This design comes from an exercise in tuning for small area and a short achievable clock period on the open sky130 flow, not from production work.
Where RTL was checked, it was by simulation tests only, not by an equivalence proof against the original.
Not every run is shown, and edits may drop behaviour that the tests do not exercise.
The RTL of runs 4 to 11 was laid out without a check of its function.

**design/flow/config.mk**
```make
export PLATFORM = sky130hd
export DESIGN_NAME = LDL_crc32_dn_check
export DESIGN_NICKNAME = LDL_crc32_dn_check
export VERILOG_FILES = /design/flow/design.v
export SDC_FILE = /design/flow/constraint.sdc
export NUM_CORES = 4
export LEC_CHECK = 0
export ABC_CLOCK_PERIOD_IN_PS = 1500
export CAP_MARGIN = 20
export CORE_MARGIN = 2
export CORE_UTILIZATION = 50
export CTS_BUF_LIST = sky130_fd_sc_hd__clkbuf_4 sky130_fd_sc_hd__clkbuf_8
export PLACE_DENSITY = 0.75
export SLEW_MARGIN = 20
export SYNTH_HIERARCHICAL = 1
export SYNTH_MINIMUM_KEEP_SIZE = 0
```
**design/flow/standard.sh**
```bash
#!/bin/bash
# synth_recipe.tcl (not shown) runs the flow's synth.tcl, then flattens the netlist and writes it again
# the make line also repeats each setting of config.mk as NAME=value (left out here)
make -C /OpenROAD-flow-scripts/flow DESIGN_CONFIG=/design/flow/config.mk WORK_HOME=/design/flow/orfs CLKGATE_MAP_FILE= SYNTH_SCRIPT=/design/flow/synth_recipe.tcl "${@:-finish}"
```
**design/flow/constraint.sdc**
```tcl
create_clock -name core_clock -period 24.0 [get_ports {clk}]
set_input_delay 4.8000 -clock core_clock [delete_from_list [all_inputs] [get_ports {clk}]]
set_output_delay 4.8000 -clock core_clock [all_outputs]
set_load 0.01 [all_outputs]
```
**design/flow/design.v**
```verilog
module LDL_crc32_d8 (
  input      [ 7:0] data,
  input      [31:0] crc_in,
  output reg [31:0] crc_out
);
always @(*) begin
    crc_out[0] = crc_in[24] ^ crc_in[30] ^ data[0] ^ data[6];
    crc_out[1] = crc_in[24] ^ crc_in[25] ^ crc_in[30] ^ crc_in[31] ^ data[0] ^ data[1] ^ data[6] ^ data[7];
    crc_out[2] = crc_in[24] ^ crc_in[25] ^ crc_in[26] ^ crc_in[30] ^ crc_in[31] ^ data[0] ^ data[1] ^ data[2] ^ data[6] ^ data[7];
    crc_out[3] = crc_in[25] ^ crc_in[26] ^ crc_in[27] ^ crc_in[31] ^ data[1] ^ data[2] ^ data[3] ^ data[7];
    crc_out[4] = crc_in[24] ^ crc_in[26] ^ crc_in[27] ^ crc_in[28] ^ crc_in[30] ^ data[0] ^ data[2] ^ data[3] ^ data[4] ^ data[6];
    crc_out[5] = crc_in[24] ^ crc_in[25] ^ crc_in[27] ^ crc_in[28] ^ crc_in[29] ^ crc_in[30] ^ crc_in[31] ^ data[0] ^ data[1] ^ data[3] ^ data[4] ^ data[5] ^ data[6] ^ data[7];
    crc_out[6] = crc_in[25] ^ crc_in[26] ^ crc_in[28] ^ crc_in[29] ^ crc_in[30] ^ crc_in[31] ^ data[1] ^ data[2] ^ data[4] ^ data[5] ^ data[6] ^ data[7];
    crc_out[7] = crc_in[24] ^ crc_in[26] ^ crc_in[27] ^ crc_in[29] ^ crc_in[31] ^ data[0] ^ data[2] ^ data[3] ^ data[5] ^ data[7];
    crc_out[8] = crc_in[0] ^ crc_in[24] ^ crc_in[25] ^ crc_in[27] ^ crc_in[28] ^ data[0] ^ data[1] ^ data[3] ^ data[4];
    crc_out[9] = crc_in[1] ^ crc_in[25] ^ crc_in[26] ^ crc_in[28] ^ crc_in[29] ^ data[1] ^ data[2] ^ data[4] ^ data[5];
    crc_out[10] = crc_in[2] ^ crc_in[24] ^ crc_in[26] ^ crc_in[27] ^ crc_in[29] ^ data[0] ^ data[2] ^ data[3] ^ data[5];
    crc_out[11] = crc_in[3] ^ crc_in[24] ^ crc_in[25] ^ crc_in[27] ^ crc_in[28] ^ data[0] ^ data[1] ^ data[3] ^ data[4];
    crc_out[12] = crc_in[4] ^ crc_in[24] ^ crc_in[25] ^ crc_in[26] ^ crc_in[28] ^ crc_in[29] ^ crc_in[30] ^ data[0] ^ data[1] ^ data[2] ^ data[4] ^ data[5] ^ data[6];
    crc_out[13] = crc_in[5] ^ crc_in[25] ^ crc_in[26] ^ crc_in[27] ^ crc_in[29] ^ crc_in[30] ^ crc_in[31] ^ data[1] ^ data[2] ^ data[3] ^ data[5] ^ data[6] ^ data[7];
    crc_out[14] = crc_in[6] ^ crc_in[26] ^ crc_in[27] ^ crc_in[28] ^ crc_in[30] ^ crc_in[31] ^ data[2] ^ data[3] ^ data[4] ^ data[6] ^ data[7];
    crc_out[15] = crc_in[7] ^ crc_in[27] ^ crc_in[28] ^ crc_in[29] ^ crc_in[31] ^ data[3] ^ data[4] ^ data[5] ^ data[7];
    crc_out[16] = crc_in[8] ^ crc_in[24] ^ crc_in[28] ^ crc_in[29] ^ data[0] ^ data[4] ^ data[5];
    crc_out[17] = crc_in[9] ^ crc_in[25] ^ crc_in[29] ^ crc_in[30] ^ data[1] ^ data[5] ^ data[6];
    crc_out[18] = crc_in[10] ^ crc_in[26] ^ crc_in[30] ^ crc_in[31] ^ data[2] ^ data[6] ^ data[7];
    crc_out[19] = crc_in[11] ^ crc_in[27] ^ crc_in[31] ^ data[3] ^ data[7];
    crc_out[20] = crc_in[12] ^ crc_in[28] ^ data[4];
    crc_out[21] = crc_in[13] ^ crc_in[29] ^ data[5];
    crc_out[22] = crc_in[14] ^ crc_in[24] ^ data[0];
    crc_out[23] = crc_in[15] ^ crc_in[24] ^ crc_in[25] ^ crc_in[30] ^ data[0] ^ data[1] ^ data[6];
    crc_out[24] = crc_in[16] ^ crc_in[25] ^ crc_in[26] ^ crc_in[31] ^ data[1] ^ data[2] ^ data[7];
    crc_out[25] = crc_in[17] ^ crc_in[26] ^ crc_in[27] ^ data[2] ^ data[3];
    crc_out[26] = crc_in[18] ^ crc_in[24] ^ crc_in[27] ^ crc_in[28] ^ crc_in[30] ^ data[0] ^ data[3] ^ data[4] ^ data[6];
    crc_out[27] = crc_in[19] ^ crc_in[25] ^ crc_in[28] ^ crc_in[29] ^ crc_in[31] ^ data[1] ^ data[4] ^ data[5] ^ data[7];
    crc_out[28] = crc_in[20] ^ crc_in[26] ^ crc_in[29] ^ crc_in[30] ^ data[2] ^ data[5] ^ data[6];
    crc_out[29] = crc_in[21] ^ crc_in[27] ^ crc_in[30] ^ crc_in[31] ^ data[3] ^ data[6] ^ data[7];
    crc_out[30] = crc_in[22] ^ crc_in[28] ^ crc_in[31] ^ data[4] ^ data[7];
    crc_out[31] = crc_in[23] ^ crc_in[29] ^ data[5];
end  
endmodule  
module LDL_crc32_dn
#(parameter
  NUM = 4
)(
  input  [NUM -1:0][7:0] data ,
  input  [$clog2(NUM) -1:0]  bnum,  
  input  [31:0]          crc_in,
  output [31:0]          crc_out
);
wire [NUM-1:0][ 7:0]  d_inv;
wire [NUM  :0][31:0]  connect;
generate
    genvar i;
    for (i=0; i<NUM; i++) begin  
        assign  d_inv[i] = {data[i][0], data[i][1], data[i][2], data[i][3],
                            data[i][4], data[i][5], data[i][6], data[i][7]};
        LDL_crc32_d8  crc32_d8 (
            .data                   ( d_inv[i]               ),  
            .crc_in                 ( connect[i+1]           ),  
            .crc_out                ( connect[i]             )   
        );
    end
endgenerate
assign  connect[NUM] = crc_in;
wire [$clog2(NUM) -1:0]  sel = (bnum == 0) ? 0 : (NUM - bnum);
assign  crc_out = connect[sel];
endmodule  
module LDL_crc32_dn_check #(parameter NUM = 16)(
  input  [8*NUM -1:0]        data,  
  input  [$clog2(NUM) -1:0]  bnum,  
  input         valid,
  input         eof  ,
  output reg    err  ,
  input         rst_n,
  input         clk
);
reg  [31:0] s;       
wire [15:1] en, dis;
crc_lanes u_lanes (.eof(eof), .bnum(bnum), .en(en), .dis(dis));
wire [1004:0] t;
assign t[0] = ~data[120] ^ s[0];
assign t[1] = ~data[121] ^ s[1];
assign t[2] = ~data[122] ^ s[2];
assign t[3] = ~data[123] ^ s[3];
assign t[4] = ~data[124] ^ s[4];
assign t[5] = ~data[125] ^ s[5];
assign t[6] = ~data[126] ^ s[6];
assign t[7] = ~data[127] ^ s[7];
wire m8;
crc_nand2 n8 (.a(data[112]), .b(en[1]), .y(m8));
assign t[8] = m8 ^ s[8];
wire m9;
crc_nor2 n9 (.a(data[113]), .b(dis[1]), .y(m9));
assign t[9] = m9 ^ s[9];
wire m10;
crc_nor2 n10 (.a(data[114]), .b(dis[1]), .y(m10));
assign t[10] = m10 ^ s[10];
wire m11;
crc_nor2 n11 (.a(data[115]), .b(dis[1]), .y(m11));
assign t[11] = m11 ^ s[11];
wire m12;
crc_nor2 n12 (.a(data[116]), .b(dis[1]), .y(m12));
assign t[12] = m12 ^ s[12];
wire m13;
crc_nand2 n13 (.a(data[117]), .b(en[1]), .y(m13));
assign t[13] = m13 ^ s[13];
wire m14;
crc_nand2 n14 (.a(data[118]), .b(en[1]), .y(m14));
assign t[14] = m14 ^ s[14];
wire m15;
crc_nand2 n15 (.a(data[119]), .b(en[1]), .y(m15));
assign t[15] = m15 ^ s[15];
wire m16;
crc_nor2 n16 (.a(data[104]), .b(dis[2]), .y(m16));
assign t[16] = m16 ^ s[16];
wire m17;
crc_nand2 n17 (.a(data[105]), .b(en[2]), .y(m17));
assign t[17] = m17 ^ s[17];
wire m18;
crc_nor2 n18 (.a(data[106]), .b(dis[2]), .y(m18));
assign t[18] = m18 ^ s[18];
wire m19;
crc_nor2 n19 (.a(data[107]), .b(dis[2]), .y(m19));
assign t[19] = m19 ^ s[19];
wire m20;
crc_nor2 n20 (.a(data[108]), .b(dis[2]), .y(m20));
assign t[20] = m20 ^ s[20];
wire m21;
crc_nor2 n21 (.a(data[109]), .b(dis[2]), .y(m21));
assign t[21] = m21 ^ s[21];
wire m22;
crc_nor2 n22 (.a(data[110]), .b(dis[2]), .y(m22));
assign t[22] = m22 ^ s[22];
wire m23;
crc_nor2 n23 (.a(data[111]), .b(dis[2]), .y(m23));
assign t[23] = m23 ^ s[23];
wire m24;
crc_nor2 n24 (.a(data[96]), .b(dis[3]), .y(m24));
assign t[24] = m24 ^ s[24];
wire m25;
crc_nor2 n25 (.a(data[97]), .b(dis[3]), .y(m25));
assign t[25] = m25 ^ s[25];
wire m26;
crc_nor2 n26 (.a(data[98]), .b(dis[3]), .y(m26));
assign t[26] = m26 ^ s[26];
wire m27;
crc_nand2 n27 (.a(data[99]), .b(en[3]), .y(m27));
assign t[27] = m27 ^ s[27];
wire m28;
crc_nand2 n28 (.a(data[100]), .b(en[3]), .y(m28));
assign t[28] = m28 ^ s[28];
wire m29;
crc_nand2 n29 (.a(data[101]), .b(en[3]), .y(m29));
assign t[29] = m29 ^ s[29];
wire m30;
crc_nor2 n30 (.a(data[102]), .b(dis[3]), .y(m30));
assign t[30] = m30 ^ s[30];
wire m31;
crc_nor2 n31 (.a(data[103]), .b(dis[3]), .y(m31));
assign t[31] = m31 ^ s[31];
wire m32;
crc_nor2 n32 (.a(data[88]), .b(dis[4]), .y(m32));
assign t[32] = m32;
wire m33;
crc_nor2 n33 (.a(data[89]), .b(dis[4]), .y(m33));
assign t[33] = m33;
wire m34;
crc_nand2 n34 (.a(data[90]), .b(en[4]), .y(m34));
assign t[34] = m34;
wire m35;
crc_nor2 n35 (.a(data[91]), .b(dis[4]), .y(m35));
assign t[35] = m35;
wire m36;
crc_nor2 n36 (.a(data[92]), .b(dis[4]), .y(m36));
assign t[36] = m36;
wire m37;
crc_nand2 n37 (.a(data[93]), .b(en[4]), .y(m37));
assign t[37] = m37;
wire m38;
crc_nand2 n38 (.a(data[94]), .b(en[4]), .y(m38));
assign t[38] = m38;
wire m39;
crc_nand2 n39 (.a(data[95]), .b(en[4]), .y(m39));
assign t[39] = m39;
wire m40;
crc_nor2 n40 (.a(data[80]), .b(dis[5]), .y(m40));
assign t[40] = m40;
wire m41;
crc_nor2 n41 (.a(data[81]), .b(dis[5]), .y(m41));
assign t[41] = m41;
wire m42;
crc_nor2 n42 (.a(data[82]), .b(dis[5]), .y(m42));
assign t[42] = m42;
wire m43;
crc_nand2 n43 (.a(data[83]), .b(en[5]), .y(m43));
assign t[43] = m43;
wire m44;
crc_nor2 n44 (.a(data[84]), .b(dis[5]), .y(m44));
assign t[44] = m44;
wire m45;
crc_nand2 n45 (.a(data[85]), .b(en[5]), .y(m45));
assign t[45] = m45;
wire m46;
crc_nor2 n46 (.a(data[86]), .b(dis[5]), .y(m46));
assign t[46] = m46;
wire m47;
crc_nor2 n47 (.a(data[87]), .b(dis[5]), .y(m47));
assign t[47] = m47;
wire m48;
crc_nor2 n48 (.a(data[72]), .b(dis[6]), .y(m48));
assign t[48] = m48;
wire m49;
crc_nor2 n49 (.a(data[73]), .b(dis[6]), .y(m49));
assign t[49] = m49;
wire m50;
crc_nand2 n50 (.a(data[74]), .b(en[6]), .y(m50));
assign t[50] = m50;
wire m51;
crc_nor2 n51 (.a(data[75]), .b(dis[6]), .y(m51));
assign t[51] = m51;
wire m52;
crc_nor2 n52 (.a(data[76]), .b(dis[6]), .y(m52));
assign t[52] = m52;
wire m53;
crc_nand2 n53 (.a(data[77]), .b(en[6]), .y(m53));
assign t[53] = m53;
wire m54;
crc_nand2 n54 (.a(data[78]), .b(en[6]), .y(m54));
assign t[54] = m54;
wire m55;
crc_nand2 n55 (.a(data[79]), .b(en[6]), .y(m55));
assign t[55] = m55;
wire m56;
crc_nor2 n56 (.a(data[64]), .b(dis[7]), .y(m56));
assign t[56] = m56;
wire m57;
crc_nand2 n57 (.a(data[65]), .b(en[7]), .y(m57));
assign t[57] = m57;
wire m58;
crc_nor2 n58 (.a(data[66]), .b(dis[7]), .y(m58));
assign t[58] = m58;
wire m59;
crc_nand2 n59 (.a(data[67]), .b(en[7]), .y(m59));
assign t[59] = m59;
wire m60;
crc_nand2 n60 (.a(data[68]), .b(en[7]), .y(m60));
assign t[60] = m60;
wire m61;
crc_nor2 n61 (.a(data[69]), .b(dis[7]), .y(m61));
assign t[61] = m61;
wire m62;
crc_nor2 n62 (.a(data[70]), .b(dis[7]), .y(m62));
assign t[62] = m62;
wire m63;
crc_nor2 n63 (.a(data[71]), .b(dis[7]), .y(m63));
assign t[63] = m63;
wire m64;
crc_nand2 n64 (.a(data[56]), .b(en[8]), .y(m64));
assign t[64] = m64;
wire m65;
crc_nor2 n65 (.a(data[57]), .b(dis[8]), .y(m65));
assign t[65] = m65;
wire m66;
crc_nor2 n66 (.a(data[58]), .b(dis[8]), .y(m66));
assign t[66] = m66;
wire m67;
crc_nand2 n67 (.a(data[59]), .b(en[8]), .y(m67));
assign t[67] = m67;
wire m68;
crc_nor2 n68 (.a(data[60]), .b(dis[8]), .y(m68));
assign t[68] = m68;
wire m69;
crc_nand2 n69 (.a(data[61]), .b(en[8]), .y(m69));
assign t[69] = m69;
wire m70;
crc_nor2 n70 (.a(data[62]), .b(dis[8]), .y(m70));
assign t[70] = m70;
wire m71;
crc_nor2 n71 (.a(data[63]), .b(dis[8]), .y(m71));
assign t[71] = m71;
wire m72;
crc_nand2 n72 (.a(data[48]), .b(en[9]), .y(m72));
assign t[72] = m72;
wire m73;
crc_nand2 n73 (.a(data[49]), .b(en[9]), .y(m73));
assign t[73] = m73;
wire m74;
crc_nor2 n74 (.a(data[50]), .b(dis[9]), .y(m74));
assign t[74] = m74;
wire m75;
crc_nor2 n75 (.a(data[51]), .b(dis[9]), .y(m75));
assign t[75] = m75;
wire m76;
crc_nand2 n76 (.a(data[52]), .b(en[9]), .y(m76));
assign t[76] = m76;
wire m77;
crc_nor2 n77 (.a(data[53]), .b(dis[9]), .y(m77));
assign t[77] = m77;
wire m78;
crc_nand2 n78 (.a(data[54]), .b(en[9]), .y(m78));
assign t[78] = m78;
wire m79;
crc_nor2 n79 (.a(data[55]), .b(dis[9]), .y(m79));
assign t[79] = m79;
wire m80;
crc_nor2 n80 (.a(data[40]), .b(dis[10]), .y(m80));
assign t[80] = m80;
wire m81;
crc_nand2 n81 (.a(data[41]), .b(en[10]), .y(m81));
assign t[81] = m81;
wire m82;
crc_nand2 n82 (.a(data[42]), .b(en[10]), .y(m82));
assign t[82] = m82;
wire m83;
crc_nor2 n83 (.a(data[43]), .b(dis[10]), .y(m83));
assign t[83] = m83;
wire m84;
crc_nand2 n84 (.a(data[44]), .b(en[10]), .y(m84));
assign t[84] = m84;
wire m85;
crc_nor2 n85 (.a(data[45]), .b(dis[10]), .y(m85));
assign t[85] = m85;
wire m86;
crc_nand2 n86 (.a(data[46]), .b(en[10]), .y(m86));
assign t[86] = m86;
wire m87;
crc_nand2 n87 (.a(data[47]), .b(en[10]), .y(m87));
assign t[87] = m87;
wire m88;
crc_nor2 n88 (.a(data[32]), .b(dis[11]), .y(m88));
assign t[88] = m88;
wire m89;
crc_nor2 n89 (.a(data[33]), .b(dis[11]), .y(m89));
assign t[89] = m89;
wire m90;
crc_nor2 n90 (.a(data[34]), .b(dis[11]), .y(m90));
assign t[90] = m90;
wire m91;
crc_nand2 n91 (.a(data[35]), .b(en[11]), .y(m91));
assign t[91] = m91;
wire m92;
crc_nand2 n92 (.a(data[36]), .b(en[11]), .y(m92));
assign t[92] = m92;
wire m93;
crc_nor2 n93 (.a(data[37]), .b(dis[11]), .y(m93));
assign t[93] = m93;
wire m94;
crc_nand2 n94 (.a(data[38]), .b(en[11]), .y(m94));
assign t[94] = m94;
wire m95;
crc_nor2 n95 (.a(data[39]), .b(dis[11]), .y(m95));
assign t[95] = m95;
wire m96;
crc_nor2 n96 (.a(data[24]), .b(dis[12]), .y(m96));
assign t[96] = m96;
wire m97;
crc_nor2 n97 (.a(data[25]), .b(dis[12]), .y(m97));
assign t[97] = m97;
wire m98;
crc_nor2 n98 (.a(data[26]), .b(dis[12]), .y(m98));
assign t[98] = m98;
wire m99;
crc_nor2 n99 (.a(data[27]), .b(dis[12]), .y(m99));
assign t[99] = m99;
wire m100;
crc_nand2 n100 (.a(data[28]), .b(en[12]), .y(m100));
assign t[100] = m100;
wire m101;
crc_nand2 n101 (.a(data[29]), .b(en[12]), .y(m101));
assign t[101] = m101;
wire m102;
crc_nand2 n102 (.a(data[30]), .b(en[12]), .y(m102));
assign t[102] = m102;
wire m103;
crc_nand2 n103 (.a(data[31]), .b(en[12]), .y(m103));
assign t[103] = m103;
wire m104;
crc_nor2 n104 (.a(data[16]), .b(dis[13]), .y(m104));
assign t[104] = m104;
wire m105;
crc_nor2 n105 (.a(data[17]), .b(dis[13]), .y(m105));
assign t[105] = m105;
wire m106;
crc_nor2 n106 (.a(data[18]), .b(dis[13]), .y(m106));
assign t[106] = m106;
wire m107;
crc_nand2 n107 (.a(data[19]), .b(en[13]), .y(m107));
assign t[107] = m107;
wire m108;
crc_nor2 n108 (.a(data[20]), .b(dis[13]), .y(m108));
assign t[108] = m108;
wire m109;
crc_nor2 n109 (.a(data[21]), .b(dis[13]), .y(m109));
assign t[109] = m109;
wire m110;
crc_nor2 n110 (.a(data[22]), .b(dis[13]), .y(m110));
assign t[110] = m110;
wire m111;
crc_nand2 n111 (.a(data[23]), .b(en[13]), .y(m111));
assign t[111] = m111;
wire m112;
crc_nor2 n112 (.a(data[8]), .b(dis[14]), .y(m112));
assign t[112] = m112;
wire m113;
crc_nor2 n113 (.a(data[9]), .b(dis[14]), .y(m113));
assign t[113] = m113;
wire m114;
crc_nor2 n114 (.a(data[10]), .b(dis[14]), .y(m114));
assign t[114] = m114;
wire m115;
crc_nor2 n115 (.a(data[11]), .b(dis[14]), .y(m115));
assign t[115] = m115;
wire m116;
crc_nand2 n116 (.a(data[12]), .b(en[14]), .y(m116));
assign t[116] = m116;
wire m117;
crc_nand2 n117 (.a(data[13]), .b(en[14]), .y(m117));
assign t[117] = m117;
wire m118;
crc_nor2 n118 (.a(data[14]), .b(dis[14]), .y(m118));
assign t[118] = m118;
wire m119;
crc_nand2 n119 (.a(data[15]), .b(en[14]), .y(m119));
assign t[119] = m119;
wire m120;
crc_nand2 n120 (.a(data[0]), .b(en[15]), .y(m120));
assign t[120] = m120;
wire m121;
crc_nand2 n121 (.a(data[1]), .b(en[15]), .y(m121));
assign t[121] = m121;
wire m122;
crc_nor2 n122 (.a(data[2]), .b(dis[15]), .y(m122));
assign t[122] = m122;
wire m123;
crc_nand2 n123 (.a(data[3]), .b(en[15]), .y(m123));
assign t[123] = m123;
wire m124;
crc_nand2 n124 (.a(data[4]), .b(en[15]), .y(m124));
assign t[124] = m124;
wire m125;
crc_nor2 n125 (.a(data[5]), .b(dis[15]), .y(m125));
assign t[125] = m125;
wire m126;
crc_nor2 n126 (.a(data[6]), .b(dis[15]), .y(m126));
assign t[126] = m126;
wire m127;
crc_nor2 n127 (.a(data[7]), .b(dis[15]), .y(m127));
assign t[127] = m127;
assign t[128] = dis[1];
assign t[129] = dis[2];
assign t[130] = dis[3];
assign t[131] = dis[4];
assign t[132] = dis[5];
assign t[133] = dis[6];
assign t[134] = dis[7];
assign t[135] = dis[8];
assign t[136] = dis[9];
assign t[137] = dis[10];
assign t[138] = dis[11];
assign t[139] = dis[12];
assign t[140] = dis[13];
assign t[141] = dis[14];
assign t[142] = dis[15];
crc_x2 g0 (.a(t[5]), .b(t[14]), .y(t[143]));
crc_x2 g1 (.a(t[4]), .b(t[33]), .y(t[144]));
crc_x2 g2 (.a(t[6]), .b(t[44]), .y(t[145]));
crc_x2 g3 (.a(t[7]), .b(t[36]), .y(t[146]));
crc_x2 g4 (.a(t[29]), .b(t[75]), .y(t[147]));
crc_x2 g5 (.a(t[8]), .b(t[23]), .y(t[148]));
crc_x2 g6 (.a(t[67]), .b(t[77]), .y(t[149]));
crc_x2 g7 (.a(t[3]), .b(t[119]), .y(t[150]));
crc_x2 g8 (.a(t[47]), .b(t[120]), .y(t[151]));
crc_x2 g9 (.a(t[48]), .b(t[121]), .y(t[152]));
crc_x2 g10 (.a(t[83]), .b(t[103]), .y(t[153]));
crc_x2 g11 (.a(t[45]), .b(t[76]), .y(t[154]));
crc_x2 g12 (.a(t[12]), .b(t[98]), .y(t[155]));
crc_x2 g13 (.a(t[10]), .b(t[96]), .y(t[156]));
crc_x2 g14 (.a(t[30]), .b(t[73]), .y(t[157]));
crc_x2 g15 (.a(t[24]), .b(t[80]), .y(t[158]));
crc_x2 g16 (.a(t[34]), .b(t[143]), .y(t[159]));
crc_x2 g17 (.a(t[32]), .b(t[102]), .y(t[160]));
crc_x2 g18 (.a(t[22]), .b(t[37]), .y(t[161]));
crc_x2 g19 (.a(t[15]), .b(t[68]), .y(t[162]));
crc_x2 g20 (.a(t[16]), .b(t[69]), .y(t[163]));
crc_x2 g21 (.a(t[57]), .b(t[72]), .y(t[164]));
crc_x2 g22 (.a(t[100]), .b(t[118]), .y(t[165]));
crc_x2 g23 (.a(t[38]), .b(t[39]), .y(t[166]));
crc_x2 g24 (.a(t[46]), .b(t[99]), .y(t[167]));
crc_x2 g25 (.a(t[56]), .b(t[71]), .y(t[168]));
crc_x2 g26 (.a(t[11]), .b(t[97]), .y(t[169]));
crc_x2 g27 (.a(t[28]), .b(t[74]), .y(t[170]));
crc_x2 g28 (.a(t[101]), .b(t[144]), .y(t[171]));
crc_x2 g29 (.a(t[27]), .b(t[43]), .y(t[172]));
crc_x2 g30 (.a(t[17]), .b(t[70]), .y(t[173]));
crc_x2 g31 (.a(t[51]), .b(t[124]), .y(t[174]));
crc_x2 g32 (.a(t[40]), .b(t[110]), .y(t[175]));
crc_x2 g33 (.a(t[50]), .b(t[81]), .y(t[176]));
crc_x2 g34 (.a(t[53]), .b(t[126]), .y(t[177]));
crc_x2 g35 (.a(t[35]), .b(t[78]), .y(t[178]));
crc_x2 g36 (.a(t[54]), .b(t[62]), .y(t[179]));
crc_x2 g37 (.a(t[49]), .b(t[122]), .y(t[180]));
crc_x2 g38 (.a(t[52]), .b(t[125]), .y(t[181]));
crc_x2 g39 (.a(t[9]), .b(t[95]), .y(t[182]));
crc_x2 g40 (.a(t[111]), .b(t[149]), .y(t[183]));
crc_x2 g41 (.a(t[21]), .b(t[41]), .y(t[184]));
crc_x2 g42 (.a(t[13]), .b(t[26]), .y(t[185]));
crc_x2 g43 (.a(t[79]), .b(t[146]), .y(t[186]));
crc_x2 g44 (.a(t[42]), .b(t[59]), .y(t[187]));
crc_x2 g45 (.a(t[19]), .b(t[147]), .y(t[188]));
crc_x2 g46 (.a(t[148]), .b(t[161]), .y(t[189]));
crc_x2 g47 (.a(t[1]), .b(t[85]), .y(t[190]));
crc_x2 g48 (.a(t[91]), .b(t[94]), .y(t[191]));
crc_x2 g49 (.a(t[58]), .b(t[114]), .y(t[192]));
crc_x2 g50 (.a(t[145]), .b(t[164]), .y(t[193]));
crc_x2 g51 (.a(t[0]), .b(t[127]), .y(t[194]));
crc_x2 g52 (.a(t[115]), .b(t[153]), .y(t[195]));
crc_x2 g53 (.a(t[20]), .b(t[87]), .y(t[196]));
crc_x2 g54 (.a(t[25]), .b(t[63]), .y(t[197]));
crc_x2 g55 (.a(t[65]), .b(t[159]), .y(t[198]));
crc_x2 g56 (.a(t[86]), .b(t[123]), .y(t[199]));
crc_x2 g57 (.a(t[84]), .b(t[104]), .y(t[200]));
crc_x2 g58 (.a(t[60]), .b(t[89]), .y(t[201]));
crc_x2 g59 (.a(t[90]), .b(t[117]), .y(t[202]));
crc_x2 g60 (.a(t[88]), .b(t[108]), .y(t[203]));
crc_x2 g61 (.a(t[64]), .b(t[66]), .y(t[204]));
crc_x2 g62 (.a(t[18]), .b(t[132]), .y(t[205]));
crc_x2 g63 (.a(t[107]), .b(t[152]), .y(t[206]));
crc_x2 g64 (.a(t[105]), .b(t[154]), .y(t[207]));
crc_x2 g65 (.a(t[2]), .b(t[165]), .y(t[208]));
crc_x2 g66 (.a(t[109]), .b(t[166]), .y(t[209]));
crc_x2 g67 (.a(t[106]), .b(t[151]), .y(t[210]));
crc_x2 g68 (.a(t[31]), .b(t[155]), .y(t[211]));
crc_x2 g69 (.a(t[82]), .b(t[163]), .y(t[212]));
crc_x2 g70 (.a(t[61]), .b(t[92]), .y(t[213]));
crc_x2 g71 (.a(t[112]), .b(t[168]), .y(t[214]));
crc_x2 g72 (.a(t[158]), .b(t[160]), .y(t[215]));
crc_x2 g73 (.a(t[150]), .b(t[181]), .y(t[216]));
crc_x2 g74 (.a(t[113]), .b(t[193]), .y(t[217]));
crc_x2 g75 (.a(t[157]), .b(t[162]), .y(t[218]));
crc_x2 g76 (.a(t[93]), .b(t[185]), .y(t[219]));
crc_x2 g77 (.a(t[48]), .b(t[200]), .y(t[220]));
crc_x2 g78 (.a(t[116]), .b(t[131]), .y(t[221]));
crc_x2 g79 (.a(t[177]), .b(t[192]), .y(t[222]));
crc_x2 g80 (.a(t[170]), .b(t[182]), .y(t[223]));
crc_x2 g81 (.a(t[174]), .b(t[214]), .y(t[224]));
crc_x2 g82 (.a(t[55]), .b(t[183]), .y(t[225]));
crc_x2 g83 (.a(t[169]), .b(t[172]), .y(t[226]));
crc_x2 g84 (.a(t[156]), .b(t[186]), .y(t[227]));
crc_x2 g85 (.a(t[179]), .b(t[187]), .y(t[228]));
crc_x2 g86 (.a(t[167]), .b(t[204]), .y(t[229]));
crc_x2 g87 (.a(t[20]), .b(t[137]), .y(t[230]));
crc_x2 g88 (.a(t[8]), .b(t[58]), .y(t[231]));
crc_x2 g89 (.a(t[133]), .b(t[190]), .y(t[232]));
crc_x2 g90 (.a(t[76]), .b(t[129]), .y(t[233]));
crc_x2 g91 (.a(t[103]), .b(t[178]), .y(t[234]));
crc_x2 g92 (.a(t[138]), .b(t[139]), .y(t[235]));
crc_x2 g93 (.a(t[11]), .b(t[130]), .y(t[236]));
crc_x2 g94 (.a(t[66]), .b(t[142]), .y(t[237]));
crc_x2 g95 (.a(t[201]), .b(t[209]), .y(t[238]));
crc_x2 g96 (.a(t[135]), .b(t[171]), .y(t[239]));
crc_x2 g97 (.a(t[179]), .b(t[206]), .y(t[240]));
crc_x2 g98 (.a(t[173]), .b(t[180]), .y(t[241]));
crc_x2 g99 (.a(t[47]), .b(t[211]), .y(t[242]));
crc_x2 g100 (.a(t[188]), .b(t[199]), .y(t[243]));
crc_x2 g101 (.a(t[212]), .b(t[215]), .y(t[244]));
crc_x2 g102 (.a(t[141]), .b(t[198]), .y(t[245]));
crc_x2 g103 (.a(t[32]), .b(t[75]), .y(t[246]));
crc_x2 g104 (.a(t[45]), .b(t[72]), .y(t[247]));
crc_x2 g105 (.a(t[46]), .b(t[89]), .y(t[248]));
crc_x2 g106 (.a(t[59]), .b(t[98]), .y(t[249]));
crc_x2 g107 (.a(t[53]), .b(t[70]), .y(t[250]));
crc_x2 g108 (.a(t[7]), .b(t[65]), .y(t[251]));
crc_x2 g109 (.a(t[0]), .b(t[51]), .y(t[252]));
crc_x2 g110 (.a(t[18]), .b(t[176]), .y(t[253]));
crc_x2 g111 (.a(t[71]), .b(t[128]), .y(t[254]));
crc_x2 g112 (.a(t[16]), .b(t[194]), .y(t[255]));
crc_x2 g113 (.a(t[134]), .b(t[145]), .y(t[256]));
crc_x2 g114 (.a(t[19]), .b(t[107]), .y(t[257]));
crc_x2 g115 (.a(t[18]), .b(t[191]), .y(t[258]));
crc_x2 g116 (.a(t[77]), .b(t[140]), .y(t[259]));
crc_x2 g117 (.a(t[25]), .b(t[175]), .y(t[260]));
crc_x2 g118 (.a(t[22]), .b(t[202]), .y(t[261]));
crc_x2 g119 (.a(t[6]), .b(t[234]), .y(t[262]));
crc_x2 g120 (.a(t[205]), .b(t[254]), .y(t[263]));
crc_x2 g121 (.a(t[175]), .b(t[221]), .y(t[264]));
crc_x2 g122 (.a(t[104]), .b(t[230]), .y(t[265]));
crc_x2 g123 (.a(t[195]), .b(t[197]), .y(t[266]));
crc_x2 g124 (.a(t[136]), .b(t[184]), .y(t[267]));
crc_x2 g125 (.a(t[3]), .b(t[208]), .y(t[268]));
crc_x2 g126 (.a(t[196]), .b(t[207]), .y(t[269]));
crc_x2 g127 (.a(t[63]), .b(t[210]), .y(t[270]));
crc_x2 g128 (.a(t[213]), .b(t[220]), .y(t[271]));
crc_x2 g129 (.a(t[2]), .b(t[229]), .y(t[272]));
crc_x2 g130 (.a(t[156]), .b(t[157]), .y(t[273]));
crc_x2 g131 (.a(t[147]), .b(t[235]), .y(t[274]));
crc_x2 g132 (.a(t[94]), .b(t[233]), .y(t[275]));
crc_x2 g133 (.a(t[26]), .b(t[143]), .y(t[276]));
crc_x2 g134 (.a(t[101]), .b(t[189]), .y(t[277]));
crc_x2 g135 (.a(t[96]), .b(t[188]), .y(t[278]));
crc_x2 g136 (.a(t[31]), .b(t[223]), .y(t[279]));
crc_x2 g137 (.a(t[84]), .b(t[217]), .y(t[280]));
crc_x2 g138 (.a(t[80]), .b(t[243]), .y(t[281]));
crc_x2 g139 (.a(t[49]), .b(t[127]), .y(t[282]));
crc_x2 g140 (.a(t[41]), .b(t[68]), .y(t[283]));
crc_x2 g141 (.a(t[35]), .b(t[79]), .y(t[284]));
crc_x2 g142 (.a(t[61]), .b(t[82]), .y(t[285]));
crc_x2 g143 (.a(t[112]), .b(t[116]), .y(t[286]));
crc_x2 g144 (.a(t[40]), .b(t[105]), .y(t[287]));
crc_x2 g145 (.a(t[68]), .b(t[69]), .y(t[288]));
crc_x2 g146 (.a(t[78]), .b(t[81]), .y(t[289]));
crc_x2 g147 (.a(t[42]), .b(t[100]), .y(t[290]));
crc_x2 g148 (.a(t[50]), .b(t[123]), .y(t[291]));
crc_x2 g149 (.a(t[92]), .b(t[93]), .y(t[292]));
crc_x2 g150 (.a(t[90]), .b(t[108]), .y(t[293]));
crc_x2 g151 (.a(t[43]), .b(t[118]), .y(t[294]));
crc_x2 g152 (.a(t[38]), .b(t[150]), .y(t[295]));
crc_x2 g153 (.a(t[14]), .b(t[17]), .y(t[296]));
crc_x2 g154 (.a(t[37]), .b(t[160]), .y(t[297]));
crc_x2 g155 (.a(t[52]), .b(t[203]), .y(t[298]));
crc_x2 g156 (.a(t[62]), .b(t[167]), .y(t[299]));
crc_x2 g157 (.a(t[21]), .b(t[133]), .y(t[300]));
crc_x2 g158 (.a(t[125]), .b(t[203]), .y(t[301]));
crc_x2 g159 (.a(t[7]), .b(t[67]), .y(t[302]));
crc_x2 g160 (.a(t[15]), .b(t[177]), .y(t[303]));
crc_x2 g161 (.a(t[55]), .b(t[153]), .y(t[304]));
crc_x2 g162 (.a(t[30]), .b(t[145]), .y(t[305]));
crc_x2 g163 (.a(t[28]), .b(t[106]), .y(t[306]));
crc_x2 g164 (.a(t[176]), .b(t[187]), .y(t[307]));
crc_x2 g165 (.a(t[23]), .b(t[168]), .y(t[308]));
crc_x2 g166 (.a(t[24]), .b(t[128]), .y(t[309]));
crc_x2 g167 (.a(t[95]), .b(t[137]), .y(t[310]));
crc_x2 g168 (.a(t[22]), .b(t[74]), .y(t[311]));
crc_x2 g169 (.a(t[140]), .b(t[151]), .y(t[312]));
crc_x2 g170 (.a(t[29]), .b(t[247]), .y(t[313]));
crc_x2 g171 (.a(t[54]), .b(t[181]), .y(t[314]));
crc_x2 g172 (.a(t[252]), .b(t[303]), .y(t[315]));
crc_x2 g173 (.a(t[88]), .b(t[173]), .y(t[316]));
crc_x2 g174 (.a(t[146]), .b(t[260]), .y(t[317]));
crc_x2 g175 (.a(t[102]), .b(t[257]), .y(t[318]));
crc_x2 g176 (.a(t[129]), .b(t[228]), .y(t[319]));
crc_x2 g177 (.a(t[83]), .b(t[172]), .y(t[320]));
crc_x2 g178 (.a(t[232]), .b(t[246]), .y(t[321]));
crc_x2 g179 (.a(t[13]), .b(t[231]), .y(t[322]));
crc_x2 g180 (.a(t[158]), .b(t[182]), .y(t[323]));
crc_x2 g181 (.a(t[167]), .b(t[237]), .y(t[324]));
crc_x2 g182 (.a(t[178]), .b(t[206]), .y(t[325]));
crc_x2 g183 (.a(t[57]), .b(t[253]), .y(t[326]));
crc_x2 g184 (.a(t[199]), .b(t[259]), .y(t[327]));
crc_x2 g185 (.a(t[222]), .b(t[255]), .y(t[328]));
crc_x2 g186 (.a(t[155]), .b(t[293]), .y(t[329]));
crc_x2 g187 (.a(t[99]), .b(t[261]), .y(t[330]));
crc_x2 g188 (.a(t[64]), .b(t[236]), .y(t[331]));
crc_x2 g189 (.a(t[86]), .b(t[216]), .y(t[332]));
crc_x2 g190 (.a(t[154]), .b(t[169]), .y(t[333]));
crc_x2 g191 (.a(t[39]), .b(t[126]), .y(t[334]));
crc_x2 g192 (.a(t[85]), .b(t[121]), .y(t[335]));
crc_x2 g193 (.a(t[195]), .b(t[250]), .y(t[336]));
crc_x2 g194 (.a(t[124]), .b(t[196]), .y(t[337]));
crc_x2 g195 (.a(t[202]), .b(t[272]), .y(t[338]));
crc_x2 g196 (.a(t[219]), .b(t[265]), .y(t[339]));
crc_x2 g197 (.a(t[144]), .b(t[218]), .y(t[340]));
crc_x2 g198 (.a(t[225]), .b(t[273]), .y(t[341]));
crc_x2 g199 (.a(t[208]), .b(t[226]), .y(t[342]));
crc_x2 g200 (.a(t[27]), .b(t[275]), .y(t[343]));
crc_x2 g201 (.a(t[191]), .b(t[227]), .y(t[344]));
crc_x2 g202 (.a(t[197]), .b(t[274]), .y(t[345]));
crc_x2 g203 (.a(t[171]), .b(t[211]), .y(t[346]));
crc_x2 g204 (.a(t[15]), .b(t[241]), .y(t[347]));
crc_x2 g205 (.a(t[152]), .b(t[279]), .y(t[348]));
crc_x2 g206 (.a(t[156]), .b(t[242]), .y(t[349]));
crc_x2 g207 (.a(t[91]), .b(t[111]), .y(t[350]));
crc_x2 g208 (.a(t[108]), .b(t[120]), .y(t[351]));
crc_x2 g209 (.a(t[5]), .b(t[34]), .y(t[352]));
crc_x2 g210 (.a(t[106]), .b(t[115]), .y(t[353]));
crc_x2 g211 (.a(t[33]), .b(t[41]), .y(t[354]));
crc_x2 g212 (.a(t[60]), .b(t[61]), .y(t[355]));
crc_x2 g213 (.a(t[94]), .b(t[119]), .y(t[356]));
crc_x2 g214 (.a(t[87]), .b(t[109]), .y(t[357]));
crc_x2 g215 (.a(t[2]), .b(t[118]), .y(t[358]));
crc_x2 g216 (.a(t[52]), .b(t[123]), .y(t[359]));
crc_x2 g217 (.a(t[0]), .b(t[56]), .y(t[360]));
crc_x2 g218 (.a(t[69]), .b(t[127]), .y(t[361]));
crc_x2 g219 (.a(t[32]), .b(t[50]), .y(t[362]));
crc_x2 g220 (.a(t[76]), .b(t[93]), .y(t[363]));
crc_x2 g221 (.a(t[1]), .b(t[44]), .y(t[364]));
crc_x2 g222 (.a(t[110]), .b(t[126]), .y(t[365]));
crc_x2 g223 (.a(t[6]), .b(t[67]), .y(t[366]));
crc_x2 g224 (.a(t[12]), .b(t[39]), .y(t[367]));
crc_x2 g225 (.a(t[139]), .b(t[294]), .y(t[368]));
crc_x2 g226 (.a(t[286]), .b(t[360]), .y(t[369]));
crc_x2 g227 (.a(t[112]), .b(t[166]), .y(t[370]));
crc_x2 g228 (.a(t[35]), .b(t[149]), .y(t[371]));
crc_x2 g229 (.a(t[122]), .b(t[249]), .y(t[372]));
crc_x2 g230 (.a(t[14]), .b(t[356]), .y(t[373]));
crc_x2 g231 (.a(t[180]), .b(t[203]), .y(t[374]));
crc_x2 g232 (.a(t[117]), .b(t[174]), .y(t[375]));
crc_x2 g233 (.a(t[9]), .b(t[289]), .y(t[376]));
crc_x2 g234 (.a(t[78]), .b(t[291]), .y(t[377]));
crc_x2 g235 (.a(t[194]), .b(t[288]), .y(t[378]));
crc_x2 g236 (.a(t[88]), .b(t[130]), .y(t[379]));
crc_x2 g237 (.a(t[355]), .b(t[364]), .y(t[380]));
crc_x2 g238 (.a(t[3]), .b(t[165]), .y(t[381]));
crc_x2 g239 (.a(t[201]), .b(t[334]), .y(t[382]));
crc_x2 g240 (.a(t[109]), .b(t[335]), .y(t[383]));
crc_x2 g241 (.a(t[56]), .b(t[180]), .y(t[384]));
crc_x2 g242 (.a(t[27]), .b(t[366]), .y(t[385]));
crc_x2 g243 (.a(t[40]), .b(t[284]), .y(t[386]));
crc_x2 g244 (.a(t[16]), .b(t[72]), .y(t[387]));
crc_x2 g245 (.a(t[95]), .b(t[302]), .y(t[388]));
crc_x2 g246 (.a(t[99]), .b(t[251]), .y(t[389]));
crc_x2 g247 (.a(t[73]), .b(t[285]), .y(t[390]));
crc_x2 g248 (.a(t[160]), .b(t[190]), .y(t[391]));
crc_x2 g249 (.a(t[59]), .b(t[176]), .y(t[392]));
crc_x2 g250 (.a(t[142]), .b(t[251]), .y(t[393]));
crc_x2 g251 (.a(t[131]), .b(t[190]), .y(t[394]));
crc_x2 g252 (.a(t[248]), .b(t[283]), .y(t[395]));
crc_x2 g253 (.a(t[151]), .b(t[290]), .y(t[396]));
crc_x2 g254 (.a(t[71]), .b(t[144]), .y(t[397]));
crc_x2 g255 (.a(t[70]), .b(t[282]), .y(t[398]));
crc_x2 g256 (.a(t[122]), .b(t[205]), .y(t[399]));
crc_x2 g257 (.a(t[4]), .b(t[163]), .y(t[400]));
crc_x2 g258 (.a(t[5]), .b(t[309]), .y(t[401]));
crc_x2 g259 (.a(t[299]), .b(t[311]), .y(t[402]));
crc_x2 g260 (.a(t[312]), .b(t[365]), .y(t[403]));
crc_x2 g261 (.a(t[172]), .b(t[395]), .y(t[404]));
crc_x2 g262 (.a(t[148]), .b(t[363]), .y(t[405]));
crc_x2 g263 (.a(t[170]), .b(t[209]), .y(t[406]));
crc_x2 g264 (.a(t[21]), .b(t[236]), .y(t[407]));
crc_x2 g265 (.a(t[222]), .b(t[296]), .y(t[408]));
crc_x2 g266 (.a(t[150]), .b(t[258]), .y(t[409]));
crc_x2 g267 (.a(t[193]), .b(t[384]), .y(t[410]));
crc_x2 g268 (.a(t[138]), .b(t[184]), .y(t[411]));
crc_x2 g269 (.a(t[103]), .b(t[310]), .y(t[412]));
crc_x2 g270 (.a(t[183]), .b(t[314]), .y(t[413]));
crc_x2 g271 (.a(t[301]), .b(t[357]), .y(t[414]));
crc_x2 g272 (.a(t[134]), .b(t[304]), .y(t[415]));
crc_x2 g273 (.a(t[207]), .b(t[305]), .y(t[416]));
crc_x2 g274 (.a(t[113]), .b(t[170]), .y(t[417]));
crc_x2 g275 (.a(t[185]), .b(t[210]), .y(t[418]));
crc_x2 g276 (.a(t[38]), .b(t[374]), .y(t[419]));
crc_x2 g277 (.a(t[114]), .b(t[171]), .y(t[420]));
crc_x2 g278 (.a(t[158]), .b(t[292]), .y(t[421]));
crc_x2 g279 (.a(t[256]), .b(t[300]), .y(t[422]));
crc_x2 g280 (.a(t[87]), .b(t[186]), .y(t[423]));
crc_x2 g281 (.a(t[184]), .b(t[362]), .y(t[424]));
crc_x2 g282 (.a(t[205]), .b(t[386]), .y(t[425]));
crc_x2 g283 (.a(t[77]), .b(t[307]), .y(t[426]));
crc_x2 g284 (.a(t[136]), .b(t[147]), .y(t[427]));
crc_x2 g285 (.a(t[10]), .b(t[308]), .y(t[428]));
crc_x2 g286 (.a(t[183]), .b(t[287]), .y(t[429]));
crc_x2 g287 (.a(t[20]), .b(t[162]), .y(t[430]));
crc_x2 g288 (.a(t[306]), .b(t[392]), .y(t[431]));
crc_x2 g289 (.a(t[79]), .b(t[148]), .y(t[432]));
crc_x2 g290 (.a(t[216]), .b(t[240]), .y(t[433]));
crc_x2 g291 (.a(t[192]), .b(t[276]), .y(t[434]));
crc_x2 g292 (.a(t[162]), .b(t[267]), .y(t[435]));
crc_x2 g293 (.a(t[189]), .b(t[413]), .y(t[436]));
crc_x2 g294 (.a(t[256]), .b(t[269]), .y(t[437]));
crc_x2 g295 (.a(t[263]), .b(t[313]), .y(t[438]));
crc_x2 g296 (.a(t[240]), .b(t[298]), .y(t[439]));
crc_x2 g297 (.a(t[33]), .b(t[327]), .y(t[440]));
crc_x2 g298 (.a(t[264]), .b(t[331]), .y(t[441]));
crc_x2 g299 (.a(t[264]), .b(t[320]), .y(t[442]));
crc_x2 g300 (.a(t[163]), .b(t[224]), .y(t[443]));
crc_x2 g301 (.a(t[271]), .b(t[326]), .y(t[444]));
crc_x2 g302 (.a(t[224]), .b(t[319]), .y(t[445]));
crc_x2 g303 (.a(t[238]), .b(t[271]), .y(t[446]));
crc_x2 g304 (.a(t[266]), .b(t[408]), .y(t[447]));
crc_x2 g305 (.a(t[295]), .b(t[323]), .y(t[448]));
crc_x2 g306 (.a(t[47]), .b(t[218]), .y(t[449]));
crc_x2 g307 (.a(t[141]), .b(t[406]), .y(t[450]));
crc_x2 g308 (.a(t[30]), .b(t[316]), .y(t[451]));
crc_x2 g309 (.a(t[333]), .b(t[353]), .y(t[452]));
crc_x2 g310 (.a(t[155]), .b(t[337]), .y(t[453]));
crc_x2 g311 (.a(t[189]), .b(t[336]), .y(t[454]));
crc_x2 g312 (.a(t[82]), .b(t[219]), .y(t[455]));
crc_x2 g313 (.a(t[159]), .b(t[262]), .y(t[456]));
crc_x2 g314 (.a(t[367]), .b(t[411]), .y(t[457]));
crc_x2 g315 (.a(t[19]), .b(t[321]), .y(t[458]));
crc_x2 g316 (.a(t[43]), .b(t[330]), .y(t[459]));
crc_x2 g317 (.a(t[161]), .b(t[318]), .y(t[460]));
crc_x2 g318 (.a(t[239]), .b(t[419]), .y(t[461]));
crc_x2 g319 (.a(t[315]), .b(t[418]), .y(t[462]));
crc_x2 g320 (.a(t[225]), .b(t[393]), .y(t[463]));
crc_x2 g321 (.a(t[212]), .b(t[417]), .y(t[464]));
crc_x2 g322 (.a(t[217]), .b(t[378]), .y(t[465]));
crc_x2 g323 (.a(t[105]), .b(t[325]), .y(t[466]));
crc_x2 g324 (.a(t[270]), .b(t[371]), .y(t[467]));
crc_x2 g325 (.a(t[239]), .b(t[297]), .y(t[468]));
crc_x2 g326 (.a(t[152]), .b(t[268]), .y(t[469]));
crc_x2 g327 (.a(t[238]), .b(t[324]), .y(t[470]));
crc_x2 g328 (.a(t[204]), .b(t[262]), .y(t[471]));
crc_x2 g329 (.a(t[263]), .b(t[431]), .y(t[472]));
crc_x2 g330 (.a(t[196]), .b(t[266]), .y(t[473]));
crc_x2 g331 (.a(t[223]), .b(t[351]), .y(t[474]));
crc_x2 g332 (.a(t[317]), .b(t[399]), .y(t[475]));
crc_x2 g333 (.a(t[139]), .b(t[340]), .y(t[476]));
crc_x2 g334 (.a(t[215]), .b(t[345]), .y(t[477]));
crc_x2 g335 (.a(t[213]), .b(t[436]), .y(t[478]));
crc_x2 g336 (.a(t[86]), .b(t[278]), .y(t[479]));
crc_x2 g337 (.a(t[227]), .b(t[435]), .y(t[480]));
crc_x2 g338 (.a(t[267]), .b(t[280]), .y(t[481]));
crc_x2 g339 (.a(t[322]), .b(t[343]), .y(t[482]));
crc_x2 g340 (.a(t[194]), .b(t[244]), .y(t[483]));
crc_x2 g341 (.a(t[442]), .b(t[443]), .y(t[484]));
crc_x2 g342 (.a(t[189]), .b(t[344]), .y(t[485]));
crc_x2 g343 (.a(t[25]), .b(t[456]), .y(t[486]));
crc_x2 g344 (.a(t[198]), .b(t[241]), .y(t[487]));
crc_x2 g345 (.a(t[278]), .b(t[403]), .y(t[488]));
crc_x2 g346 (.a(t[280]), .b(t[390]), .y(t[489]));
crc_x2 g347 (.a(t[328]), .b(t[439]), .y(t[490]));
crc_x2 g348 (.a(t[42]), .b(t[342]), .y(t[491]));
crc_x2 g349 (.a(t[164]), .b(t[339]), .y(t[492]));
crc_x2 g350 (.a(t[423]), .b(t[462]), .y(t[493]));
crc_x2 g351 (.a(t[173]), .b(t[281]), .y(t[494]));
crc_x2 g352 (.a(t[245]), .b(t[438]), .y(t[495]));
crc_x2 g353 (.a(t[17]), .b(t[349]), .y(t[496]));
crc_x2 g354 (.a(t[221]), .b(t[281]), .y(t[497]));
crc_x2 g355 (.a(t[348]), .b(t[368]), .y(t[498]));
crc_x2 g356 (.a(t[245]), .b(t[470]), .y(t[499]));
crc_x2 g357 (.a(t[45]), .b(t[67]), .y(t[500]));
crc_x2 g358 (.a(t[200]), .b(t[354]), .y(t[501]));
crc_x2 g359 (.a(t[500]), .b(t[369]), .y(t[502]));
crc_x2 g360 (.a(t[376]), .b(t[380]), .y(t[503]));
crc_x2 g361 (.a(t[501]), .b(t[218]), .y(t[504]));
crc_x2 g362 (.a(t[402]), .b(t[409]), .y(t[505]));
crc_x2 g363 (.a(t[415]), .b(t[502]), .y(t[506]));
crc_x2 g364 (.a(t[503]), .b(t[342]), .y(t[507]));
crc_x2 g365 (.a(t[504]), .b(t[505]), .y(t[508]));
crc_x2 g366 (.a(t[506]), .b(t[349]), .y(t[509]));
crc_x2 g367 (.a(t[477]), .b(t[487]), .y(t[510]));
crc_x2 g368 (.a(t[507]), .b(t[508]), .y(t[511]));
crc_x2 g369 (.a(t[509]), .b(t[510]), .y(t[512]));
crc_x2 g370 (.a(t[511]), .b(t[512]), .y(t[513]));
crc_x2 g371 (.a(t[34]), .b(t[62]), .y(t[514]));
crc_x2 g372 (.a(t[117]), .b(t[123]), .y(t[515]));
crc_x2 g373 (.a(t[150]), .b(t[284]), .y(t[516]));
crc_x2 g374 (.a(t[514]), .b(t[515]), .y(t[517]));
crc_x2 g375 (.a(t[162]), .b(t[169]), .y(t[518]));
crc_x2 g376 (.a(t[185]), .b(t[197]), .y(t[519]));
crc_x2 g377 (.a(t[396]), .b(t[516]), .y(t[520]));
crc_x2 g378 (.a(t[517]), .b(t[272]), .y(t[521]));
crc_x2 g379 (.a(t[412]), .b(t[416]), .y(t[522]));
crc_x2 g380 (.a(t[428]), .b(t[518]), .y(t[523]));
crc_x2 g381 (.a(t[519]), .b(t[520]), .y(t[524]));
crc_x2 g382 (.a(t[346]), .b(t[444]), .y(t[525]));
crc_x2 g383 (.a(t[458]), .b(t[464]), .y(t[526]));
crc_x2 g384 (.a(t[521]), .b(t[522]), .y(t[527]));
crc_x2 g385 (.a(t[523]), .b(t[524]), .y(t[528]));
crc_x2 g386 (.a(t[525]), .b(t[526]), .y(t[529]));
crc_x2 g387 (.a(t[527]), .b(t[528]), .y(t[530]));
crc_x2 g388 (.a(t[529]), .b(t[530]), .y(t[531]));
crc_x2 g389 (.a(t[49]), .b(t[85]), .y(t[532]));
crc_x2 g390 (.a(t[129]), .b(t[146]), .y(t[533]));
crc_x2 g391 (.a(t[174]), .b(t[192]), .y(t[534]));
crc_x2 g392 (.a(t[532]), .b(t[173]), .y(t[535]));
crc_x2 g393 (.a(t[207]), .b(t[299]), .y(t[536]));
crc_x2 g394 (.a(t[533]), .b(t[534]), .y(t[537]));
crc_x2 g395 (.a(t[320]), .b(t[331]), .y(t[538]));
crc_x2 g396 (.a(t[535]), .b(t[536]), .y(t[539]));
crc_x2 g397 (.a(t[537]), .b(t[244]), .y(t[540]));
crc_x2 g398 (.a(t[346]), .b(t[467]), .y(t[541]));
crc_x2 g399 (.a(t[469]), .b(t[538]), .y(t[542]));
crc_x2 g400 (.a(t[539]), .b(t[245]), .y(t[543]));
crc_x2 g401 (.a(t[479]), .b(t[492]), .y(t[544]));
crc_x2 g402 (.a(t[540]), .b(t[541]), .y(t[545]));
crc_x2 g403 (.a(t[542]), .b(t[543]), .y(t[546]));
crc_x2 g404 (.a(t[544]), .b(t[545]), .y(t[547]));
crc_x2 g405 (.a(t[546]), .b(t[547]), .y(t[548]));
crc_x2 g406 (.a(t[36]), .b(t[84]), .y(t[549]));
crc_x2 g407 (.a(t[97]), .b(t[100]), .y(t[550]));
crc_x2 g408 (.a(t[12]), .b(t[130]), .y(t[551]));
crc_x2 g409 (.a(t[549]), .b(t[550]), .y(t[552]));
crc_x2 g410 (.a(t[229]), .b(t[259]), .y(t[553]));
crc_x2 g411 (.a(t[551]), .b(t[552]), .y(t[554]));
crc_x2 g412 (.a(t[332]), .b(t[422]), .y(t[555]));
crc_x2 g413 (.a(t[553]), .b(t[554]), .y(t[556]));
crc_x2 g414 (.a(t[449]), .b(t[466]), .y(t[557]));
crc_x2 g415 (.a(t[468]), .b(t[472]), .y(t[558]));
crc_x2 g416 (.a(t[473]), .b(t[555]), .y(t[559]));
crc_x2 g417 (.a(t[556]), .b(t[482]), .y(t[560]));
crc_x2 g418 (.a(t[487]), .b(t[557]), .y(t[561]));
crc_x2 g419 (.a(t[558]), .b(t[559]), .y(t[562]));
crc_x2 g420 (.a(t[560]), .b(t[561]), .y(t[563]));
crc_x2 g421 (.a(t[562]), .b(t[563]), .y(t[564]));
crc_x2 g422 (.a(t[60]), .b(t[85]), .y(t[565]));
crc_x2 g423 (.a(t[100]), .b(t[116]), .y(t[566]));
crc_x2 g424 (.a(t[149]), .b(t[249]), .y(t[567]));
crc_x2 g425 (.a(t[291]), .b(t[565]), .y(t[568]));
crc_x2 g426 (.a(t[566]), .b(t[220]), .y(t[569]));
crc_x2 g427 (.a(t[300]), .b(t[567]), .y(t[570]));
crc_x2 g428 (.a(t[568]), .b(t[212]), .y(t[571]));
crc_x2 g429 (.a(t[569]), .b(t[570]), .y(t[572]));
crc_x2 g430 (.a(t[279]), .b(t[460]), .y(t[573]));
crc_x2 g431 (.a(t[461]), .b(t[471]), .y(t[574]));
crc_x2 g432 (.a(t[571]), .b(t[572]), .y(t[575]));
crc_x2 g433 (.a(t[493]), .b(t[573]), .y(t[576]));
crc_x2 g434 (.a(t[574]), .b(t[575]), .y(t[577]));
crc_x2 g435 (.a(t[495]), .b(t[576]), .y(t[578]));
crc_x2 g436 (.a(t[577]), .b(t[578]), .y(t[579]));
crc_x2 g437 (.a(t[50]), .b(t[54]), .y(t[580]));
crc_x2 g438 (.a(t[61]), .b(t[153]), .y(t[581]));
crc_x2 g439 (.a(t[282]), .b(t[580]), .y(t[582]));
crc_x2 g440 (.a(t[298]), .b(t[375]), .y(t[583]));
crc_x2 g441 (.a(t[385]), .b(t[387]), .y(t[584]));
crc_x2 g442 (.a(t[391]), .b(t[581]), .y(t[585]));
crc_x2 g443 (.a(t[582]), .b(t[218]), .y(t[586]));
crc_x2 g444 (.a(t[227]), .b(t[265]), .y(t[587]));
crc_x2 g445 (.a(t[583]), .b(t[584]), .y(t[588]));
crc_x2 g446 (.a(t[585]), .b(t[277]), .y(t[589]));
crc_x2 g447 (.a(t[466]), .b(t[586]), .y(t[590]));
crc_x2 g448 (.a(t[587]), .b(t[588]), .y(t[591]));
crc_x2 g449 (.a(t[589]), .b(t[590]), .y(t[592]));
crc_x2 g450 (.a(t[591]), .b(t[494]), .y(t[593]));
crc_x2 g451 (.a(t[499]), .b(t[592]), .y(t[594]));
crc_x2 g452 (.a(t[593]), .b(t[594]), .y(t[595]));
crc_x2 g453 (.a(t[1]), .b(t[133]), .y(t[596]));
crc_x2 g454 (.a(t[178]), .b(t[250]), .y(t[597]));
crc_x2 g455 (.a(t[306]), .b(t[596]), .y(t[598]));
crc_x2 g456 (.a(t[597]), .b(t[329]), .y(t[599]));
crc_x2 g457 (.a(t[332]), .b(t[424]), .y(t[600]));
crc_x2 g458 (.a(t[598]), .b(t[345]), .y(t[601]));
crc_x2 g459 (.a(t[437]), .b(t[599]), .y(t[602]));
crc_x2 g460 (.a(t[600]), .b(t[484]), .y(t[603]));
crc_x2 g461 (.a(t[485]), .b(t[601]), .y(t[604]));
crc_x2 g462 (.a(t[602]), .b(t[499]), .y(t[605]));
crc_x2 g463 (.a(t[603]), .b(t[604]), .y(t[606]));
crc_x2 g464 (.a(t[605]), .b(t[606]), .y(t[607]));
crc_x2 g465 (.a(t[35]), .b(t[91]), .y(t[608]));
crc_x2 g466 (.a(t[107]), .b(t[28]), .y(t[609]));
crc_x2 g467 (.a(t[29]), .b(t[175]), .y(t[610]));
crc_x2 g468 (.a(t[290]), .b(t[608]), .y(t[611]));
crc_x2 g469 (.a(t[209]), .b(t[397]), .y(t[612]));
crc_x2 g470 (.a(t[609]), .b(t[610]), .y(t[613]));
crc_x2 g471 (.a(t[611]), .b(t[323]), .y(t[614]));
crc_x2 g472 (.a(t[333]), .b(t[612]), .y(t[615]));
crc_x2 g473 (.a(t[613]), .b(t[338]), .y(t[616]));
crc_x2 g474 (.a(t[451]), .b(t[614]), .y(t[617]));
crc_x2 g475 (.a(t[615]), .b(t[478]), .y(t[618]));
crc_x2 g476 (.a(t[481]), .b(t[493]), .y(t[619]));
crc_x2 g477 (.a(t[616]), .b(t[617]), .y(t[620]));
crc_x2 g478 (.a(t[618]), .b(t[619]), .y(t[621]));
crc_x2 g479 (.a(t[620]), .b(t[621]), .y(t[622]));
crc_x2 g480 (.a(t[42]), .b(t[91]), .y(t[623]));
crc_x2 g481 (.a(t[131]), .b(t[623]), .y(t[624]));
crc_x2 g482 (.a(t[232]), .b(t[370]), .y(t[625]));
crc_x2 g483 (.a(t[376]), .b(t[381]), .y(t[626]));
crc_x2 g484 (.a(t[624]), .b(t[317]), .y(t[627]));
crc_x2 g485 (.a(t[404]), .b(t[421]), .y(t[628]));
crc_x2 g486 (.a(t[625]), .b(t[626]), .y(t[629]));
crc_x2 g487 (.a(t[242]), .b(t[277]), .y(t[630]));
crc_x2 g488 (.a(t[341]), .b(t[627]), .y(t[631]));
crc_x2 g489 (.a(t[628]), .b(t[629]), .y(t[632]));
crc_x2 g490 (.a(t[490]), .b(t[630]), .y(t[633]));
crc_x2 g491 (.a(t[631]), .b(t[632]), .y(t[634]));
crc_x2 g492 (.a(t[495]), .b(t[633]), .y(t[635]));
crc_x2 g493 (.a(t[634]), .b(t[635]), .y(t[636]));
crc_x2 g494 (.a(t[80]), .b(t[113]), .y(t[637]));
crc_x2 g495 (.a(t[116]), .b(t[28]), .y(t[638]));
crc_x2 g496 (.a(t[247]), .b(t[350]), .y(t[639]));
crc_x2 g497 (.a(t[361]), .b(t[637]), .y(t[640]));
crc_x2 g498 (.a(t[171]), .b(t[237]), .y(t[641]));
crc_x2 g499 (.a(t[381]), .b(t[385]), .y(t[642]));
crc_x2 g500 (.a(t[638]), .b(t[639]), .y(t[643]));
crc_x2 g501 (.a(t[640]), .b(t[319]), .y(t[644]));
crc_x2 g502 (.a(t[329]), .b(t[425]), .y(t[645]));
crc_x2 g503 (.a(t[641]), .b(t[642]), .y(t[646]));
crc_x2 g504 (.a(t[643]), .b(t[198]), .y(t[647]));
crc_x2 g505 (.a(t[446]), .b(t[454]), .y(t[648]));
crc_x2 g506 (.a(t[455]), .b(t[644]), .y(t[649]));
crc_x2 g507 (.a(t[645]), .b(t[646]), .y(t[650]));
crc_x2 g508 (.a(t[479]), .b(t[647]), .y(t[651]));
crc_x2 g509 (.a(t[648]), .b(t[649]), .y(t[652]));
crc_x2 g510 (.a(t[650]), .b(t[651]), .y(t[653]));
crc_x2 g511 (.a(t[652]), .b(t[653]), .y(t[654]));
crc_x2 g512 (.a(t[54]), .b(t[65]), .y(t[655]));
crc_x2 g513 (.a(t[11]), .b(t[13]), .y(t[656]));
crc_x2 g514 (.a(t[292]), .b(t[655]), .y(t[657]));
crc_x2 g515 (.a(t[234]), .b(t[237]), .y(t[658]));
crc_x2 g516 (.a(t[261]), .b(t[308]), .y(t[659]));
crc_x2 g517 (.a(t[656]), .b(t[657]), .y(t[660]));
crc_x2 g518 (.a(t[268]), .b(t[420]), .y(t[661]));
crc_x2 g519 (.a(t[658]), .b(t[659]), .y(t[662]));
crc_x2 g520 (.a(t[660]), .b(t[437]), .y(t[663]));
crc_x2 g521 (.a(t[450]), .b(t[458]), .y(t[664]));
crc_x2 g522 (.a(t[475]), .b(t[661]), .y(t[665]));
crc_x2 g523 (.a(t[662]), .b(t[663]), .y(t[666]));
crc_x2 g524 (.a(t[664]), .b(t[665]), .y(t[667]));
crc_x2 g525 (.a(t[496]), .b(t[666]), .y(t[668]));
crc_x2 g526 (.a(t[667]), .b(t[668]), .y(t[669]));
crc_x2 g527 (.a(t[48]), .b(t[24]), .y(t[670]));
crc_x2 g528 (.a(t[175]), .b(t[358]), .y(t[671]));
crc_x2 g529 (.a(t[148]), .b(t[186]), .y(t[672]));
crc_x2 g530 (.a(t[379]), .b(t[670]), .y(t[673]));
crc_x2 g531 (.a(t[671]), .b(t[159]), .y(t[674]));
crc_x2 g532 (.a(t[225]), .b(t[324]), .y(t[675]));
crc_x2 g533 (.a(t[409]), .b(t[672]), .y(t[676]));
crc_x2 g534 (.a(t[673]), .b(t[243]), .y(t[677]));
crc_x2 g535 (.a(t[452]), .b(t[457]), .y(t[678]));
crc_x2 g536 (.a(t[468]), .b(t[674]), .y(t[679]));
crc_x2 g537 (.a(t[675]), .b(t[676]), .y(t[680]));
crc_x2 g538 (.a(t[492]), .b(t[677]), .y(t[681]));
crc_x2 g539 (.a(t[678]), .b(t[679]), .y(t[682]));
crc_x2 g540 (.a(t[680]), .b(t[681]), .y(t[683]));
crc_x2 g541 (.a(t[682]), .b(t[683]), .y(t[684]));
crc_x2 g542 (.a(t[49]), .b(t[92]), .y(t[685]));
crc_x2 g543 (.a(t[248]), .b(t[685]), .y(t[686]));
crc_x2 g544 (.a(t[184]), .b(t[369]), .y(t[687]));
crc_x2 g545 (.a(t[396]), .b(t[686]), .y(t[688]));
crc_x2 g546 (.a(t[429]), .b(t[687]), .y(t[689]));
crc_x2 g547 (.a(t[688]), .b(t[448]), .y(t[690]));
crc_x2 g548 (.a(t[453]), .b(t[460]), .y(t[691]));
crc_x2 g549 (.a(t[689]), .b(t[476]), .y(t[692]));
crc_x2 g550 (.a(t[482]), .b(t[486]), .y(t[693]));
crc_x2 g551 (.a(t[690]), .b(t[691]), .y(t[694]));
crc_x2 g552 (.a(t[692]), .b(t[693]), .y(t[695]));
crc_x2 g553 (.a(t[694]), .b(t[695]), .y(t[696]));
crc_x2 g554 (.a(t[1]), .b(t[57]), .y(t[697]));
crc_x2 g555 (.a(t[101]), .b(t[113]), .y(t[698]));
crc_x2 g556 (.a(t[23]), .b(t[697]), .y(t[699]));
crc_x2 g557 (.a(t[698]), .b(t[210]), .y(t[700]));
crc_x2 g558 (.a(t[301]), .b(t[370]), .y(t[701]));
crc_x2 g559 (.a(t[699]), .b(t[400]), .y(t[702]));
crc_x2 g560 (.a(t[426]), .b(t[700]), .y(t[703]));
crc_x2 g561 (.a(t[701]), .b(t[339]), .y(t[704]));
crc_x2 g562 (.a(t[459]), .b(t[702]), .y(t[705]));
crc_x2 g563 (.a(t[703]), .b(t[348]), .y(t[706]));
crc_x2 g564 (.a(t[480]), .b(t[486]), .y(t[707]));
crc_x2 g565 (.a(t[704]), .b(t[705]), .y(t[708]));
crc_x2 g566 (.a(t[706]), .b(t[707]), .y(t[709]));
crc_x2 g567 (.a(t[708]), .b(t[709]), .y(t[710]));
crc_x2 g568 (.a(t[51]), .b(t[104]), .y(t[711]));
crc_x2 g569 (.a(t[109]), .b(t[113]), .y(t[712]));
crc_x2 g570 (.a(t[287]), .b(t[711]), .y(t[713]));
crc_x2 g571 (.a(t[712]), .b(t[382]), .y(t[714]));
crc_x2 g572 (.a(t[713]), .b(t[325]), .y(t[715]));
crc_x2 g573 (.a(t[422]), .b(t[427]), .y(t[716]));
crc_x2 g574 (.a(t[714]), .b(t[244]), .y(t[717]));
crc_x2 g575 (.a(t[347]), .b(t[434]), .y(t[718]));
crc_x2 g576 (.a(t[715]), .b(t[716]), .y(t[719]));
crc_x2 g577 (.a(t[485]), .b(t[491]), .y(t[720]));
crc_x2 g578 (.a(t[717]), .b(t[718]), .y(t[721]));
crc_x2 g579 (.a(t[719]), .b(t[720]), .y(t[722]));
crc_x2 g580 (.a(t[721]), .b(t[722]), .y(t[723]));
crc_x2 g581 (.a(t[114]), .b(t[138]), .y(t[724]));
crc_x2 g582 (.a(t[213]), .b(t[354]), .y(t[725]));
crc_x2 g583 (.a(t[359]), .b(t[186]), .y(t[726]));
crc_x2 g584 (.a(t[195]), .b(t[255]), .y(t[727]));
crc_x2 g585 (.a(t[260]), .b(t[724]), .y(t[728]));
crc_x2 g586 (.a(t[725]), .b(t[226]), .y(t[729]));
crc_x2 g587 (.a(t[329]), .b(t[416]), .y(t[730]));
crc_x2 g588 (.a(t[726]), .b(t[727]), .y(t[731]));
crc_x2 g589 (.a(t[728]), .b(t[277]), .y(t[732]));
crc_x2 g590 (.a(t[347]), .b(t[448]), .y(t[733]));
crc_x2 g591 (.a(t[472]), .b(t[729]), .y(t[734]));
crc_x2 g592 (.a(t[730]), .b(t[731]), .y(t[735]));
crc_x2 g593 (.a(t[732]), .b(t[733]), .y(t[736]));
crc_x2 g594 (.a(t[734]), .b(t[735]), .y(t[737]));
crc_x2 g595 (.a(t[736]), .b(t[737]), .y(t[738]));
crc_x2 g596 (.a(t[94]), .b(t[133]), .y(t[739]));
crc_x2 g597 (.a(t[150]), .b(t[180]), .y(t[740]));
crc_x2 g598 (.a(t[246]), .b(t[285]), .y(t[741]));
crc_x2 g599 (.a(t[143]), .b(t[257]), .y(t[742]));
crc_x2 g600 (.a(t[377]), .b(t[387]), .y(t[743]));
crc_x2 g601 (.a(t[739]), .b(t[740]), .y(t[744]));
crc_x2 g602 (.a(t[741]), .b(t[219]), .y(t[745]));
crc_x2 g603 (.a(t[224]), .b(t[270]), .y(t[746]));
crc_x2 g604 (.a(t[742]), .b(t[743]), .y(t[747]));
crc_x2 g605 (.a(t[744]), .b(t[450]), .y(t[748]));
crc_x2 g606 (.a(t[454]), .b(t[463]), .y(t[749]));
crc_x2 g607 (.a(t[745]), .b(t[746]), .y(t[750]));
crc_x2 g608 (.a(t[747]), .b(t[476]), .y(t[751]));
crc_x2 g609 (.a(t[491]), .b(t[748]), .y(t[752]));
crc_x2 g610 (.a(t[749]), .b(t[750]), .y(t[753]));
crc_x2 g611 (.a(t[751]), .b(t[752]), .y(t[754]));
crc_x2 g612 (.a(t[753]), .b(t[754]), .y(t[755]));
crc_x2 g613 (.a(t[73]), .b(t[17]), .y(t[756]));
crc_x2 g614 (.a(t[166]), .b(t[200]), .y(t[757]));
crc_x2 g615 (.a(t[204]), .b(t[309]), .y(t[758]));
crc_x2 g616 (.a(t[377]), .b(t[756]), .y(t[759]));
crc_x2 g617 (.a(t[757]), .b(t[159]), .y(t[760]));
crc_x2 g618 (.a(t[217]), .b(t[275]), .y(t[761]));
crc_x2 g619 (.a(t[427]), .b(t[430]), .y(t[762]));
crc_x2 g620 (.a(t[432]), .b(t[758]), .y(t[763]));
crc_x2 g621 (.a(t[759]), .b(t[346]), .y(t[764]));
crc_x2 g622 (.a(t[433]), .b(t[474]), .y(t[765]));
crc_x2 g623 (.a(t[760]), .b(t[761]), .y(t[766]));
crc_x2 g624 (.a(t[762]), .b(t[763]), .y(t[767]));
crc_x2 g625 (.a(t[484]), .b(t[764]), .y(t[768]));
crc_x2 g626 (.a(t[765]), .b(t[766]), .y(t[769]));
crc_x2 g627 (.a(t[767]), .b(t[768]), .y(t[770]));
crc_x2 g628 (.a(t[769]), .b(t[770]), .y(t[771]));
crc_x2 g629 (.a(t[39]), .b(t[13]), .y(t[772]));
crc_x2 g630 (.a(t[181]), .b(t[352]), .y(t[773]));
crc_x2 g631 (.a(t[207]), .b(t[222]), .y(t[774]));
crc_x2 g632 (.a(t[375]), .b(t[383]), .y(t[775]));
crc_x2 g633 (.a(t[389]), .b(t[772]), .y(t[776]));
crc_x2 g634 (.a(t[773]), .b(t[400]), .y(t[777]));
crc_x2 g635 (.a(t[425]), .b(t[774]), .y(t[778]));
crc_x2 g636 (.a(t[775]), .b(t[776]), .y(t[779]));
crc_x2 g637 (.a(t[341]), .b(t[347]), .y(t[780]));
crc_x2 g638 (.a(t[474]), .b(t[777]), .y(t[781]));
crc_x2 g639 (.a(t[778]), .b(t[779]), .y(t[782]));
crc_x2 g640 (.a(t[477]), .b(t[481]), .y(t[783]));
crc_x2 g641 (.a(t[780]), .b(t[781]), .y(t[784]));
crc_x2 g642 (.a(t[782]), .b(t[783]), .y(t[785]));
crc_x2 g643 (.a(t[784]), .b(t[785]), .y(t[786]));
crc_x2 g644 (.a(t[33]), .b(t[46]), .y(t[787]));
crc_x2 g645 (.a(t[8]), .b(t[31]), .y(t[788]));
crc_x2 g646 (.a(t[165]), .b(t[283]), .y(t[789]));
crc_x2 g647 (.a(t[787]), .b(t[214]), .y(t[790]));
crc_x2 g648 (.a(t[235]), .b(t[311]), .y(t[791]));
crc_x2 g649 (.a(t[314]), .b(t[383]), .y(t[792]));
crc_x2 g650 (.a(t[788]), .b(t[789]), .y(t[793]));
crc_x2 g651 (.a(t[273]), .b(t[276]), .y(t[794]));
crc_x2 g652 (.a(t[328]), .b(t[426]), .y(t[795]));
crc_x2 g653 (.a(t[790]), .b(t[791]), .y(t[796]));
crc_x2 g654 (.a(t[792]), .b(t[793]), .y(t[797]));
crc_x2 g655 (.a(t[452]), .b(t[471]), .y(t[798]));
crc_x2 g656 (.a(t[475]), .b(t[794]), .y(t[799]));
crc_x2 g657 (.a(t[795]), .b(t[796]), .y(t[800]));
crc_x2 g658 (.a(t[797]), .b(t[798]), .y(t[801]));
crc_x2 g659 (.a(t[799]), .b(t[800]), .y(t[802]));
crc_x2 g660 (.a(t[494]), .b(t[801]), .y(t[803]));
crc_x2 g661 (.a(t[802]), .b(t[803]), .y(t[804]));
crc_x2 g662 (.a(t[99]), .b(t[110]), .y(t[805]));
crc_x2 g663 (.a(t[111]), .b(t[29]), .y(t[806]));
crc_x2 g664 (.a(t[154]), .b(t[177]), .y(t[807]));
crc_x2 g665 (.a(t[288]), .b(t[805]), .y(t[808]));
crc_x2 g666 (.a(t[158]), .b(t[398]), .y(t[809]));
crc_x2 g667 (.a(t[806]), .b(t[807]), .y(t[810]));
crc_x2 g668 (.a(t[808]), .b(t[268]), .y(t[811]));
crc_x2 g669 (.a(t[276]), .b(t[318]), .y(t[812]));
crc_x2 g670 (.a(t[809]), .b(t[810]), .y(t[813]));
crc_x2 g671 (.a(t[277]), .b(t[344]), .y(t[814]));
crc_x2 g672 (.a(t[440]), .b(t[445]), .y(t[815]));
crc_x2 g673 (.a(t[473]), .b(t[811]), .y(t[816]));
crc_x2 g674 (.a(t[812]), .b(t[813]), .y(t[817]));
crc_x2 g675 (.a(t[489]), .b(t[814]), .y(t[818]));
crc_x2 g676 (.a(t[815]), .b(t[816]), .y(t[819]));
crc_x2 g677 (.a(t[817]), .b(t[818]), .y(t[820]));
crc_x2 g678 (.a(t[819]), .b(t[820]), .y(t[821]));
crc_x2 g679 (.a(t[64]), .b(t[168]), .y(t[822]));
crc_x2 g680 (.a(t[358]), .b(t[258]), .y(t[823]));
crc_x2 g681 (.a(t[310]), .b(t[389]), .y(t[824]));
crc_x2 g682 (.a(t[394]), .b(t[822]), .y(t[825]));
crc_x2 g683 (.a(t[274]), .b(t[337]), .y(t[826]));
crc_x2 g684 (.a(t[424]), .b(t[823]), .y(t[827]));
crc_x2 g685 (.a(t[824]), .b(t[825]), .y(t[828]));
crc_x2 g686 (.a(t[434]), .b(t[461]), .y(t[829]));
crc_x2 g687 (.a(t[465]), .b(t[826]), .y(t[830]));
crc_x2 g688 (.a(t[827]), .b(t[828]), .y(t[831]));
crc_x2 g689 (.a(t[478]), .b(t[829]), .y(t[832]));
crc_x2 g690 (.a(t[830]), .b(t[831]), .y(t[833]));
crc_x2 g691 (.a(t[496]), .b(t[832]), .y(t[834]));
crc_x2 g692 (.a(t[833]), .b(t[834]), .y(t[835]));
crc_x2 g693 (.a(t[46]), .b(t[66]), .y(t[836]));
crc_x2 g694 (.a(t[69]), .b(t[74]), .y(t[837]));
crc_x2 g695 (.a(t[125]), .b(t[10]), .y(t[838]));
crc_x2 g696 (.a(t[13]), .b(t[191]), .y(t[839]));
crc_x2 g697 (.a(t[252]), .b(t[294]), .y(t[840]));
crc_x2 g698 (.a(t[836]), .b(t[837]), .y(t[841]));
crc_x2 g699 (.a(t[184]), .b(t[307]), .y(t[842]));
crc_x2 g700 (.a(t[379]), .b(t[388]), .y(t[843]));
crc_x2 g701 (.a(t[838]), .b(t[839]), .y(t[844]));
crc_x2 g702 (.a(t[840]), .b(t[841]), .y(t[845]));
crc_x2 g703 (.a(t[405]), .b(t[410]), .y(t[846]));
crc_x2 g704 (.a(t[842]), .b(t[843]), .y(t[847]));
crc_x2 g705 (.a(t[844]), .b(t[845]), .y(t[848]));
crc_x2 g706 (.a(t[242]), .b(t[446]), .y(t[849]));
crc_x2 g707 (.a(t[447]), .b(t[846]), .y(t[850]));
crc_x2 g708 (.a(t[847]), .b(t[848]), .y(t[851]));
crc_x2 g709 (.a(t[849]), .b(t[850]), .y(t[852]));
crc_x2 g710 (.a(t[851]), .b(t[497]), .y(t[853]));
crc_x2 g711 (.a(t[852]), .b(t[853]), .y(t[854]));
crc_x2 g712 (.a(t[7]), .b(t[44]), .y(t[855]));
crc_x2 g713 (.a(t[96]), .b(t[115]), .y(t[856]));
crc_x2 g714 (.a(t[24]), .b(t[149]), .y(t[857]));
crc_x2 g715 (.a(t[174]), .b(t[359]), .y(t[858]));
crc_x2 g716 (.a(t[855]), .b(t[856]), .y(t[859]));
crc_x2 g717 (.a(t[182]), .b(t[228]), .y(t[860]));
crc_x2 g718 (.a(t[231]), .b(t[373]), .y(t[861]));
crc_x2 g719 (.a(t[382]), .b(t[398]), .y(t[862]));
crc_x2 g720 (.a(t[857]), .b(t[858]), .y(t[863]));
crc_x2 g721 (.a(t[859]), .b(t[269]), .y(t[864]));
crc_x2 g722 (.a(t[321]), .b(t[860]), .y(t[865]));
crc_x2 g723 (.a(t[861]), .b(t[862]), .y(t[866]));
crc_x2 g724 (.a(t[863]), .b(t[441]), .y(t[867]));
crc_x2 g725 (.a(t[444]), .b(t[449]), .y(t[868]));
crc_x2 g726 (.a(t[455]), .b(t[459]), .y(t[869]));
crc_x2 g727 (.a(t[864]), .b(t[865]), .y(t[870]));
crc_x2 g728 (.a(t[866]), .b(t[867]), .y(t[871]));
crc_x2 g729 (.a(t[868]), .b(t[869]), .y(t[872]));
crc_x2 g730 (.a(t[870]), .b(t[871]), .y(t[873]));
crc_x2 g731 (.a(t[872]), .b(t[873]), .y(t[874]));
crc_x2 g732 (.a(t[53]), .b(t[58]), .y(t[875]));
crc_x2 g733 (.a(t[127]), .b(t[138]), .y(t[876]));
crc_x2 g734 (.a(t[140]), .b(t[352]), .y(t[877]));
crc_x2 g735 (.a(t[875]), .b(t[157]), .y(t[878]));
crc_x2 g736 (.a(t[210]), .b(t[220]), .y(t[879]));
crc_x2 g737 (.a(t[232]), .b(t[253]), .y(t[880]));
crc_x2 g738 (.a(t[372]), .b(t[876]), .y(t[881]));
crc_x2 g739 (.a(t[877]), .b(t[188]), .y(t[882]));
crc_x2 g740 (.a(t[224]), .b(t[316]), .y(t[883]));
crc_x2 g741 (.a(t[330]), .b(t[332]), .y(t[884]));
crc_x2 g742 (.a(t[405]), .b(t[407]), .y(t[885]));
crc_x2 g743 (.a(t[412]), .b(t[429]), .y(t[886]));
crc_x2 g744 (.a(t[878]), .b(t[879]), .y(t[887]));
crc_x2 g745 (.a(t[880]), .b(t[881]), .y(t[888]));
crc_x2 g746 (.a(t[244]), .b(t[882]), .y(t[889]));
crc_x2 g747 (.a(t[883]), .b(t[884]), .y(t[890]));
crc_x2 g748 (.a(t[885]), .b(t[886]), .y(t[891]));
crc_x2 g749 (.a(t[887]), .b(t[888]), .y(t[892]));
crc_x2 g750 (.a(t[889]), .b(t[890]), .y(t[893]));
crc_x2 g751 (.a(t[891]), .b(t[892]), .y(t[894]));
crc_x2 g752 (.a(t[893]), .b(t[894]), .y(t[895]));
crc_x2 g753 (.a(t[4]), .b(t[55]), .y(t[896]));
crc_x2 g754 (.a(t[248]), .b(t[896]), .y(t[897]));
crc_x2 g755 (.a(t[372]), .b(t[391]), .y(t[898]));
crc_x2 g756 (.a(t[897]), .b(t[226]), .y(t[899]));
crc_x2 g757 (.a(t[269]), .b(t[315]), .y(t[900]));
crc_x2 g758 (.a(t[428]), .b(t[898]), .y(t[901]));
crc_x2 g759 (.a(t[198]), .b(t[433]), .y(t[902]));
crc_x2 g760 (.a(t[467]), .b(t[899]), .y(t[903]));
crc_x2 g761 (.a(t[900]), .b(t[901]), .y(t[904]));
crc_x2 g762 (.a(t[489]), .b(t[902]), .y(t[905]));
crc_x2 g763 (.a(t[903]), .b(t[904]), .y(t[906]));
crc_x2 g764 (.a(t[497]), .b(t[905]), .y(t[907]));
crc_x2 g765 (.a(t[906]), .b(t[907]), .y(t[908]));
crc_x2 g766 (.a(t[60]), .b(t[81]), .y(t[909]));
crc_x2 g767 (.a(t[137]), .b(t[146]), .y(t[910]));
crc_x2 g768 (.a(t[154]), .b(t[178]), .y(t[911]));
crc_x2 g769 (.a(t[909]), .b(t[170]), .y(t[912]));
crc_x2 g770 (.a(t[394]), .b(t[910]), .y(t[913]));
crc_x2 g771 (.a(t[911]), .b(t[270]), .y(t[914]));
crc_x2 g772 (.a(t[327]), .b(t[401]), .y(t[915]));
crc_x2 g773 (.a(t[407]), .b(t[410]), .y(t[916]));
crc_x2 g774 (.a(t[415]), .b(t[912]), .y(t[917]));
crc_x2 g775 (.a(t[913]), .b(t[338]), .y(t[918]));
crc_x2 g776 (.a(t[340]), .b(t[453]), .y(t[919]));
crc_x2 g777 (.a(t[914]), .b(t[915]), .y(t[920]));
crc_x2 g778 (.a(t[916]), .b(t[917]), .y(t[921]));
crc_x2 g779 (.a(t[490]), .b(t[918]), .y(t[922]));
crc_x2 g780 (.a(t[919]), .b(t[920]), .y(t[923]));
crc_x2 g781 (.a(t[921]), .b(t[922]), .y(t[924]));
crc_x2 g782 (.a(t[923]), .b(t[924]), .y(t[925]));
crc_x2 g783 (.a(t[37]), .b(t[64]), .y(t[926]));
crc_x2 g784 (.a(t[124]), .b(t[9]), .y(t[927]));
crc_x2 g785 (.a(t[201]), .b(t[249]), .y(t[928]));
crc_x2 g786 (.a(t[286]), .b(t[926]), .y(t[929]));
crc_x2 g787 (.a(t[305]), .b(t[373]), .y(t[930]));
crc_x2 g788 (.a(t[927]), .b(t[928]), .y(t[931]));
crc_x2 g789 (.a(t[929]), .b(t[226]), .y(t[932]));
crc_x2 g790 (.a(t[240]), .b(t[322]), .y(t[933]));
crc_x2 g791 (.a(t[326]), .b(t[336]), .y(t[934]));
crc_x2 g792 (.a(t[414]), .b(t[930]), .y(t[935]));
crc_x2 g793 (.a(t[931]), .b(t[440]), .y(t[936]));
crc_x2 g794 (.a(t[932]), .b(t[933]), .y(t[937]));
crc_x2 g795 (.a(t[934]), .b(t[935]), .y(t[938]));
crc_x2 g796 (.a(t[480]), .b(t[483]), .y(t[939]));
crc_x2 g797 (.a(t[936]), .b(t[937]), .y(t[940]));
crc_x2 g798 (.a(t[938]), .b(t[939]), .y(t[941]));
crc_x2 g799 (.a(t[940]), .b(t[941]), .y(t[942]));
crc_x2 g800 (.a(t[135]), .b(t[202]), .y(t[943]));
crc_x2 g801 (.a(t[157]), .b(t[208]), .y(t[944]));
crc_x2 g802 (.a(t[231]), .b(t[258]), .y(t[945]));
crc_x2 g803 (.a(t[295]), .b(t[297]), .y(t[946]));
crc_x2 g804 (.a(t[388]), .b(t[943]), .y(t[947]));
crc_x2 g805 (.a(t[401]), .b(t[404]), .y(t[948]));
crc_x2 g806 (.a(t[414]), .b(t[944]), .y(t[949]));
crc_x2 g807 (.a(t[945]), .b(t[946]), .y(t[950]));
crc_x2 g808 (.a(t[947]), .b(t[445]), .y(t[951]));
crc_x2 g809 (.a(t[464]), .b(t[948]), .y(t[952]));
crc_x2 g810 (.a(t[949]), .b(t[950]), .y(t[953]));
crc_x2 g811 (.a(t[488]), .b(t[951]), .y(t[954]));
crc_x2 g812 (.a(t[952]), .b(t[953]), .y(t[955]));
crc_x2 g813 (.a(t[954]), .b(t[955]), .y(t[956]));
crc_x2 g814 (.a(t[90]), .b(t[92]), .y(t[957]));
crc_x2 g815 (.a(t[97]), .b(t[8]), .y(t[958]));
crc_x2 g816 (.a(t[132]), .b(t[187]), .y(t[959]));
crc_x2 g817 (.a(t[350]), .b(t[957]), .y(t[960]));
crc_x2 g818 (.a(t[197]), .b(t[216]), .y(t[961]));
crc_x2 g819 (.a(t[230]), .b(t[233]), .y(t[962]));
crc_x2 g820 (.a(t[304]), .b(t[958]), .y(t[963]));
crc_x2 g821 (.a(t[959]), .b(t[960]), .y(t[964]));
crc_x2 g822 (.a(t[238]), .b(t[420]), .y(t[965]));
crc_x2 g823 (.a(t[961]), .b(t[962]), .y(t[966]));
crc_x2 g824 (.a(t[963]), .b(t[964]), .y(t[967]));
crc_x2 g825 (.a(t[451]), .b(t[465]), .y(t[968]));
crc_x2 g826 (.a(t[965]), .b(t[966]), .y(t[969]));
crc_x2 g827 (.a(t[967]), .b(t[488]), .y(t[970]));
crc_x2 g828 (.a(t[968]), .b(t[969]), .y(t[971]));
crc_x2 g829 (.a(t[498]), .b(t[970]), .y(t[972]));
crc_x2 g830 (.a(t[971]), .b(t[972]), .y(t[973]));
crc_x2 g831 (.a(t[89]), .b(t[90]), .y(t[974]));
crc_x2 g832 (.a(t[26]), .b(t[135]), .y(t[975]));
crc_x2 g833 (.a(t[289]), .b(t[361]), .y(t[976]));
crc_x2 g834 (.a(t[974]), .b(t[312]), .y(t[977]));
crc_x2 g835 (.a(t[397]), .b(t[975]), .y(t[978]));
crc_x2 g836 (.a(t[976]), .b(t[402]), .y(t[979]));
crc_x2 g837 (.a(t[421]), .b(t[430]), .y(t[980]));
crc_x2 g838 (.a(t[977]), .b(t[978]), .y(t[981]));
crc_x2 g839 (.a(t[343]), .b(t[441]), .y(t[982]));
crc_x2 g840 (.a(t[447]), .b(t[457]), .y(t[983]));
crc_x2 g841 (.a(t[463]), .b(t[469]), .y(t[984]));
crc_x2 g842 (.a(t[979]), .b(t[980]), .y(t[985]));
crc_x2 g843 (.a(t[981]), .b(t[982]), .y(t[986]));
crc_x2 g844 (.a(t[983]), .b(t[984]), .y(t[987]));
crc_x2 g845 (.a(t[985]), .b(t[986]), .y(t[988]));
crc_x2 g846 (.a(t[987]), .b(t[988]), .y(t[989]));
crc_x2 g847 (.a(t[40]), .b(t[98]), .y(t[990]));
crc_x2 g848 (.a(t[21]), .b(t[990]), .y(t[991]));
crc_x2 g849 (.a(t[169]), .b(t[195]), .y(t[992]));
crc_x2 g850 (.a(t[228]), .b(t[296]), .y(t[993]));
crc_x2 g851 (.a(t[313]), .b(t[380]), .y(t[994]));
crc_x2 g852 (.a(t[991]), .b(t[219]), .y(t[995]));
crc_x2 g853 (.a(t[239]), .b(t[432]), .y(t[996]));
crc_x2 g854 (.a(t[992]), .b(t[993]), .y(t[997]));
crc_x2 g855 (.a(t[994]), .b(t[338]), .y(t[998]));
crc_x2 g856 (.a(t[341]), .b(t[995]), .y(t[999]));
crc_x2 g857 (.a(t[996]), .b(t[997]), .y(t[1000]));
crc_x2 g858 (.a(t[483]), .b(t[998]), .y(t[1001]));
crc_x2 g859 (.a(t[999]), .b(t[1000]), .y(t[1002]));
crc_x2 g860 (.a(t[498]), .b(t[1001]), .y(t[1003]));
crc_x2 g861 (.a(t[1002]), .b(t[1003]), .y(t[1004]));
wire [31:0] z = {t[1004], t[989], t[973], t[956], t[942], t[925], t[908], t[895], t[874], t[854], t[835], t[821], t[804], t[786], t[771], t[755], t[738], t[723], t[710], t[696], t[684], t[669], t[654], t[636], t[622], t[607], t[595], t[579], t[564], t[548], t[531], t[513]} ^ 32'hd3088d4f;
always @(posedge clk) begin
    if (!rst_n) begin
        s   <= '1;
        err <= 1'b0;
    end else if (valid) begin
        s   <= eof ? '1 : z;
        err <= eof && (z != 32'hdebb20e3);
    end else
        err <= 1'b0;
end
endmodule
module crc_lanes (input eof, input [3:0] bnum, output [15:1] en, output [15:1] dis);
wire [3:0] b = bnum;
wire q, p, nb3, w10, w21, w210, x10;
crc_fn_q  u_q  (.b(b), .e(eof), .y(q));           
crc_fn_p  u_p  (.b(b), .e(eof), .y(p));           
crc_fn_or2 u_w10 (.a(b[1]), .b(b[0]), .y(w10));
crc_fn_or2 u_w21 (.a(b[2]), .b(b[1]), .y(w21));
crc_fn_or3 u_w210 (.a(b[2]), .b(b[1]), .c(b[0]), .y(w210));
crc_fn_a21o u_x10 (.a1(b[1]), .a2(b[0]), .b1(b[2]), .y(x10));
crc_fn_nor3  u_d1  (.a(p), .b(b[2]), .c(b[1]), .y(dis[1]));
crc_fn_a211oi u_d2 (.a1(b[1]), .a2(b[0]), .b1(b[2]), .c1(p), .y(dis[2]));
crc_fn_nor2  u_d3  (.a(p), .b(b[2]), .y(dis[3]));
crc_fn_a21oi u_d4  (.a1(b[2]), .a2(w10), .b1(p), .y(dis[4]));
crc_fn_a21oi u_d5  (.a1(b[2]), .a2(b[1]), .b1(p), .y(dis[5]));
crc_fn_a31oi u_d6  (.a1(b[2]), .a2(b[1]), .a3(b[0]), .b1(p), .y(dis[6]));
crc_fn_d7    u_d7  (.b(b), .e(eof), .y(dis[7]));   
crc_fn_a21oi u_d8  (.a1(b[3]), .a2(w210), .b1(q), .y(dis[8]));
crc_fn_a21oi u_d9  (.a1(b[3]), .a2(w21), .b1(q), .y(dis[9]));
crc_fn_a21oi u_d10 (.a1(b[3]), .a2(x10), .b1(q), .y(dis[10]));
crc_fn_a21oi u_d11 (.a1(b[3]), .a2(b[2]), .b1(q), .y(dis[11]));
crc_fn_a31oi u_d12 (.a1(b[3]), .a2(b[2]), .a3(w10), .b1(q), .y(dis[12]));
crc_fn_a31oi u_d13 (.a1(b[3]), .a2(b[2]), .a3(b[1]), .b1(q), .y(dis[13]));
crc_fn_a41oi u_d14 (.a1(b[3]), .a2(b[2]), .a3(b[1]), .a4(b[0]), .b1(q), .y(dis[14]));
crc_fn_d15   u_d15 (.b(b), .e(eof), .y(dis[15]));  
crc_fn_inv u_e1 (.a(dis[1]), .y(en[1]));
crc_fn_inv u_e2 (.a(dis[2]), .y(en[2]));
crc_fn_inv u_e3 (.a(dis[3]), .y(en[3]));
crc_fn_inv u_e4 (.a(dis[4]), .y(en[4]));
crc_fn_inv u_e5 (.a(dis[5]), .y(en[5]));
crc_fn_inv u_e6 (.a(dis[6]), .y(en[6]));
crc_fn_inv u_e7 (.a(dis[7]), .y(en[7]));
crc_fn_inv u_e8 (.a(dis[8]), .y(en[8]));
crc_fn_inv u_e9 (.a(dis[9]), .y(en[9]));
crc_fn_inv u_e10 (.a(dis[10]), .y(en[10]));
crc_fn_inv u_e11 (.a(dis[11]), .y(en[11]));
crc_fn_inv u_e12 (.a(dis[12]), .y(en[12]));
crc_fn_inv u_e13 (.a(dis[13]), .y(en[13]));
crc_fn_inv u_e14 (.a(dis[14]), .y(en[14]));
crc_fn_inv u_e15 (.a(dis[15]), .y(en[15]));
endmodule
module crc_fn_q (input [3:0] b, input e, output y);
assign y = ~(e & (b[3] | b[2] | b[1] | b[0]));
endmodule
module crc_fn_p (input [3:0] b, input e, output y);
assign y = ~(e & ~b[3] & (b[2] | b[1] | b[0]));
endmodule
module crc_fn_d7 (input [3:0] b, input e, output y);
assign y = e & ~b[3] & (b[2] | b[1] | b[0]);
endmodule
module crc_fn_d15 (input [3:0] b, input e, output y);
assign y = e & (b[3] | b[2] | b[1] | b[0]);
endmodule
module crc_fn_or2 (input a, input b, output y);
assign y = a | b;
endmodule
module crc_fn_or3 (input a, input b, input c, output y);
assign y = a | b | c;
endmodule
module crc_fn_nor2 (input a, input b, output y);
assign y = ~(a | b);
endmodule
module crc_fn_nor3 (input a, input b, input c, output y);
assign y = ~(a | b | c);
endmodule
module crc_fn_a21o (input a1, input a2, input b1, output y);
assign y = (a1 & a2) | b1;
endmodule
module crc_fn_a21oi (input a1, input a2, input b1, output y);
assign y = ~((a1 & a2) | b1);
endmodule
module crc_fn_a31oi (input a1, input a2, input a3, input b1, output y);
assign y = ~((a1 & a2 & a3) | b1);
endmodule
module crc_fn_a41oi (input a1, input a2, input a3, input a4, input b1, output y);
assign y = ~((a1 & a2 & a3 & a4) | b1);
endmodule
module crc_fn_a211oi (input a1, input a2, input b1, input c1, output y);
assign y = ~((a1 & a2) | b1 | c1);
endmodule
module crc_fn_inv (input a, output y);
assign y = ~a;
endmodule
module crc_nand2 (input a, input b, output y);
assign y = ~(a & b);
endmodule
module crc_nor2 (input a, input b, output y);
assign y = ~(a | b);
endmodule
module crc_x2 (input a, input b, output y);
assign y = a ^ b;
endmodule
```
**design/flow/flow/run.sh**
```bash
#!/bin/bash
# Layout: the standard ORFS flow (standard.sh) with the standard synthesis, and these
# changes to how the rest of the layout is made:
#  - port buffers are sky130_fd_sc_hd__buf_1 cells (buffer_ports -buffer_cell) instead of
#    the delay-buffer cells buffer_ports picks by default;
#  - after synthesis, the delay cells (clkdlybuf4s*, dlygate*, dlymetal*) join the
#    platform's DONT_USE_CELLS, so placement and repair do not use them;
set -euo pipefail
bash standard.sh synth > make_synth.log 2>&1
export BUFFER_PORTS_ARGS="-buffer_cell sky130_fd_sc_hd__buf_1"
DU="sky130_fd_sc_hd__probe_p_8 sky130_fd_sc_hd__probec_p_8 sky130_fd_sc_hd__lpflow_bleeder_1 sky130_fd_sc_hd__lpflow_clkbufkapwr_1 sky130_fd_sc_hd__lpflow_clkbufkapwr_16 sky130_fd_sc_hd__lpflow_clkbufkapwr_2 sky130_fd_sc_hd__lpflow_clkbufkapwr_4 sky130_fd_sc_hd__lpflow_clkbufkapwr_8 sky130_fd_sc_hd__lpflow_clkinvkapwr_1 sky130_fd_sc_hd__lpflow_clkinvkapwr_16 sky130_fd_sc_hd__lpflow_clkinvkapwr_2 sky130_fd_sc_hd__lpflow_clkinvkapwr_4 sky130_fd_sc_hd__lpflow_clkinvkapwr_8 sky130_fd_sc_hd__lpflow_decapkapwr_12 sky130_fd_sc_hd__lpflow_decapkapwr_3 sky130_fd_sc_hd__lpflow_decapkapwr_4 sky130_fd_sc_hd__lpflow_decapkapwr_6 sky130_fd_sc_hd__lpflow_decapkapwr_8 sky130_fd_sc_hd__lpflow_inputiso0n_1 sky130_fd_sc_hd__lpflow_inputiso0p_1 sky130_fd_sc_hd__lpflow_inputiso1n_1 sky130_fd_sc_hd__lpflow_inputiso1p_1 sky130_fd_sc_hd__lpflow_inputisolatch_1 sky130_fd_sc_hd__lpflow_isobufsrc_1 sky130_fd_sc_hd__lpflow_isobufsrc_16 sky130_fd_sc_hd__lpflow_isobufsrc_2 sky130_fd_sc_hd__lpflow_isobufsrc_4 sky130_fd_sc_hd__lpflow_isobufsrc_8 sky130_fd_sc_hd__lpflow_isobufsrckapwr_16 sky130_fd_sc_hd__lpflow_lsbuf_lh_hl_isowell_tap_1 sky130_fd_sc_hd__lpflow_lsbuf_lh_hl_isowell_tap_2 sky130_fd_sc_hd__lpflow_lsbuf_lh_hl_isowell_tap_4 sky130_fd_sc_hd__lpflow_lsbuf_lh_isowell_4 sky130_fd_sc_hd__lpflow_lsbuf_lh_isowell_tap_1 sky130_fd_sc_hd__lpflow_lsbuf_lh_isowell_tap_2 sky130_fd_sc_hd__lpflow_lsbuf_lh_isowell_tap_4"
DU="$DU sky130_fd_sc_hd__clkdlybuf4s15_1 sky130_fd_sc_hd__clkdlybuf4s15_2 sky130_fd_sc_hd__clkdlybuf4s18_1 sky130_fd_sc_hd__clkdlybuf4s18_2 sky130_fd_sc_hd__clkdlybuf4s25_1 sky130_fd_sc_hd__clkdlybuf4s25_2 sky130_fd_sc_hd__clkdlybuf4s50_1 sky130_fd_sc_hd__clkdlybuf4s50_2 sky130_fd_sc_hd__dlygate4sd1_1 sky130_fd_sc_hd__dlygate4sd2_1 sky130_fd_sc_hd__dlygate4sd3_1 sky130_fd_sc_hd__dlymetal6s2s_1 sky130_fd_sc_hd__dlymetal6s4s_1 sky130_fd_sc_hd__dlymetal6s6s_1"
bash standard.sh "DONT_USE_CELLS=$DU" SETUP_SLACK_MARGIN=14 finish > make_finish.log 2>&1
```
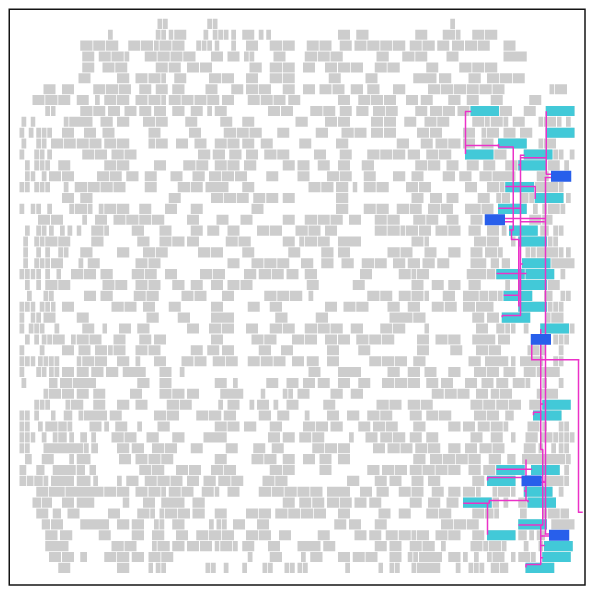
**Above:** run 1 (clock wires, drivers and flops).
Scale: 4 px per um.
- cyan: flip-flops (count 33)
- blue: cells driving clock nets (count 5)
- magenta: clock wires (length 490 um)
- flops lie: a column on the right
Worst Skew: 0.01185 ns
clock latency (worst-skew pair): 0.30 ns

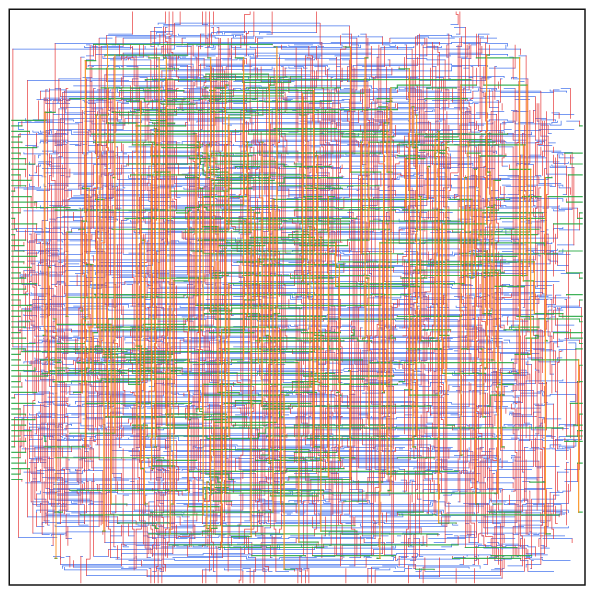
**Above:** run 1 (wiring by layer).
Scale: 4 px per um.
- red: met2 (wire length 20.9 mm)
- blue: met1 (wire length 20.1 mm)
- orange: met4 (wire length 5340 um)
- green: met3 (wire length 5540 um)
total track usage: 0.4981
final WL: 51860 um
via count: 9170
routed len/inst: 32.51 um

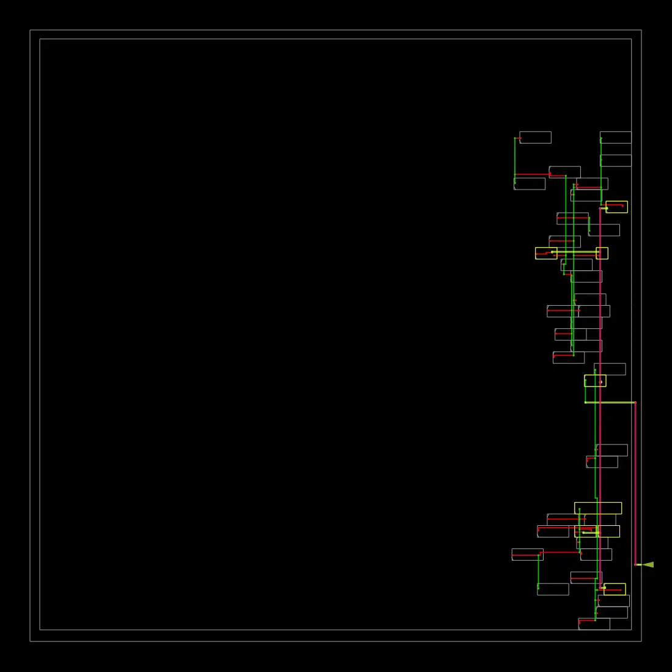
**Above:** run 1 (clock nets).
CTS buffer count: 5
Layout clock buffers: 7

==> results.py, run 1 <==
metrics = {
    "outcome": {
        "status": "complete, no violations",
    },
    "clocking": {
        "clockBufferDepth": 2,
        "cts.reportedPaths.clkPinSlew_ns": 0.07,
        "ctsRootBufferMaster": "clkbuf_8",
        "tritoncts": "yes",
        "htreeDepth": 2,
        "cts.sink_count": 33,
    },
    "synth": {
        "synth_area_sq_mm": 0.009738,
        "yosysUniqueCellTypes": 31,
        "syn_nets": 1312,
        "synthMuxAreaShare": 0,
        "synth_fa_ha_area_frac": 0,
        "yosysSeqAreaShare": 0.06784,
        "yosysWarnings": 7,
        "synth_top_area_frac": 0.7969,
        "synth_edf_count": 0,
        "syn_inst": 1176,
        "synth.largest_area_cell": "xor2_1",
        "synth_compound_area_frac": 0.04060,
        "synth.most_common_cell": "xor2_1",
        "yosys_register_bits": 33,
        "ys_top_cells_by_area": "xor2_1 (80%), dfxtp_1 (6.8%), nand2_1 (3.2%)",
        "synth_xor_area_frac": 0.8041,
        "synth_top_family_by_area": "XOR/XNOR gates",
        "syn_avg_cell_area_sq_um": 8.281,
        "synth_common_cells": "xor2_1 (886), nand2_1 (83), nor2_1 (72)",
        "async_flop_share": 0,
        "ys.flop_type": "dfxtp_1",
        "synth-simple-area-share": 0.07606,
    },
    "placement": {
        "port_buffers": 136,
        "hpwl_um": 45570,
        "gp_congestion": 1.189,
        "place_area_sq_mm": 0.01061,
        "pre_cts_slack_ns": 12.63,
    },
    "routing": {
        "drtAntennaViolNets": 0,
        "drtPass1Iterations": 5,
        "vias_per_cell": 5.749,
        "drt_iter0_markers": 1205,
        "drc": 0,
    },
    "sta": {
        "fin_crit_ns": 10.09,
        "setup_ws_ns": 13.91,
        "setup_violations": 0,
        "worstMarginPinSlew_ns": 1.133,
        "drv_slew": 0,
        "tns_ns": 0,
        "max_clock_freq_mhz": 99.11,
        "hold_viol": 0,
        "relSlewSlack": 0.2392,
        "grt_setup_unrepaired": "false",
        "period_share": 0.4204,
    },
    "hold_path": {
        "hold_class": "flop to flop",
    },
    "setup_path": {
        "path_buf_inv": 2,
        "timing.critical_path.depth": 15,
        "cpPeakStageDelay_ns": 0.67,
        "cp_cell_sequence": "buf_2 -> o41ai_4 -> a21oi_2 -> buf_1 -> nor2_1 -> xor2_2 -> xor2_1 -> xor2_1 -> xor2_1 -> xor2_1 -> xor2_1 -> xor2_1 -> or4bb_1 -> nor4_1 -> a31oi_1",
        "end_kind": "flop",
        "ff2ff_setup_slack_ns": 18.92,
        "critPathKind": "primary input to flop",
        "reg2regPathDepth": 15,
        "cp.arrival_ns": 10.25,
        "path_common_cell": "xor2_1",
        "critical_path.endpoint": "err",
        "crit_family": "XOR/XNOR gates",
        "worstPathMaxFanout": 17,
        "cpMaxStageDelayCell": "o41ai_4",
        "startpoint": "bnum[2]",
        "critPathRequiredTime_ns": 24.16,
        "crit_path_start_kind": "primary input",
        "rr_endpoint": "err",
        "timing.rr.start": "s[7]",
    },
    "floorplan": {
        "rows": 51,
        "ios": 137,
        "dieHeight_um": 143.6,
        "initial_core_util": 0.5053,
        "coreArea_sq_mm": 0.01927,
        "die-area_sq_mm": 0.02061,
        "die-width_um": 143.6,
    },
    "grt": {
        "grt_pass1_wl_um": 68810,
        "grt_max_degree": 27,
        "first_global_vias": 9016,
        "antenna_found_initial": 0,
        "overflow": 0,
    },
    "layout": {
        "finalNetCount": 1465,
        "final_util": 0.5705,
        "antenna_cells": 0,
        "layout-area-overhead-vs-synth_pct": 12.90,
        "layout-drive-gt1-share": 0.04887,
        "fin_area_sq_mm": 0.01099,
    },
    "job": {
        "cap_violations": 0,
    },
}
run 1: cell families (layout without fill, tap and decap cells):
family                    after synthesis  count (layout)
buffers and inverters                  28             182
AOI/OAI and AO/OA                      48              48
DFF                                    33              33
xor gates and xnor gates              894             894
and+or+nand+nor                       173             173
run 1: per-module statistics from Yosys (local to each module, per instance), excerpt:
module	area, sq um	cells
crc_fn_a211oi	12.51	1
crc_fn_p	20.02	2
LDL_crc32_dn_check	1471	156
crc_fn_a21oi	8.758	1
crc_fn_or2	6.256	1
crc_fn_inv	3.754	1
crc_fn_a21o	7.507	1
crc_fn_d7	22.52	2
crc_nor2	3.754	1
crc_fn_nor3	10.01	1
crc_nand2	3.754	1
crc_fn_d15	11.26	1
crc_fn_q	16.27	1
crc_fn_a41oi	16.27	1
run 1: through the flow:
stage	instances	hold WS (ns)
after floorplan	1176	0.4533
after global placement	1587	0.4641
after detailed placement	1587	0.4736
after CTS	1595	0.4981
after global routing	1595	0.5179
final	1595	0.4970
run 1: sequential cells by signal, indices dropped and copies added, names as in the netlist:
register,flops
err,1
s,32
run 1: cell usage in the layout (no fill, tap or decap), types with 2 or more instances in the layout:
cell and n:
buf_1 147, nor2_1 68, o2bb2ai_1 15, clkbuf_2 5
nor4_1 2, nand4b_1 2, dfxtp_1 33, nor2_2 4
or2_1 2, nand2_1 83, nor3_2 2, inv_1 16
o22ai_1 17, xnor2_1 8, xor2_2 27, buf_2 6
a31oi_1 4, or4bb_1 2, a21oi_2 5, xor2_1 859
clkbuf_8 6
run 1: routing by layer:
layer,global-route usage,vias up,share of wire
met5,0,-,0
met4,0.4051,0,0.10
met3,0.1183,250,0.11
met2,0.7318,748,0.40
met1,0.6163,4255,0.39
li1,-,3917,-
run 1: worst min path at each step:
stage                from     to  slack, ns  depth (start not counted)
finish               s[1]   s[1]       0.50                          2
global route        s[30]  s[30]       0.52                          2
global placement    s[25]  s[25]       0.46                          2
detailed placement  s[30]  s[30]       0.47                          2
CTS                 s[30]  s[30]       0.50                          2
floorplan           s[10]  s[10]       0.45                          2
run 1: what timing repair did:
| action | CTS | global route |
|---|---|---|
| hold buffers | 0 | 0 |
| endpoints found under the hold margin | 0 | 0 |
| resized for setup | 23 | 22 |
| setup buffers | 0 | 0 |
| endpoints found under the setup margin | 15 | 1 |
run 1: worst min-delay path: cells and delay by family, from the launching register on:
family / cells / cell delay [ns]
compound gates: 1 / 0.06
flops: 1 / 0.35
simple gates: 1 / 0.05
run 1: final cells by class:
type | count | area, sq um
well taps | 265 | 331.6
clock buffers | 7 | 90.09
repair buffers | 158 | 606.8
inverters | 16 | 60.06
clock inverters | 1 | 30.03
fillers | 1889 | 8277
multi-input cells | 1115 | 9215
flip-flops and latches | 33 | 660.6
==> run 1 -> run 2 <==
--- a/design/flow/config.mk
+++ b/design/flow/config.mk
@@ -8,7 +8,7 @@
 export ABC_CLOCK_PERIOD_IN_PS = 1500
 export CAP_MARGIN = 20
 export CORE_MARGIN = 2
-export CORE_UTILIZATION = 50
+export CORE_UTILIZATION = 55
 export CTS_BUF_LIST = sky130_fd_sc_hd__clkbuf_4 sky130_fd_sc_hd__clkbuf_8
 export PLACE_DENSITY = 0.75
 export SLEW_MARGIN = 20
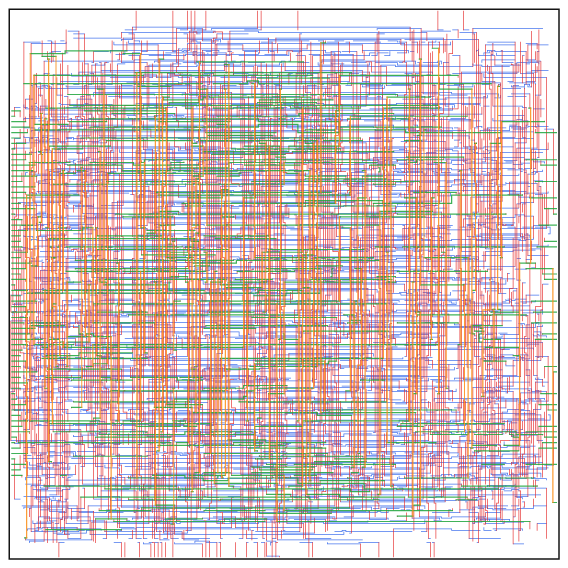
**Above:** run 2 (wiring by layer).
Scale: 4 px per um.
- green: met3 (wire length 6090 um)
- orange: met4 (wire length 5100 um)
- blue: met1 (wire length 17900 um)
- red: met2 (wire length 19400 um)
routed len/inst: 31.16 um
final WL: 48460 um
via count: 9103
total track usage: 0.5144

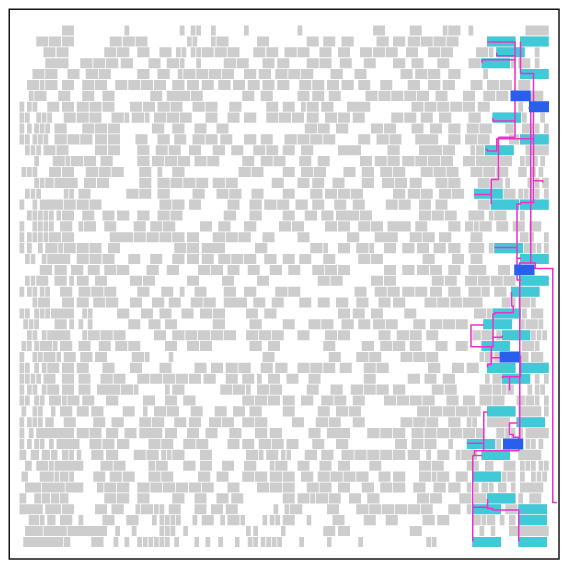
**Above:** run 2 (clock wires, drivers and flops).
Scale: 4 px per um.
- magenta: clock wires (length 501 um)
- blue: cells driving clock nets (count 5)
- cyan: flip-flops (count 33)
- flops lie: a column on the right
Worst Skew: 0.005867 ns

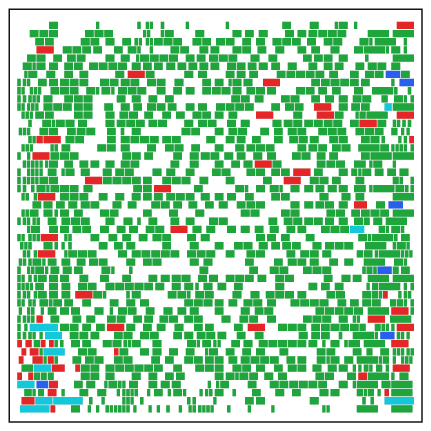
**Above:** run 2 (cells by drive strength).
Scale: 3 px per um.
- blue: drive 6 and up (cells 6; most used clkbuf_8)
- green: drive 1 or less (cells 1260; most used xor2_1)
- cyan: drive 3 to 4 (cells 11; most used a21oi_4)
- red: drive 2 (cells 53; most used xor2_2)
Area Overhead vs Synth: 12.81%
fin area: 0.01099 sq mm

==> results.py, run 2 <==
metrics = {
    "grt": {
        "antenna_found_initial": 0,
        "use_met3": 0.1526,
        "use_met1": 0.6189,
        "overflow": 0,
        "first_global_vias": 8857,
        "use_met2": 0.7421,
        "grt_max_degree": 30,
        "busiest_layer": "met2",
        "grt_pass1_wl_um": 64920,
    },
    "clocking": {
        "cts_buffers": 5,
        "clk_latency_ns": 0.30,
        "ctsRootBufferMaster": "clkbuf_8",
        "tritoncts": "yes",
        "clockBufferDepth": 2,
        "cts.sink_count": 33,
        "cts.reportedPaths.clkPinSlew_ns": 0.07,
        "htreeDepth": 2,
    },
    "synth": {
        "ys.flop_type": "dfxtp_1",
        "syn_avg_cell_area_sq_um": 8.281,
        "synth.most_common_cell": "xor2_1",
        "synth_top_area_frac": 0.7969,
        "yosysUniqueCellTypes": 31,
        "synth.largest_area_cell": "xor2_1",
        "synth_edf_count": 0,
        "synth_common_cells": "xor2_1 (886), nand2_1 (83), nor2_1 (72)",
        "ys_top_cells_by_area": "xor2_1 (80%), dfxtp_1 (6.8%), nand2_1 (3.2%)",
        "syn_inst": 1176,
        "yosys_register_bits": 33,
        "synth_area_sq_mm": 0.009738,
        "syn_nets": 1312,
        "yosysWarnings": 7,
        "async_flop_share": 0,
        "yosysSeqAreaShare": 0.06784,
    },
    "floorplan": {
        "initial_core_util": 0.5630,
        "rows": 48,
        "dieHeight_um": 137.1,
        "die-area_sq_mm": 0.01879,
        "coreArea_sq_mm": 0.01730,
        "ios": 137,
        "die-width_um": 137.1,
    },
    "layout": {
        "layout-drive-gt1-share": 0.05263,
        "largest_register": "s",
        "seq_area_sq_um": 660.6,
        "final_common_cell": "xor2_1",
        "finalNetCount": 1465,
        "antenna_cells": 0,
        "top_regs": "s x32, err x1",
        "fillCellCount": 1639,
        "largest_reg_flops": 32,
        "multi_input_area_sq_mm": 0.009283,
        "final_util": 0.6351,
        "layout_common_cells": "xor2_1 (857), buf_1 (146), nand2_1 (83)",
    },
    "hold_path": {
        "hold_depth": 2,
        "min-delay-start": "s[6]",
        "hold_class": "flop to flop",
        "whs_endpoint": "s[6]",
    },
    "job": {
        "cap_violations": 0,
    },
    "outcome": {
        "status": "complete, no violations",
    },
    "sta": {
        "period_share": 0.4160,
        "relSlewSlack": 0.2255,
        "tns_ns": 0,
        "setup_violations": 0,
        "hold_viol": 0,
        "grt_setup_unrepaired": "false",
        "hold_ws_ns": 0.4970,
        "drv_slew": 0,
        "max_clock_freq_mhz": 100.2,
        "worstMarginPinSlew_ns": 1.154,
        "fin_crit_ns": 9.984,
    },
    "setup_path": {
        "critPathKind": "primary input to flop",
        "path_common_cell": "xor2_1",
        "cp.arrival_ns": 10.14,
        "worstPathMaxFanout": 17,
        "rr_endpoint": "err",
        "end_kind": "flop",
        "ff2ff_setup_slack_ns": 18.75,
        "cpPeakStageDelay_ns": 0.69,
        "cpMaxStageDelayCell": "xor2_1",
        "timing.rr.start": "s[7]",
        "crit_family": "XOR/XNOR gates",
        "reg2regPathDepth": 12,
        "critPathRequiredTime_ns": 24.16,
        "crit_path_start_kind": "primary input",
        "path_buf_inv": 3,
        "cp_cell_sequence": "buf_2 -> o41ai_4 -> buf_6 -> a21oi_2 -> inv_1 -> nand2_1 -> xor2_1 -> xor2_1 -> xor2_1 -> xor2_1 -> xor2_1 -> xor2_1 -> xor2_1 -> or4b_4 -> nor4_2 -> a31oi_1",
    },
    "placement": {
        "gp_congestion": 1.205,
        "hpwl_um": 42770,
        "port_buffers": 136,
    },
    "routing": {
        "drc": 0,
        "drtAntennaViolNets": 0,
        "drtPass1Iterations": 5,
        "drt_iter0_markers": 1155,
        "vias_per_cell": 5.854,
    },
}
[run 2: per-module statistics from Yosys, one instance, submodules excluded, excerpt]
module	cells	cell area [sq um]	times used	flops+latches
LDL_crc32_dn_check	156	1471	1	33
crc_fn_a211oi	1	12.51	1	0
crc_nor2	1	3.754	71	0
crc_fn_inv	1	3.754	15	0
crc_fn_or3	1	6.256	1	0
crc_fn_a31oi	1	6.256	3	0
crc_fn_d15	1	11.26	1	0
crc_fn_or2	1	6.256	2	0
crc_fn_a41oi	1	16.27	1	0
crc_x2	1	8.758	862	0
crc_fn_p	2	20.02	1	0
crc_fn_a21o	1	7.507	1	0
crc_fn_a21oi	1	8.758	6	0
crc_fn_nor2	1	3.754	1	0
crc_fn_q	1	16.27	1	0
crc_nand2	1	3.754	49	0
[run 2: worst max-delay path by stage]
stage / startpoint / cells past startpoint / slack, ns / to
3_3_place_gp: bnum[2] / 16 / 12.76 / err
2_1_floorplan: bnum[0] / 15 / 15.14 / err
3_5_place_dp: bnum[2] / 16 / 12.78 / err
5_1_grt: bnum[2] / 16 / 13.99 / err
6_report: bnum[2] / 16 / 14.02 / err
4_1_cts: bnum[2] / 16 / 14.12 / err
[run 2: through the flow]
step / worst slack (ns) / cells / cell area (sq um)
after floorplan: 15.14 / 1176 / 9738
after global placement: 12.76 / 1545 / 10550
after detailed placement: 12.78 / 1545 / 10560
after CTS: 14.12 / 1555 / 10830
after global routing: 13.99 / 1555 / 10990
final: 14.02 / 1555 / 10990
[run 2: worst reg2reg max path, cell delays in order (launching register included)]
cell	delay (ns)
dfxtp_1	0.33
xnor2_1	0.91
xor2_1	0.55
xor2_1	0.57
xor2_1	0.42
xor2_1	0.30
xor2_1	0.28
xor2_1	0.29
xor2_1	0.22
xor2_1	0.12
or4bb_1	0.49
nor4_1	0.48
a31oi_1	0.16
[run 2: layout make-up]
cell class / instances / share of cell area
multi-input combinational: 1115 / 0.8450
sequential: 33 / 0.06014
timing repair buffer: 158 / 0.05592
tap: 225 / 0.02563
clock buffer: 5 / 0.006264
inverter: 16 / 0.005467
clock inverter: 3 / 0.001595
[run 2: repair_timing]
action / CTS / global route
pin swaps: 1 / 0
setup endpoints to repair: 7 / 1
resized for setup: 28 / 24
hold buffers: 0 / 0
setup buffers: 2 / 0
[run 2: cells by family (layout without fill, tap and decap cells)]
group                     Yosys count  count (layout)  share of synthesized area
AOI/OAI and AO/OA                  48              48                    0.04060
xor gates and xnor gates          894             894                     0.8041
buffers and inverters              28             182                    0.01144
DFF                                33              33                    0.06784
and+or+nand+nor                   173             173                    0.07606
[run 2: routing by layer]
layer	up-vias	share of wire
li1	3920	-
met1	4189	0.37
met2	743	0.40
met3	251	0.13
met4	0	0.11
met5	-	0
==> run 2 -> run 3 <==
--- a/design/flow/config.mk
+++ b/design/flow/config.mk
@@ -8,8 +8,9 @@
 export ABC_CLOCK_PERIOD_IN_PS = 1500
 export CAP_MARGIN = 20
 export CORE_MARGIN = 2
-export CORE_UTILIZATION = 55
+export CORE_UTILIZATION = 50
 export CTS_BUF_LIST = sky130_fd_sc_hd__clkbuf_4 sky130_fd_sc_hd__clkbuf_8
+export GPL_ROUTABILITY_DRIVEN = 0
 export PLACE_DENSITY = 0.75
 export SLEW_MARGIN = 20
 export SYNTH_HIERARCHICAL = 1
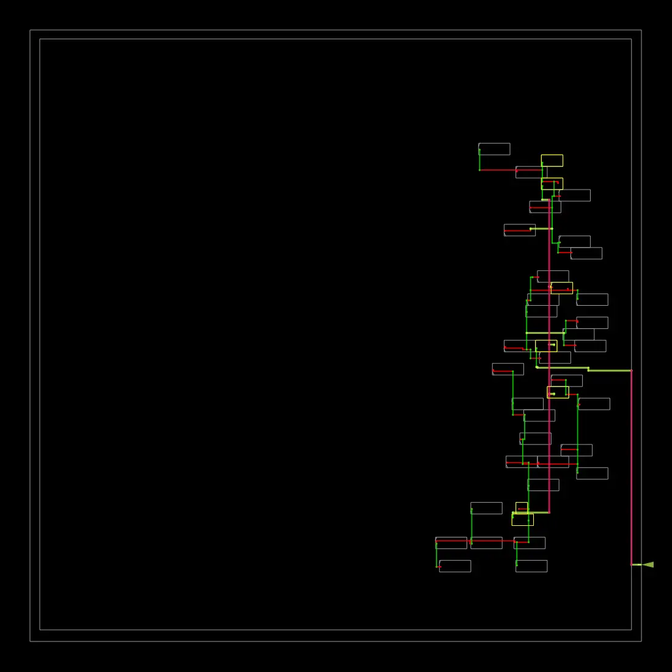
**Above:** run 3 (clock nets).
number of sequential cells: 33

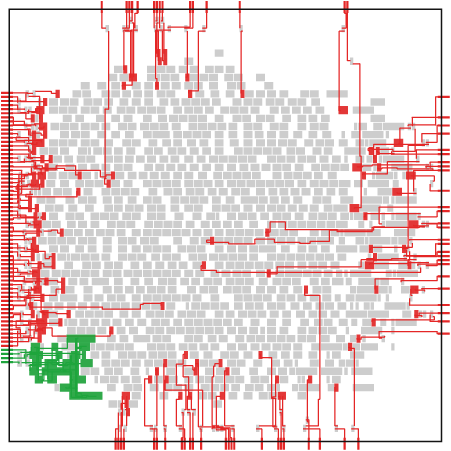
**Above:** run 3 (port wiring).
Scale: 3 px per um.
- green: bnum (bits 4; direction input; edge west; end cells 23; wire 283 um)
- red: data (bits 128; direction input; edge 63 west, 26 east, 24 south, 15 north; end cells 128; wire 2840 um)
IO Count: 137
Buffers on Ports: 136

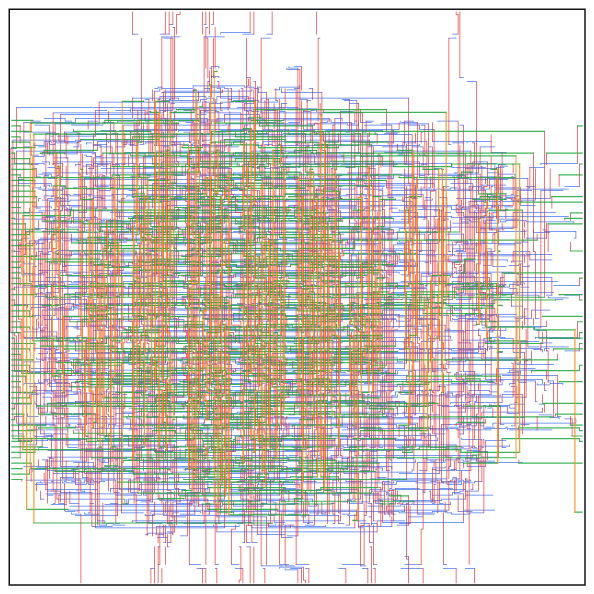
**Above:** run 3 (wiring by layer).
Scale: 4 px per um.
- orange: met4 (wire length 4780 um)
- red: met2 (wire length 16500 um)
- blue: met1 (wire length 15100 um)
- green: met3 (wire length 7590 um)
final WL: 43950 um
total track usage: 0.4170
via count: 9427
routed len/inst: 27.73 um

==> results.py, run 3 <==
metrics = {
    "outcome": {
        "status": "complete, no violations",
    },
    "layout": {
        "top_regs": "s x32, err x1",
        "layout_common_cells": "xor2_1 (873), buf_1 (142), nand2_1 (83)",
        "layout-area-overhead-vs-synth_pct": 11.09,
        "final_util": 0.5614,
        "antenna_cells": 0,
        "finalNetCount": 1456,
        "fillCellCount": 1802,
        "final_common_cell": "xor2_1",
        "fin_area_sq_mm": 0.01082,
    },
    "clocking": {
        "clk_latency_ns": 0.28,
        "cts.reportedPaths.clkPinSlew_ns": 0.06,
        "ctsRootBufferMaster": "clkbuf_8",
        "cts_setup_buffers": 0,
        "tritoncts": "yes",
        "cts.sink_count": 33,
        "cts_buffers": 5,
    },
    "setup_path": {
        "critPathKind": "primary input to flop",
        "cp.arrival_ns": 10.16,
        "rr_endpoint": "err",
        "cpMaxStageDelayCell": "xor2_1",
        "ff2ff_setup_slack_ns": 19.17,
        "crit_family": "XOR/XNOR gates",
        "cpPeakStageDelay_ns": 0.58,
        "path_common_cell": "xor2_1",
        "crit_path_start_kind": "primary input",
        "end_kind": "flop",
        "worstPathMaxFanout": 17,
    },
    "grt": {
        "antenna_found_initial": 0,
        "grt_max_degree": 24,
        "overflow": 0,
    },
    "synth": {
        "yosys_register_bits": 33,
        "synth_edf_count": 0,
        "async_flop_share": 0,
        "synth_area_sq_mm": 0.009738,
        "synth.largest_area_cell": "xor2_1",
        "yosysUniqueCellTypes": 31,
        "syn_inst": 1176,
        "ys_top_cells_by_area": "xor2_1 (80%), dfxtp_1 (6.8%), nand2_1 (3.2%)",
        "synth_common_cells": "xor2_1 (886), nand2_1 (83), nor2_1 (72)",
        "syn_nets": 1312,
        "synth.most_common_cell": "xor2_1",
    },
    "routing": {
        "vias_per_cell": 5.948,
        "drt_iter0_markers": 1684,
        "drc": 0,
        "drtAntennaViolNets": 0,
    },
    "hold_path": {
        "hold_class": "flop to flop",
        "whs_endpoint": "s[30]",
        "hold_depth": 2,
    },
    "floorplan": {
        "die-width_um": 143.6,
        "initial_core_util": 0.5053,
        "rows": 51,
        "dieHeight_um": 143.6,
        "coreArea_sq_mm": 0.01927,
        "die-area_sq_mm": 0.02061,
    },
    "sta": {
        "drv_slew": 0,
        "fin_skew_ns": 0.001614,
        "max_clock_freq_mhz": 100.0,
        "fin_crit_ns": 9.997,
        "hold_viol": 0,
        "grt_setup_unrepaired": "false",
        "hold_ws_ns": 0.4914,
        "worstMarginPinSlew_ns": 1.101,
        "tns_ns": 0,
        "relSlewSlack": 0.2606,
    },
    "placement": {
        "place_area_sq_mm": 0.01058,
    },
    "job": {
        "cap_violations": 0,
    },
}
## run 3: cell types whose count changed in the layout (fill, tap and decap cells not counted), sizes merged
cell / before / now
buf: 155 / 145
clkbuf: 8 / 11
clkinv: 2 / 0
clkinvlp: 1 / 0
## run 3: what timing repair did
item	4_1_cts	5_1_grt
resized for setup	14	13
endpoints found under the setup margin	4	1
pin swaps	0	0
hold buffers	0	0
## run 3: kinds of logic (layout without fill, tap and decap cells)
logic type / Yosys count / in the layout / share of synthesized area
DFF: 33 / 33 / 0.06784
and+or+nand+nor: 173 / 173 / 0.07606
xor gates and xnor gates: 894 / 894 / 0.8041
buffers and inverters: 28 / 172 / 0.01144
AOI/OAI and AO/OA: 48 / 48 / 0.04060
## run 3: through the flow
stage / worst slack, ns / cells
after floorplan: 15.14 / 1176
after global placement: 13.14 / 1578
after detailed placement: 13.01 / 1578
after CTS: 14.01 / 1585
after global routing: 14.01 / 1585
final: 14.00 / 1585
## run 3: how the worst max path moves through the flow
| stage | start | to | cells after the start |
|---|---|---|---|
| after CTS | bnum[3] | err | 16 |
| final | bnum[2] | err | 17 |
| after floorplan | bnum[0] | err | 15 |
| after detailed placement | bnum[2] | err | 16 |
| after global routing | bnum[2] | err | 17 |
| after global placement | bnum[2] | err | 16 |
## run 3: Yosys stat by module (local to each module, per instance), a selection
module	cells inside	times used
crc_fn_a41oi	1	1
crc_fn_q	1	1
crc_fn_p	2	1
crc_fn_inv	1	15
crc_fn_or2	1	2
crc_fn_a21o	1	1
crc_fn_nor2	1	1
crc_fn_a31oi	1	3
crc_x2	1	862
crc_nand2	1	49
crc_fn_a21oi	1	6
crc_fn_or3	1	1
crc_fn_d15	1	1
crc_fn_a211oi	1	1
crc_fn_nor3	1	1
LDL_crc32_dn_check	156	1
## run 3: layout make-up
| cell class | count | area, sq um | share of cell area |
|---|---|---|---|
| well taps | 265 | 331.6 | 0.03065 |
| multi-input cells | 1115 | 9107 | 0.8419 |
| inverters | 16 | 60.06 | 0.005552 |
| repair buffers | 149 | 568.0 | 0.05251 |
| clock buffers | 7 | 90.09 | 0.008328 |
| flip-flops and latches | 33 | 660.6 | 0.06107 |
## run 3: per-layer routing
| metal | global-route usage | part of all wire |
|---|---|---|
| met4 | 0.3545 | 0.11 |
| met5 | 0 | 0 |
| met3 | 0.1726 | 0.17 |
| met2 | 0.5722 | 0.37 |
| met1 | 0.4980 | 0.34 |
## run 3: worst min-delay path, delay by kind of cell, from the launching register on
family          cells  cell delay (ns)
compound gates      1             0.07
flops               1             0.35
simple gates        1             0.05
==> run 3 -> run 4 <==
--- a/design/flow/design.v
+++ b/design/flow/design.v
@@ -1337,85 +1337,99 @@
 endmodule
 module crc_lanes (input eof, input [3:0] bnum, output [15:1] en, output [15:1] dis);
 wire [3:0] b = bnum;
-wire q, p, nb3, w10, w21, w210, x10;
-crc_fn_q  u_q  (.b(b), .e(eof), .y(q));           
-crc_fn_p  u_p  (.b(b), .e(eof), .y(p));           
-crc_fn_or2 u_w10 (.a(b[1]), .b(b[0]), .y(w10));
-crc_fn_or2 u_w21 (.a(b[2]), .b(b[1]), .y(w21));
-crc_fn_or3 u_w210 (.a(b[2]), .b(b[1]), .c(b[0]), .y(w210));
-crc_fn_a21o u_x10 (.a1(b[1]), .a2(b[0]), .b1(b[2]), .y(x10));
-crc_fn_nor3  u_d1  (.a(p), .b(b[2]), .c(b[1]), .y(dis[1]));
-crc_fn_a211oi u_d2 (.a1(b[1]), .a2(b[0]), .b1(b[2]), .c1(p), .y(dis[2]));
-crc_fn_nor2  u_d3  (.a(p), .b(b[2]), .y(dis[3]));
-crc_fn_a21oi u_d4  (.a1(b[2]), .a2(w10), .b1(p), .y(dis[4]));
-crc_fn_a21oi u_d5  (.a1(b[2]), .a2(b[1]), .b1(p), .y(dis[5]));
-crc_fn_a31oi u_d6  (.a1(b[2]), .a2(b[1]), .a3(b[0]), .b1(p), .y(dis[6]));
-crc_fn_d7    u_d7  (.b(b), .e(eof), .y(dis[7]));   
-crc_fn_a21oi u_d8  (.a1(b[3]), .a2(w210), .b1(q), .y(dis[8]));
-crc_fn_a21oi u_d9  (.a1(b[3]), .a2(w21), .b1(q), .y(dis[9]));
-crc_fn_a21oi u_d10 (.a1(b[3]), .a2(x10), .b1(q), .y(dis[10]));
-crc_fn_a21oi u_d11 (.a1(b[3]), .a2(b[2]), .b1(q), .y(dis[11]));
-crc_fn_a31oi u_d12 (.a1(b[3]), .a2(b[2]), .a3(w10), .b1(q), .y(dis[12]));
-crc_fn_a31oi u_d13 (.a1(b[3]), .a2(b[2]), .a3(b[1]), .b1(q), .y(dis[13]));
-crc_fn_a41oi u_d14 (.a1(b[3]), .a2(b[2]), .a3(b[1]), .a4(b[0]), .b1(q), .y(dis[14]));
-crc_fn_d15   u_d15 (.b(b), .e(eof), .y(dis[15]));  
-crc_fn_inv u_e1 (.a(dis[1]), .y(en[1]));
-crc_fn_inv u_e2 (.a(dis[2]), .y(en[2]));
-crc_fn_inv u_e3 (.a(dis[3]), .y(en[3]));
-crc_fn_inv u_e4 (.a(dis[4]), .y(en[4]));
-crc_fn_inv u_e5 (.a(dis[5]), .y(en[5]));
-crc_fn_inv u_e6 (.a(dis[6]), .y(en[6]));
-crc_fn_inv u_e7 (.a(dis[7]), .y(en[7]));
-crc_fn_inv u_e8 (.a(dis[8]), .y(en[8]));
-crc_fn_inv u_e9 (.a(dis[9]), .y(en[9]));
-crc_fn_inv u_e10 (.a(dis[10]), .y(en[10]));
-crc_fn_inv u_e11 (.a(dis[11]), .y(en[11]));
-crc_fn_inv u_e12 (.a(dis[12]), .y(en[12]));
-crc_fn_inv u_e13 (.a(dis[13]), .y(en[13]));
-crc_fn_inv u_e14 (.a(dis[14]), .y(en[14]));
-crc_fn_inv u_e15 (.a(dis[15]), .y(en[15]));
-endmodule
-module crc_fn_q (input [3:0] b, input e, output y);
-assign y = ~(e & (b[3] | b[2] | b[1] | b[0]));
-endmodule
-module crc_fn_p (input [3:0] b, input e, output y);
-assign y = ~(e & ~b[3] & (b[2] | b[1] | b[0]));
+wire e = eof;
+wire nb3, nz, eb3;
+wire [15:9] y;     
+crc_fn_inv   u_nb3 (.a(b[3]), .y(nb3));
+crc_fn_or3   u_nz  (.a(b[2]), .b(b[1]), .c(b[0]), .y(nz));       
+crc_fn_and2  u_eb3 (.a(e), .b(b[3]), .y(eb3));
+crc_fn_nor2  u_y9  (.a(b[2]), .b(b[1]), .y(y[9]));                
+crc_fn_a21oi u_y10 (.a1(b[1]), .a2(b[0]), .b1(b[2]), .y(y[10]));  
+crc_fn_inv   u_y11 (.a(b[2]), .y(y[11]));                         
+crc_fn_o21ai u_y12 (.a1(b[1]), .a2(b[0]), .b1(b[2]), .y(y[12]));  
+crc_fn_nand2 u_y13 (.a(b[2]), .b(b[1]), .y(y[13]));               
+crc_fn_nand3 u_y14 (.a(b[2]), .b(b[1]), .c(b[0]), .y(y[14]));     
+assign y[15] = 1'b1;
+wire nzn;
+crc_fn_nor3  u_y8  (.a(b[2]), .b(b[1]), .c(b[0]), .y(nzn));      
+crc_fn_nand4 u_e1 (.a(e), .b(nb3), .c(nz), .d(y[9]), .y(en[1]));
+crc_fn_and4  u_d1 (.a(e), .b(nb3), .c(nz), .d(y[9]), .y(dis[1]));
+crc_fn_nand4 u_e2 (.a(e), .b(nb3), .c(nz), .d(y[10]), .y(en[2]));
+crc_fn_and4  u_d2 (.a(e), .b(nb3), .c(nz), .d(y[10]), .y(dis[2]));
+crc_fn_nand4 u_e3 (.a(e), .b(nb3), .c(nz), .d(y[11]), .y(en[3]));
+crc_fn_and4  u_d3 (.a(e), .b(nb3), .c(nz), .d(y[11]), .y(dis[3]));
+crc_fn_nand4 u_e4 (.a(e), .b(nb3), .c(nz), .d(y[12]), .y(en[4]));
+crc_fn_and4  u_d4 (.a(e), .b(nb3), .c(nz), .d(y[12]), .y(dis[4]));
+crc_fn_nand4 u_e5 (.a(e), .b(nb3), .c(nz), .d(y[13]), .y(en[5]));
+crc_fn_and4  u_d5 (.a(e), .b(nb3), .c(nz), .d(y[13]), .y(dis[5]));
+crc_fn_nand4 u_e6 (.a(e), .b(nb3), .c(nz), .d(y[14]), .y(en[6]));
+crc_fn_and4  u_d6 (.a(e), .b(nb3), .c(nz), .d(y[14]), .y(dis[6]));
+crc_fn_nand3 u_e7 (.a(e), .b(nb3), .c(nz), .y(en[7]));
+crc_fn_and3  u_d7 (.a(e), .b(nb3), .c(nz), .y(dis[7]));
+crc_fn_a32oi u_e8 (.a1(e), .a2(nb3), .a3(nz), .b1(eb3), .b2(nzn), .y(en[8]));
+crc_fn_a32o  u_d8 (.a1(e), .a2(nb3), .a3(nz), .b1(eb3), .b2(nzn), .y(dis[8]));
+crc_fn_a32oi u_e9 (.a1(e), .a2(nb3), .a3(nz), .b1(eb3), .b2(y[9]), .y(en[9]));
+crc_fn_a32o  u_d9 (.a1(e), .a2(nb3), .a3(nz), .b1(eb3), .b2(y[9]), .y(dis[9]));
+crc_fn_a32oi u_e10 (.a1(e), .a2(nb3), .a3(nz), .b1(eb3), .b2(y[10]), .y(en[10]));
+crc_fn_a32o  u_d10 (.a1(e), .a2(nb3), .a3(nz), .b1(eb3), .b2(y[10]), .y(dis[10]));
+crc_fn_a32oi u_e11 (.a1(e), .a2(nb3), .a3(nz), .b1(eb3), .b2(y[11]), .y(en[11]));
+crc_fn_a32o  u_d11 (.a1(e), .a2(nb3), .a3(nz), .b1(eb3), .b2(y[11]), .y(dis[11]));
+crc_fn_a32oi u_e12 (.a1(e), .a2(nb3), .a3(nz), .b1(eb3), .b2(y[12]), .y(en[12]));
+crc_fn_a32o  u_d12 (.a1(e), .a2(nb3), .a3(nz), .b1(eb3), .b2(y[12]), .y(dis[12]));
+crc_fn_a32oi u_e13 (.a1(e), .a2(nb3), .a3(nz), .b1(eb3), .b2(y[13]), .y(en[13]));
+crc_fn_a32o  u_d13 (.a1(e), .a2(nb3), .a3(nz), .b1(eb3), .b2(y[13]), .y(dis[13]));
+crc_fn_a32oi u_e14 (.a1(e), .a2(nb3), .a3(nz), .b1(eb3), .b2(y[14]), .y(en[14]));
+crc_fn_a32o  u_d14 (.a1(e), .a2(nb3), .a3(nz), .b1(eb3), .b2(y[14]), .y(dis[14]));
+crc_fn_a31oi u_e15 (.a1(e), .a2(nb3), .a3(nz), .b1(eb3), .y(en[15]));
+crc_fn_a31o  u_d15 (.a1(e), .a2(nb3), .a3(nz), .b1(eb3), .y(dis[15]));
 endmodule
-module crc_fn_d7 (input [3:0] b, input e, output y);
-assign y = e & ~b[3] & (b[2] | b[1] | b[0]);
-endmodule
-module crc_fn_d15 (input [3:0] b, input e, output y);
-assign y = e & (b[3] | b[2] | b[1] | b[0]);
-endmodule
-module crc_fn_or2 (input a, input b, output y);
-assign y = a | b;
+module crc_fn_inv (input a, output y);
+assign y = ~a;
 endmodule
 module crc_fn_or3 (input a, input b, input c, output y);
 assign y = a | b | c;
 endmodule
+module crc_fn_nor3 (input a, input b, input c, output y);
+assign y = ~(a | b | c);
+endmodule
+module crc_fn_and2 (input a, input b, output y);
+assign y = a & b;
+endmodule
+module crc_fn_and3 (input a, input b, input c, output y);
+assign y = a & b & c;
+endmodule
+module crc_fn_and4 (input a, input b, input c, input d, output y);
+assign y = a & b & c & d;
+endmodule
 module crc_fn_nor2 (input a, input b, output y);
 assign y = ~(a | b);
 endmodule
-module crc_fn_nor3 (input a, input b, input c, output y);
-assign y = ~(a | b | c);
+module crc_fn_nand2 (input a, input b, output y);
+assign y = ~(a & b);
 endmodule
-module crc_fn_a21o (input a1, input a2, input b1, output y);
-assign y = (a1 & a2) | b1;
+module crc_fn_nand3 (input a, input b, input c, output y);
+assign y = ~(a & b & c);
+endmodule
+module crc_fn_nand4 (input a, input b, input c, input d, output y);
+assign y = ~(a & b & c & d);
 endmodule
 module crc_fn_a21oi (input a1, input a2, input b1, output y);
 assign y = ~((a1 & a2) | b1);
 endmodule
+module crc_fn_o21ai (input a1, input a2, input b1, output y);
+assign y = ~((a1 | a2) & b1);
+endmodule
 module crc_fn_a31oi (input a1, input a2, input a3, input b1, output y);
 assign y = ~((a1 & a2 & a3) | b1);
 endmodule
-module crc_fn_a41oi (input a1, input a2, input a3, input a4, input b1, output y);
-assign y = ~((a1 & a2 & a3 & a4) | b1);
+module crc_fn_a31o (input a1, input a2, input a3, input b1, output y);
+assign y = (a1 & a2 & a3) | b1;
 endmodule
-module crc_fn_a211oi (input a1, input a2, input b1, input c1, output y);
-assign y = ~((a1 & a2) | b1 | c1);
+module crc_fn_a32oi (input a1, input a2, input a3, input b1, input b2, output y);
+assign y = ~((a1 & a2 & a3) | (b1 & b2));
 endmodule
-module crc_fn_inv (input a, output y);
-assign y = ~a;
+module crc_fn_a32o (input a1, input a2, input a3, input b1, input b2, output y);
+assign y = (a1 & a2 & a3) | (b1 & b2);
 endmodule
 module crc_nand2 (input a, input b, output y);
 assign y = ~(a & b);
--- a/design/flow/config.mk
+++ b/design/flow/config.mk
@@ -10,7 +10,6 @@
 export CORE_MARGIN = 2
 export CORE_UTILIZATION = 50
 export CTS_BUF_LIST = sky130_fd_sc_hd__clkbuf_4 sky130_fd_sc_hd__clkbuf_8
-export GPL_ROUTABILITY_DRIVEN = 0
 export PLACE_DENSITY = 0.75
 export SLEW_MARGIN = 20
 export SYNTH_HIERARCHICAL = 1
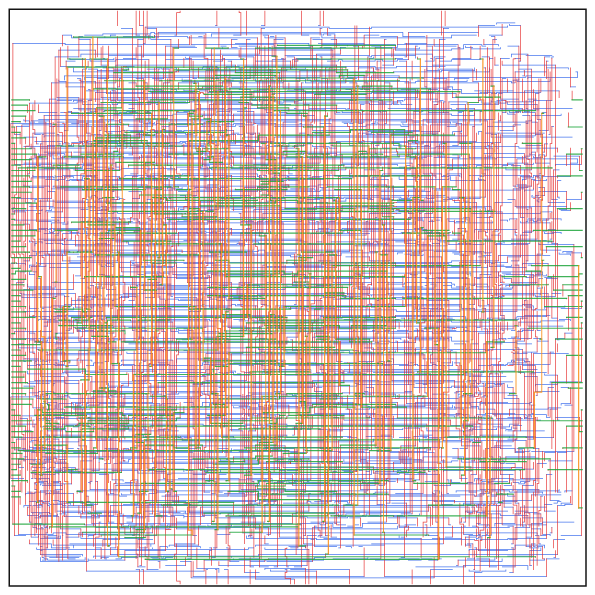
**Above:** run 4 (wiring by layer).
Scale: 4 px per um.
- orange: met4 (wire length 5330 um)
- green: met3 (wire length 6230 um)
- blue: met1 (wire length 19400 um)
- red: met2 (wire length 21.0 mm)
via count: 9365
final WL: 51990 um
total track usage: 0.4986
routed len/inst: 32.53 um

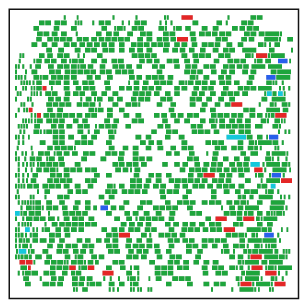
**Above:** run 4 (cells by drive strength).
Scale: 2 px per um.
Buffers excl. clock: 159
Area Overhead vs Synth: 11.72%

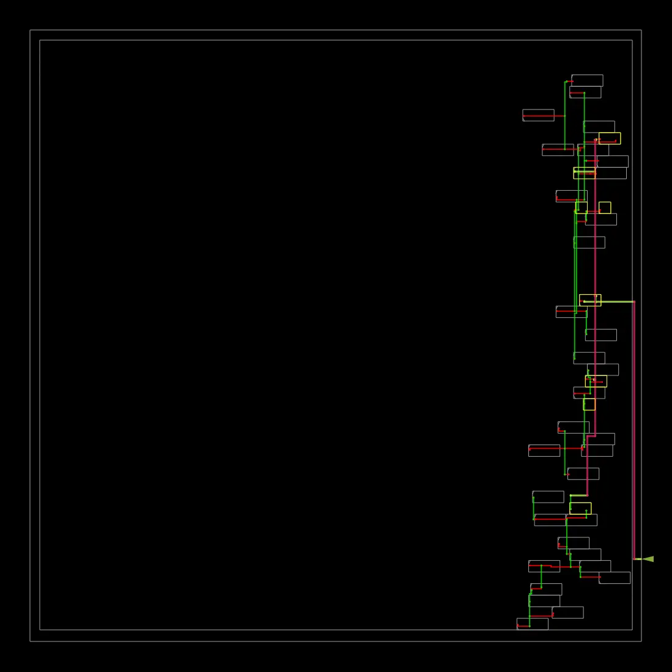
**Above:** run 4 (clock nets).
Layout clock buffers: 5
Worst Skew: 0.01062 ns
clk sinks: 33

==> results.py, run 4 <==
metrics = {
    "layout": {
        "final_common_cell": "xor2_1",
        "fin_area_sq_mm": 0.01092,
        "finalNetCount": 1468,
        "stdcell_count": 1598,
        "antenna_cells": 0,
        "layout_common_cells": "xor2_1 (868), buf_1 (156), nand2_1 (84)",
        "top_regs": "s x32, err x1",
    },
    "synth": {
        "syn_nets": 1314,
        "synth_xor_area_frac": 0.8010,
        "synth.largest_area_cell": "xor2_1",
        "synthMuxAreaShare": 0,
        "synth_compound_area_frac": 0.04134,
        "async_flop_share": 0,
        "synth_common_cells": "xor2_1 (886), nand2_1 (84), nor2_1 (72)",
        "synth_fa_ha_area_frac": 0,
        "synth_edf_count": 0,
        "synth.most_common_cell": "xor2_1",
        "synth-simple-area-share": 0.08409,
        "synth_area_sq_mm": 0.009776,
        "synth_top_family_by_area": "XOR/XNOR gates",
        "synth_top_area_frac": 0.7938,
        "yosys_register_bits": 33,
        "ys_top_cells_by_area": "xor2_1 (79%), dfxtp_1 (6.8%), nand2_1 (3.2%)",
        "yosysSeqAreaShare": 0.06758,
    },
    "sta": {
        "relSlewSlack": 0.2522,
        "tns_ns": 0,
        "hold_viol": 0,
        "max_clock_freq_mhz": 100.1,
        "setup_ws_ns": 14.01,
        "period_share": 0.4162,
        "drv_slew": 0,
        "fin_crit_ns": 9.989,
        "grt_setup_unrepaired": "false",
        "worstMarginPinSlew_ns": 1.114,
        "hold_ws_ns": 0.5010,
    },
    "grt": {
        "antenna_found_initial": 0,
        "grt_max_degree": 32,
        "overflow": 0,
        "first_global_vias": 9292,
    },
    "setup_path": {
        "ff2ff_setup_slack_ns": 19.20,
        "crit_path_start_kind": "primary input",
        "cpPeakStageDelay_ns": 0.58,
        "crit_family": "XOR/XNOR gates",
        "rr_endpoint": "err",
        "path_common_cell": "xor2_1",
        "cp.arrival_ns": 10.16,
        "critPathKind": "primary input to flop",
        "worstPathMaxFanout": 30,
        "end_kind": "flop",
        "cpMaxStageDelayCell": "or3_4",
    },
    "floorplan": {
        "ios": 137,
        "dieHeight_um": 143.8,
        "die-width_um": 143.8,
        "initial_core_util": 0.5056,
        "coreArea_sq_mm": 0.01933,
        "rows": 51,
        "die-area_sq_mm": 0.02069,
    },
    "routing": {
        "drc": 0,
        "vias_per_cell": 5.860,
        "drtAntennaViolNets": 0,
        "drt_iter0_markers": 1218,
    },
    "placement": {
        "pre_cts_slack_ns": 12.92,
        "dpl.cell_count": 1589,
        "place_area_sq_mm": 0.01065,
        "port_buffers": 136,
    },
    "clocking": {
        "cts_hold_buf": 0,
        "cts.reportedPaths.clkPinSlew_ns": 0.08,
        "cts_buffers": 5,
        "ctsRootBufferMaster": "clkbuf_8",
        "tritoncts": "yes",
        "clk_latency_ns": 0.30,
    },
    "hold_path": {
        "whs_endpoint": "s[0]",
        "hold_depth": 2,
        "hold_class": "flop to flop",
    },
    "outcome": {
        "status": "complete, no violations",
    },
    "job": {
        "cap_violations": 0,
    },
}
run 4: repair_timing:
| item | 4_1_cts | 5_1_grt |
|---|---|---|
| pin swaps | 0 | 1 |
| gates resized for setup | 21 | 8 |
| setup endpoints to repair | 3 | 2 |
| setup buffers | 0 | 1 |
run 4: cells by family after synthesis:
| group | Yosys count |
|---|---|
| XOR/XNOR | 894 |
| AND/OR/NAND/NOR | 186 |
| buffers and inverters | 14 |
| AO/OA/AOI/OAI | 51 |
| flip-flops | 33 |
run 4: through the flow:
step | utilization
floorplan | -
global placement | 0.5508
detailed placement | 0.5508
CTS | 0.5625
global route | 0.5649
finish | 0.5649
run 4: per-layer routing:
metal / vias to the layer above / wire length, um / track usage
li1: 3994 / - / -
met1: 4323 / 19400 / 0.6019
met2: 809 / 21020 / 0.7446
met3: 239 / 6234 / 0.1286
met4: 0 / 5334 / 0.4020
met5: - / 0 / 0
run 4: worst reg2reg max path: stages, from the launching register on:
cell and delay (ns):
dfxtp_1 0.33, xnor2_1 0.17, buf_1 0.47, xor2_1 0.56, xor2_1 0.64, xor2_1 0.23
xor2_1 0.34, xor2_1 0.59, xor2_1 0.23, xor2_1 0.30, or4bb_1 0.44, nor4_1 0.24
a31oi_1 0.12
run 4: cell type report:
class	instances	area [sq um]
Multi-Input combinational cell	1131	9218
Timing Repair Buffer	159	609.3
Clock inverter	3	22.52
Tap cell	265	331.6
Fill cell	1945	8413
Clock buffer	5	68.82
Sequential cell	33	660.6
Inverter	2	11.26
run 4: worst max path at each step:
stage                     slack [ns]    start  cells after the start  end
final                          14.01  bnum[1]                     15  err
after global routing           14.02  bnum[1]                     15  err
after CTS                      14.00  bnum[1]                     14  err
after detailed placement       12.92  bnum[2]                     15  err
after global placement         12.65      eof                     15  err
after floorplan                14.93  bnum[1]                     14  err
run 4: Yosys stat by module, one instance, submodules excluded, a selection:
module	flip-flops and latches	area (sq um)
LDL_crc32_dn_check	33	1471
crc_fn_a31o	0	8.758
crc_fn_and4	0	8.758
crc_fn_inv	0	3.754
crc_fn_nand4	0	6.256
crc_fn_nor2	0	3.754
crc_fn_nor3	0	10.01
crc_fn_or3	0	6.256
crc_nand2	0	3.754
crc_nor2	0	3.754
==> run 4 -> run 5 <==
--- a/design/flow/config.mk
+++ b/design/flow/config.mk
@@ -10,6 +10,7 @@
 export CORE_MARGIN = 2
 export CORE_UTILIZATION = 50
 export CTS_BUF_LIST = sky130_fd_sc_hd__clkbuf_4 sky130_fd_sc_hd__clkbuf_8
+export GPL_ROUTABILITY_DRIVEN = 0
 export PLACE_DENSITY = 0.75
 export SLEW_MARGIN = 20
 export SYNTH_HIERARCHICAL = 1
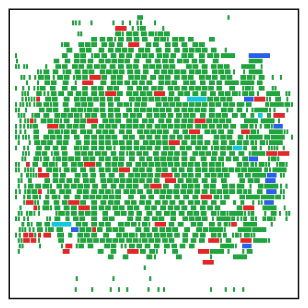
**Above:** run 5 (cells by drive strength).
Scale: 2 px per um.
- red: drive 2 (cells 49; most used xor2_2)
- blue: drive 6 and up (cells 10; most used clkbuf_8)
- cyan: drive 3 to 4 (cells 4)
- green: drive 1 or less (cells 1255; most used xor2_1)
Area Overhead vs Synth: 12.99%
fin area: 0.01105 sq mm
Buffers excl. clock: 144
Worst Setup Slack, final: 13.93 ns

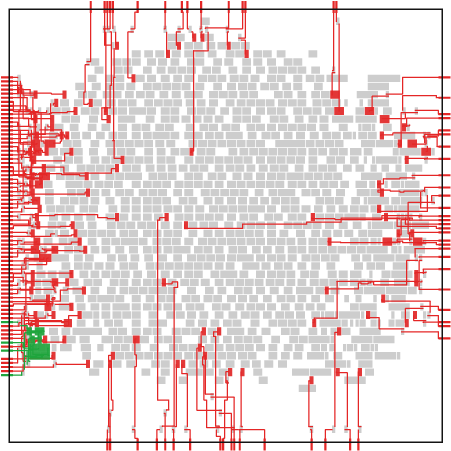
**Above:** run 5 (port wiring).
Scale: 3 px per um.

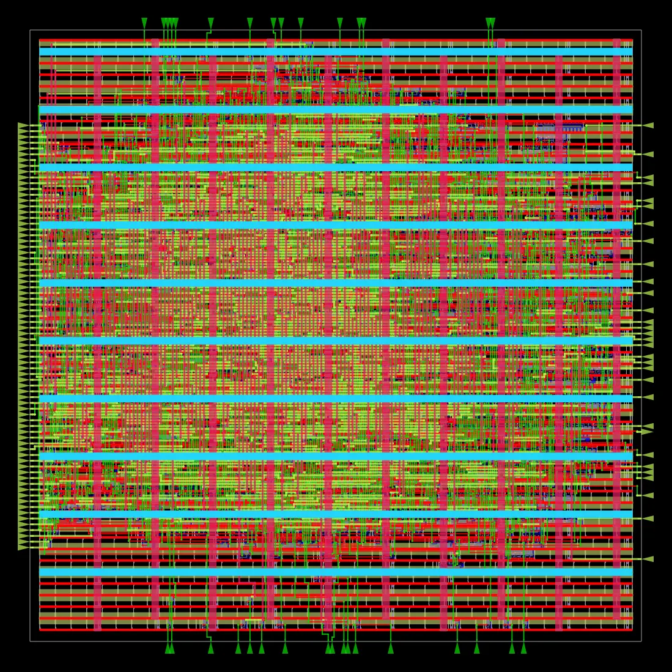
**Above:** run 5 (final layout).
# rows: 51
DIE WIDTH: 143.8 um
die area: 0.02069 sq mm

==> results.py, run 5 <==
metrics = {
    "floorplan": {
        "coreArea_sq_mm": 0.01933,
        "ios": 137,
        "initial_core_util": 0.5056,
    },
    "synth": {
        "synth_common_cells": "xor2_1 (886), nand2_1 (84), nor2_1 (72)",
        "async_flop_share": 0,
        "syn_inst": 1178,
        "synth_top_area_frac": 0.7938,
        "yosys_register_bits": 33,
        "synth.most_common_cell": "xor2_1",
        "yosysWarnings": 7,
        "syn_avg_cell_area_sq_um": 8.298,
        "yosysSeqAreaShare": 0.06758,
        "ys.flop_type": "dfxtp_1",
        "yosysUniqueCellTypes": 31,
        "synth_edf_count": 0,
        "ys_top_cells_by_area": "xor2_1 (79%), dfxtp_1 (6.8%), nand2_1 (3.2%)",
        "synth_area_sq_mm": 0.009776,
        "synth.largest_area_cell": "xor2_1",
        "syn_nets": 1314,
    },
    "setup_path": {
        "cp_cell_sequence": "buf_1 -> or3_2 -> and4_1 -> nor2_1 -> xor2_1 -> xor2_1 -> xor2_1 -> xor2_1 -> xor2_1 -> xor2_1 -> xor2_1 -> or4bb_1 -> nor4_1 -> a31oi_1",
        "cpMaxStageDelayCell": "or3_2",
        "cpPeakStageDelay_ns": 0.77,
        "end_kind": "flop",
        "ff2ff_setup_slack_ns": 19.16,
        "cp.arrival_ns": 10.24,
        "crit_family": "simple AND/OR/NAND/NOR gates",
        "critPathRequiredTime_ns": 24.17,
        "critPathKind": "primary input to flop",
        "crit_path_start_kind": "primary input",
        "path_common_cell": "xor2_1",
        "path_buf_inv": 1,
        "worstPathMaxFanout": 30,
    },
    "sta": {
        "worstMarginPinSlew_ns": 1.260,
        "fin_crit_ns": 10.07,
        "setup_violations": 0,
        "drv_slew": 0,
        "grt_setup_unrepaired": "false",
        "relSlewSlack": 0.1538,
        "period_share": 0.4198,
        "hold_viol": 0,
        "max_clock_freq_mhz": 99.26,
        "fin_skew_ns": 0.006231,
        "tns_ns": 0,
    },
    "routing": {
        "vias_per_cell": 6.206,
        "wl_um": 46170,
        "drtAntennaViolNets": 0,
        "drtPass1Iterations": 11,
        "drc": 0,
        "wl_per_cell_um": 29.16,
        "vias": 9824,
        "drt_iter0_markers": 1666,
    },
    "layout": {
        "layout_common_cells": "xor2_1 (854), buf_1 (140), nand2_1 (84)",
        "finalNetCount": 1453,
        "layout-drive-gt1-share": 0.04780,
        "antenna_cells": 0,
        "largest_register": "s",
        "top_regs": "s x32, err x1",
        "largest_reg_flops": 32,
        "final_common_cell": "xor2_1",
    },
    "clocking": {
        "clk_latency_ns": 0.30,
        "cts_hold_buf": 0,
        "cts_buffers": 5,
        "htreeDepth": 2,
        "cts.reportedPaths.clkPinSlew_ns": 0.07,
        "clockBufferDepth": 2,
        "tritoncts": "yes",
        "cts.sink_count": 33,
        "ctsRootBufferMaster": "clkbuf_8",
    },
    "grt": {
        "grt_max_degree": 31,
        "overflow": 0,
        "grt_pass1_wl_um": 62400,
        "grt_use_total": 0.4309,
        "first_global_vias": 9389,
        "antenna_found_initial": 0,
    },
    "outcome": {
        "status": "complete, no violations",
    },
    "placement": {
        "port_buffers": 136,
        "hpwl_um": 38470,
    },
    "hold_path": {
        "hold_class": "flop to flop",
    },
    "job": {
        "cap_violations": 0,
    },
}
run 5: logic make-up (layout without fill, tap and decap cells):
kind of cell | count (synthesis) | in the layout | share of synthesized area
AOI/OAI and AO/OA | 51 | 51 | 0.04134
xor gates and xnor gates | 894 | 894 | 0.8010
buffers and inverters | 14 | 154 | 0.006016
DFF | 33 | 33 | 0.06758
and+or+nand+nor | 186 | 186 | 0.08409
run 5: repair_timing:
| item | 4_1_cts | 5_1_grt |
|---|---|---|
| pin swaps | 0 | 1 |
| setup endpoints to repair | 2 | 1 |
| buffers inserted | 0 | 1 |
| gates resized for setup | 14 | 35 |
run 5: Yosys stat by module (local to each module, per instance), a selection:
module / area [sq um] / flip-flops and latches
crc_fn_a32oi: 8.758 / 0
crc_nor2: 3.754 / 0
crc_fn_a31o: 8.758 / 0
crc_fn_and3: 6.256 / 0
crc_fn_nor3: 10.01 / 0
crc_fn_nand3: 5.005 / 0
run 5: worst min-delay path, cell delays in order, from the launching register on:
cell and delay, ns:
dfxtp_1 0.35, o2bb2ai_1 0.06, nand2_1 0.05
run 5: worst paths after layout:
kind / startpoint / end / cells past startpoint
setup / recovery: bnum[1] / err / 14
hold / removal: s[1] / s[1] / 2
hold reg to reg: s[1] / s[1] / 2
setup reg to reg: s[1] / err / 11
run 5: cell type report:
class                   count  area (sq um)
well taps                 265         331.6
fillers                  1783          8289
clock buffers               7         90.09
flip-flops and latches     33         660.6
multi-input cells        1131          9354
clock inverters             1         30.03
inverters                   2         7.507
repair buffers            144         571.8
run 5: per-stage QoR:
stage          hold slack (ns)    util  instances  cell area [sq um]  worst slack [ns]
2_1_floorplan           0.4533       -       1178               9776             14.93
3_3_place_gp            0.4657  0.5475       1572              10590             13.16
3_5_place_dp            0.4727  0.5482       1573              10600             13.03
4_1_cts                 0.4912  0.5589       1581              10810             14.05
5_1_grt                 0.5141  0.5713       1583              11050             14.00
6_report                0.4889  0.5713       1583              11050             13.93
run 5: metal layers:
layer,GRT usage,up-vias,share of wire
met3,0.2149,373,0.18
met1,0.4997,4408,0.34
met5,0.002506,-,0
met2,0.5892,1098,0.38
met4,0.3514,0,0.11
li1,-,3945,-
==> run 5 -> run 6 <==
--- a/design/flow/flow/run.sh
+++ b/design/flow/flow/run.sh
@@ -10,4 +10,4 @@
 export BUFFER_PORTS_ARGS="-buffer_cell sky130_fd_sc_hd__buf_1"
 DU="sky130_fd_sc_hd__probe_p_8 sky130_fd_sc_hd__probec_p_8 sky130_fd_sc_hd__lpflow_bleeder_1 sky130_fd_sc_hd__lpflow_clkbufkapwr_1 sky130_fd_sc_hd__lpflow_clkbufkapwr_16 sky130_fd_sc_hd__lpflow_clkbufkapwr_2 sky130_fd_sc_hd__lpflow_clkbufkapwr_4 sky130_fd_sc_hd__lpflow_clkbufkapwr_8 sky130_fd_sc_hd__lpflow_clkinvkapwr_1 sky130_fd_sc_hd__lpflow_clkinvkapwr_16 sky130_fd_sc_hd__lpflow_clkinvkapwr_2 sky130_fd_sc_hd__lpflow_clkinvkapwr_4 sky130_fd_sc_hd__lpflow_clkinvkapwr_8 sky130_fd_sc_hd__lpflow_decapkapwr_12 sky130_fd_sc_hd__lpflow_decapkapwr_3 sky130_fd_sc_hd__lpflow_decapkapwr_4 sky130_fd_sc_hd__lpflow_decapkapwr_6 sky130_fd_sc_hd__lpflow_decapkapwr_8 sky130_fd_sc_hd__lpflow_inputiso0n_1 sky130_fd_sc_hd__lpflow_inputiso0p_1 sky130_fd_sc_hd__lpflow_inputiso1n_1 sky130_fd_sc_hd__lpflow_inputiso1p_1 sky130_fd_sc_hd__lpflow_inputisolatch_1 sky130_fd_sc_hd__lpflow_isobufsrc_1 sky130_fd_sc_hd__lpflow_isobufsrc_16 sky130_fd_sc_hd__lpflow_isobufsrc_2 sky130_fd_sc_hd__lpflow_isobufsrc_4 sky130_fd_sc_hd__lpflow_isobufsrc_8 sky130_fd_sc_hd__lpflow_isobufsrckapwr_16 sky130_fd_sc_hd__lpflow_lsbuf_lh_hl_isowell_tap_1 sky130_fd_sc_hd__lpflow_lsbuf_lh_hl_isowell_tap_2 sky130_fd_sc_hd__lpflow_lsbuf_lh_hl_isowell_tap_4 sky130_fd_sc_hd__lpflow_lsbuf_lh_isowell_4 sky130_fd_sc_hd__lpflow_lsbuf_lh_isowell_tap_1 sky130_fd_sc_hd__lpflow_lsbuf_lh_isowell_tap_2 sky130_fd_sc_hd__lpflow_lsbuf_lh_isowell_tap_4"
 DU="$DU sky130_fd_sc_hd__clkdlybuf4s15_1 sky130_fd_sc_hd__clkdlybuf4s15_2 sky130_fd_sc_hd__clkdlybuf4s18_1 sky130_fd_sc_hd__clkdlybuf4s18_2 sky130_fd_sc_hd__clkdlybuf4s25_1 sky130_fd_sc_hd__clkdlybuf4s25_2 sky130_fd_sc_hd__clkdlybuf4s50_1 sky130_fd_sc_hd__clkdlybuf4s50_2 sky130_fd_sc_hd__dlygate4sd1_1 sky130_fd_sc_hd__dlygate4sd2_1 sky130_fd_sc_hd__dlygate4sd3_1 sky130_fd_sc_hd__dlymetal6s2s_1 sky130_fd_sc_hd__dlymetal6s4s_1 sky130_fd_sc_hd__dlymetal6s6s_1"
-bash standard.sh "DONT_USE_CELLS=$DU" SETUP_SLACK_MARGIN=14 finish > make_finish.log 2>&1
+bash standard.sh "DONT_USE_CELLS=$DU" SETUP_SLACK_MARGIN=15 finish > make_finish.log 2>&1
--- a/design/flow/config.mk
+++ b/design/flow/config.mk
@@ -10,7 +10,6 @@
 export CORE_MARGIN = 2
 export CORE_UTILIZATION = 50
 export CTS_BUF_LIST = sky130_fd_sc_hd__clkbuf_4 sky130_fd_sc_hd__clkbuf_8
-export GPL_ROUTABILITY_DRIVEN = 0
 export PLACE_DENSITY = 0.75
 export SLEW_MARGIN = 20
 export SYNTH_HIERARCHICAL = 1
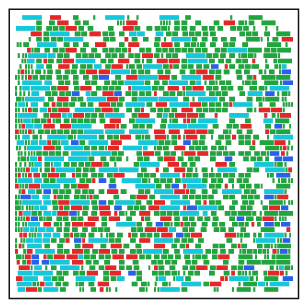
**Above:** run 6 (cells by drive strength).
Scale: 2 px per um.
Area Overhead vs Synth: 52.03%
Buffers excl. clock: 277

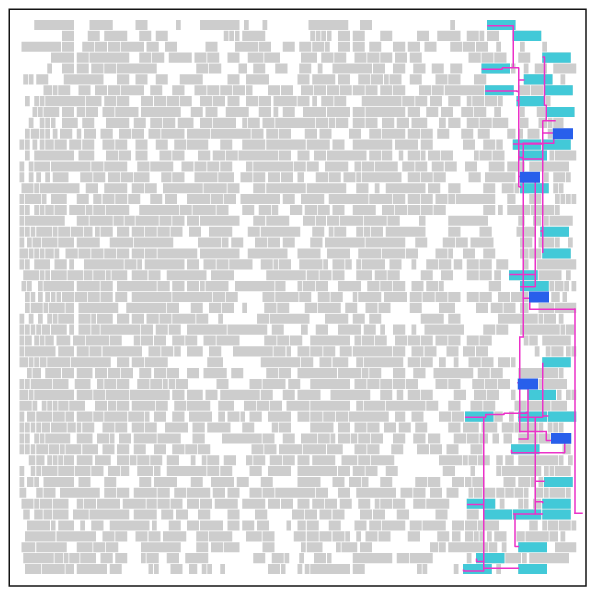
**Above:** run 6 (clock wires, drivers and flops).
Scale: 4 px per um.
- magenta: clock wires (length 527 um)
- blue: cells driving clock nets (count 5)
- cyan: flip-flops (count 33)
- flops lie: a column on the right
Worst Skew: 0.006468 ns

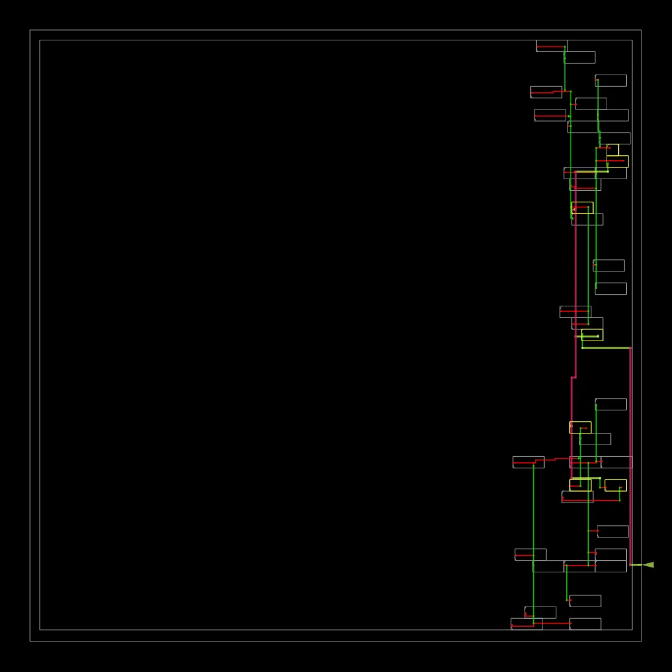
**Above:** run 6 (clock nets).
Layout clock buffers: 7

==> results.py, run 6 <==
metrics = {
    "setup_path": {
        "end_kind": "flop",
        "crit_path_start_kind": "primary input",
        "path_buf_inv": 2,
        "cp_cell_sequence": "clkbuf_2 -> or3_4 -> and4_4 -> nor2_4 -> xor2_1 -> clkbuf_4 -> xor2_4 -> xor2_1 -> xor2_1 -> xor2_1 -> xor2_1 -> xor2_1 -> xor2_1 -> nand4b_1 -> nor4_4 -> a31oi_1",
        "startpoint": "bnum[1]",
        "cp.arrival_ns": 9.28,
        "crit_family": "XOR/XNOR gates",
        "critPathKind": "primary input to flop",
        "worstPathMaxFanout": 10,
        "timing.critical_path.depth": 16,
        "timing.rr.start": "s[6]",
        "path_common_cell": "xor2_1",
        "cpMaxStageDelayCell": "or3_4",
        "critPathRequiredTime_ns": 24.17,
        "reg2regPathDepth": 11,
        "cpPeakStageDelay_ns": 0.49,
    },
    "synth": {
        "async_flop_share": 0,
        "synth_edf_count": 0,
        "synth_top_area_frac": 0.7938,
        "synth.largest_area_cell": "xor2_1",
        "yosysUniqueCellTypes": 31,
        "ys.flop_type": "dfxtp_1",
        "ys_top_cells_by_area": "xor2_1 (79%), dfxtp_1 (6.8%), nand2_1 (3.2%)",
        "syn_inst": 1178,
        "synth.most_common_cell": "xor2_1",
        "yosys_register_bits": 33,
        "synth_common_cells": "xor2_1 (886), nand2_1 (84), nor2_1 (72)",
        "syn_nets": 1314,
        "yosysSeqAreaShare": 0.06758,
        "syn_avg_cell_area_sq_um": 8.298,
        "synth_area_sq_mm": 0.009776,
        "yosysWarnings": 7,
    },
    "sta": {
        "setup_violations": 0,
        "setup_ws_ns": 14.89,
        "relSlewSlack": 0.06532,
        "drv_slew": 0,
        "tns_ns": 0,
        "worstMarginPinSlew_ns": 1.392,
        "fin_crit_ns": 9.108,
        "max_clock_freq_mhz": 109.8,
        "period_share": 0.3795,
        "grt_setup_unrepaired": "false",
        "hold_viol": 0,
    },
    "clocking": {
        "clk_latency_ns": 0.30,
        "cts.sink_count": 33,
        "ctsRootBufferMaster": "clkbuf_8",
        "htreeDepth": 2,
        "tritoncts": "yes",
        "cts.reportedPaths.clkPinSlew_ns": 0.07,
        "clockBufferDepth": 2,
        "cts_buffers": 5,
    },
    "hold_path": {
        "hold_depth": 2,
        "hold_class": "flop to flop",
        "min-delay-start": "s[21]",
    },
    "layout": {
        "top_regs": "s x32, err x1",
        "layout-drive-gt1-share": 0.2889,
        "largest_reg_flops": 32,
        "final_common_cell": "xor2_1",
        "finalNetCount": 1590,
        "largest_register": "s",
        "final_util": 0.7687,
        "fin_area_sq_mm": 0.01486,
        "layout_common_cells": "xor2_1 (676), buf_1 (186), xor2_2 (117)",
        "antenna_cells": 0,
    },
    "floorplan": {
        "rows": 51,
        "ios": 137,
        "coreArea_sq_mm": 0.01933,
        "initial_core_util": 0.5056,
        "die-width_um": 143.8,
        "die-area_sq_mm": 0.02069,
    },
    "routing": {
        "wl_um": 55560,
        "drtPass1Iterations": 5,
        "vias_per_cell": 5.965,
        "drtAntennaViolNets": 0,
        "drc": 0,
        "drt_iter0_markers": 1213,
        "vias": 10254,
        "wl_per_cell_um": 32.32,
    },
    "placement": {
        "hpwl_um": 44340,
        "pre_cts_slack_ns": 12.70,
        "port_buffers": 136,
        "place_area_sq_mm": 0.01064,
    },
    "grt": {
        "antenna_found_initial": 0,
        "overflow": 0,
        "first_global_vias": 9833,
        "grt_pass1_wl_um": 71170,
        "grt_max_degree": 29,
        "grt_use_total": 0.5104,
    },
    "job": {
        "cap_violations": 0,
    },
    "outcome": {
        "status": "complete, no violations",
    },
}
==> run 6: cell counts after synthesis <==
Identical to the previous run, type by type.
==> run 6: area by class of cell <==
class	count	area, sq um
multi-input cells	1134	12330
fillers	1336	4473
repair buffers	277	1435
repair inverters	1	7.507
clock buffers	7	90.09
inverters	2	11.26
well taps	265	331.6
flip-flops and latches	33	660.6
==> run 6: worst min-delay path: stages (launching register included) <==
cell     delay, ns
dfxtp_1       0.35
o22ai_1       0.08
nand2_1       0.06
==> run 6: path summary, 6_finish.rpt <==
check,endpoint,slack [ns]
worst max-delay path,err,14.89
worst min-delay path,s[21],0.51
worst max register to register,err,19.45
worst min register to register,s[21],0.51
==> run 6: stage by stage <==
step | hold slack (ns) | cells
2_1_floorplan | 0.4533 | 1178
3_3_place_gp | 0.4636 | 1582
3_5_place_dp | 0.4724 | 1582
4_1_cts | 0.4960 | 1646
5_1_grt | 0.5433 | 1719
6_report | 0.5115 | 1719
==> run 6: metal layers <==
layer  track usage  share of wire  up-vias
li1              -              -     4125
met1        0.6046           0.34     4781
met2        0.7439           0.41      988
met3        0.1470           0.13      360
met4        0.4613           0.12        0
met5             0              0        -
==> run 6: Yosys stat by module (local to each module, per instance), a selection <==
module | cells inside | copies in the design | area (sq um) | flops+latches
crc_fn_or3 | 1 | 1 | 6.256 | 0
crc_fn_a31o | 1 | 1 | 8.758 | 0
crc_fn_inv | 1 | 2 | 3.754 | 0
crc_fn_and2 | 1 | 1 | 6.256 | 0
crc_fn_and4 | 1 | 6 | 8.758 | 0
crc_fn_a32oi | 1 | 7 | 8.758 | 0
LDL_crc32_dn_check | 156 | 1 | 1471 | 33
crc_fn_a21oi | 1 | 1 | 8.758 | 0
crc_fn_o21ai | 1 | 1 | 5.005 | 0
crc_x2 | 1 | 862 | 8.758 | 0
crc_nor2 | 1 | 71 | 3.754 | 0
==> run 6: cells by family after synthesis <==
logic type / share of synthesized area
simple gates: 0.08409
flops: 0.06758
compound gates: 0.04134
buf+inv: 0.006016
xor+xnor: 0.8010
==> run 6: repair_timing <==
item / in CTS / in global routing
gates resized for setup: 327 / 163
pin swaps: 41 / 55
hold buffers: 0 / 0
endpoints found under the setup margin: 33 / 3
cloned: 2 / 2
setup buffers: 55 / 71
==> run 6 -> run 7 <==
--- a/design/flow/design.v
+++ b/design/flow/design.v
@@ -831,7 +831,7 @@
 crc_x2 g367 (.a(t[477]), .b(t[487]), .y(t[510]));
 crc_x2 g368 (.a(t[507]), .b(t[508]), .y(t[511]));
 crc_x2 g369 (.a(t[509]), .b(t[510]), .y(t[512]));
-crc_x2 g370 (.a(t[511]), .b(t[512]), .y(t[513]));
+crc_xn2 g370 (.a(t[511]), .b(t[512]), .y(t[513]));
 crc_x2 g371 (.a(t[34]), .b(t[62]), .y(t[514]));
 crc_x2 g372 (.a(t[117]), .b(t[123]), .y(t[515]));
 crc_x2 g373 (.a(t[150]), .b(t[284]), .y(t[516]));
@@ -849,7 +849,7 @@
 crc_x2 g385 (.a(t[523]), .b(t[524]), .y(t[528]));
 crc_x2 g386 (.a(t[525]), .b(t[526]), .y(t[529]));
 crc_x2 g387 (.a(t[527]), .b(t[528]), .y(t[530]));
-crc_x2 g388 (.a(t[529]), .b(t[530]), .y(t[531]));
+crc_xn2 g388 (.a(t[529]), .b(t[530]), .y(t[531]));
 crc_x2 g389 (.a(t[49]), .b(t[85]), .y(t[532]));
 crc_x2 g390 (.a(t[129]), .b(t[146]), .y(t[533]));
 crc_x2 g391 (.a(t[174]), .b(t[192]), .y(t[534]));
@@ -897,7 +897,7 @@
 crc_x2 g433 (.a(t[493]), .b(t[573]), .y(t[576]));
 crc_x2 g434 (.a(t[574]), .b(t[575]), .y(t[577]));
 crc_x2 g435 (.a(t[495]), .b(t[576]), .y(t[578]));
-crc_x2 g436 (.a(t[577]), .b(t[578]), .y(t[579]));
+crc_xn2 g436 (.a(t[577]), .b(t[578]), .y(t[579]));
 crc_x2 g437 (.a(t[50]), .b(t[54]), .y(t[580]));
 crc_x2 g438 (.a(t[61]), .b(t[153]), .y(t[581]));
 crc_x2 g439 (.a(t[282]), .b(t[580]), .y(t[582]));
@@ -925,7 +925,7 @@
 crc_x2 g461 (.a(t[485]), .b(t[601]), .y(t[604]));
 crc_x2 g462 (.a(t[602]), .b(t[499]), .y(t[605]));
 crc_x2 g463 (.a(t[603]), .b(t[604]), .y(t[606]));
-crc_x2 g464 (.a(t[605]), .b(t[606]), .y(t[607]));
+crc_xn2 g464 (.a(t[605]), .b(t[606]), .y(t[607]));
 crc_x2 g465 (.a(t[35]), .b(t[91]), .y(t[608]));
 crc_x2 g466 (.a(t[107]), .b(t[28]), .y(t[609]));
 crc_x2 g467 (.a(t[29]), .b(t[175]), .y(t[610]));
@@ -972,7 +972,7 @@
 crc_x2 g508 (.a(t[479]), .b(t[647]), .y(t[651]));
 crc_x2 g509 (.a(t[648]), .b(t[649]), .y(t[652]));
 crc_x2 g510 (.a(t[650]), .b(t[651]), .y(t[653]));
-crc_x2 g511 (.a(t[652]), .b(t[653]), .y(t[654]));
+crc_xn2 g511 (.a(t[652]), .b(t[653]), .y(t[654]));
 crc_x2 g512 (.a(t[54]), .b(t[65]), .y(t[655]));
 crc_x2 g513 (.a(t[11]), .b(t[13]), .y(t[656]));
 crc_x2 g514 (.a(t[292]), .b(t[655]), .y(t[657]));
@@ -1014,7 +1014,7 @@
 crc_x2 g550 (.a(t[482]), .b(t[486]), .y(t[693]));
 crc_x2 g551 (.a(t[690]), .b(t[691]), .y(t[694]));
 crc_x2 g552 (.a(t[692]), .b(t[693]), .y(t[695]));
-crc_x2 g553 (.a(t[694]), .b(t[695]), .y(t[696]));
+crc_xn2 g553 (.a(t[694]), .b(t[695]), .y(t[696]));
 crc_x2 g554 (.a(t[1]), .b(t[57]), .y(t[697]));
 crc_x2 g555 (.a(t[101]), .b(t[113]), .y(t[698]));
 crc_x2 g556 (.a(t[23]), .b(t[697]), .y(t[699]));
@@ -1041,7 +1041,7 @@
 crc_x2 g577 (.a(t[485]), .b(t[491]), .y(t[720]));
 crc_x2 g578 (.a(t[717]), .b(t[718]), .y(t[721]));
 crc_x2 g579 (.a(t[719]), .b(t[720]), .y(t[722]));
-crc_x2 g580 (.a(t[721]), .b(t[722]), .y(t[723]));
+crc_xn2 g580 (.a(t[721]), .b(t[722]), .y(t[723]));
 crc_x2 g581 (.a(t[114]), .b(t[138]), .y(t[724]));
 crc_x2 g582 (.a(t[213]), .b(t[354]), .y(t[725]));
 crc_x2 g583 (.a(t[359]), .b(t[186]), .y(t[726]));
@@ -1104,7 +1104,7 @@
 crc_x2 g640 (.a(t[477]), .b(t[481]), .y(t[783]));
 crc_x2 g641 (.a(t[780]), .b(t[781]), .y(t[784]));
 crc_x2 g642 (.a(t[782]), .b(t[783]), .y(t[785]));
-crc_x2 g643 (.a(t[784]), .b(t[785]), .y(t[786]));
+crc_xn2 g643 (.a(t[784]), .b(t[785]), .y(t[786]));
 crc_x2 g644 (.a(t[33]), .b(t[46]), .y(t[787]));
 crc_x2 g645 (.a(t[8]), .b(t[31]), .y(t[788]));
 crc_x2 g646 (.a(t[165]), .b(t[283]), .y(t[789]));
@@ -1122,7 +1122,7 @@
 crc_x2 g658 (.a(t[797]), .b(t[798]), .y(t[801]));
 crc_x2 g659 (.a(t[799]), .b(t[800]), .y(t[802]));
 crc_x2 g660 (.a(t[494]), .b(t[801]), .y(t[803]));
-crc_x2 g661 (.a(t[802]), .b(t[803]), .y(t[804]));
+crc_xn2 g661 (.a(t[802]), .b(t[803]), .y(t[804]));
 crc_x2 g662 (.a(t[99]), .b(t[110]), .y(t[805]));
 crc_x2 g663 (.a(t[111]), .b(t[29]), .y(t[806]));
 crc_x2 g664 (.a(t[154]), .b(t[177]), .y(t[807]));
@@ -1172,7 +1172,7 @@
 crc_x2 g708 (.a(t[847]), .b(t[848]), .y(t[851]));
 crc_x2 g709 (.a(t[849]), .b(t[850]), .y(t[852]));
 crc_x2 g710 (.a(t[851]), .b(t[497]), .y(t[853]));
-crc_x2 g711 (.a(t[852]), .b(t[853]), .y(t[854]));
+crc_xn2 g711 (.a(t[852]), .b(t[853]), .y(t[854]));
 crc_x2 g712 (.a(t[7]), .b(t[44]), .y(t[855]));
 crc_x2 g713 (.a(t[96]), .b(t[115]), .y(t[856]));
 crc_x2 g714 (.a(t[24]), .b(t[149]), .y(t[857]));
@@ -1226,7 +1226,7 @@
 crc_x2 g762 (.a(t[489]), .b(t[902]), .y(t[905]));
 crc_x2 g763 (.a(t[903]), .b(t[904]), .y(t[906]));
 crc_x2 g764 (.a(t[497]), .b(t[905]), .y(t[907]));
-crc_x2 g765 (.a(t[906]), .b(t[907]), .y(t[908]));
+crc_xn2 g765 (.a(t[906]), .b(t[907]), .y(t[908]));
 crc_x2 g766 (.a(t[60]), .b(t[81]), .y(t[909]));
 crc_x2 g767 (.a(t[137]), .b(t[146]), .y(t[910]));
 crc_x2 g768 (.a(t[154]), .b(t[178]), .y(t[911]));
@@ -1274,7 +1274,7 @@
 crc_x2 g810 (.a(t[949]), .b(t[950]), .y(t[953]));
 crc_x2 g811 (.a(t[488]), .b(t[951]), .y(t[954]));
 crc_x2 g812 (.a(t[952]), .b(t[953]), .y(t[955]));
-crc_x2 g813 (.a(t[954]), .b(t[955]), .y(t[956]));
+crc_xn2 g813 (.a(t[954]), .b(t[955]), .y(t[956]));
 crc_x2 g814 (.a(t[90]), .b(t[92]), .y(t[957]));
 crc_x2 g815 (.a(t[97]), .b(t[8]), .y(t[958]));
 crc_x2 g816 (.a(t[132]), .b(t[187]), .y(t[959]));
@@ -1291,7 +1291,7 @@
 crc_x2 g827 (.a(t[967]), .b(t[488]), .y(t[970]));
 crc_x2 g828 (.a(t[968]), .b(t[969]), .y(t[971]));
 crc_x2 g829 (.a(t[498]), .b(t[970]), .y(t[972]));
-crc_x2 g830 (.a(t[971]), .b(t[972]), .y(t[973]));
+crc_xn2 g830 (.a(t[971]), .b(t[972]), .y(t[973]));
 crc_x2 g831 (.a(t[89]), .b(t[90]), .y(t[974]));
 crc_x2 g832 (.a(t[26]), .b(t[135]), .y(t[975]));
 crc_x2 g833 (.a(t[289]), .b(t[361]), .y(t[976]));
@@ -1307,7 +1307,7 @@
 crc_x2 g843 (.a(t[981]), .b(t[982]), .y(t[986]));
 crc_x2 g844 (.a(t[983]), .b(t[984]), .y(t[987]));
 crc_x2 g845 (.a(t[985]), .b(t[986]), .y(t[988]));
-crc_x2 g846 (.a(t[987]), .b(t[988]), .y(t[989]));
+crc_xn2 g846 (.a(t[987]), .b(t[988]), .y(t[989]));
 crc_x2 g847 (.a(t[40]), .b(t[98]), .y(t[990]));
 crc_x2 g848 (.a(t[21]), .b(t[990]), .y(t[991]));
 crc_x2 g849 (.a(t[169]), .b(t[195]), .y(t[992]));
@@ -1322,17 +1322,31 @@
 crc_x2 g858 (.a(t[483]), .b(t[998]), .y(t[1001]));
 crc_x2 g859 (.a(t[999]), .b(t[1000]), .y(t[1002]));
 crc_x2 g860 (.a(t[498]), .b(t[1001]), .y(t[1003]));
-crc_x2 g861 (.a(t[1002]), .b(t[1003]), .y(t[1004]));
-wire [31:0] z = {t[1004], t[989], t[973], t[956], t[942], t[925], t[908], t[895], t[874], t[854], t[835], t[821], t[804], t[786], t[771], t[755], t[738], t[723], t[710], t[696], t[684], t[669], t[654], t[636], t[622], t[607], t[595], t[579], t[564], t[548], t[531], t[513]} ^ 32'hd3088d4f;
+crc_xn2 g861 (.a(t[1002]), .b(t[1003]), .y(t[1004]));
+wire [31:0] match = {t[1004], t[989], t[973], t[956], t[942], t[925], t[908], t[895], t[874], t[854], t[835], t[821], t[804], t[786], t[771], t[755], t[738], t[723], t[710], t[696], t[684], t[669], t[654], t[636], t[622], t[607], t[595], t[579], t[564], t[548], t[531], t[513]};
+wire [31:0] z = match ^ 32'h2144df1c;
+wire [7:0] g;
+wire [1:0] h;
+wire nvr;
+crc_fn_nand4 u_g0 (.a(match[0]), .b(match[1]), .c(match[2]), .d(match[3]), .y(g[0]));
+crc_fn_nand4 u_g1 (.a(match[4]), .b(match[5]), .c(match[6]), .d(match[7]), .y(g[1]));
+crc_fn_nand4 u_g2 (.a(match[8]), .b(match[9]), .c(match[10]), .d(match[11]), .y(g[2]));
+crc_fn_nand4 u_g3 (.a(match[12]), .b(match[13]), .c(match[14]), .d(match[15]), .y(g[3]));
+crc_fn_nand4 u_g4 (.a(match[16]), .b(match[17]), .c(match[18]), .d(match[19]), .y(g[4]));
+crc_fn_nand4 u_g5 (.a(match[20]), .b(match[21]), .c(match[22]), .d(match[23]), .y(g[5]));
+crc_fn_nand4 u_g6 (.a(match[24]), .b(match[25]), .c(match[26]), .d(match[27]), .y(g[6]));
+crc_fn_nand4 u_g7 (.a(match[28]), .b(match[29]), .c(match[30]), .d(match[31]), .y(g[7]));
+crc_fn_nor4  u_h0 (.a(g[0]), .b(g[1]), .c(g[2]), .d(g[3]), .y(h[0]));
+crc_fn_nor4  u_h1 (.a(g[4]), .b(g[5]), .c(g[6]), .d(g[7]), .y(h[1]));
+crc_fn_nand3 u_vr (.a(valid), .b(eof), .c(rst_n), .y(nvr));
+wire err_d;
+crc_fn_a21oi u_err (.a1(h[0]), .a2(h[1]), .b1(nvr), .y(err_d));
 always @(posedge clk) begin
-    if (!rst_n) begin
-        s   <= '1;
-        err <= 1'b0;
-    end else if (valid) begin
-        s   <= eof ? '1 : z;
-        err <= eof && (z != 32'hdebb20e3);
-    end else
-        err <= 1'b0;
+    if (!rst_n)
+        s <= '1;
+    else if (valid)
+        s <= eof ? '1 : z;
+    err <= err_d;
 end
 endmodule
 module crc_lanes (input eof, input [3:0] bnum, output [15:1] en, output [15:1] dis);
@@ -1413,6 +1427,9 @@
 module crc_fn_nand4 (input a, input b, input c, input d, output y);
 assign y = ~(a & b & c & d);
 endmodule
+module crc_fn_nor4 (input a, input b, input c, input d, output y);
+assign y = ~(a | b | c | d);
+endmodule
 module crc_fn_a21oi (input a1, input a2, input b1, output y);
 assign y = ~((a1 & a2) | b1);
 endmodule
@@ -1437,6 +1454,9 @@
 module crc_nor2 (input a, input b, output y);
 assign y = ~(a | b);
 endmodule
+module crc_xn2 (input a, input b, output y);
+assign y = ~(a ^ b);
+endmodule
 module crc_x2 (input a, input b, output y);
 assign y = a ^ b;
 endmodule
--- a/design/flow/flow/run.sh
+++ b/design/flow/flow/run.sh
@@ -10,4 +10,4 @@
 export BUFFER_PORTS_ARGS="-buffer_cell sky130_fd_sc_hd__buf_1"
 DU="sky130_fd_sc_hd__probe_p_8 sky130_fd_sc_hd__probec_p_8 sky130_fd_sc_hd__lpflow_bleeder_1 sky130_fd_sc_hd__lpflow_clkbufkapwr_1 sky130_fd_sc_hd__lpflow_clkbufkapwr_16 sky130_fd_sc_hd__lpflow_clkbufkapwr_2 sky130_fd_sc_hd__lpflow_clkbufkapwr_4 sky130_fd_sc_hd__lpflow_clkbufkapwr_8 sky130_fd_sc_hd__lpflow_clkinvkapwr_1 sky130_fd_sc_hd__lpflow_clkinvkapwr_16 sky130_fd_sc_hd__lpflow_clkinvkapwr_2 sky130_fd_sc_hd__lpflow_clkinvkapwr_4 sky130_fd_sc_hd__lpflow_clkinvkapwr_8 sky130_fd_sc_hd__lpflow_decapkapwr_12 sky130_fd_sc_hd__lpflow_decapkapwr_3 sky130_fd_sc_hd__lpflow_decapkapwr_4 sky130_fd_sc_hd__lpflow_decapkapwr_6 sky130_fd_sc_hd__lpflow_decapkapwr_8 sky130_fd_sc_hd__lpflow_inputiso0n_1 sky130_fd_sc_hd__lpflow_inputiso0p_1 sky130_fd_sc_hd__lpflow_inputiso1n_1 sky130_fd_sc_hd__lpflow_inputiso1p_1 sky130_fd_sc_hd__lpflow_inputisolatch_1 sky130_fd_sc_hd__lpflow_isobufsrc_1 sky130_fd_sc_hd__lpflow_isobufsrc_16 sky130_fd_sc_hd__lpflow_isobufsrc_2 sky130_fd_sc_hd__lpflow_isobufsrc_4 sky130_fd_sc_hd__lpflow_isobufsrc_8 sky130_fd_sc_hd__lpflow_isobufsrckapwr_16 sky130_fd_sc_hd__lpflow_lsbuf_lh_hl_isowell_tap_1 sky130_fd_sc_hd__lpflow_lsbuf_lh_hl_isowell_tap_2 sky130_fd_sc_hd__lpflow_lsbuf_lh_hl_isowell_tap_4 sky130_fd_sc_hd__lpflow_lsbuf_lh_isowell_4 sky130_fd_sc_hd__lpflow_lsbuf_lh_isowell_tap_1 sky130_fd_sc_hd__lpflow_lsbuf_lh_isowell_tap_2 sky130_fd_sc_hd__lpflow_lsbuf_lh_isowell_tap_4"
 DU="$DU sky130_fd_sc_hd__clkdlybuf4s15_1 sky130_fd_sc_hd__clkdlybuf4s15_2 sky130_fd_sc_hd__clkdlybuf4s18_1 sky130_fd_sc_hd__clkdlybuf4s18_2 sky130_fd_sc_hd__clkdlybuf4s25_1 sky130_fd_sc_hd__clkdlybuf4s25_2 sky130_fd_sc_hd__clkdlybuf4s50_1 sky130_fd_sc_hd__clkdlybuf4s50_2 sky130_fd_sc_hd__dlygate4sd1_1 sky130_fd_sc_hd__dlygate4sd2_1 sky130_fd_sc_hd__dlygate4sd3_1 sky130_fd_sc_hd__dlymetal6s2s_1 sky130_fd_sc_hd__dlymetal6s4s_1 sky130_fd_sc_hd__dlymetal6s6s_1"
-bash standard.sh "DONT_USE_CELLS=$DU" SETUP_SLACK_MARGIN=15 finish > make_finish.log 2>&1
+bash standard.sh "DONT_USE_CELLS=$DU" SETUP_SLACK_MARGIN=14 finish > make_finish.log 2>&1
--- a/design/flow/config.mk
+++ b/design/flow/config.mk
@@ -10,6 +10,7 @@
 export CORE_MARGIN = 2
 export CORE_UTILIZATION = 50
 export CTS_BUF_LIST = sky130_fd_sc_hd__clkbuf_4 sky130_fd_sc_hd__clkbuf_8
+export GPL_ROUTABILITY_DRIVEN = 0
 export PLACE_DENSITY = 0.75
 export SLEW_MARGIN = 20
 export SYNTH_HIERARCHICAL = 1
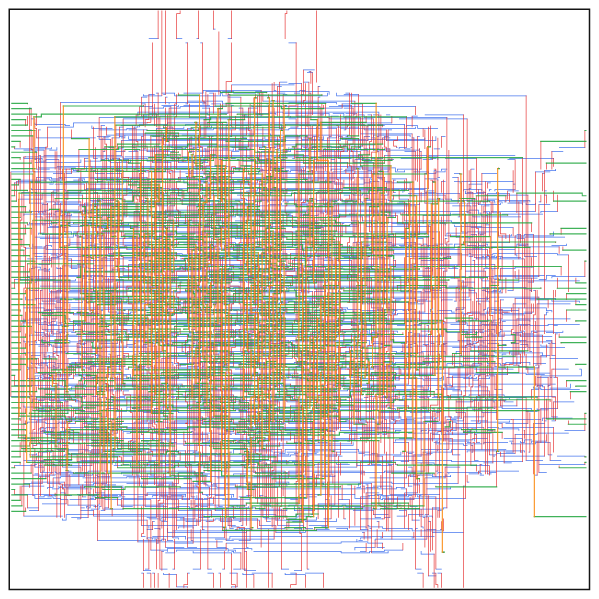
**Above:** run 7 (wiring by layer).
Scale: 4 px per um.
- green: met3 (wire length 8010 um)
- blue: met1 (wire length 15700 um)
- orange: met4 (wire length 4700 um)
- red: met2 (wire length 16900 um)
via count: 9869
routed len/inst: 28.36 um

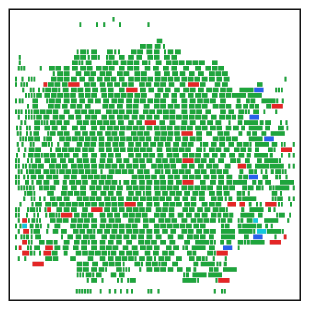
**Above:** run 7 (cells by drive strength).
Scale: 2 px per um.
Worst Setup Slack, final: 13.98 ns
fin area: 0.01094 sq mm

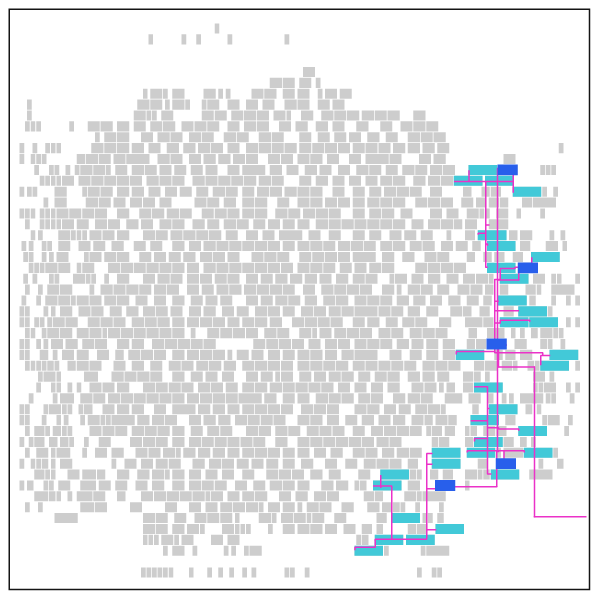
**Above:** run 7 (clock wires, drivers and flops).
Scale: 4 px per um.
- cyan: flip-flops (count 33)
- blue: cells driving clock nets (count 5)
- magenta: clock wires (length 438 um)
- routed clock nets: 6
clock latency (worst-skew pair): 0.29 ns
Worst Skew: 0.006715 ns

==> results.py, run 7 <==
metrics = {
    "floorplan": {
        "rows": 51,
        "initial_core_util": 0.5086,
        "die-area_sq_mm": 0.02094,
        "die-width_um": 144.7,
        "ios": 137,
        "dieHeight_um": 144.7,
        "coreArea_sq_mm": 0.01946,
    },
    "setup_path": {
        "cp.arrival_ns": 10.19,
        "crit_path_start_kind": "primary input",
        "critPathKind": "primary input to flop",
        "end_kind": "flop",
        "critPathRequiredTime_ns": 24.17,
        "worstPathMaxFanout": 30,
    },
    "grt": {
        "grt_pass1_wl_um": 62170,
        "first_global_vias": 9415,
        "grt_use_total": 0.4250,
        "overflow": 0,
        "antenna_found_initial": 1,
        "grt_max_degree": 53,
    },
    "synth": {
        "yosysSeqAreaShare": 0.06674,
        "synth_edf_count": 0,
        "async_flop_share": 0,
        "yosys_register_bits": 33,
        "syn_nets": 1331,
        "synth.largest_area_cell": "xor2_1",
        "syn_avg_cell_area_sq_um": 8.283,
        "synth_common_cells": "xor2_1 (871), nor2_1 (90), nand2_1 (50)",
        "ys.flop_type": "dfxtp_1",
        "synth_area_sq_mm": 0.009898,
        "syn_inst": 1195,
        "ys_top_cells_by_area": "xor2_1 (77%), dfxtp_1 (6.7%), nor2_1 (3.4%)",
        "synth.most_common_cell": "xor2_1",
        "yosysWarnings": 7,
        "synth_top_area_frac": 0.7707,
        "yosysUniqueCellTypes": 27,
    },
    "hold_path": {
        "hold_class": "flop to flop",
    },
    "clocking": {
        "htreeDepth": 2,
        "clockBufferDepth": 2,
        "tritoncts": "yes",
        "ctsRootBufferMaster": "clkbuf_8",
        "cts_setup_buffers": 0,
        "cts.reportedPaths.clkPinSlew_ns": 0.06,
        "cts_hold_buf": 0,
        "cts_buffers": 5,
        "cts.sink_count": 33,
    },
    "layout": {
        "final_common_cell": "xor2_1",
        "final_util": 0.5619,
        "layout_common_cells": "xor2_1 (855), buf_1 (141), nor2_1 (88)",
        "largest_reg_flops": 32,
        "antenna_cells": 0,
        "largest_register": "s",
        "layout-drive-gt1-share": 0.02928,
        "finalNetCount": 1468,
        "layout-area-overhead-vs-synth_pct": 10.48,
        "top_regs": "s x32, err x1",
    },
    "sta": {
        "relSlewSlack": 0.3006,
        "drv_slew": 0,
        "hold_viol": 0,
        "period_share": 0.4174,
        "fin_crit_ns": 10.02,
        "setup_violations": 0,
        "grt_setup_unrepaired": "false",
        "max_clock_freq_mhz": 99.83,
        "worstMarginPinSlew_ns": 1.049,
        "tns_ns": 0,
    },
    "routing": {
        "drt_iter0_markers": 1950,
        "drc": 0,
        "vias_per_cell": 6.180,
        "wl_um": 45290,
        "drtAntennaViolNets": 0,
        "drtPass1Iterations": 12,
    },
    "outcome": {
        "status": "complete, no violations",
    },
    "placement": {
        "port_buffers": 136,
        "hpwl_um": 37750,
    },
    "job": {
        "cap_violations": 0,
    },
}
-- run 7: changes by cell type after synthesis, moves of 17 or more --
cell,before,now
nand2_1,84,50
nor2_1,72,90
nor3b_1,0,32
o21ai_0,0,17
o22ai_1,17,0
-- run 7: final timing paths --
check,startpoint,end,slack (ns),depth (start not counted)
worst max-delay path,bnum[1],err,13.98,15
worst min-delay path,s[0],s[0],0.52,2
worst max register to register,s[7],err,19.40,14
worst min register to register,s[0],s[0],0.52,2
-- run 7: per-module statistics from Yosys, one instance, submodules excluded, a selection --
module,cells,flops+latches,cell area (sq um)
crc_fn_o21ai,1,0,5.005
LDL_crc32_dn_check,161,33,1505
crc_fn_a32oi,1,0,8.758
crc_nand2,1,0,3.754
crc_fn_and4,1,0,8.758
crc_fn_nand2,1,0,3.754
-- run 7: kinds of logic after synthesis --
group / share of synthesized area
xor+xnor: 0.7911
simple gates: 0.09986
compound gates: 0.03502
flops: 0.06674
buf+inv: 0.007331
-- run 7: area by class of cell --
cell class / instances / area (sq um)
multi-input cells: 1147 / 9303
fillers: 1850 / 8527
flip-flops and latches: 33 / 660.6
repair buffers: 143 / 539.3
well taps: 265 / 331.6
clock buffers: 7 / 90.09
inverters: 2 / 11.26
-- run 7: what timing repair did --
| action | 4_1_cts | 5_1_grt |
|---|---|---|
| gates cloned | 0 | 0 |
| endpoints found under the setup margin | 1 | 3 |
| resized for setup | 2 | 21 |
-- run 7: critical path, stage by stage --
cell and delay (ns):
buf_1 0.16, or3_2 0.78, and4_1 0.55, nor2_1 0.28, xor2_2 0.51, xor2_2 0.44
xor2_2 0.37, xor2_1 0.29, xor2_1 0.36, xor2_1 0.55, xor2_1 0.26, xor2_1 0.30
nand4_1 0.17, nor4_2 0.26, a21oi_2 0.09
-- run 7: metal layers --
layer,share of wire,wire length (um),GRT usage,vias up
li1,-,-,-,4024
met1,0.35,15690,0.5232,4381
met2,0.37,16880,0.5894,1122
met3,0.18,8010,0.1757,342
met4,0.10,4699,0.3107,0
met5,0,0,0,-
-- run 7: metrics by stage --
stage / hold WS, ns / cells / cell area [sq um] / worst slack [ns]
floorplan: 0.4894 / 1195 / 9898 / 15.19
global placement: 0.5063 / 1590 / 10700 / 13.53
detailed placement: 0.5120 / 1590 / 10700 / 13.49
CTS: 0.5232 / 1597 / 10800 / 14.06
global route: 0.5564 / 1597 / 10940 / 14.02
finish: 0.5241 / 1597 / 10940 / 13.98
## Run 8: large edit since run 7, in outline
design/flow/design.v: 1462 -> 1451 lines; modules unchanged: 24
  LDL_crc32_dn_check: edited, 1284 -> 1273 lines
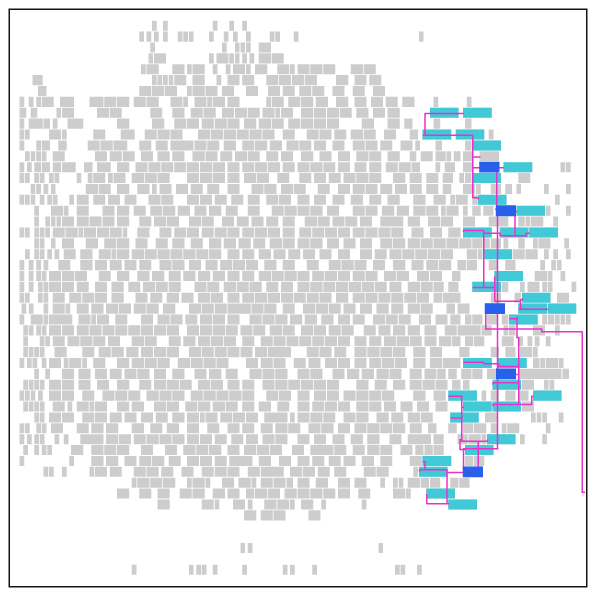
**Above:** run 8 (clock wires, drivers and flops).
Scale: 4 px per um.
- magenta: clock wires (length 417 um)
- cyan: flip-flops (count 33)
- blue: cells driving clock nets (count 5)
- routed clock nets: 6

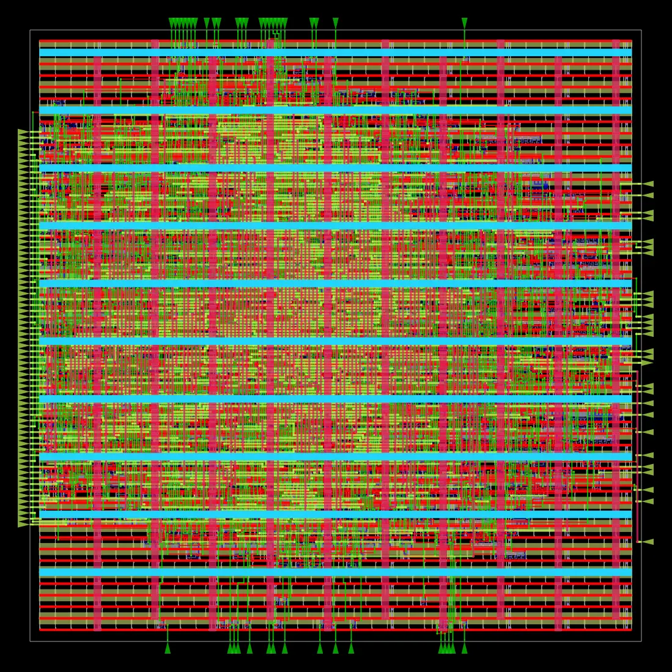
**Above:** run 8 (final layout).
height of the die: 144.0 um
Non-Filler Instances: 1586
final WL: 43280 um
die area: 0.02074 sq mm

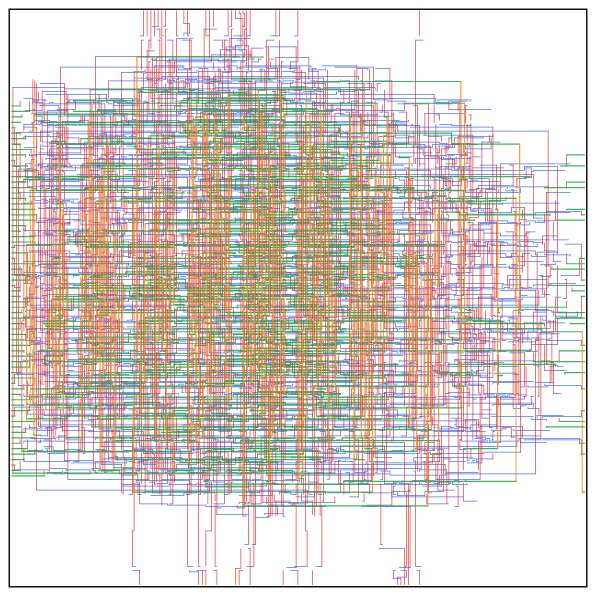
**Above:** run 8 (wiring by layer).
Scale: 4 px per um.
- red: met2 (wire length 16400 um)
- green: met3 (wire length 7080 um)
- blue: met1 (wire length 15400 um)
- orange: met4 (wire length 4440 um)
routed len/inst: 27.29 um
via count: 9486

==> results.py, run 8 <==
metrics = {
    "outcome": {
        "status": "complete, no violations",
    },
    "hold_path": {
        "min-delay-start": "s[30]",
        "hold_class": "flop to flop",
        "hold_depth": 2,
    },
    "clocking": {
        "cts_setup_buffers": 0,
        "tritoncts": "yes",
        "clk_latency_ns": 0.29,
        "cts.sink_count": 33,
        "ctsRootBufferMaster": "clkbuf_8",
        "clockBufferDepth": 2,
        "cts.reportedPaths.clkPinSlew_ns": 0.07,
        "htreeDepth": 2,
    },
    "synth": {
        "ys_top_cells_by_area": "xor2_1 (77%), dfxtp_1 (6.7%), nor2_1 (3.3%)",
        "yosysWarnings": 7,
        "syn_inst": 1184,
        "ys.flop_type": "dfxtp_1",
        "yosys_register_bits": 33,
        "yosysSeqAreaShare": 0.06740,
        "synth_common_cells": "xor2_1 (860), nor2_1 (85), nand2_1 (55)",
        "synth_area_sq_mm": 0.009802,
        "synth.largest_area_cell": "xor2_1",
        "async_flop_share": 0,
        "syn_nets": 1320,
        "syn_avg_cell_area_sq_um": 8.279,
        "synth_edf_count": 0,
    },
    "floorplan": {
        "ios": 137,
        "rows": 51,
        "coreArea_sq_mm": 0.01933,
        "die-width_um": 144.0,
    },
    "layout": {
        "layout-area-overhead-vs-synth_pct": 10.40,
        "fillCellCount": 1795,
        "final_common_cell": "xor2_1",
        "finalNetCount": 1456,
        "largest_register": "s",
        "layout-drive-gt1-share": 0.02498,
        "largest_reg_flops": 32,
    },
    "grt": {
        "grt_max_degree": 53,
        "antenna_found_initial": 0,
        "first_global_vias": 9202,
        "overflow": 0,
    },
    "setup_path": {
        "cp.arrival_ns": 10.24,
        "cpMaxStageDelayCell": "or3_2",
        "path_buf_inv": 1,
        "timing.rr.start": "s[7]",
        "critPathKind": "primary input to flop",
        "ff2ff_setup_slack_ns": 19.33,
        "worstPathMaxFanout": 30,
        "critPathRequiredTime_ns": 24.17,
        "path_common_cell": "xor2_1",
        "end_kind": "flop",
        "reg2regPathDepth": 13,
        "crit_family": "XOR/XNOR gates",
    },
    "routing": {
        "drc": 0,
        "drtAntennaViolNets": 0,
        "drtPass1Iterations": 7,
        "drt_iter0_markers": 1592,
    },
    "placement": {
        "port_buffers": 136,
        "hpwl_um": 36270,
    },
    "sta": {
        "setup_violations": 0,
        "tns_ns": 0,
        "hold_ws_ns": 0.5188,
        "relSlewSlack": 0.1868,
        "fin_skew_ns": 0.005045,
        "hold_viol": 0,
        "fin_crit_ns": 10.07,
        "drv_slew": 0,
        "max_clock_freq_mhz": 99.29,
    },
    "job": {
        "cap_violations": 0,
    },
}
-- run 8: tightest hold or removal path, cell delays in order (launching register included) --
cell,delay [ns]
dfxtp_1,0.32
nor2_1,0.07
o21ai_0,0.08
-- run 8: how the worst max path moves through the flow --
stage            start  endpoint  cells after the start
6_report       bnum[1]       err                     15
5_1_grt        bnum[1]       err                     15
3_5_place_dp   bnum[2]       err                     15
4_1_cts            eof       err                     15
2_1_floorplan  bnum[1]       err                     14
3_3_place_gp   bnum[2]       err                     15
-- run 8: through the flow --
step	instances	utilization	worst slack [ns]	instance area (sq um)
final	1586	0.5597	13.93	10820
after global routing	1586	0.5597	13.92	10820
after detailed placement	1578	0.5484	13.51	10600
after global placement	1578	0.5484	13.59	10600
after CTS	1586	0.5547	14.00	10730
after floorplan	1184	-	15.15	9802
-- run 8: kinds of logic after synthesis --
logic type      synth area share
flops                    0.06740
compound gates           0.03536
xor+xnor                  0.7890
simple gates              0.1008
buf+inv                 0.007403
-- run 8: layer usage --
metal  GRT usage  share of wire  vias to the layer above  wire length [um]
met5           0              0                        -                 0
met4      0.3297           0.10                        0              4437
met3      0.1768           0.16                      318              7080
met2      0.5634           0.38                      918             16360
met1      0.4854           0.36                     4252             15400
li1            -              -                     3998                 -
-- run 8: per-module statistics from Yosys, one instance, submodules excluded, excerpt --
module | cells inside | times used | cell area [sq um] | flip-flops and latches
crc_xn2 | 1 | 15 | 8.758 | 0
crc_x2 | 1 | 836 | 8.758 | 0
crc_fn_a31oi | 1 | 1 | 6.256 | 0
crc_fn_nand4 | 1 | 14 | 6.256 | 0
crc_fn_or3 | 1 | 1 | 6.256 | 0
crc_fn_nand3 | 1 | 3 | 5.005 | 0
crc_fn_o21ai | 1 | 1 | 5.005 | 0
crc_fn_inv | 1 | 2 | 3.754 | 0
crc_fn_nand2 | 1 | 1 | 3.754 | 0
crc_fn_nor2 | 1 | 1 | 3.754 | 0
-- run 8: timing repair --
item                                    4_1_cts  5_1_grt
hold buffers                                  0        0
gates resized for setup                       1       16
endpoints found under the setup margin        1        5
-- run 8: area by class of cell --
type	instances	area (sq um)	area share
Clock buffer	7	90.09	0.008325
Clock inverter	1	30.03	0.002775
Inverter	2	7.507	0.0006937
Multi-Input combinational cell	1136	9164	0.8468
Sequential cell	33	660.6	0.06105
Tap cell	265	331.6	0.03064
Timing Repair Buffer	142	538.0	0.04972
==> run 8 -> run 9 <==
--- a/design/flow/design.v
+++ b/design/flow/design.v
@@ -76,7 +76,8 @@
 );
 reg  [31:0] s;       
 wire [15:1] en, dis;
-crc_lanes u_lanes (.eof(eof), .bnum(bnum), .en(en), .dis(dis));
+wire [15:1] disl;
+crc_lanes u_lanes (.eof(eof), .bnum(bnum), .en(en), .dis(dis), .disl(disl));
 wire [993:0] t;
 assign t[0] = ~data[120] ^ s[0];
 assign t[1] = ~data[121] ^ s[1];
@@ -446,21 +447,21 @@
 wire m127;
 crc_nor2 n127 (.a(data[7]), .b(dis[15]), .y(m127));
 assign t[127] = m127;
-assign t[128] = dis[1];
-assign t[129] = dis[2];
-assign t[130] = dis[3];
-assign t[131] = dis[4];
-assign t[132] = dis[5];
-assign t[133] = dis[6];
-assign t[134] = dis[7];
-assign t[135] = dis[8];
-assign t[136] = dis[9];
-assign t[137] = dis[10];
-assign t[138] = dis[11];
-assign t[139] = dis[12];
-assign t[140] = dis[13];
-assign t[141] = dis[14];
-assign t[142] = dis[15];
+assign t[128] = disl[1];
+assign t[129] = disl[2];
+assign t[130] = disl[3];
+assign t[131] = disl[4];
+assign t[132] = disl[5];
+assign t[133] = disl[6];
+assign t[134] = disl[7];
+assign t[135] = disl[8];
+assign t[136] = disl[9];
+assign t[137] = disl[10];
+assign t[138] = disl[11];
+assign t[139] = disl[12];
+assign t[140] = disl[13];
+assign t[141] = disl[14];
+assign t[142] = disl[15];
 crc_x2 g0 (.a(t[5]), .b(t[14]), .y(t[143]));
 crc_x2 g1 (.a(t[4]), .b(t[33]), .y(t[144]));
 crc_x2 g2 (.a(t[6]), .b(t[44]), .y(t[145]));
@@ -1338,53 +1339,79 @@
     err <= err_d;
 end
 endmodule
-module crc_lanes (input eof, input [3:0] bnum, output [15:1] en, output [15:1] dis);
+module crc_lanes (input eof, input [3:0] bnum, output [15:1] en, output [15:1] dis, output [15:1] disl);
 wire [3:0] b = bnum;
 wire e = eof;
-wire nb3, nz, eb3;
+wire nb3_0, nz_0, eb3_0;
+crc_fn_inv   u_nb3_0 (.a(b[3]), .y(nb3_0));
+crc_fn_or3   u_nz_0  (.a(b[2]), .b(b[1]), .c(b[0]), .y(nz_0));       
+crc_fn_and2  u_eb3_0 (.a(e), .b(b[3]), .y(eb3_0));
+wire nb3_1, nz_1, eb3_1;
+crc_fn_inv   u_nb3_1 (.a(b[3]), .y(nb3_1));
+crc_fn_or3   u_nz_1  (.a(b[2]), .b(b[1]), .c(b[0]), .y(nz_1));       
+crc_fn_and2  u_eb3_1 (.a(e), .b(b[3]), .y(eb3_1));
+wire nb3_2, nz_2, eb3_2;
+crc_fn_inv   u_nb3_2 (.a(b[3]), .y(nb3_2));
+crc_fn_or3   u_nz_2  (.a(b[2]), .b(b[1]), .c(b[0]), .y(nz_2));       
+crc_fn_and2  u_eb3_2 (.a(e), .b(b[3]), .y(eb3_2));
+wire nb3_3, nz_3, eb3_3;
+crc_fn_inv   u_nb3_3 (.a(b[3]), .y(nb3_3));
+crc_fn_or3   u_nz_3  (.a(b[2]), .b(b[1]), .c(b[0]), .y(nz_3));       
+crc_fn_and2  u_eb3_3 (.a(e), .b(b[3]), .y(eb3_3));
 wire [15:9] y;     
-crc_fn_inv   u_nb3 (.a(b[3]), .y(nb3));
-crc_fn_or3   u_nz  (.a(b[2]), .b(b[1]), .c(b[0]), .y(nz));       
-crc_fn_and2  u_eb3 (.a(e), .b(b[3]), .y(eb3));
 crc_fn_nor2  u_y9  (.a(b[2]), .b(b[1]), .y(y[9]));                
 crc_fn_a21oi u_y10 (.a1(b[1]), .a2(b[0]), .b1(b[2]), .y(y[10]));  
 crc_fn_inv   u_y11 (.a(b[2]), .y(y[11]));                         
 crc_fn_o21ai u_y12 (.a1(b[1]), .a2(b[0]), .b1(b[2]), .y(y[12]));  
 crc_fn_nand2 u_y13 (.a(b[2]), .b(b[1]), .y(y[13]));               
 crc_fn_nand3 u_y14 (.a(b[2]), .b(b[1]), .c(b[0]), .y(y[14]));     
-assign y[15] = 1'b1;
 wire nzn;
 crc_fn_nor3  u_y8  (.a(b[2]), .b(b[1]), .c(b[0]), .y(nzn));      
-crc_fn_nand4 u_e1 (.a(e), .b(nb3), .c(nz), .d(y[9]), .y(en[1]));
-crc_fn_and4  u_d1 (.a(e), .b(nb3), .c(nz), .d(y[9]), .y(dis[1]));
-crc_fn_nand4 u_e2 (.a(e), .b(nb3), .c(nz), .d(y[10]), .y(en[2]));
-crc_fn_and4  u_d2 (.a(e), .b(nb3), .c(nz), .d(y[10]), .y(dis[2]));
-crc_fn_nand4 u_e3 (.a(e), .b(nb3), .c(nz), .d(y[11]), .y(en[3]));
-crc_fn_and4  u_d3 (.a(e), .b(nb3), .c(nz), .d(y[11]), .y(dis[3]));
-crc_fn_nand4 u_e4 (.a(e), .b(nb3), .c(nz), .d(y[12]), .y(en[4]));
-crc_fn_and4  u_d4 (.a(e), .b(nb3), .c(nz), .d(y[12]), .y(dis[4]));
-crc_fn_nand4 u_e5 (.a(e), .b(nb3), .c(nz), .d(y[13]), .y(en[5]));
-crc_fn_and4  u_d5 (.a(e), .b(nb3), .c(nz), .d(y[13]), .y(dis[5]));
-crc_fn_nand4 u_e6 (.a(e), .b(nb3), .c(nz), .d(y[14]), .y(en[6]));
-crc_fn_and4  u_d6 (.a(e), .b(nb3), .c(nz), .d(y[14]), .y(dis[6]));
-crc_fn_nand3 u_e7 (.a(e), .b(nb3), .c(nz), .y(en[7]));
-crc_fn_and3  u_d7 (.a(e), .b(nb3), .c(nz), .y(dis[7]));
-crc_fn_a32oi u_e8 (.a1(e), .a2(nb3), .a3(nz), .b1(eb3), .b2(nzn), .y(en[8]));
-crc_fn_a32o  u_d8 (.a1(e), .a2(nb3), .a3(nz), .b1(eb3), .b2(nzn), .y(dis[8]));
-crc_fn_a32oi u_e9 (.a1(e), .a2(nb3), .a3(nz), .b1(eb3), .b2(y[9]), .y(en[9]));
-crc_fn_a32o  u_d9 (.a1(e), .a2(nb3), .a3(nz), .b1(eb3), .b2(y[9]), .y(dis[9]));
-crc_fn_a32oi u_e10 (.a1(e), .a2(nb3), .a3(nz), .b1(eb3), .b2(y[10]), .y(en[10]));
-crc_fn_a32o  u_d10 (.a1(e), .a2(nb3), .a3(nz), .b1(eb3), .b2(y[10]), .y(dis[10]));
-crc_fn_a32oi u_e11 (.a1(e), .a2(nb3), .a3(nz), .b1(eb3), .b2(y[11]), .y(en[11]));
-crc_fn_a32o  u_d11 (.a1(e), .a2(nb3), .a3(nz), .b1(eb3), .b2(y[11]), .y(dis[11]));
-crc_fn_a32oi u_e12 (.a1(e), .a2(nb3), .a3(nz), .b1(eb3), .b2(y[12]), .y(en[12]));
-crc_fn_a32o  u_d12 (.a1(e), .a2(nb3), .a3(nz), .b1(eb3), .b2(y[12]), .y(dis[12]));
-crc_fn_a32oi u_e13 (.a1(e), .a2(nb3), .a3(nz), .b1(eb3), .b2(y[13]), .y(en[13]));
-crc_fn_a32o  u_d13 (.a1(e), .a2(nb3), .a3(nz), .b1(eb3), .b2(y[13]), .y(dis[13]));
-crc_fn_a32oi u_e14 (.a1(e), .a2(nb3), .a3(nz), .b1(eb3), .b2(y[14]), .y(en[14]));
-crc_fn_a32o  u_d14 (.a1(e), .a2(nb3), .a3(nz), .b1(eb3), .b2(y[14]), .y(dis[14]));
-crc_fn_a31oi u_e15 (.a1(e), .a2(nb3), .a3(nz), .b1(eb3), .y(en[15]));
-crc_fn_a31o  u_d15 (.a1(e), .a2(nb3), .a3(nz), .b1(eb3), .y(dis[15]));
+crc_fn_and4  u_dis1 (.a(e), .b(nb3_0), .c(nz_0), .d(y[9]), .y(dis[1]));
+crc_fn_and4  u_disl1 (.a(e), .b(nb3_0), .c(nz_0), .d(y[9]), .y(disl[1]));
+crc_fn_nand4 u_en1 (.a(e), .b(nb3_0), .c(nz_0), .d(y[9]), .y(en[1]));
+crc_fn_and4  u_dis2 (.a(e), .b(nb3_0), .c(nz_0), .d(y[10]), .y(dis[2]));
+crc_fn_and4  u_disl2 (.a(e), .b(nb3_0), .c(nz_0), .d(y[10]), .y(disl[2]));
+crc_fn_nand4 u_en2 (.a(e), .b(nb3_0), .c(nz_0), .d(y[10]), .y(en[2]));
+crc_fn_and4  u_dis3 (.a(e), .b(nb3_0), .c(nz_0), .d(y[11]), .y(dis[3]));
+crc_fn_and4  u_disl3 (.a(e), .b(nb3_0), .c(nz_0), .d(y[11]), .y(disl[3]));
+crc_fn_nand4 u_en3 (.a(e), .b(nb3_0), .c(nz_0), .d(y[11]), .y(en[3]));
+crc_fn_and4  u_dis4 (.a(e), .b(nb3_0), .c(nz_0), .d(y[12]), .y(dis[4]));
+crc_fn_and4  u_disl4 (.a(e), .b(nb3_0), .c(nz_0), .d(y[12]), .y(disl[4]));
+crc_fn_nand4 u_en4 (.a(e), .b(nb3_0), .c(nz_0), .d(y[12]), .y(en[4]));
+crc_fn_and4  u_dis5 (.a(e), .b(nb3_1), .c(nz_1), .d(y[13]), .y(dis[5]));
+crc_fn_and4  u_disl5 (.a(e), .b(nb3_1), .c(nz_1), .d(y[13]), .y(disl[5]));
+crc_fn_nand4 u_en5 (.a(e), .b(nb3_1), .c(nz_1), .d(y[13]), .y(en[5]));
+crc_fn_and4  u_dis6 (.a(e), .b(nb3_1), .c(nz_1), .d(y[14]), .y(dis[6]));
+crc_fn_and4  u_disl6 (.a(e), .b(nb3_1), .c(nz_1), .d(y[14]), .y(disl[6]));
+crc_fn_nand4 u_en6 (.a(e), .b(nb3_1), .c(nz_1), .d(y[14]), .y(en[6]));
+crc_fn_and3  u_dis7 (.a(e), .b(nb3_1), .c(nz_1), .y(dis[7]));
+crc_fn_and3  u_disl7 (.a(e), .b(nb3_1), .c(nz_1), .y(disl[7]));
+crc_fn_nand3 u_en7 (.a(e), .b(nb3_1), .c(nz_1), .y(en[7]));
+crc_fn_a32o  u_dis8 (.a1(e), .a2(nb3_1), .a3(nz_1), .b1(eb3_1), .b2(nzn), .y(dis[8]));
+crc_fn_a32o  u_disl8 (.a1(e), .a2(nb3_1), .a3(nz_1), .b1(eb3_1), .b2(nzn), .y(disl[8]));
+crc_fn_a32oi u_en8 (.a1(e), .a2(nb3_1), .a3(nz_1), .b1(eb3_1), .b2(nzn), .y(en[8]));
+crc_fn_a32o  u_dis9 (.a1(e), .a2(nb3_2), .a3(nz_2), .b1(eb3_2), .b2(y[9]), .y(dis[9]));
+crc_fn_a32o  u_disl9 (.a1(e), .a2(nb3_2), .a3(nz_2), .b1(eb3_2), .b2(y[9]), .y(disl[9]));
+crc_fn_a32oi u_en9 (.a1(e), .a2(nb3_2), .a3(nz_2), .b1(eb3_2), .b2(y[9]), .y(en[9]));
+crc_fn_a32o  u_dis10 (.a1(e), .a2(nb3_2), .a3(nz_2), .b1(eb3_2), .b2(y[10]), .y(dis[10]));
+crc_fn_a32o  u_disl10 (.a1(e), .a2(nb3_2), .a3(nz_2), .b1(eb3_2), .b2(y[10]), .y(disl[10]));
+crc_fn_a32oi u_en10 (.a1(e), .a2(nb3_2), .a3(nz_2), .b1(eb3_2), .b2(y[10]), .y(en[10]));
+crc_fn_a32o  u_dis11 (.a1(e), .a2(nb3_2), .a3(nz_2), .b1(eb3_2), .b2(y[11]), .y(dis[11]));
+crc_fn_a32o  u_disl11 (.a1(e), .a2(nb3_2), .a3(nz_2), .b1(eb3_2), .b2(y[11]), .y(disl[11]));
+crc_fn_a32oi u_en11 (.a1(e), .a2(nb3_2), .a3(nz_2), .b1(eb3_2), .b2(y[11]), .y(en[11]));
+crc_fn_a32o  u_dis12 (.a1(e), .a2(nb3_2), .a3(nz_2), .b1(eb3_2), .b2(y[12]), .y(dis[12]));
+crc_fn_a32o  u_disl12 (.a1(e), .a2(nb3_2), .a3(nz_2), .b1(eb3_2), .b2(y[12]), .y(disl[12]));
+crc_fn_a32oi u_en12 (.a1(e), .a2(nb3_2), .a3(nz_2), .b1(eb3_2), .b2(y[12]), .y(en[12]));
+crc_fn_a32o  u_dis13 (.a1(e), .a2(nb3_3), .a3(nz_3), .b1(eb3_3), .b2(y[13]), .y(dis[13]));
+crc_fn_a32o  u_disl13 (.a1(e), .a2(nb3_3), .a3(nz_3), .b1(eb3_3), .b2(y[13]), .y(disl[13]));
+crc_fn_a32oi u_en13 (.a1(e), .a2(nb3_3), .a3(nz_3), .b1(eb3_3), .b2(y[13]), .y(en[13]));
+crc_fn_a32o  u_dis14 (.a1(e), .a2(nb3_3), .a3(nz_3), .b1(eb3_3), .b2(y[14]), .y(dis[14]));
+crc_fn_a32o  u_disl14 (.a1(e), .a2(nb3_3), .a3(nz_3), .b1(eb3_3), .b2(y[14]), .y(disl[14]));
+crc_fn_a32oi u_en14 (.a1(e), .a2(nb3_3), .a3(nz_3), .b1(eb3_3), .b2(y[14]), .y(en[14]));
+crc_fn_a31o  u_dis15 (.a1(e), .a2(nb3_3), .a3(nz_3), .b1(eb3_3), .y(dis[15]));
+crc_fn_a31o  u_disl15 (.a1(e), .a2(nb3_3), .a3(nz_3), .b1(eb3_3), .y(disl[15]));
+crc_fn_a31oi u_en15 (.a1(e), .a2(nb3_3), .a3(nz_3), .b1(eb3_3), .y(en[15]));
 endmodule
 module crc_fn_inv (input a, output y);
 assign y = ~a;
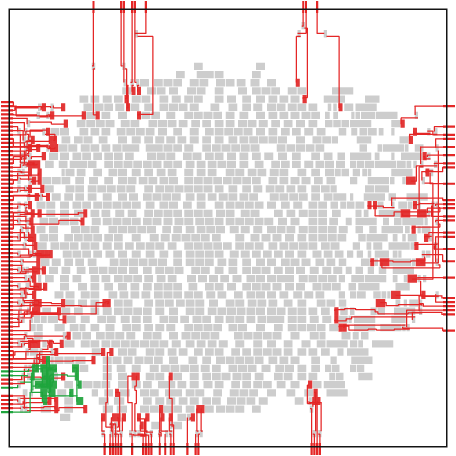
**Above:** run 9 (port wiring).
Scale: 3 px per um.
- red: data (bits 128; direction input; edge 72 west, 25 east, 22 south, 9 north; end cells 128; wire 2310 um)
- green: bnum (bits 4; direction input; edge west; end cells 18; wire 170 um)

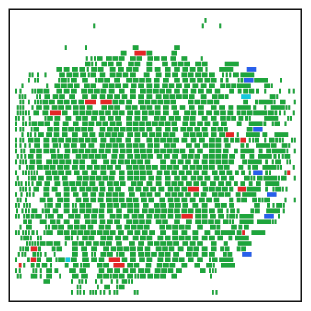
**Above:** run 9 (cells by drive strength).
Scale: 2 px per um.
- green: drive 1 or less (cells 1322; most used xor2_1)
- red: drive 2 (cells 16; most used xor2_2)
- blue: drive 6 and up (cells 7; most used clkbuf_8)
- cyan: drive 3 to 4 (cells 2)
Area Overhead vs Synth: 9.802%
fin area: 0.01096 sq mm

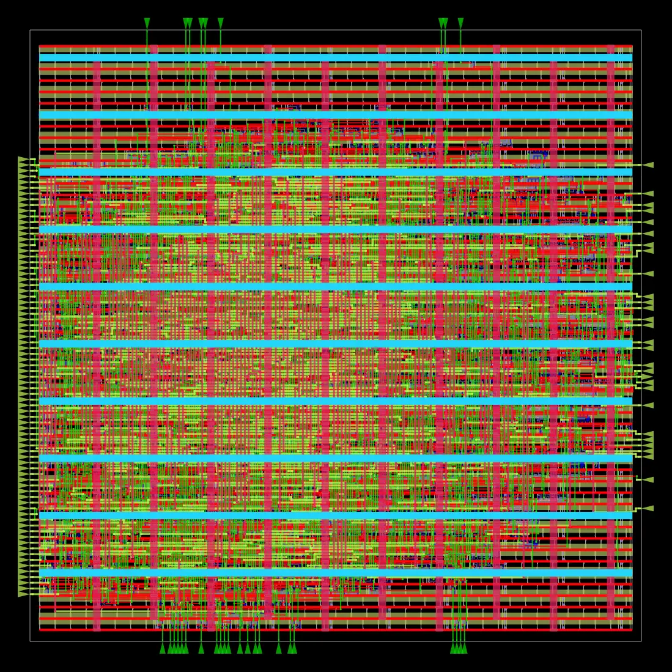
**Above:** run 9 (final layout).
DIE WIDTH: 145.3 um
Non-Filler Instances: 1612
die area: 0.02111 sq mm
final WL: 44830 um

==> results.py, run 9 <==
metrics = {
    "synth": {
        "synthMuxAreaShare": 0,
        "syn_nets": 1343,
        "synth_compound_area_frac": 0.04262,
        "synth_top_area_frac": 0.7546,
        "yosysUniqueCellTypes": 27,
        "syn_inst": 1207,
        "ys.flop_type": "dfxtp_1",
        "synth_top_family_by_area": "XOR/XNOR gates",
        "ys_top_cells_by_area": "xor2_1 (75%), dfxtp_1 (6.6%), nor2_1 (3.2%)",
        "synth_xor_area_frac": 0.7748,
        "yosysWarnings": 7,
        "syn_avg_cell_area_sq_um": 8.270,
        "synth_common_cells": "xor2_1 (860), nor2_1 (85), nand2_1 (55)",
        "synth-simple-area-share": 0.1080,
        "synth.most_common_cell": "xor2_1",
        "yosysSeqAreaShare": 0.06618,
        "yosys_register_bits": 33,
        "async_flop_share": 0,
        "synth_fa_ha_area_frac": 0,
        "synth.largest_area_cell": "xor2_1",
        "synth_area_sq_mm": 0.009982,
        "synth_edf_count": 0,
    },
    "layout": {
        "layout-drive-gt1-share": 0.01856,
        "antenna_cells": 0,
        "finalNetCount": 1482,
        "final_common_cell": "xor2_1",
        "layout_common_cells": "xor2_1 (852), buf_1 (142), nor2_1 (85)",
        "final_util": 0.5613,
        "largest_register": "s",
        "largest_reg_flops": 32,
        "top_regs": "s x32, err x1",
    },
    "outcome": {
        "status": "complete, no violations",
    },
    "sta": {
        "setup_ws_ns": 13.93,
        "fin_skew_ns": 0.003164,
        "relSlewSlack": 0.2559,
        "grt_setup_unrepaired": "false",
        "setup_violations": 0,
        "tns_ns": 0,
        "period_share": 0.4195,
        "max_clock_freq_mhz": 99.32,
        "hold_viol": 0,
        "drv_slew": 0,
        "fin_crit_ns": 10.07,
        "worstMarginPinSlew_ns": 1.112,
    },
    "placement": {
        "pre_cts_slack_ns": 13.53,
        "hpwl_um": 37890,
        "port_buffers": 136,
    },
    "routing": {
        "drt_iter0_markers": 1688,
        "drtAntennaViolNets": 0,
        "vias": 9851,
        "drtPass1Iterations": 9,
        "wl_per_cell_um": 27.81,
        "vias_per_cell": 6.111,
        "drc": 0,
    },
    "clocking": {
        "htreeDepth": 2,
        "clockBufferDepth": 2,
        "tritoncts": "yes",
        "cts_buffers": 5,
        "cts.sink_count": 33,
        "cts.reportedPaths.clkPinSlew_ns": 0.07,
        "clk_latency_ns": 0.29,
        "cts_hold_buf": 0,
        "ctsRootBufferMaster": "clkbuf_8",
        "post_cts_resized": 1,
        "cts_setup_buffers": 0,
    },
    "floorplan": {
        "coreArea_sq_mm": 0.01953,
        "initial_core_util": 0.5112,
        "rows": 51,
        "ios": 137,
    },
    "grt": {
        "grt_use_total": 0.4051,
        "grt_pass1_wl_um": 62200,
        "grt_max_degree": 53,
        "overflow": 0,
        "first_global_vias": 9398,
        "antenna_found_initial": 0,
    },
    "setup_path": {
        "cpMaxStageDelayCell": "xor2_1",
        "path_common_cell": "xor2_1",
        "critPathRequiredTime_ns": 24.18,
        "cp_cell_sequence": "buf_1 -> or3_1 -> nand4_1 -> nand2_1 -> xor2_1 -> xor2_1 -> xor2_1 -> xor2_1 -> xor2_1 -> xor2_1 -> xor2_1 -> xnor2_1 -> nand4_1 -> nor4_2 -> a21oi_2",
        "cpPeakStageDelay_ns": 0.60,
        "critPathKind": "primary input to flop",
        "cp.arrival_ns": 10.25,
        "end_kind": "flop",
        "worstPathMaxFanout": 12,
        "crit_path_start_kind": "primary input",
    },
    "job": {
        "cap_violations": 0,
    },
    "hold_path": {
        "hold_class": "flop to flop",
    },
}
run 9: cell types whose count changed in the layout (fill, tap and decap cells not counted), moves of 4 or more:
| cell | change |
|---|---|
| a32o_1 | +8 |
| buf_1 | +4 |
| or3_1 | +4 |
| and4_1 | +6 |
| xor2_1 | +4 |
| xor2_2 | -4 |
run 9: cells by family (layout without fill, tap and decap cells):
group,Yosys count,after routing
AO/OA/AOI/OAI,59,59
flip-flops,33,33
buffers and inverters,18,158
XOR/XNOR,883,883
AND/OR/NAND/NOR,214,214
run 9: layout make-up:
type	instances	area [sq um]
clock inverter	1	5.005
inverter	5	18.77
sequential	33	660.6
tap	265	331.6
clock buffer	7	96.34
timing repair buffer	145	550.5
fill	1910	8566
multi-input combinational	1156	9298
run 9: worst max-delay path: cells and delay by family:
kind	cells	cell delay [ns]
compound gates	1	0.09
xor+xnor	8	3.04
buf+inv	1	0.33
simple gates	5	1.98
run 9: per-module statistics from Yosys, one instance, submodules excluded, excerpt:
module	copies in the design	cells inside	cell area, sq um	flops+latches
LDL_crc32_dn_check	1	161	1505	33
crc_fn_nor4	2	1	12.51	0
crc_fn_a32o	14	1	10.01	0
crc_fn_and4	12	1	8.758	0
crc_fn_a31o	2	1	8.758	0
crc_fn_a32oi	7	1	8.758	0
crc_x2	836	1	8.758	0
crc_fn_nand4	14	1	6.256	0
crc_fn_and2	3	1	6.256	0
crc_fn_a31oi	1	1	6.256	0
crc_fn_nand3	3	1	5.005	0
crc_fn_nand2	1	1	3.754	0
crc_fn_nor2	1	1	3.754	0
crc_nand2	54	1	3.754	0
crc_nor2	66	1	3.754	0
run 9: final timing paths:
| kind | startpoint | endpoint | slack (ns) | depth (start not counted) |
|---|---|---|---|---|
| worst max-delay path | bnum[2] | err | 13.93 | 15 |
| worst min-delay path | s[1] | s[1] | 0.52 | 2 |
| worst max register to register | s[0] | err | 19.11 | 12 |
| worst min register to register | s[1] | s[1] | 0.52 | 2 |
run 9: per-stage QoR:
step           std cells  area [sq um]  hold slack, ns
4_1_cts             1612         10900          0.5193
2_1_floorplan       1207          9982          0.4894
6_report            1612         10960          0.5169
5_1_grt             1612         10960          0.5482
3_5_place_dp        1604         10800          0.5078
3_3_place_gp        1604         10800          0.5035
run 9: per-layer routing:
layer  GRT usage  part of all wire
met1      0.4838              0.35
met2      0.5507              0.38
met3      0.1755              0.16
met4      0.3382              0.11
met5     0.02381                 0
==> run 9 -> run 10 <==
--- a/design/flow/config.mk
+++ b/design/flow/config.mk
@@ -10,7 +10,6 @@
 export CORE_MARGIN = 2
 export CORE_UTILIZATION = 50
 export CTS_BUF_LIST = sky130_fd_sc_hd__clkbuf_4 sky130_fd_sc_hd__clkbuf_8
-export GPL_ROUTABILITY_DRIVEN = 0
 export PLACE_DENSITY = 0.75
 export SLEW_MARGIN = 20
 export SYNTH_HIERARCHICAL = 1
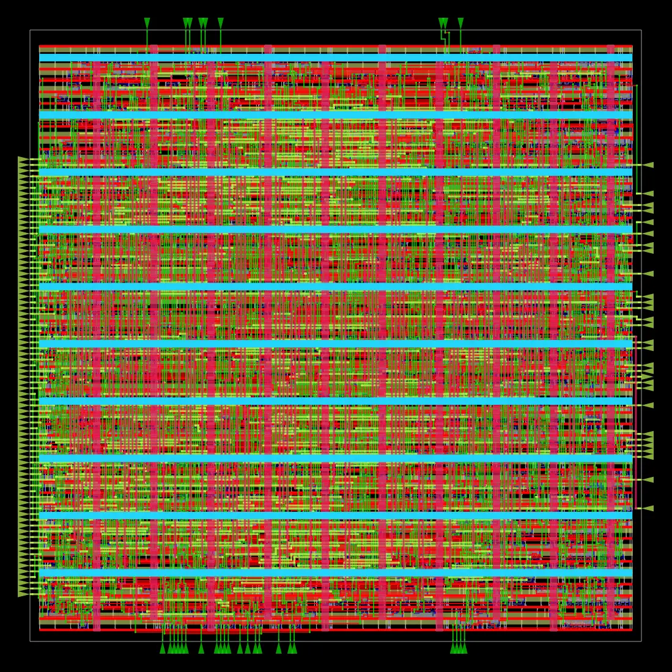
**Above:** run 10 (final layout).
height of the die: 145.3 um
final WL: 51740 um
fin area: 0.01104 sq mm

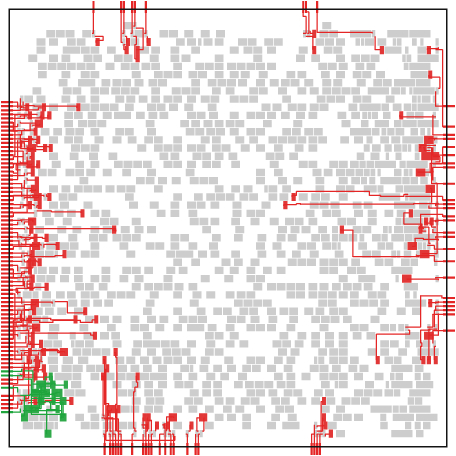
**Above:** run 10 (port wiring).
Scale: 3 px per um.
- green: bnum (bits 4; direction input; edge west; end cells 18; wire 199 um)
- red: data (bits 128; direction input; edge 72 west, 25 east, 22 south, 9 north; end cells 128; wire 2030 um)

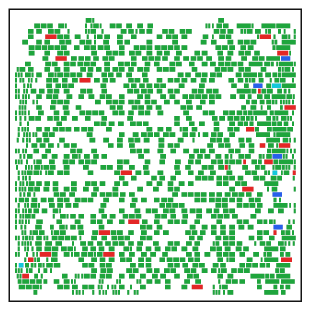
**Above:** run 10 (cells by drive strength).
Scale: 2 px per um.
Worst Setup Slack, final: 13.99 ns
Area Overhead vs Synth: 10.60%
Buffers excl. clock: 156

==> results.py, run 10 <==
metrics = {
    "synth": {
        "synth.largest_area_cell": "xor2_1",
        "synth_edf_count": 0,
        "ys.flop_type": "dfxtp_1",
        "yosys_register_bits": 33,
        "syn_avg_cell_area_sq_um": 8.270,
        "yosysSeqAreaShare": 0.06618,
        "syn_nets": 1343,
        "synth_area_sq_mm": 0.009982,
        "synth_top_area_frac": 0.7546,
        "ys_top_cells_by_area": "xor2_1 (75%), dfxtp_1 (6.6%), nor2_1 (3.2%)",
        "synth.most_common_cell": "xor2_1",
        "yosysUniqueCellTypes": 27,
        "async_flop_share": 0,
        "synth_common_cells": "xor2_1 (860), nor2_1 (85), nand2_1 (55)",
        "syn_inst": 1207,
        "yosysWarnings": 7,
    },
    "floorplan": {
        "coreArea_sq_mm": 0.01953,
        "die-width_um": 145.3,
        "ios": 137,
        "die-area_sq_mm": 0.02111,
        "initial_core_util": 0.5112,
        "rows": 51,
    },
    "sta": {
        "max_clock_freq_mhz": 99.92,
        "tns_ns": 0,
        "drv_slew": 0,
        "relSlewSlack": 0.2182,
        "setup_violations": 0,
        "fin_skew_ns": 0.007744,
        "worstMarginPinSlew_ns": 1.168,
        "period_share": 0.4170,
        "hold_viol": 0,
        "grt_setup_unrepaired": "false",
        "fin_crit_ns": 10.01,
    },
    "routing": {
        "drtAntennaViolNets": 0,
        "drc": 0,
        "wl_per_cell_um": 31.88,
        "drt_iter0_markers": 1284,
        "vias": 9635,
        "drtPass1Iterations": 5,
        "vias_per_cell": 5.937,
    },
    "clocking": {
        "cts_buffers": 5,
        "htreeDepth": 2,
        "cts.reportedPaths.clkPinSlew_ns": 0.07,
        "ctsRootBufferMaster": "clkbuf_8",
        "tritoncts": "yes",
        "clockBufferDepth": 2,
        "clk_latency_ns": 0.30,
        "cts.sink_count": 33,
        "cts_hold_buf": 0,
    },
    "setup_path": {
        "path_common_cell": "xor2_1",
        "end_kind": "flop",
        "cp_cell_sequence": "buf_1 -> or3_1 -> and4_1 -> nor2_1 -> buf_1 -> xor2_1 -> xor2_1 -> xor2_1 -> xor2_1 -> xor2_1 -> xor2_1 -> xor2_1 -> xor2_1 -> nand4_1 -> nor4_2 -> a21oi_2",
        "crit_family": "XOR/XNOR gates",
        "cpPeakStageDelay_ns": 0.63,
        "path_buf_inv": 2,
        "reg2regPathDepth": 12,
        "cp.arrival_ns": 10.19,
        "timing.critical_path.depth": 16,
        "worstPathMaxFanout": 12,
        "critPathKind": "primary input to flop",
        "cpMaxStageDelayCell": "xor2_1",
        "crit_path_start_kind": "primary input",
        "critPathRequiredTime_ns": 24.18,
    },
    "placement": {
        "port_buffers": 136,
        "dpl.cell_count": 1612,
        "pre_cts_slack_ns": 12.86,
        "gp_congestion": 1.216,
        "hpwl_um": 45400,
    },
    "grt": {
        "use_met1": 0.6003,
        "antenna_found_initial": 0,
        "use_met3": 0.08616,
        "grt_use_total": 0.4720,
        "overflow": 0,
        "first_global_vias": 9333,
        "busiest_layer": "met2",
        "use_met2": 0.6919,
        "grt_max_degree": 53,
        "grt_pass1_wl_um": 69940,
    },
    "layout": {
        "top_regs": "s x32, err x1",
        "layout-drive-gt1-share": 0.02430,
        "largest_register": "s",
        "fillCellCount": 1932,
        "layout_common_cells": "xor2_1 (847), buf_1 (152), nor2_1 (85)",
        "final_common_cell": "xor2_1",
        "finalNetCount": 1493,
        "stdcell_count": 1623,
        "final_util": 0.5654,
        "largest_reg_flops": 32,
        "antenna_cells": 0,
    },
    "job": {
        "cap_violations": 0,
    },
    "hold_path": {
        "hold_depth": 2,
        "hold_class": "flop to flop",
    },
    "outcome": {
        "status": "complete, no violations",
    },
}
[run 10: cell count changes in the layout (fill, tap and decap cells not counted), moves of 2 or more]
cell,before,now
xor2_1,852,847
xor2_2,8,13
clkbuf_8,7,5
buf_1,142,152
buf_2,0,2
[run 10: kinds of logic after synthesis]
group / count (synthesis) / synth area share
simple gates: 214 / 0.1080
flops: 33 / 0.06618
xor+xnor: 883 / 0.7748
buf+inv: 18 / 0.008397
compound gates: 59 / 0.04262
[run 10: path summary, 6_finish.rpt]
path	start	endpoint	slack, ns
worst min-delay path	s[21]	s[21]	0.52
worst max-delay path	bnum[2]	err	13.99
worst min register to register	s[21]	s[21]	0.52
worst max register to register	s[7]	err	19.08
[run 10: per-stage QoR]
step	cell area [sq um]	hold WS [ns]
2_1_floorplan	9982	0.4894
3_3_place_gp	10830	0.5095
3_5_place_dp	10830	0.5049
4_1_cts	10950	0.5192
5_1_grt	11040	0.5441
6_report	11040	0.5243
[run 10: layer usage]
layer,vias up,share of wire
li1,4136,-
met1,4475,0.39
met2,796,0.40
met3,228,0.10
met4,0,0.11
met5,-,0
[run 10: repair_timing]
item	4_1_cts	5_1_grt
setup buffers	0	3
pin swaps	0	0
resized for setup	5	11
endpoints found under the setup margin	14	1
[run 10: area by class of cell]
type | instances | area, sq um | share of cell area
Multi-Input combinational cell | 1156 | 9350 | 0.8469
Clock inverter | 3 | 17.52 | 0.001587
Timing Repair Buffer | 156 | 593.1 | 0.05372
Sequential cell | 33 | 660.6 | 0.05984
Clock buffer | 5 | 68.82 | 0.006233
Inverter | 5 | 18.77 | 0.001700
Tap cell | 265 | 331.6 | 0.03003
[run 10: modules after synthesis, one instance, submodules excluded, a selection]
module,cell area (sq um),cells
crc_fn_nor4,12.51,1
crc_fn_a32o,10.01,1
crc_fn_nor3,10.01,1
crc_fn_a32oi,8.758,1
crc_fn_nand4,6.256,1
crc_fn_and2,6.256,1
crc_fn_o21ai,5.005,1
crc_fn_nand2,3.754,1
crc_nand2,3.754,1
crc_fn_inv,3.754,1
[run 10: tightest hold or removal path, delay by kind of cell (launching register included)]
kind | cells | cell delay, ns
AND/OR/NAND/NOR | 1 | 0.08
flip-flops | 1 | 0.32
AO/OA/AOI/OAI | 1 | 0.08
==> run 10 -> run 11 <==
--- a/design/flow/design.v
+++ b/design/flow/design.v
@@ -74,91 +74,91 @@
   input         rst_n,
   input         clk
 );
-reg  [31:0] s;       
+reg  [31:0] r;       
 wire [15:1] en, dis;
 wire [15:1] disl;
 crc_lanes u_lanes (.eof(eof), .bnum(bnum), .en(en), .dis(dis), .disl(disl));
 wire [993:0] t;
-assign t[0] = ~data[120] ^ s[0];
-assign t[1] = ~data[121] ^ s[1];
-assign t[2] = ~data[122] ^ s[2];
-assign t[3] = ~data[123] ^ s[3];
-assign t[4] = ~data[124] ^ s[4];
-assign t[5] = ~data[125] ^ s[5];
-assign t[6] = ~data[126] ^ s[6];
-assign t[7] = ~data[127] ^ s[7];
+assign t[0] = data[120] ^ r[0];
+assign t[1] = data[121] ^ r[1];
+assign t[2] = data[122] ^ r[2];
+assign t[3] = data[123] ^ r[3];
+assign t[4] = data[124] ^ r[4];
+assign t[5] = data[125] ^ r[5];
+assign t[6] = data[126] ^ r[6];
+assign t[7] = data[127] ^ r[7];
 wire m8;
 crc_nand2 n8 (.a(data[112]), .b(en[1]), .y(m8));
-assign t[8] = m8 ^ s[8];
+assign t[8] = ~(m8 ^ r[8]);
 wire m9;
 crc_nor2 n9 (.a(data[113]), .b(dis[1]), .y(m9));
-assign t[9] = m9 ^ s[9];
+assign t[9] = ~(m9 ^ r[9]);
 wire m10;
 crc_nor2 n10 (.a(data[114]), .b(dis[1]), .y(m10));
-assign t[10] = m10 ^ s[10];
+assign t[10] = ~(m10 ^ r[10]);
 wire m11;
 crc_nor2 n11 (.a(data[115]), .b(dis[1]), .y(m11));
-assign t[11] = m11 ^ s[11];
+assign t[11] = ~(m11 ^ r[11]);
 wire m12;
 crc_nor2 n12 (.a(data[116]), .b(dis[1]), .y(m12));
-assign t[12] = m12 ^ s[12];
+assign t[12] = ~(m12 ^ r[12]);
 wire m13;
 crc_nand2 n13 (.a(data[117]), .b(en[1]), .y(m13));
-assign t[13] = m13 ^ s[13];
+assign t[13] = ~(m13 ^ r[13]);
 wire m14;
 crc_nand2 n14 (.a(data[118]), .b(en[1]), .y(m14));
-assign t[14] = m14 ^ s[14];
+assign t[14] = ~(m14 ^ r[14]);
 wire m15;
 crc_nand2 n15 (.a(data[119]), .b(en[1]), .y(m15));
-assign t[15] = m15 ^ s[15];
+assign t[15] = ~(m15 ^ r[15]);
 wire m16;
 crc_nor2 n16 (.a(data[104]), .b(dis[2]), .y(m16));
-assign t[16] = m16 ^ s[16];
+assign t[16] = ~(m16 ^ r[16]);
 wire m17;
 crc_nand2 n17 (.a(data[105]), .b(en[2]), .y(m17));
-assign t[17] = m17 ^ s[17];
+assign t[17] = ~(m17 ^ r[17]);
 wire m18;
 crc_nand2 n18 (.a(data[106]), .b(en[2]), .y(m18));
-assign t[18] = m18 ^ s[18];
+assign t[18] = ~(m18 ^ r[18]);
 wire m19;
 crc_nor2 n19 (.a(data[107]), .b(dis[2]), .y(m19));
-assign t[19] = m19 ^ s[19];
+assign t[19] = ~(m19 ^ r[19]);
 wire m20;
 crc_nand2 n20 (.a(data[108]), .b(en[2]), .y(m20));
-assign t[20] = m20 ^ s[20];
+assign t[20] = ~(m20 ^ r[20]);
 wire m21;
 crc_nand2 n21 (.a(data[109]), .b(en[2]), .y(m21));
-assign t[21] = m21 ^ s[21];
+assign t[21] = ~(m21 ^ r[21]);
 wire m22;
 crc_nand2 n22 (.a(data[110]), .b(en[2]), .y(m22));
-assign t[22] = m22 ^ s[22];
+assign t[22] = ~(m22 ^ r[22]);
 wire m23;
 crc_nand2 n23 (.a(data[111]), .b(en[2]), .y(m23));
-assign t[23] = m23 ^ s[23];
+assign t[23] = ~(m23 ^ r[23]);
 wire m24;
 crc_nor2 n24 (.a(data[96]), .b(dis[3]), .y(m24));
-assign t[24] = m24 ^ s[24];
+assign t[24] = ~(m24 ^ r[24]);
 wire m25;
 crc_nor2 n25 (.a(data[97]), .b(dis[3]), .y(m25));
-assign t[25] = m25 ^ s[25];
+assign t[25] = ~(m25 ^ r[25]);
 wire m26;
 crc_nor2 n26 (.a(data[98]), .b(dis[3]), .y(m26));
-assign t[26] = m26 ^ s[26];
+assign t[26] = ~(m26 ^ r[26]);
 wire m27;
 crc_nand2 n27 (.a(data[99]), .b(en[3]), .y(m27));
-assign t[27] = m27 ^ s[27];
+assign t[27] = ~(m27 ^ r[27]);
 wire m28;
 crc_nand2 n28 (.a(data[100]), .b(en[3]), .y(m28));
-assign t[28] = m28 ^ s[28];
+assign t[28] = ~(m28 ^ r[28]);
 wire m29;
 crc_nand2 n29 (.a(data[101]), .b(en[3]), .y(m29));
-assign t[29] = m29 ^ s[29];
+assign t[29] = ~(m29 ^ r[29]);
 wire m30;
 crc_nor2 n30 (.a(data[102]), .b(dis[3]), .y(m30));
-assign t[30] = m30 ^ s[30];
+assign t[30] = ~(m30 ^ r[30]);
 wire m31;
 crc_nor2 n31 (.a(data[103]), .b(dis[3]), .y(m31));
-assign t[31] = m31 ^ s[31];
+assign t[31] = ~(m31 ^ r[31]);
 wire m32;
 crc_nor2 n32 (.a(data[88]), .b(dis[4]), .y(m32));
 assign t[32] = m32;
@@ -1314,7 +1314,52 @@
 crc_x2 g849 (.a(t[504]), .b(t[990]), .y(t[992]));
 crc_xn2 g850 (.a(t[991]), .b(t[992]), .y(t[993]));
 wire [31:0] match = {t[993], t[980], t[961], t[945], t[930], t[914], t[898], t[884], t[868], t[850], t[832], t[818], t[801], t[787], t[769], t[753], t[738], t[722], t[707], t[696], t[680], t[669], t[655], t[642], t[628], t[610], t[595], t[580], t[565], t[549], t[536], t[522]};
-wire [31:0] z = match ^ 32'h2144df1c;
+wire [3:0] take, ntake, hold;
+crc_fn_take  u_tk0 (.v(valid), .e(eof), .rn(rst_n), .y(take[0]));
+crc_fn_ntake u_nt0 (.v(valid), .e(eof), .rn(rst_n), .y(ntake[0]));
+crc_fn_hold  u_hd0 (.v(valid), .rn(rst_n), .y(hold[0]));
+crc_fn_take  u_tk1 (.v(valid), .e(eof), .rn(rst_n), .y(take[1]));
+crc_fn_ntake u_nt1 (.v(valid), .e(eof), .rn(rst_n), .y(ntake[1]));
+crc_fn_hold  u_hd1 (.v(valid), .rn(rst_n), .y(hold[1]));
+crc_fn_take  u_tk2 (.v(valid), .e(eof), .rn(rst_n), .y(take[2]));
+crc_fn_ntake u_nt2 (.v(valid), .e(eof), .rn(rst_n), .y(ntake[2]));
+crc_fn_hold  u_hd2 (.v(valid), .rn(rst_n), .y(hold[2]));
+crc_fn_take  u_tk3 (.v(valid), .e(eof), .rn(rst_n), .y(take[3]));
+crc_fn_ntake u_nt3 (.v(valid), .e(eof), .rn(rst_n), .y(ntake[3]));
+crc_fn_hold  u_hd3 (.v(valid), .rn(rst_n), .y(hold[3]));
+wire [31:0] r_d;
+crc_fn_a2bb2o u_r0 (.a1n(ntake[0]), .a2n(match[0]), .b1(hold[0]), .b2(r[0]), .y(r_d[0]));
+crc_fn_a2bb2o u_r1 (.a1n(ntake[0]), .a2n(match[1]), .b1(hold[0]), .b2(r[1]), .y(r_d[1]));
+crc_fn_a22o   u_r2 (.a1(take[0]), .a2(match[2]), .b1(hold[0]), .b2(r[2]), .y(r_d[2]));
+crc_fn_a22o   u_r3 (.a1(take[0]), .a2(match[3]), .b1(hold[0]), .b2(r[3]), .y(r_d[3]));
+crc_fn_a22o   u_r4 (.a1(take[0]), .a2(match[4]), .b1(hold[0]), .b2(r[4]), .y(r_d[4]));
+crc_fn_a2bb2o u_r5 (.a1n(ntake[0]), .a2n(match[5]), .b1(hold[0]), .b2(r[5]), .y(r_d[5]));
+crc_fn_a2bb2o u_r6 (.a1n(ntake[0]), .a2n(match[6]), .b1(hold[0]), .b2(r[6]), .y(r_d[6]));
+crc_fn_a2bb2o u_r7 (.a1n(ntake[0]), .a2n(match[7]), .b1(hold[0]), .b2(r[7]), .y(r_d[7]));
+crc_fn_a22o   u_r8 (.a1(take[1]), .a2(match[8]), .b1(hold[1]), .b2(r[8]), .y(r_d[8]));
+crc_fn_a22o   u_r9 (.a1(take[1]), .a2(match[9]), .b1(hold[1]), .b2(r[9]), .y(r_d[9]));
+crc_fn_a22o   u_r10 (.a1(take[1]), .a2(match[10]), .b1(hold[1]), .b2(r[10]), .y(r_d[10]));
+crc_fn_a22o   u_r11 (.a1(take[1]), .a2(match[11]), .b1(hold[1]), .b2(r[11]), .y(r_d[11]));
+crc_fn_a22o   u_r12 (.a1(take[1]), .a2(match[12]), .b1(hold[1]), .b2(r[12]), .y(r_d[12]));
+crc_fn_a2bb2o u_r13 (.a1n(ntake[1]), .a2n(match[13]), .b1(hold[1]), .b2(r[13]), .y(r_d[13]));
+crc_fn_a22o   u_r14 (.a1(take[1]), .a2(match[14]), .b1(hold[1]), .b2(r[14]), .y(r_d[14]));
+crc_fn_a22o   u_r15 (.a1(take[1]), .a2(match[15]), .b1(hold[1]), .b2(r[15]), .y(r_d[15]));
+crc_fn_a2bb2o u_r16 (.a1n(ntake[2]), .a2n(match[16]), .b1(hold[2]), .b2(r[16]), .y(r_d[16]));
+crc_fn_a2bb2o u_r17 (.a1n(ntake[2]), .a2n(match[17]), .b1(hold[2]), .b2(r[17]), .y(r_d[17]));
+crc_fn_a22o   u_r18 (.a1(take[2]), .a2(match[18]), .b1(hold[2]), .b2(r[18]), .y(r_d[18]));
+crc_fn_a2bb2o u_r19 (.a1n(ntake[2]), .a2n(match[19]), .b1(hold[2]), .b2(r[19]), .y(r_d[19]));
+crc_fn_a2bb2o u_r20 (.a1n(ntake[2]), .a2n(match[20]), .b1(hold[2]), .b2(r[20]), .y(r_d[20]));
+crc_fn_a2bb2o u_r21 (.a1n(ntake[2]), .a2n(match[21]), .b1(hold[2]), .b2(r[21]), .y(r_d[21]));
+crc_fn_a22o   u_r22 (.a1(take[2]), .a2(match[22]), .b1(hold[2]), .b2(r[22]), .y(r_d[22]));
+crc_fn_a2bb2o u_r23 (.a1n(ntake[2]), .a2n(match[23]), .b1(hold[2]), .b2(r[23]), .y(r_d[23]));
+crc_fn_a22o   u_r24 (.a1(take[3]), .a2(match[24]), .b1(hold[3]), .b2(r[24]), .y(r_d[24]));
+crc_fn_a2bb2o u_r25 (.a1n(ntake[3]), .a2n(match[25]), .b1(hold[3]), .b2(r[25]), .y(r_d[25]));
+crc_fn_a2bb2o u_r26 (.a1n(ntake[3]), .a2n(match[26]), .b1(hold[3]), .b2(r[26]), .y(r_d[26]));
+crc_fn_a2bb2o u_r27 (.a1n(ntake[3]), .a2n(match[27]), .b1(hold[3]), .b2(r[27]), .y(r_d[27]));
+crc_fn_a2bb2o u_r28 (.a1n(ntake[3]), .a2n(match[28]), .b1(hold[3]), .b2(r[28]), .y(r_d[28]));
+crc_fn_a22o   u_r29 (.a1(take[3]), .a2(match[29]), .b1(hold[3]), .b2(r[29]), .y(r_d[29]));
+crc_fn_a2bb2o u_r30 (.a1n(ntake[3]), .a2n(match[30]), .b1(hold[3]), .b2(r[30]), .y(r_d[30]));
+crc_fn_a2bb2o u_r31 (.a1n(ntake[3]), .a2n(match[31]), .b1(hold[3]), .b2(r[31]), .y(r_d[31]));
 wire [7:0] g;
 wire [1:0] h;
 wire nvr;
@@ -1332,10 +1377,7 @@
 wire err_d;
 crc_fn_a21oi u_err (.a1(h[0]), .a2(h[1]), .b1(nvr), .y(err_d));
 always @(posedge clk) begin
-    if (!rst_n)
-        s <= '1;
-    else if (valid)
-        s <= eof ? '1 : z;
+    r   <= r_d;
     err <= err_d;
 end
 endmodule
@@ -1446,6 +1488,21 @@
 module crc_fn_nor4 (input a, input b, input c, input d, output y);
 assign y = ~(a | b | c | d);
 endmodule
+module crc_fn_a22o (input a1, input a2, input b1, input b2, output y);
+assign y = (a1 & a2) | (b1 & b2);
+endmodule
+module crc_fn_a2bb2o (input a1n, input a2n, input b1, input b2, output y);
+assign y = (~a1n & ~a2n) | (b1 & b2);
+endmodule
+module crc_fn_take (input v, input e, input rn, output y);
+assign y = v & ~e & rn;
+endmodule
+module crc_fn_ntake (input v, input e, input rn, output y);
+assign y = ~(v & ~e & rn);
+endmodule
+module crc_fn_hold (input v, input rn, output y);
+assign y = ~v & rn;
+endmodule
 module crc_fn_a21oi (input a1, input a2, input b1, output y);
 assign y = ~((a1 & a2) | b1);
 endmodule
--- a/design/flow/config.mk
+++ b/design/flow/config.mk
@@ -10,6 +10,7 @@
 export CORE_MARGIN = 2
 export CORE_UTILIZATION = 50
 export CTS_BUF_LIST = sky130_fd_sc_hd__clkbuf_4 sky130_fd_sc_hd__clkbuf_8
+export GPL_ROUTABILITY_DRIVEN = 0
 export PLACE_DENSITY = 0.75
 export SLEW_MARGIN = 20
 export SYNTH_HIERARCHICAL = 1
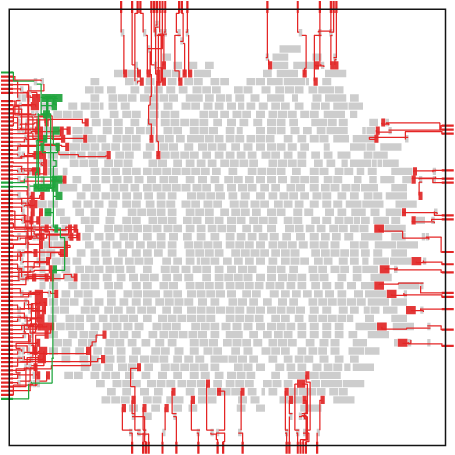
**Above:** run 11 (port wiring).
Scale: 3 px per um.

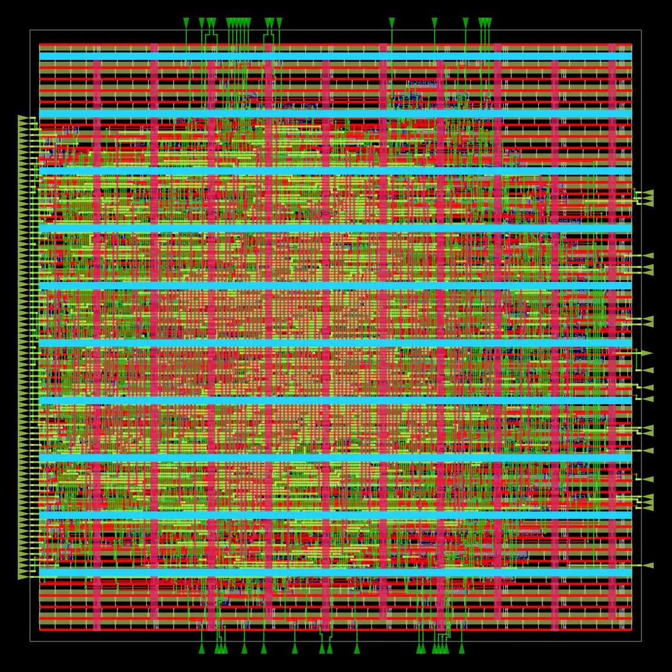
**Above:** run 11 (final layout).
final design utilization: 0.5634
DIE WIDTH: 144.9 um
die area: 0.02100 sq mm
fin area: 0.01097 sq mm

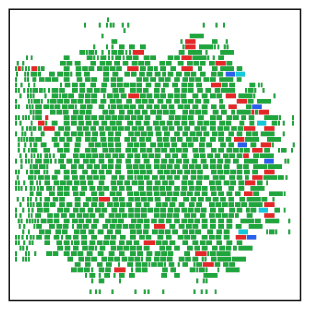
**Above:** run 11 (cells by drive strength).
Scale: 2 px per um.
- red: drive 2 (cells 38; most used o2bb2ai_2)
- blue: drive 6 and up (cells 5; most used clkbuf_8)
- green: drive 1 or less (cells 1257; most used xor2_1)
- cyan: drive 3 to 4 (cells 4; most used nor2b_4)
Worst Setup Slack, final: 13.98 ns
Buffers excl. clock: 143
Area Overhead vs Synth: 10.42%

==> results.py, run 11 <==
metrics = {
    "outcome": {
        "status": "complete, no violations",
    },
    "layout": {
        "layout-drive-gt1-share": 0.03604,
        "fillCellCount": 1847,
        "final_common_cell": "xor2_1",
        "layout_common_cells": "xor2_1 (836), buf_1 (141), nor2_1 (67)",
        "antenna_cells": 0,
        "top_regs": "r x32, err x1",
        "finalNetCount": 1441,
        "largest_reg_flops": 32,
        "stdcell_count": 1569,
        "largest_register": "r",
    },
    "setup_path": {
        "crit_path_start_kind": "primary input",
        "critPathRequiredTime_ns": 24.17,
        "worstPathMaxFanout": 32,
        "reg2regPathDepth": 11,
        "critPathKind": "primary input to flop",
        "cp.arrival_ns": 10.19,
        "end_kind": "flop",
    },
    "floorplan": {
        "rows": 51,
        "ios": 137,
        "initial_core_util": 0.5103,
        "coreArea_sq_mm": 0.01946,
    },
    "sta": {
        "tns_ns": 0,
        "hold_viol": 0,
        "drv_slew": 0,
        "relSlewSlack": 0.1618,
        "setup_violations": 0,
        "max_clock_freq_mhz": 99.83,
        "grt_setup_unrepaired": "false",
        "fin_crit_ns": 10.02,
        "period_share": 0.4174,
        "worstMarginPinSlew_ns": 1.248,
        "fin_skew_ns": 0.005678,
    },
    "synth": {
        "synth_common_cells": "xor2_1 (844), nor2_1 (67), nand2_1 (55)",
        "syn_nets": 1291,
        "yosysWarnings": 7,
        "syn_inst": 1155,
        "syn_avg_cell_area_sq_um": 8.598,
        "async_flop_share": 0,
        "synth.largest_area_cell": "xor2_1",
        "synth_edf_count": 0,
        "synth.most_common_cell": "xor2_1",
        "synth_top_area_frac": 0.7444,
        "yosysSeqAreaShare": 0.06652,
        "yosys_register_bits": 33,
        "ys.flop_type": "dfxtp_1",
        "yosysUniqueCellTypes": 25,
        "ys_top_cells_by_area": "xor2_1 (74%), dfxtp_1 (6.7%), xnor2_1 (3.4%)",
        "synth_area_sq_mm": 0.009931,
    },
    "clocking": {
        "htreeDepth": 2,
        "ctsRootBufferMaster": "clkbuf_8",
        "cts.reportedPaths.clkPinSlew_ns": 0.06,
        "cts_buffers": 5,
        "cts_hold_buf": 0,
        "clockBufferDepth": 2,
        "tritoncts": "yes",
        "cts.sink_count": 33,
        "clk_latency_ns": 0.29,
    },
    "grt": {
        "grt_max_degree": 33,
        "grt_pass1_wl_um": 61530,
        "grt_use_total": 0.4053,
        "antenna_found_initial": 0,
        "overflow": 0,
        "first_global_vias": 9299,
    },
    "routing": {
        "drtPass1Iterations": 6,
        "drc": 0,
        "wl_per_cell_um": 28.45,
        "drt_iter0_markers": 1746,
        "drtAntennaViolNets": 0,
        "vias": 9586,
        "vias_per_cell": 6.110,
        "wl_um": 44630,
    },
    "placement": {
        "pre_cts_slack_ns": 13.52,
        "place_area_sq_mm": 0.01080,
        "port_buffers": 136,
        "hpwl_um": 38010,
        "dpl.cell_count": 1563,
    },
    "hold_path": {
        "hold_class": "flop to flop",
        "hold_depth": 1,
    },
    "job": {
        "cap_violations": 0,
    },
}
[run 11: cell count changes after synthesis, moves of 3 or more]
cell / change
nor3b_1: -32
buf_2: -5
xor2_1: -16
a22o_1: +14
nand3b_1: +4
a31oi_1: -14
o2bb2ai_2: +18
clkbuf_1: -4
and3b_1: +4
nor2b_4: +3
o21ai_0: -17
xnor2_1: +16
nor2_1: -18
[run 11: layout make-up]
cell class	count	area, sq um	share of cell area
Timing Repair Buffer	143	539.3	0.04918
Tap cell	265	331.6	0.03024
Clock buffer	5	68.82	0.006276
Multi-Input combinational cell	1117	9341	0.8519
Sequential cell	33	660.6	0.06025
Inverter	5	18.77	0.001712
Clock inverter	1	5.005	0.0004564
[run 11: through the flow]
step                  util  hold slack, ns
global placement    0.5549          0.4730
floorplan                -          0.4597
finish              0.5634          0.4867
detailed placement  0.5549          0.4768
CTS                 0.5591          0.4888
global route        0.5634          0.4992
[run 11: what timing repair did]
| item | 4_1_cts | 5_1_grt |
|---|---|---|
| setup endpoints to repair | 1 | 1 |
| setup buffers | 0 | 0 |
| resized for setup | 1 | 12 |
[run 11: worst max-delay path, stage by stage]
cell and delay (ns):
clkbuf_2 0.36, clkbuf_2 0.44, and2_1 0.36, a31o_1 0.27, nor2_1 0.34, xor2_1 0.69
xor2_1 0.35, xor2_1 0.49, xor2_1 0.50, xor2_1 0.38, xor2_1 0.34, xnor2_1 0.22
nand4_1 0.16, nor4_2 0.37, a21oi_2 0.09
[run 11: final timing paths]
check             slack, ns   end  startpoint
setup / recovery      13.98   err         eof
hold / removal         0.49  r[6]        r[6]
setup reg to reg      18.98   err        r[6]
hold reg to reg        0.49  r[6]        r[6]
[run 11: cells by family after synthesis]
logic type | share of synthesized area
xor+xnor | 0.7788
simple gates | 0.08832
compound gates | 0.06451
flops | 0.06652
buf+inv | 0.001890
[run 11: per-module statistics from Yosys (local to each module, per instance), a selection]
module / copies in the design / cells inside / flops+latches
crc_fn_nand3: 3 / 1 / 0
crc_fn_hold: 4 / 1 / 0
crc_fn_or3: 4 / 1 / 0
crc_fn_inv: 5 / 1 / 0
crc_xn2: 15 / 1 / 0
crc_fn_ntake: 4 / 1 / 0
[run 11: layer usage]
metal | track usage | share of wire | vias to the layer above
met3 | 0.1355 | 0.15 | 317
met5 | 0 | 0 | -
li1 | - | - | 3982
met2 | 0.5712 | 0.39 | 1045
met1 | 0.5031 | 0.36 | 4242
met4 | 0.3163 | 0.10 | 0

==> layout pictures side by side <==
Final layout.
picture 1
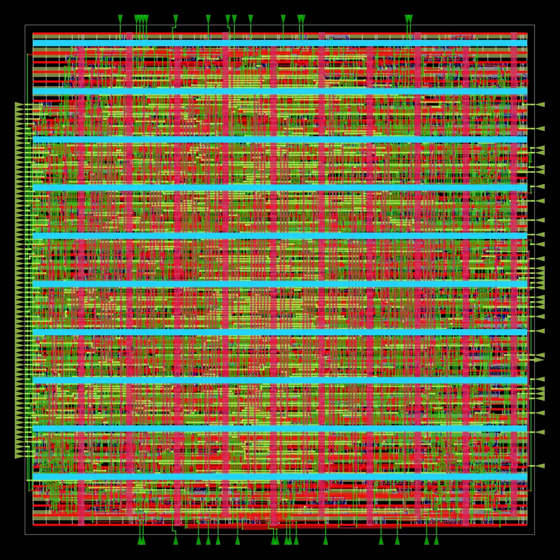
picture 2
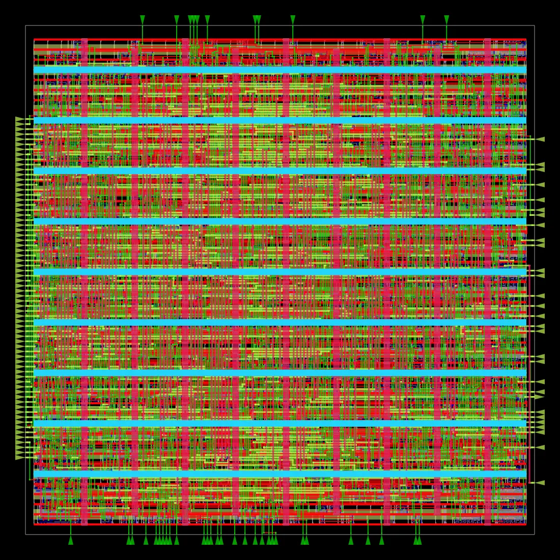
picture 3
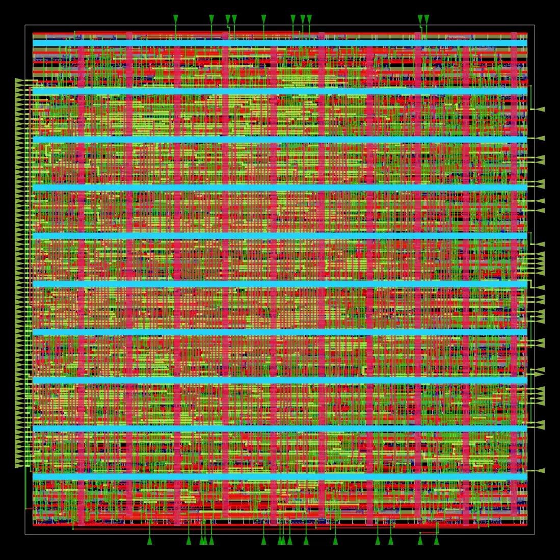
picture 4
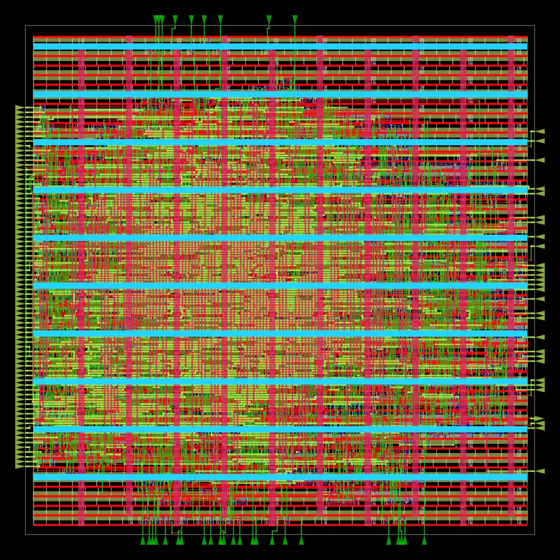
| picture | from |
|---|---|
| picture 3 | run 6 |
| picture 4 | run 7 |
| picture 2 | run 2 |
| picture 1 | run 4 |
Of these, highest utilization: picture 3


==> notes/layouts.md <==
Pictures saved along the way, in no particular order.

Wiring by layer.
Scale: 4 px per um.
Plate I
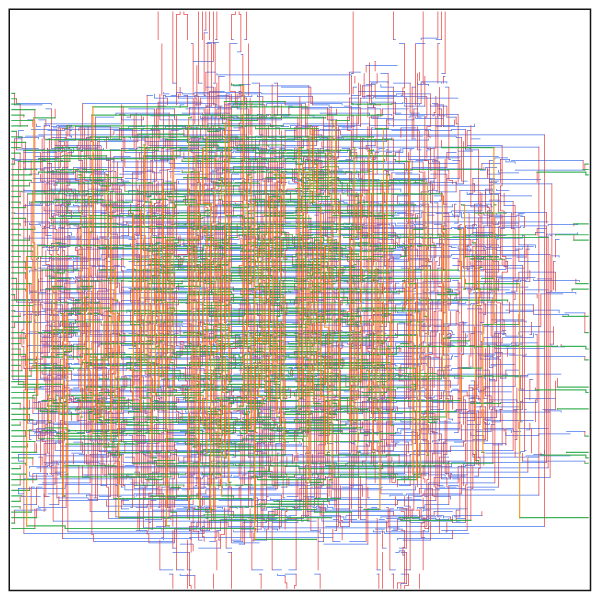
Plate II
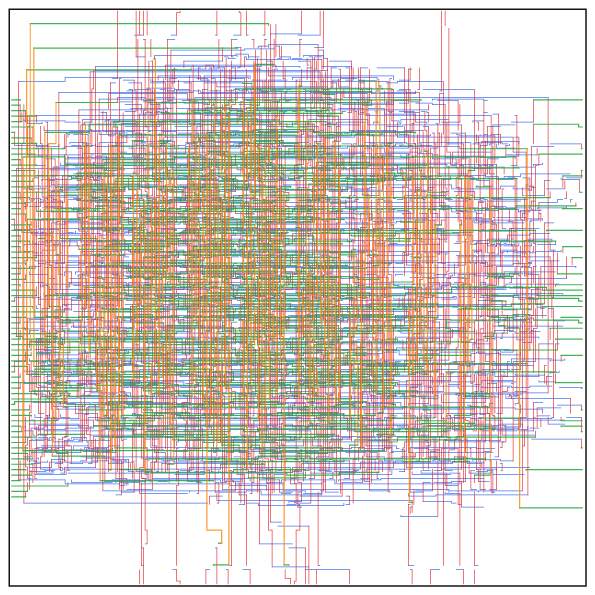
Plate III
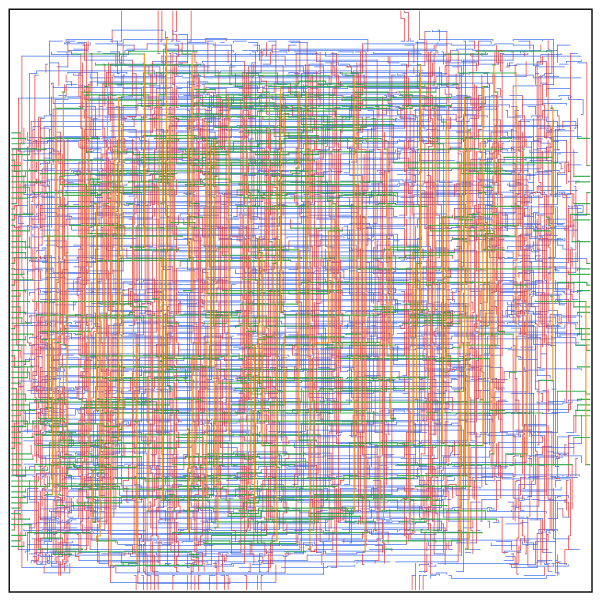
Plate IV
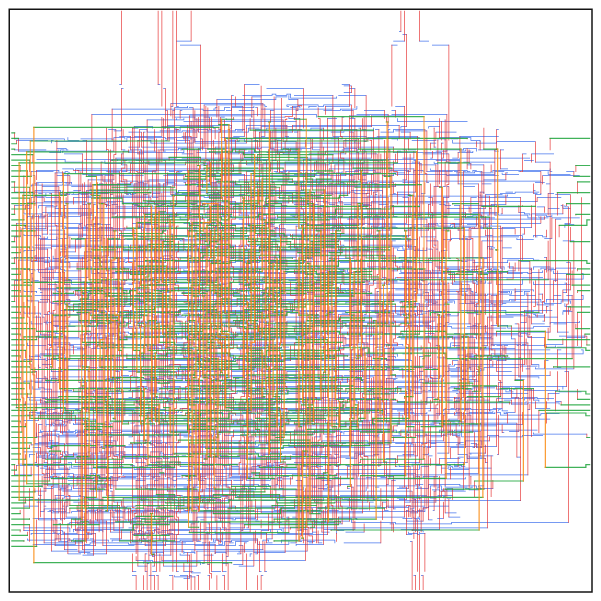
Plate V
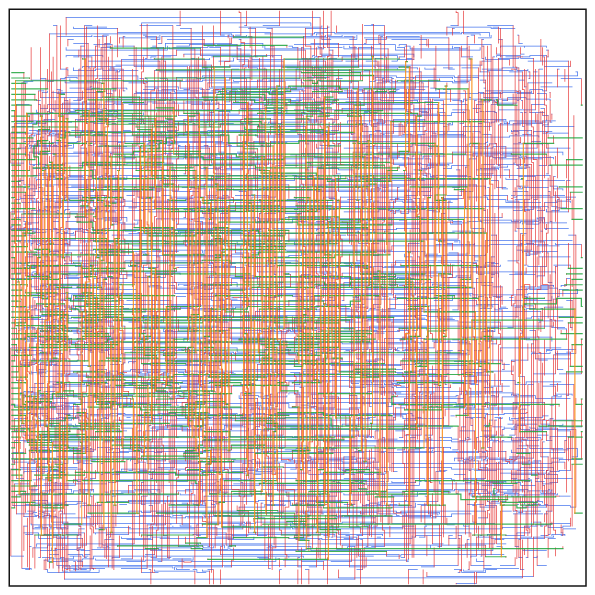
Plate II -> run 5
Plate III -> run 10
Plate V -> run 6
Plate I -> run 11
Plate IV -> run 9

==> static timing again, ports no longer ideal <==
The results above use ideal ports. As a check the final layouts listed here were re-extracted and re-timed, cells and wires unchanged.
Step 1: set_driving_cell puts a clkbuf_16 on clk and a buf_2 on each other input, an assumption about the parent block.
Step 2 adds t to the input delays and takes it off the output delays; t is the mean of the earliest and latest rising clock arrival at the registers after step 1. Input paths then give back, and output paths get back, about the clock's delay inside the block.
Slacks: ideal / step 1 / step 2; pairs: ideal / step 1.
| run | t, ns | setup slack, ns | hold WS [ns] | latest minus earliest clock arrival (ns) | worst slew at a driven data input, ns |
|---|---|---|---|---|---|
| run 1 | 0.320 | 13.910 / 13.917 / 13.597 | 0.497 / 0.497 / 0.497 | 0.012 / 0.012 | 0.05 |
| run 2 | 0.325 | 14.016 / 14.021 / 13.696 | 0.497 / 0.497 / 0.497 | 0.006 / 0.006 | 0.05 |
| run 3 | 0.312 | 14.003 / 14.006 / 13.694 | 0.491 / 0.491 / 0.491 | 0.002 / 0.001 | 0.04 |
| run 4 | 0.324 | 14.011 / 14.009 / 13.685 | 0.501 / 0.501 / 0.501 | 0.011 / 0.010 | 0.05 |
| run 5 | 0.327 | 13.926 / 13.937 / 13.610 | 0.489 / 0.489 / 0.489 | 0.006 / 0.007 | 0.04 |
| run 6 | 0.322 | 14.892 / 14.898 / 14.576 | 0.512 / 0.512 / 0.512 | 0.006 / 0.006 | 0.04 |
| run 7 | 0.314 | 13.983 / 13.988 / 13.674 | 0.524 / 0.524 / 0.524 | 0.007 / 0.007 | 0.04 |
| run 8 | 0.310 | 13.929 / 13.936 / 13.626 | 0.519 / 0.519 / 0.519 | 0.005 / 0.005 | 0.04 |
| run 9 | 0.317 | 13.932 / 13.932 / 13.615 | 0.517 / 0.517 / 0.517 | 0.003 / 0.003 | 0.04 |
| run 10 | 0.322 | 13.992 / 13.997 / 13.675 | 0.524 / 0.524 / 0.524 | 0.008 / 0.008 | 0.04 |
| run 11 | 0.321 | 13.983 / 13.995 / 13.674 | 0.487 / 0.487 / 0.487 | 0.005 / 0.006 | 0.04 |
After both steps setup and hold are still met in every run listed. The setup slack of run 4, which loses most, moves by -0.002 ns with the drivers and by -0.326 ns with both steps.
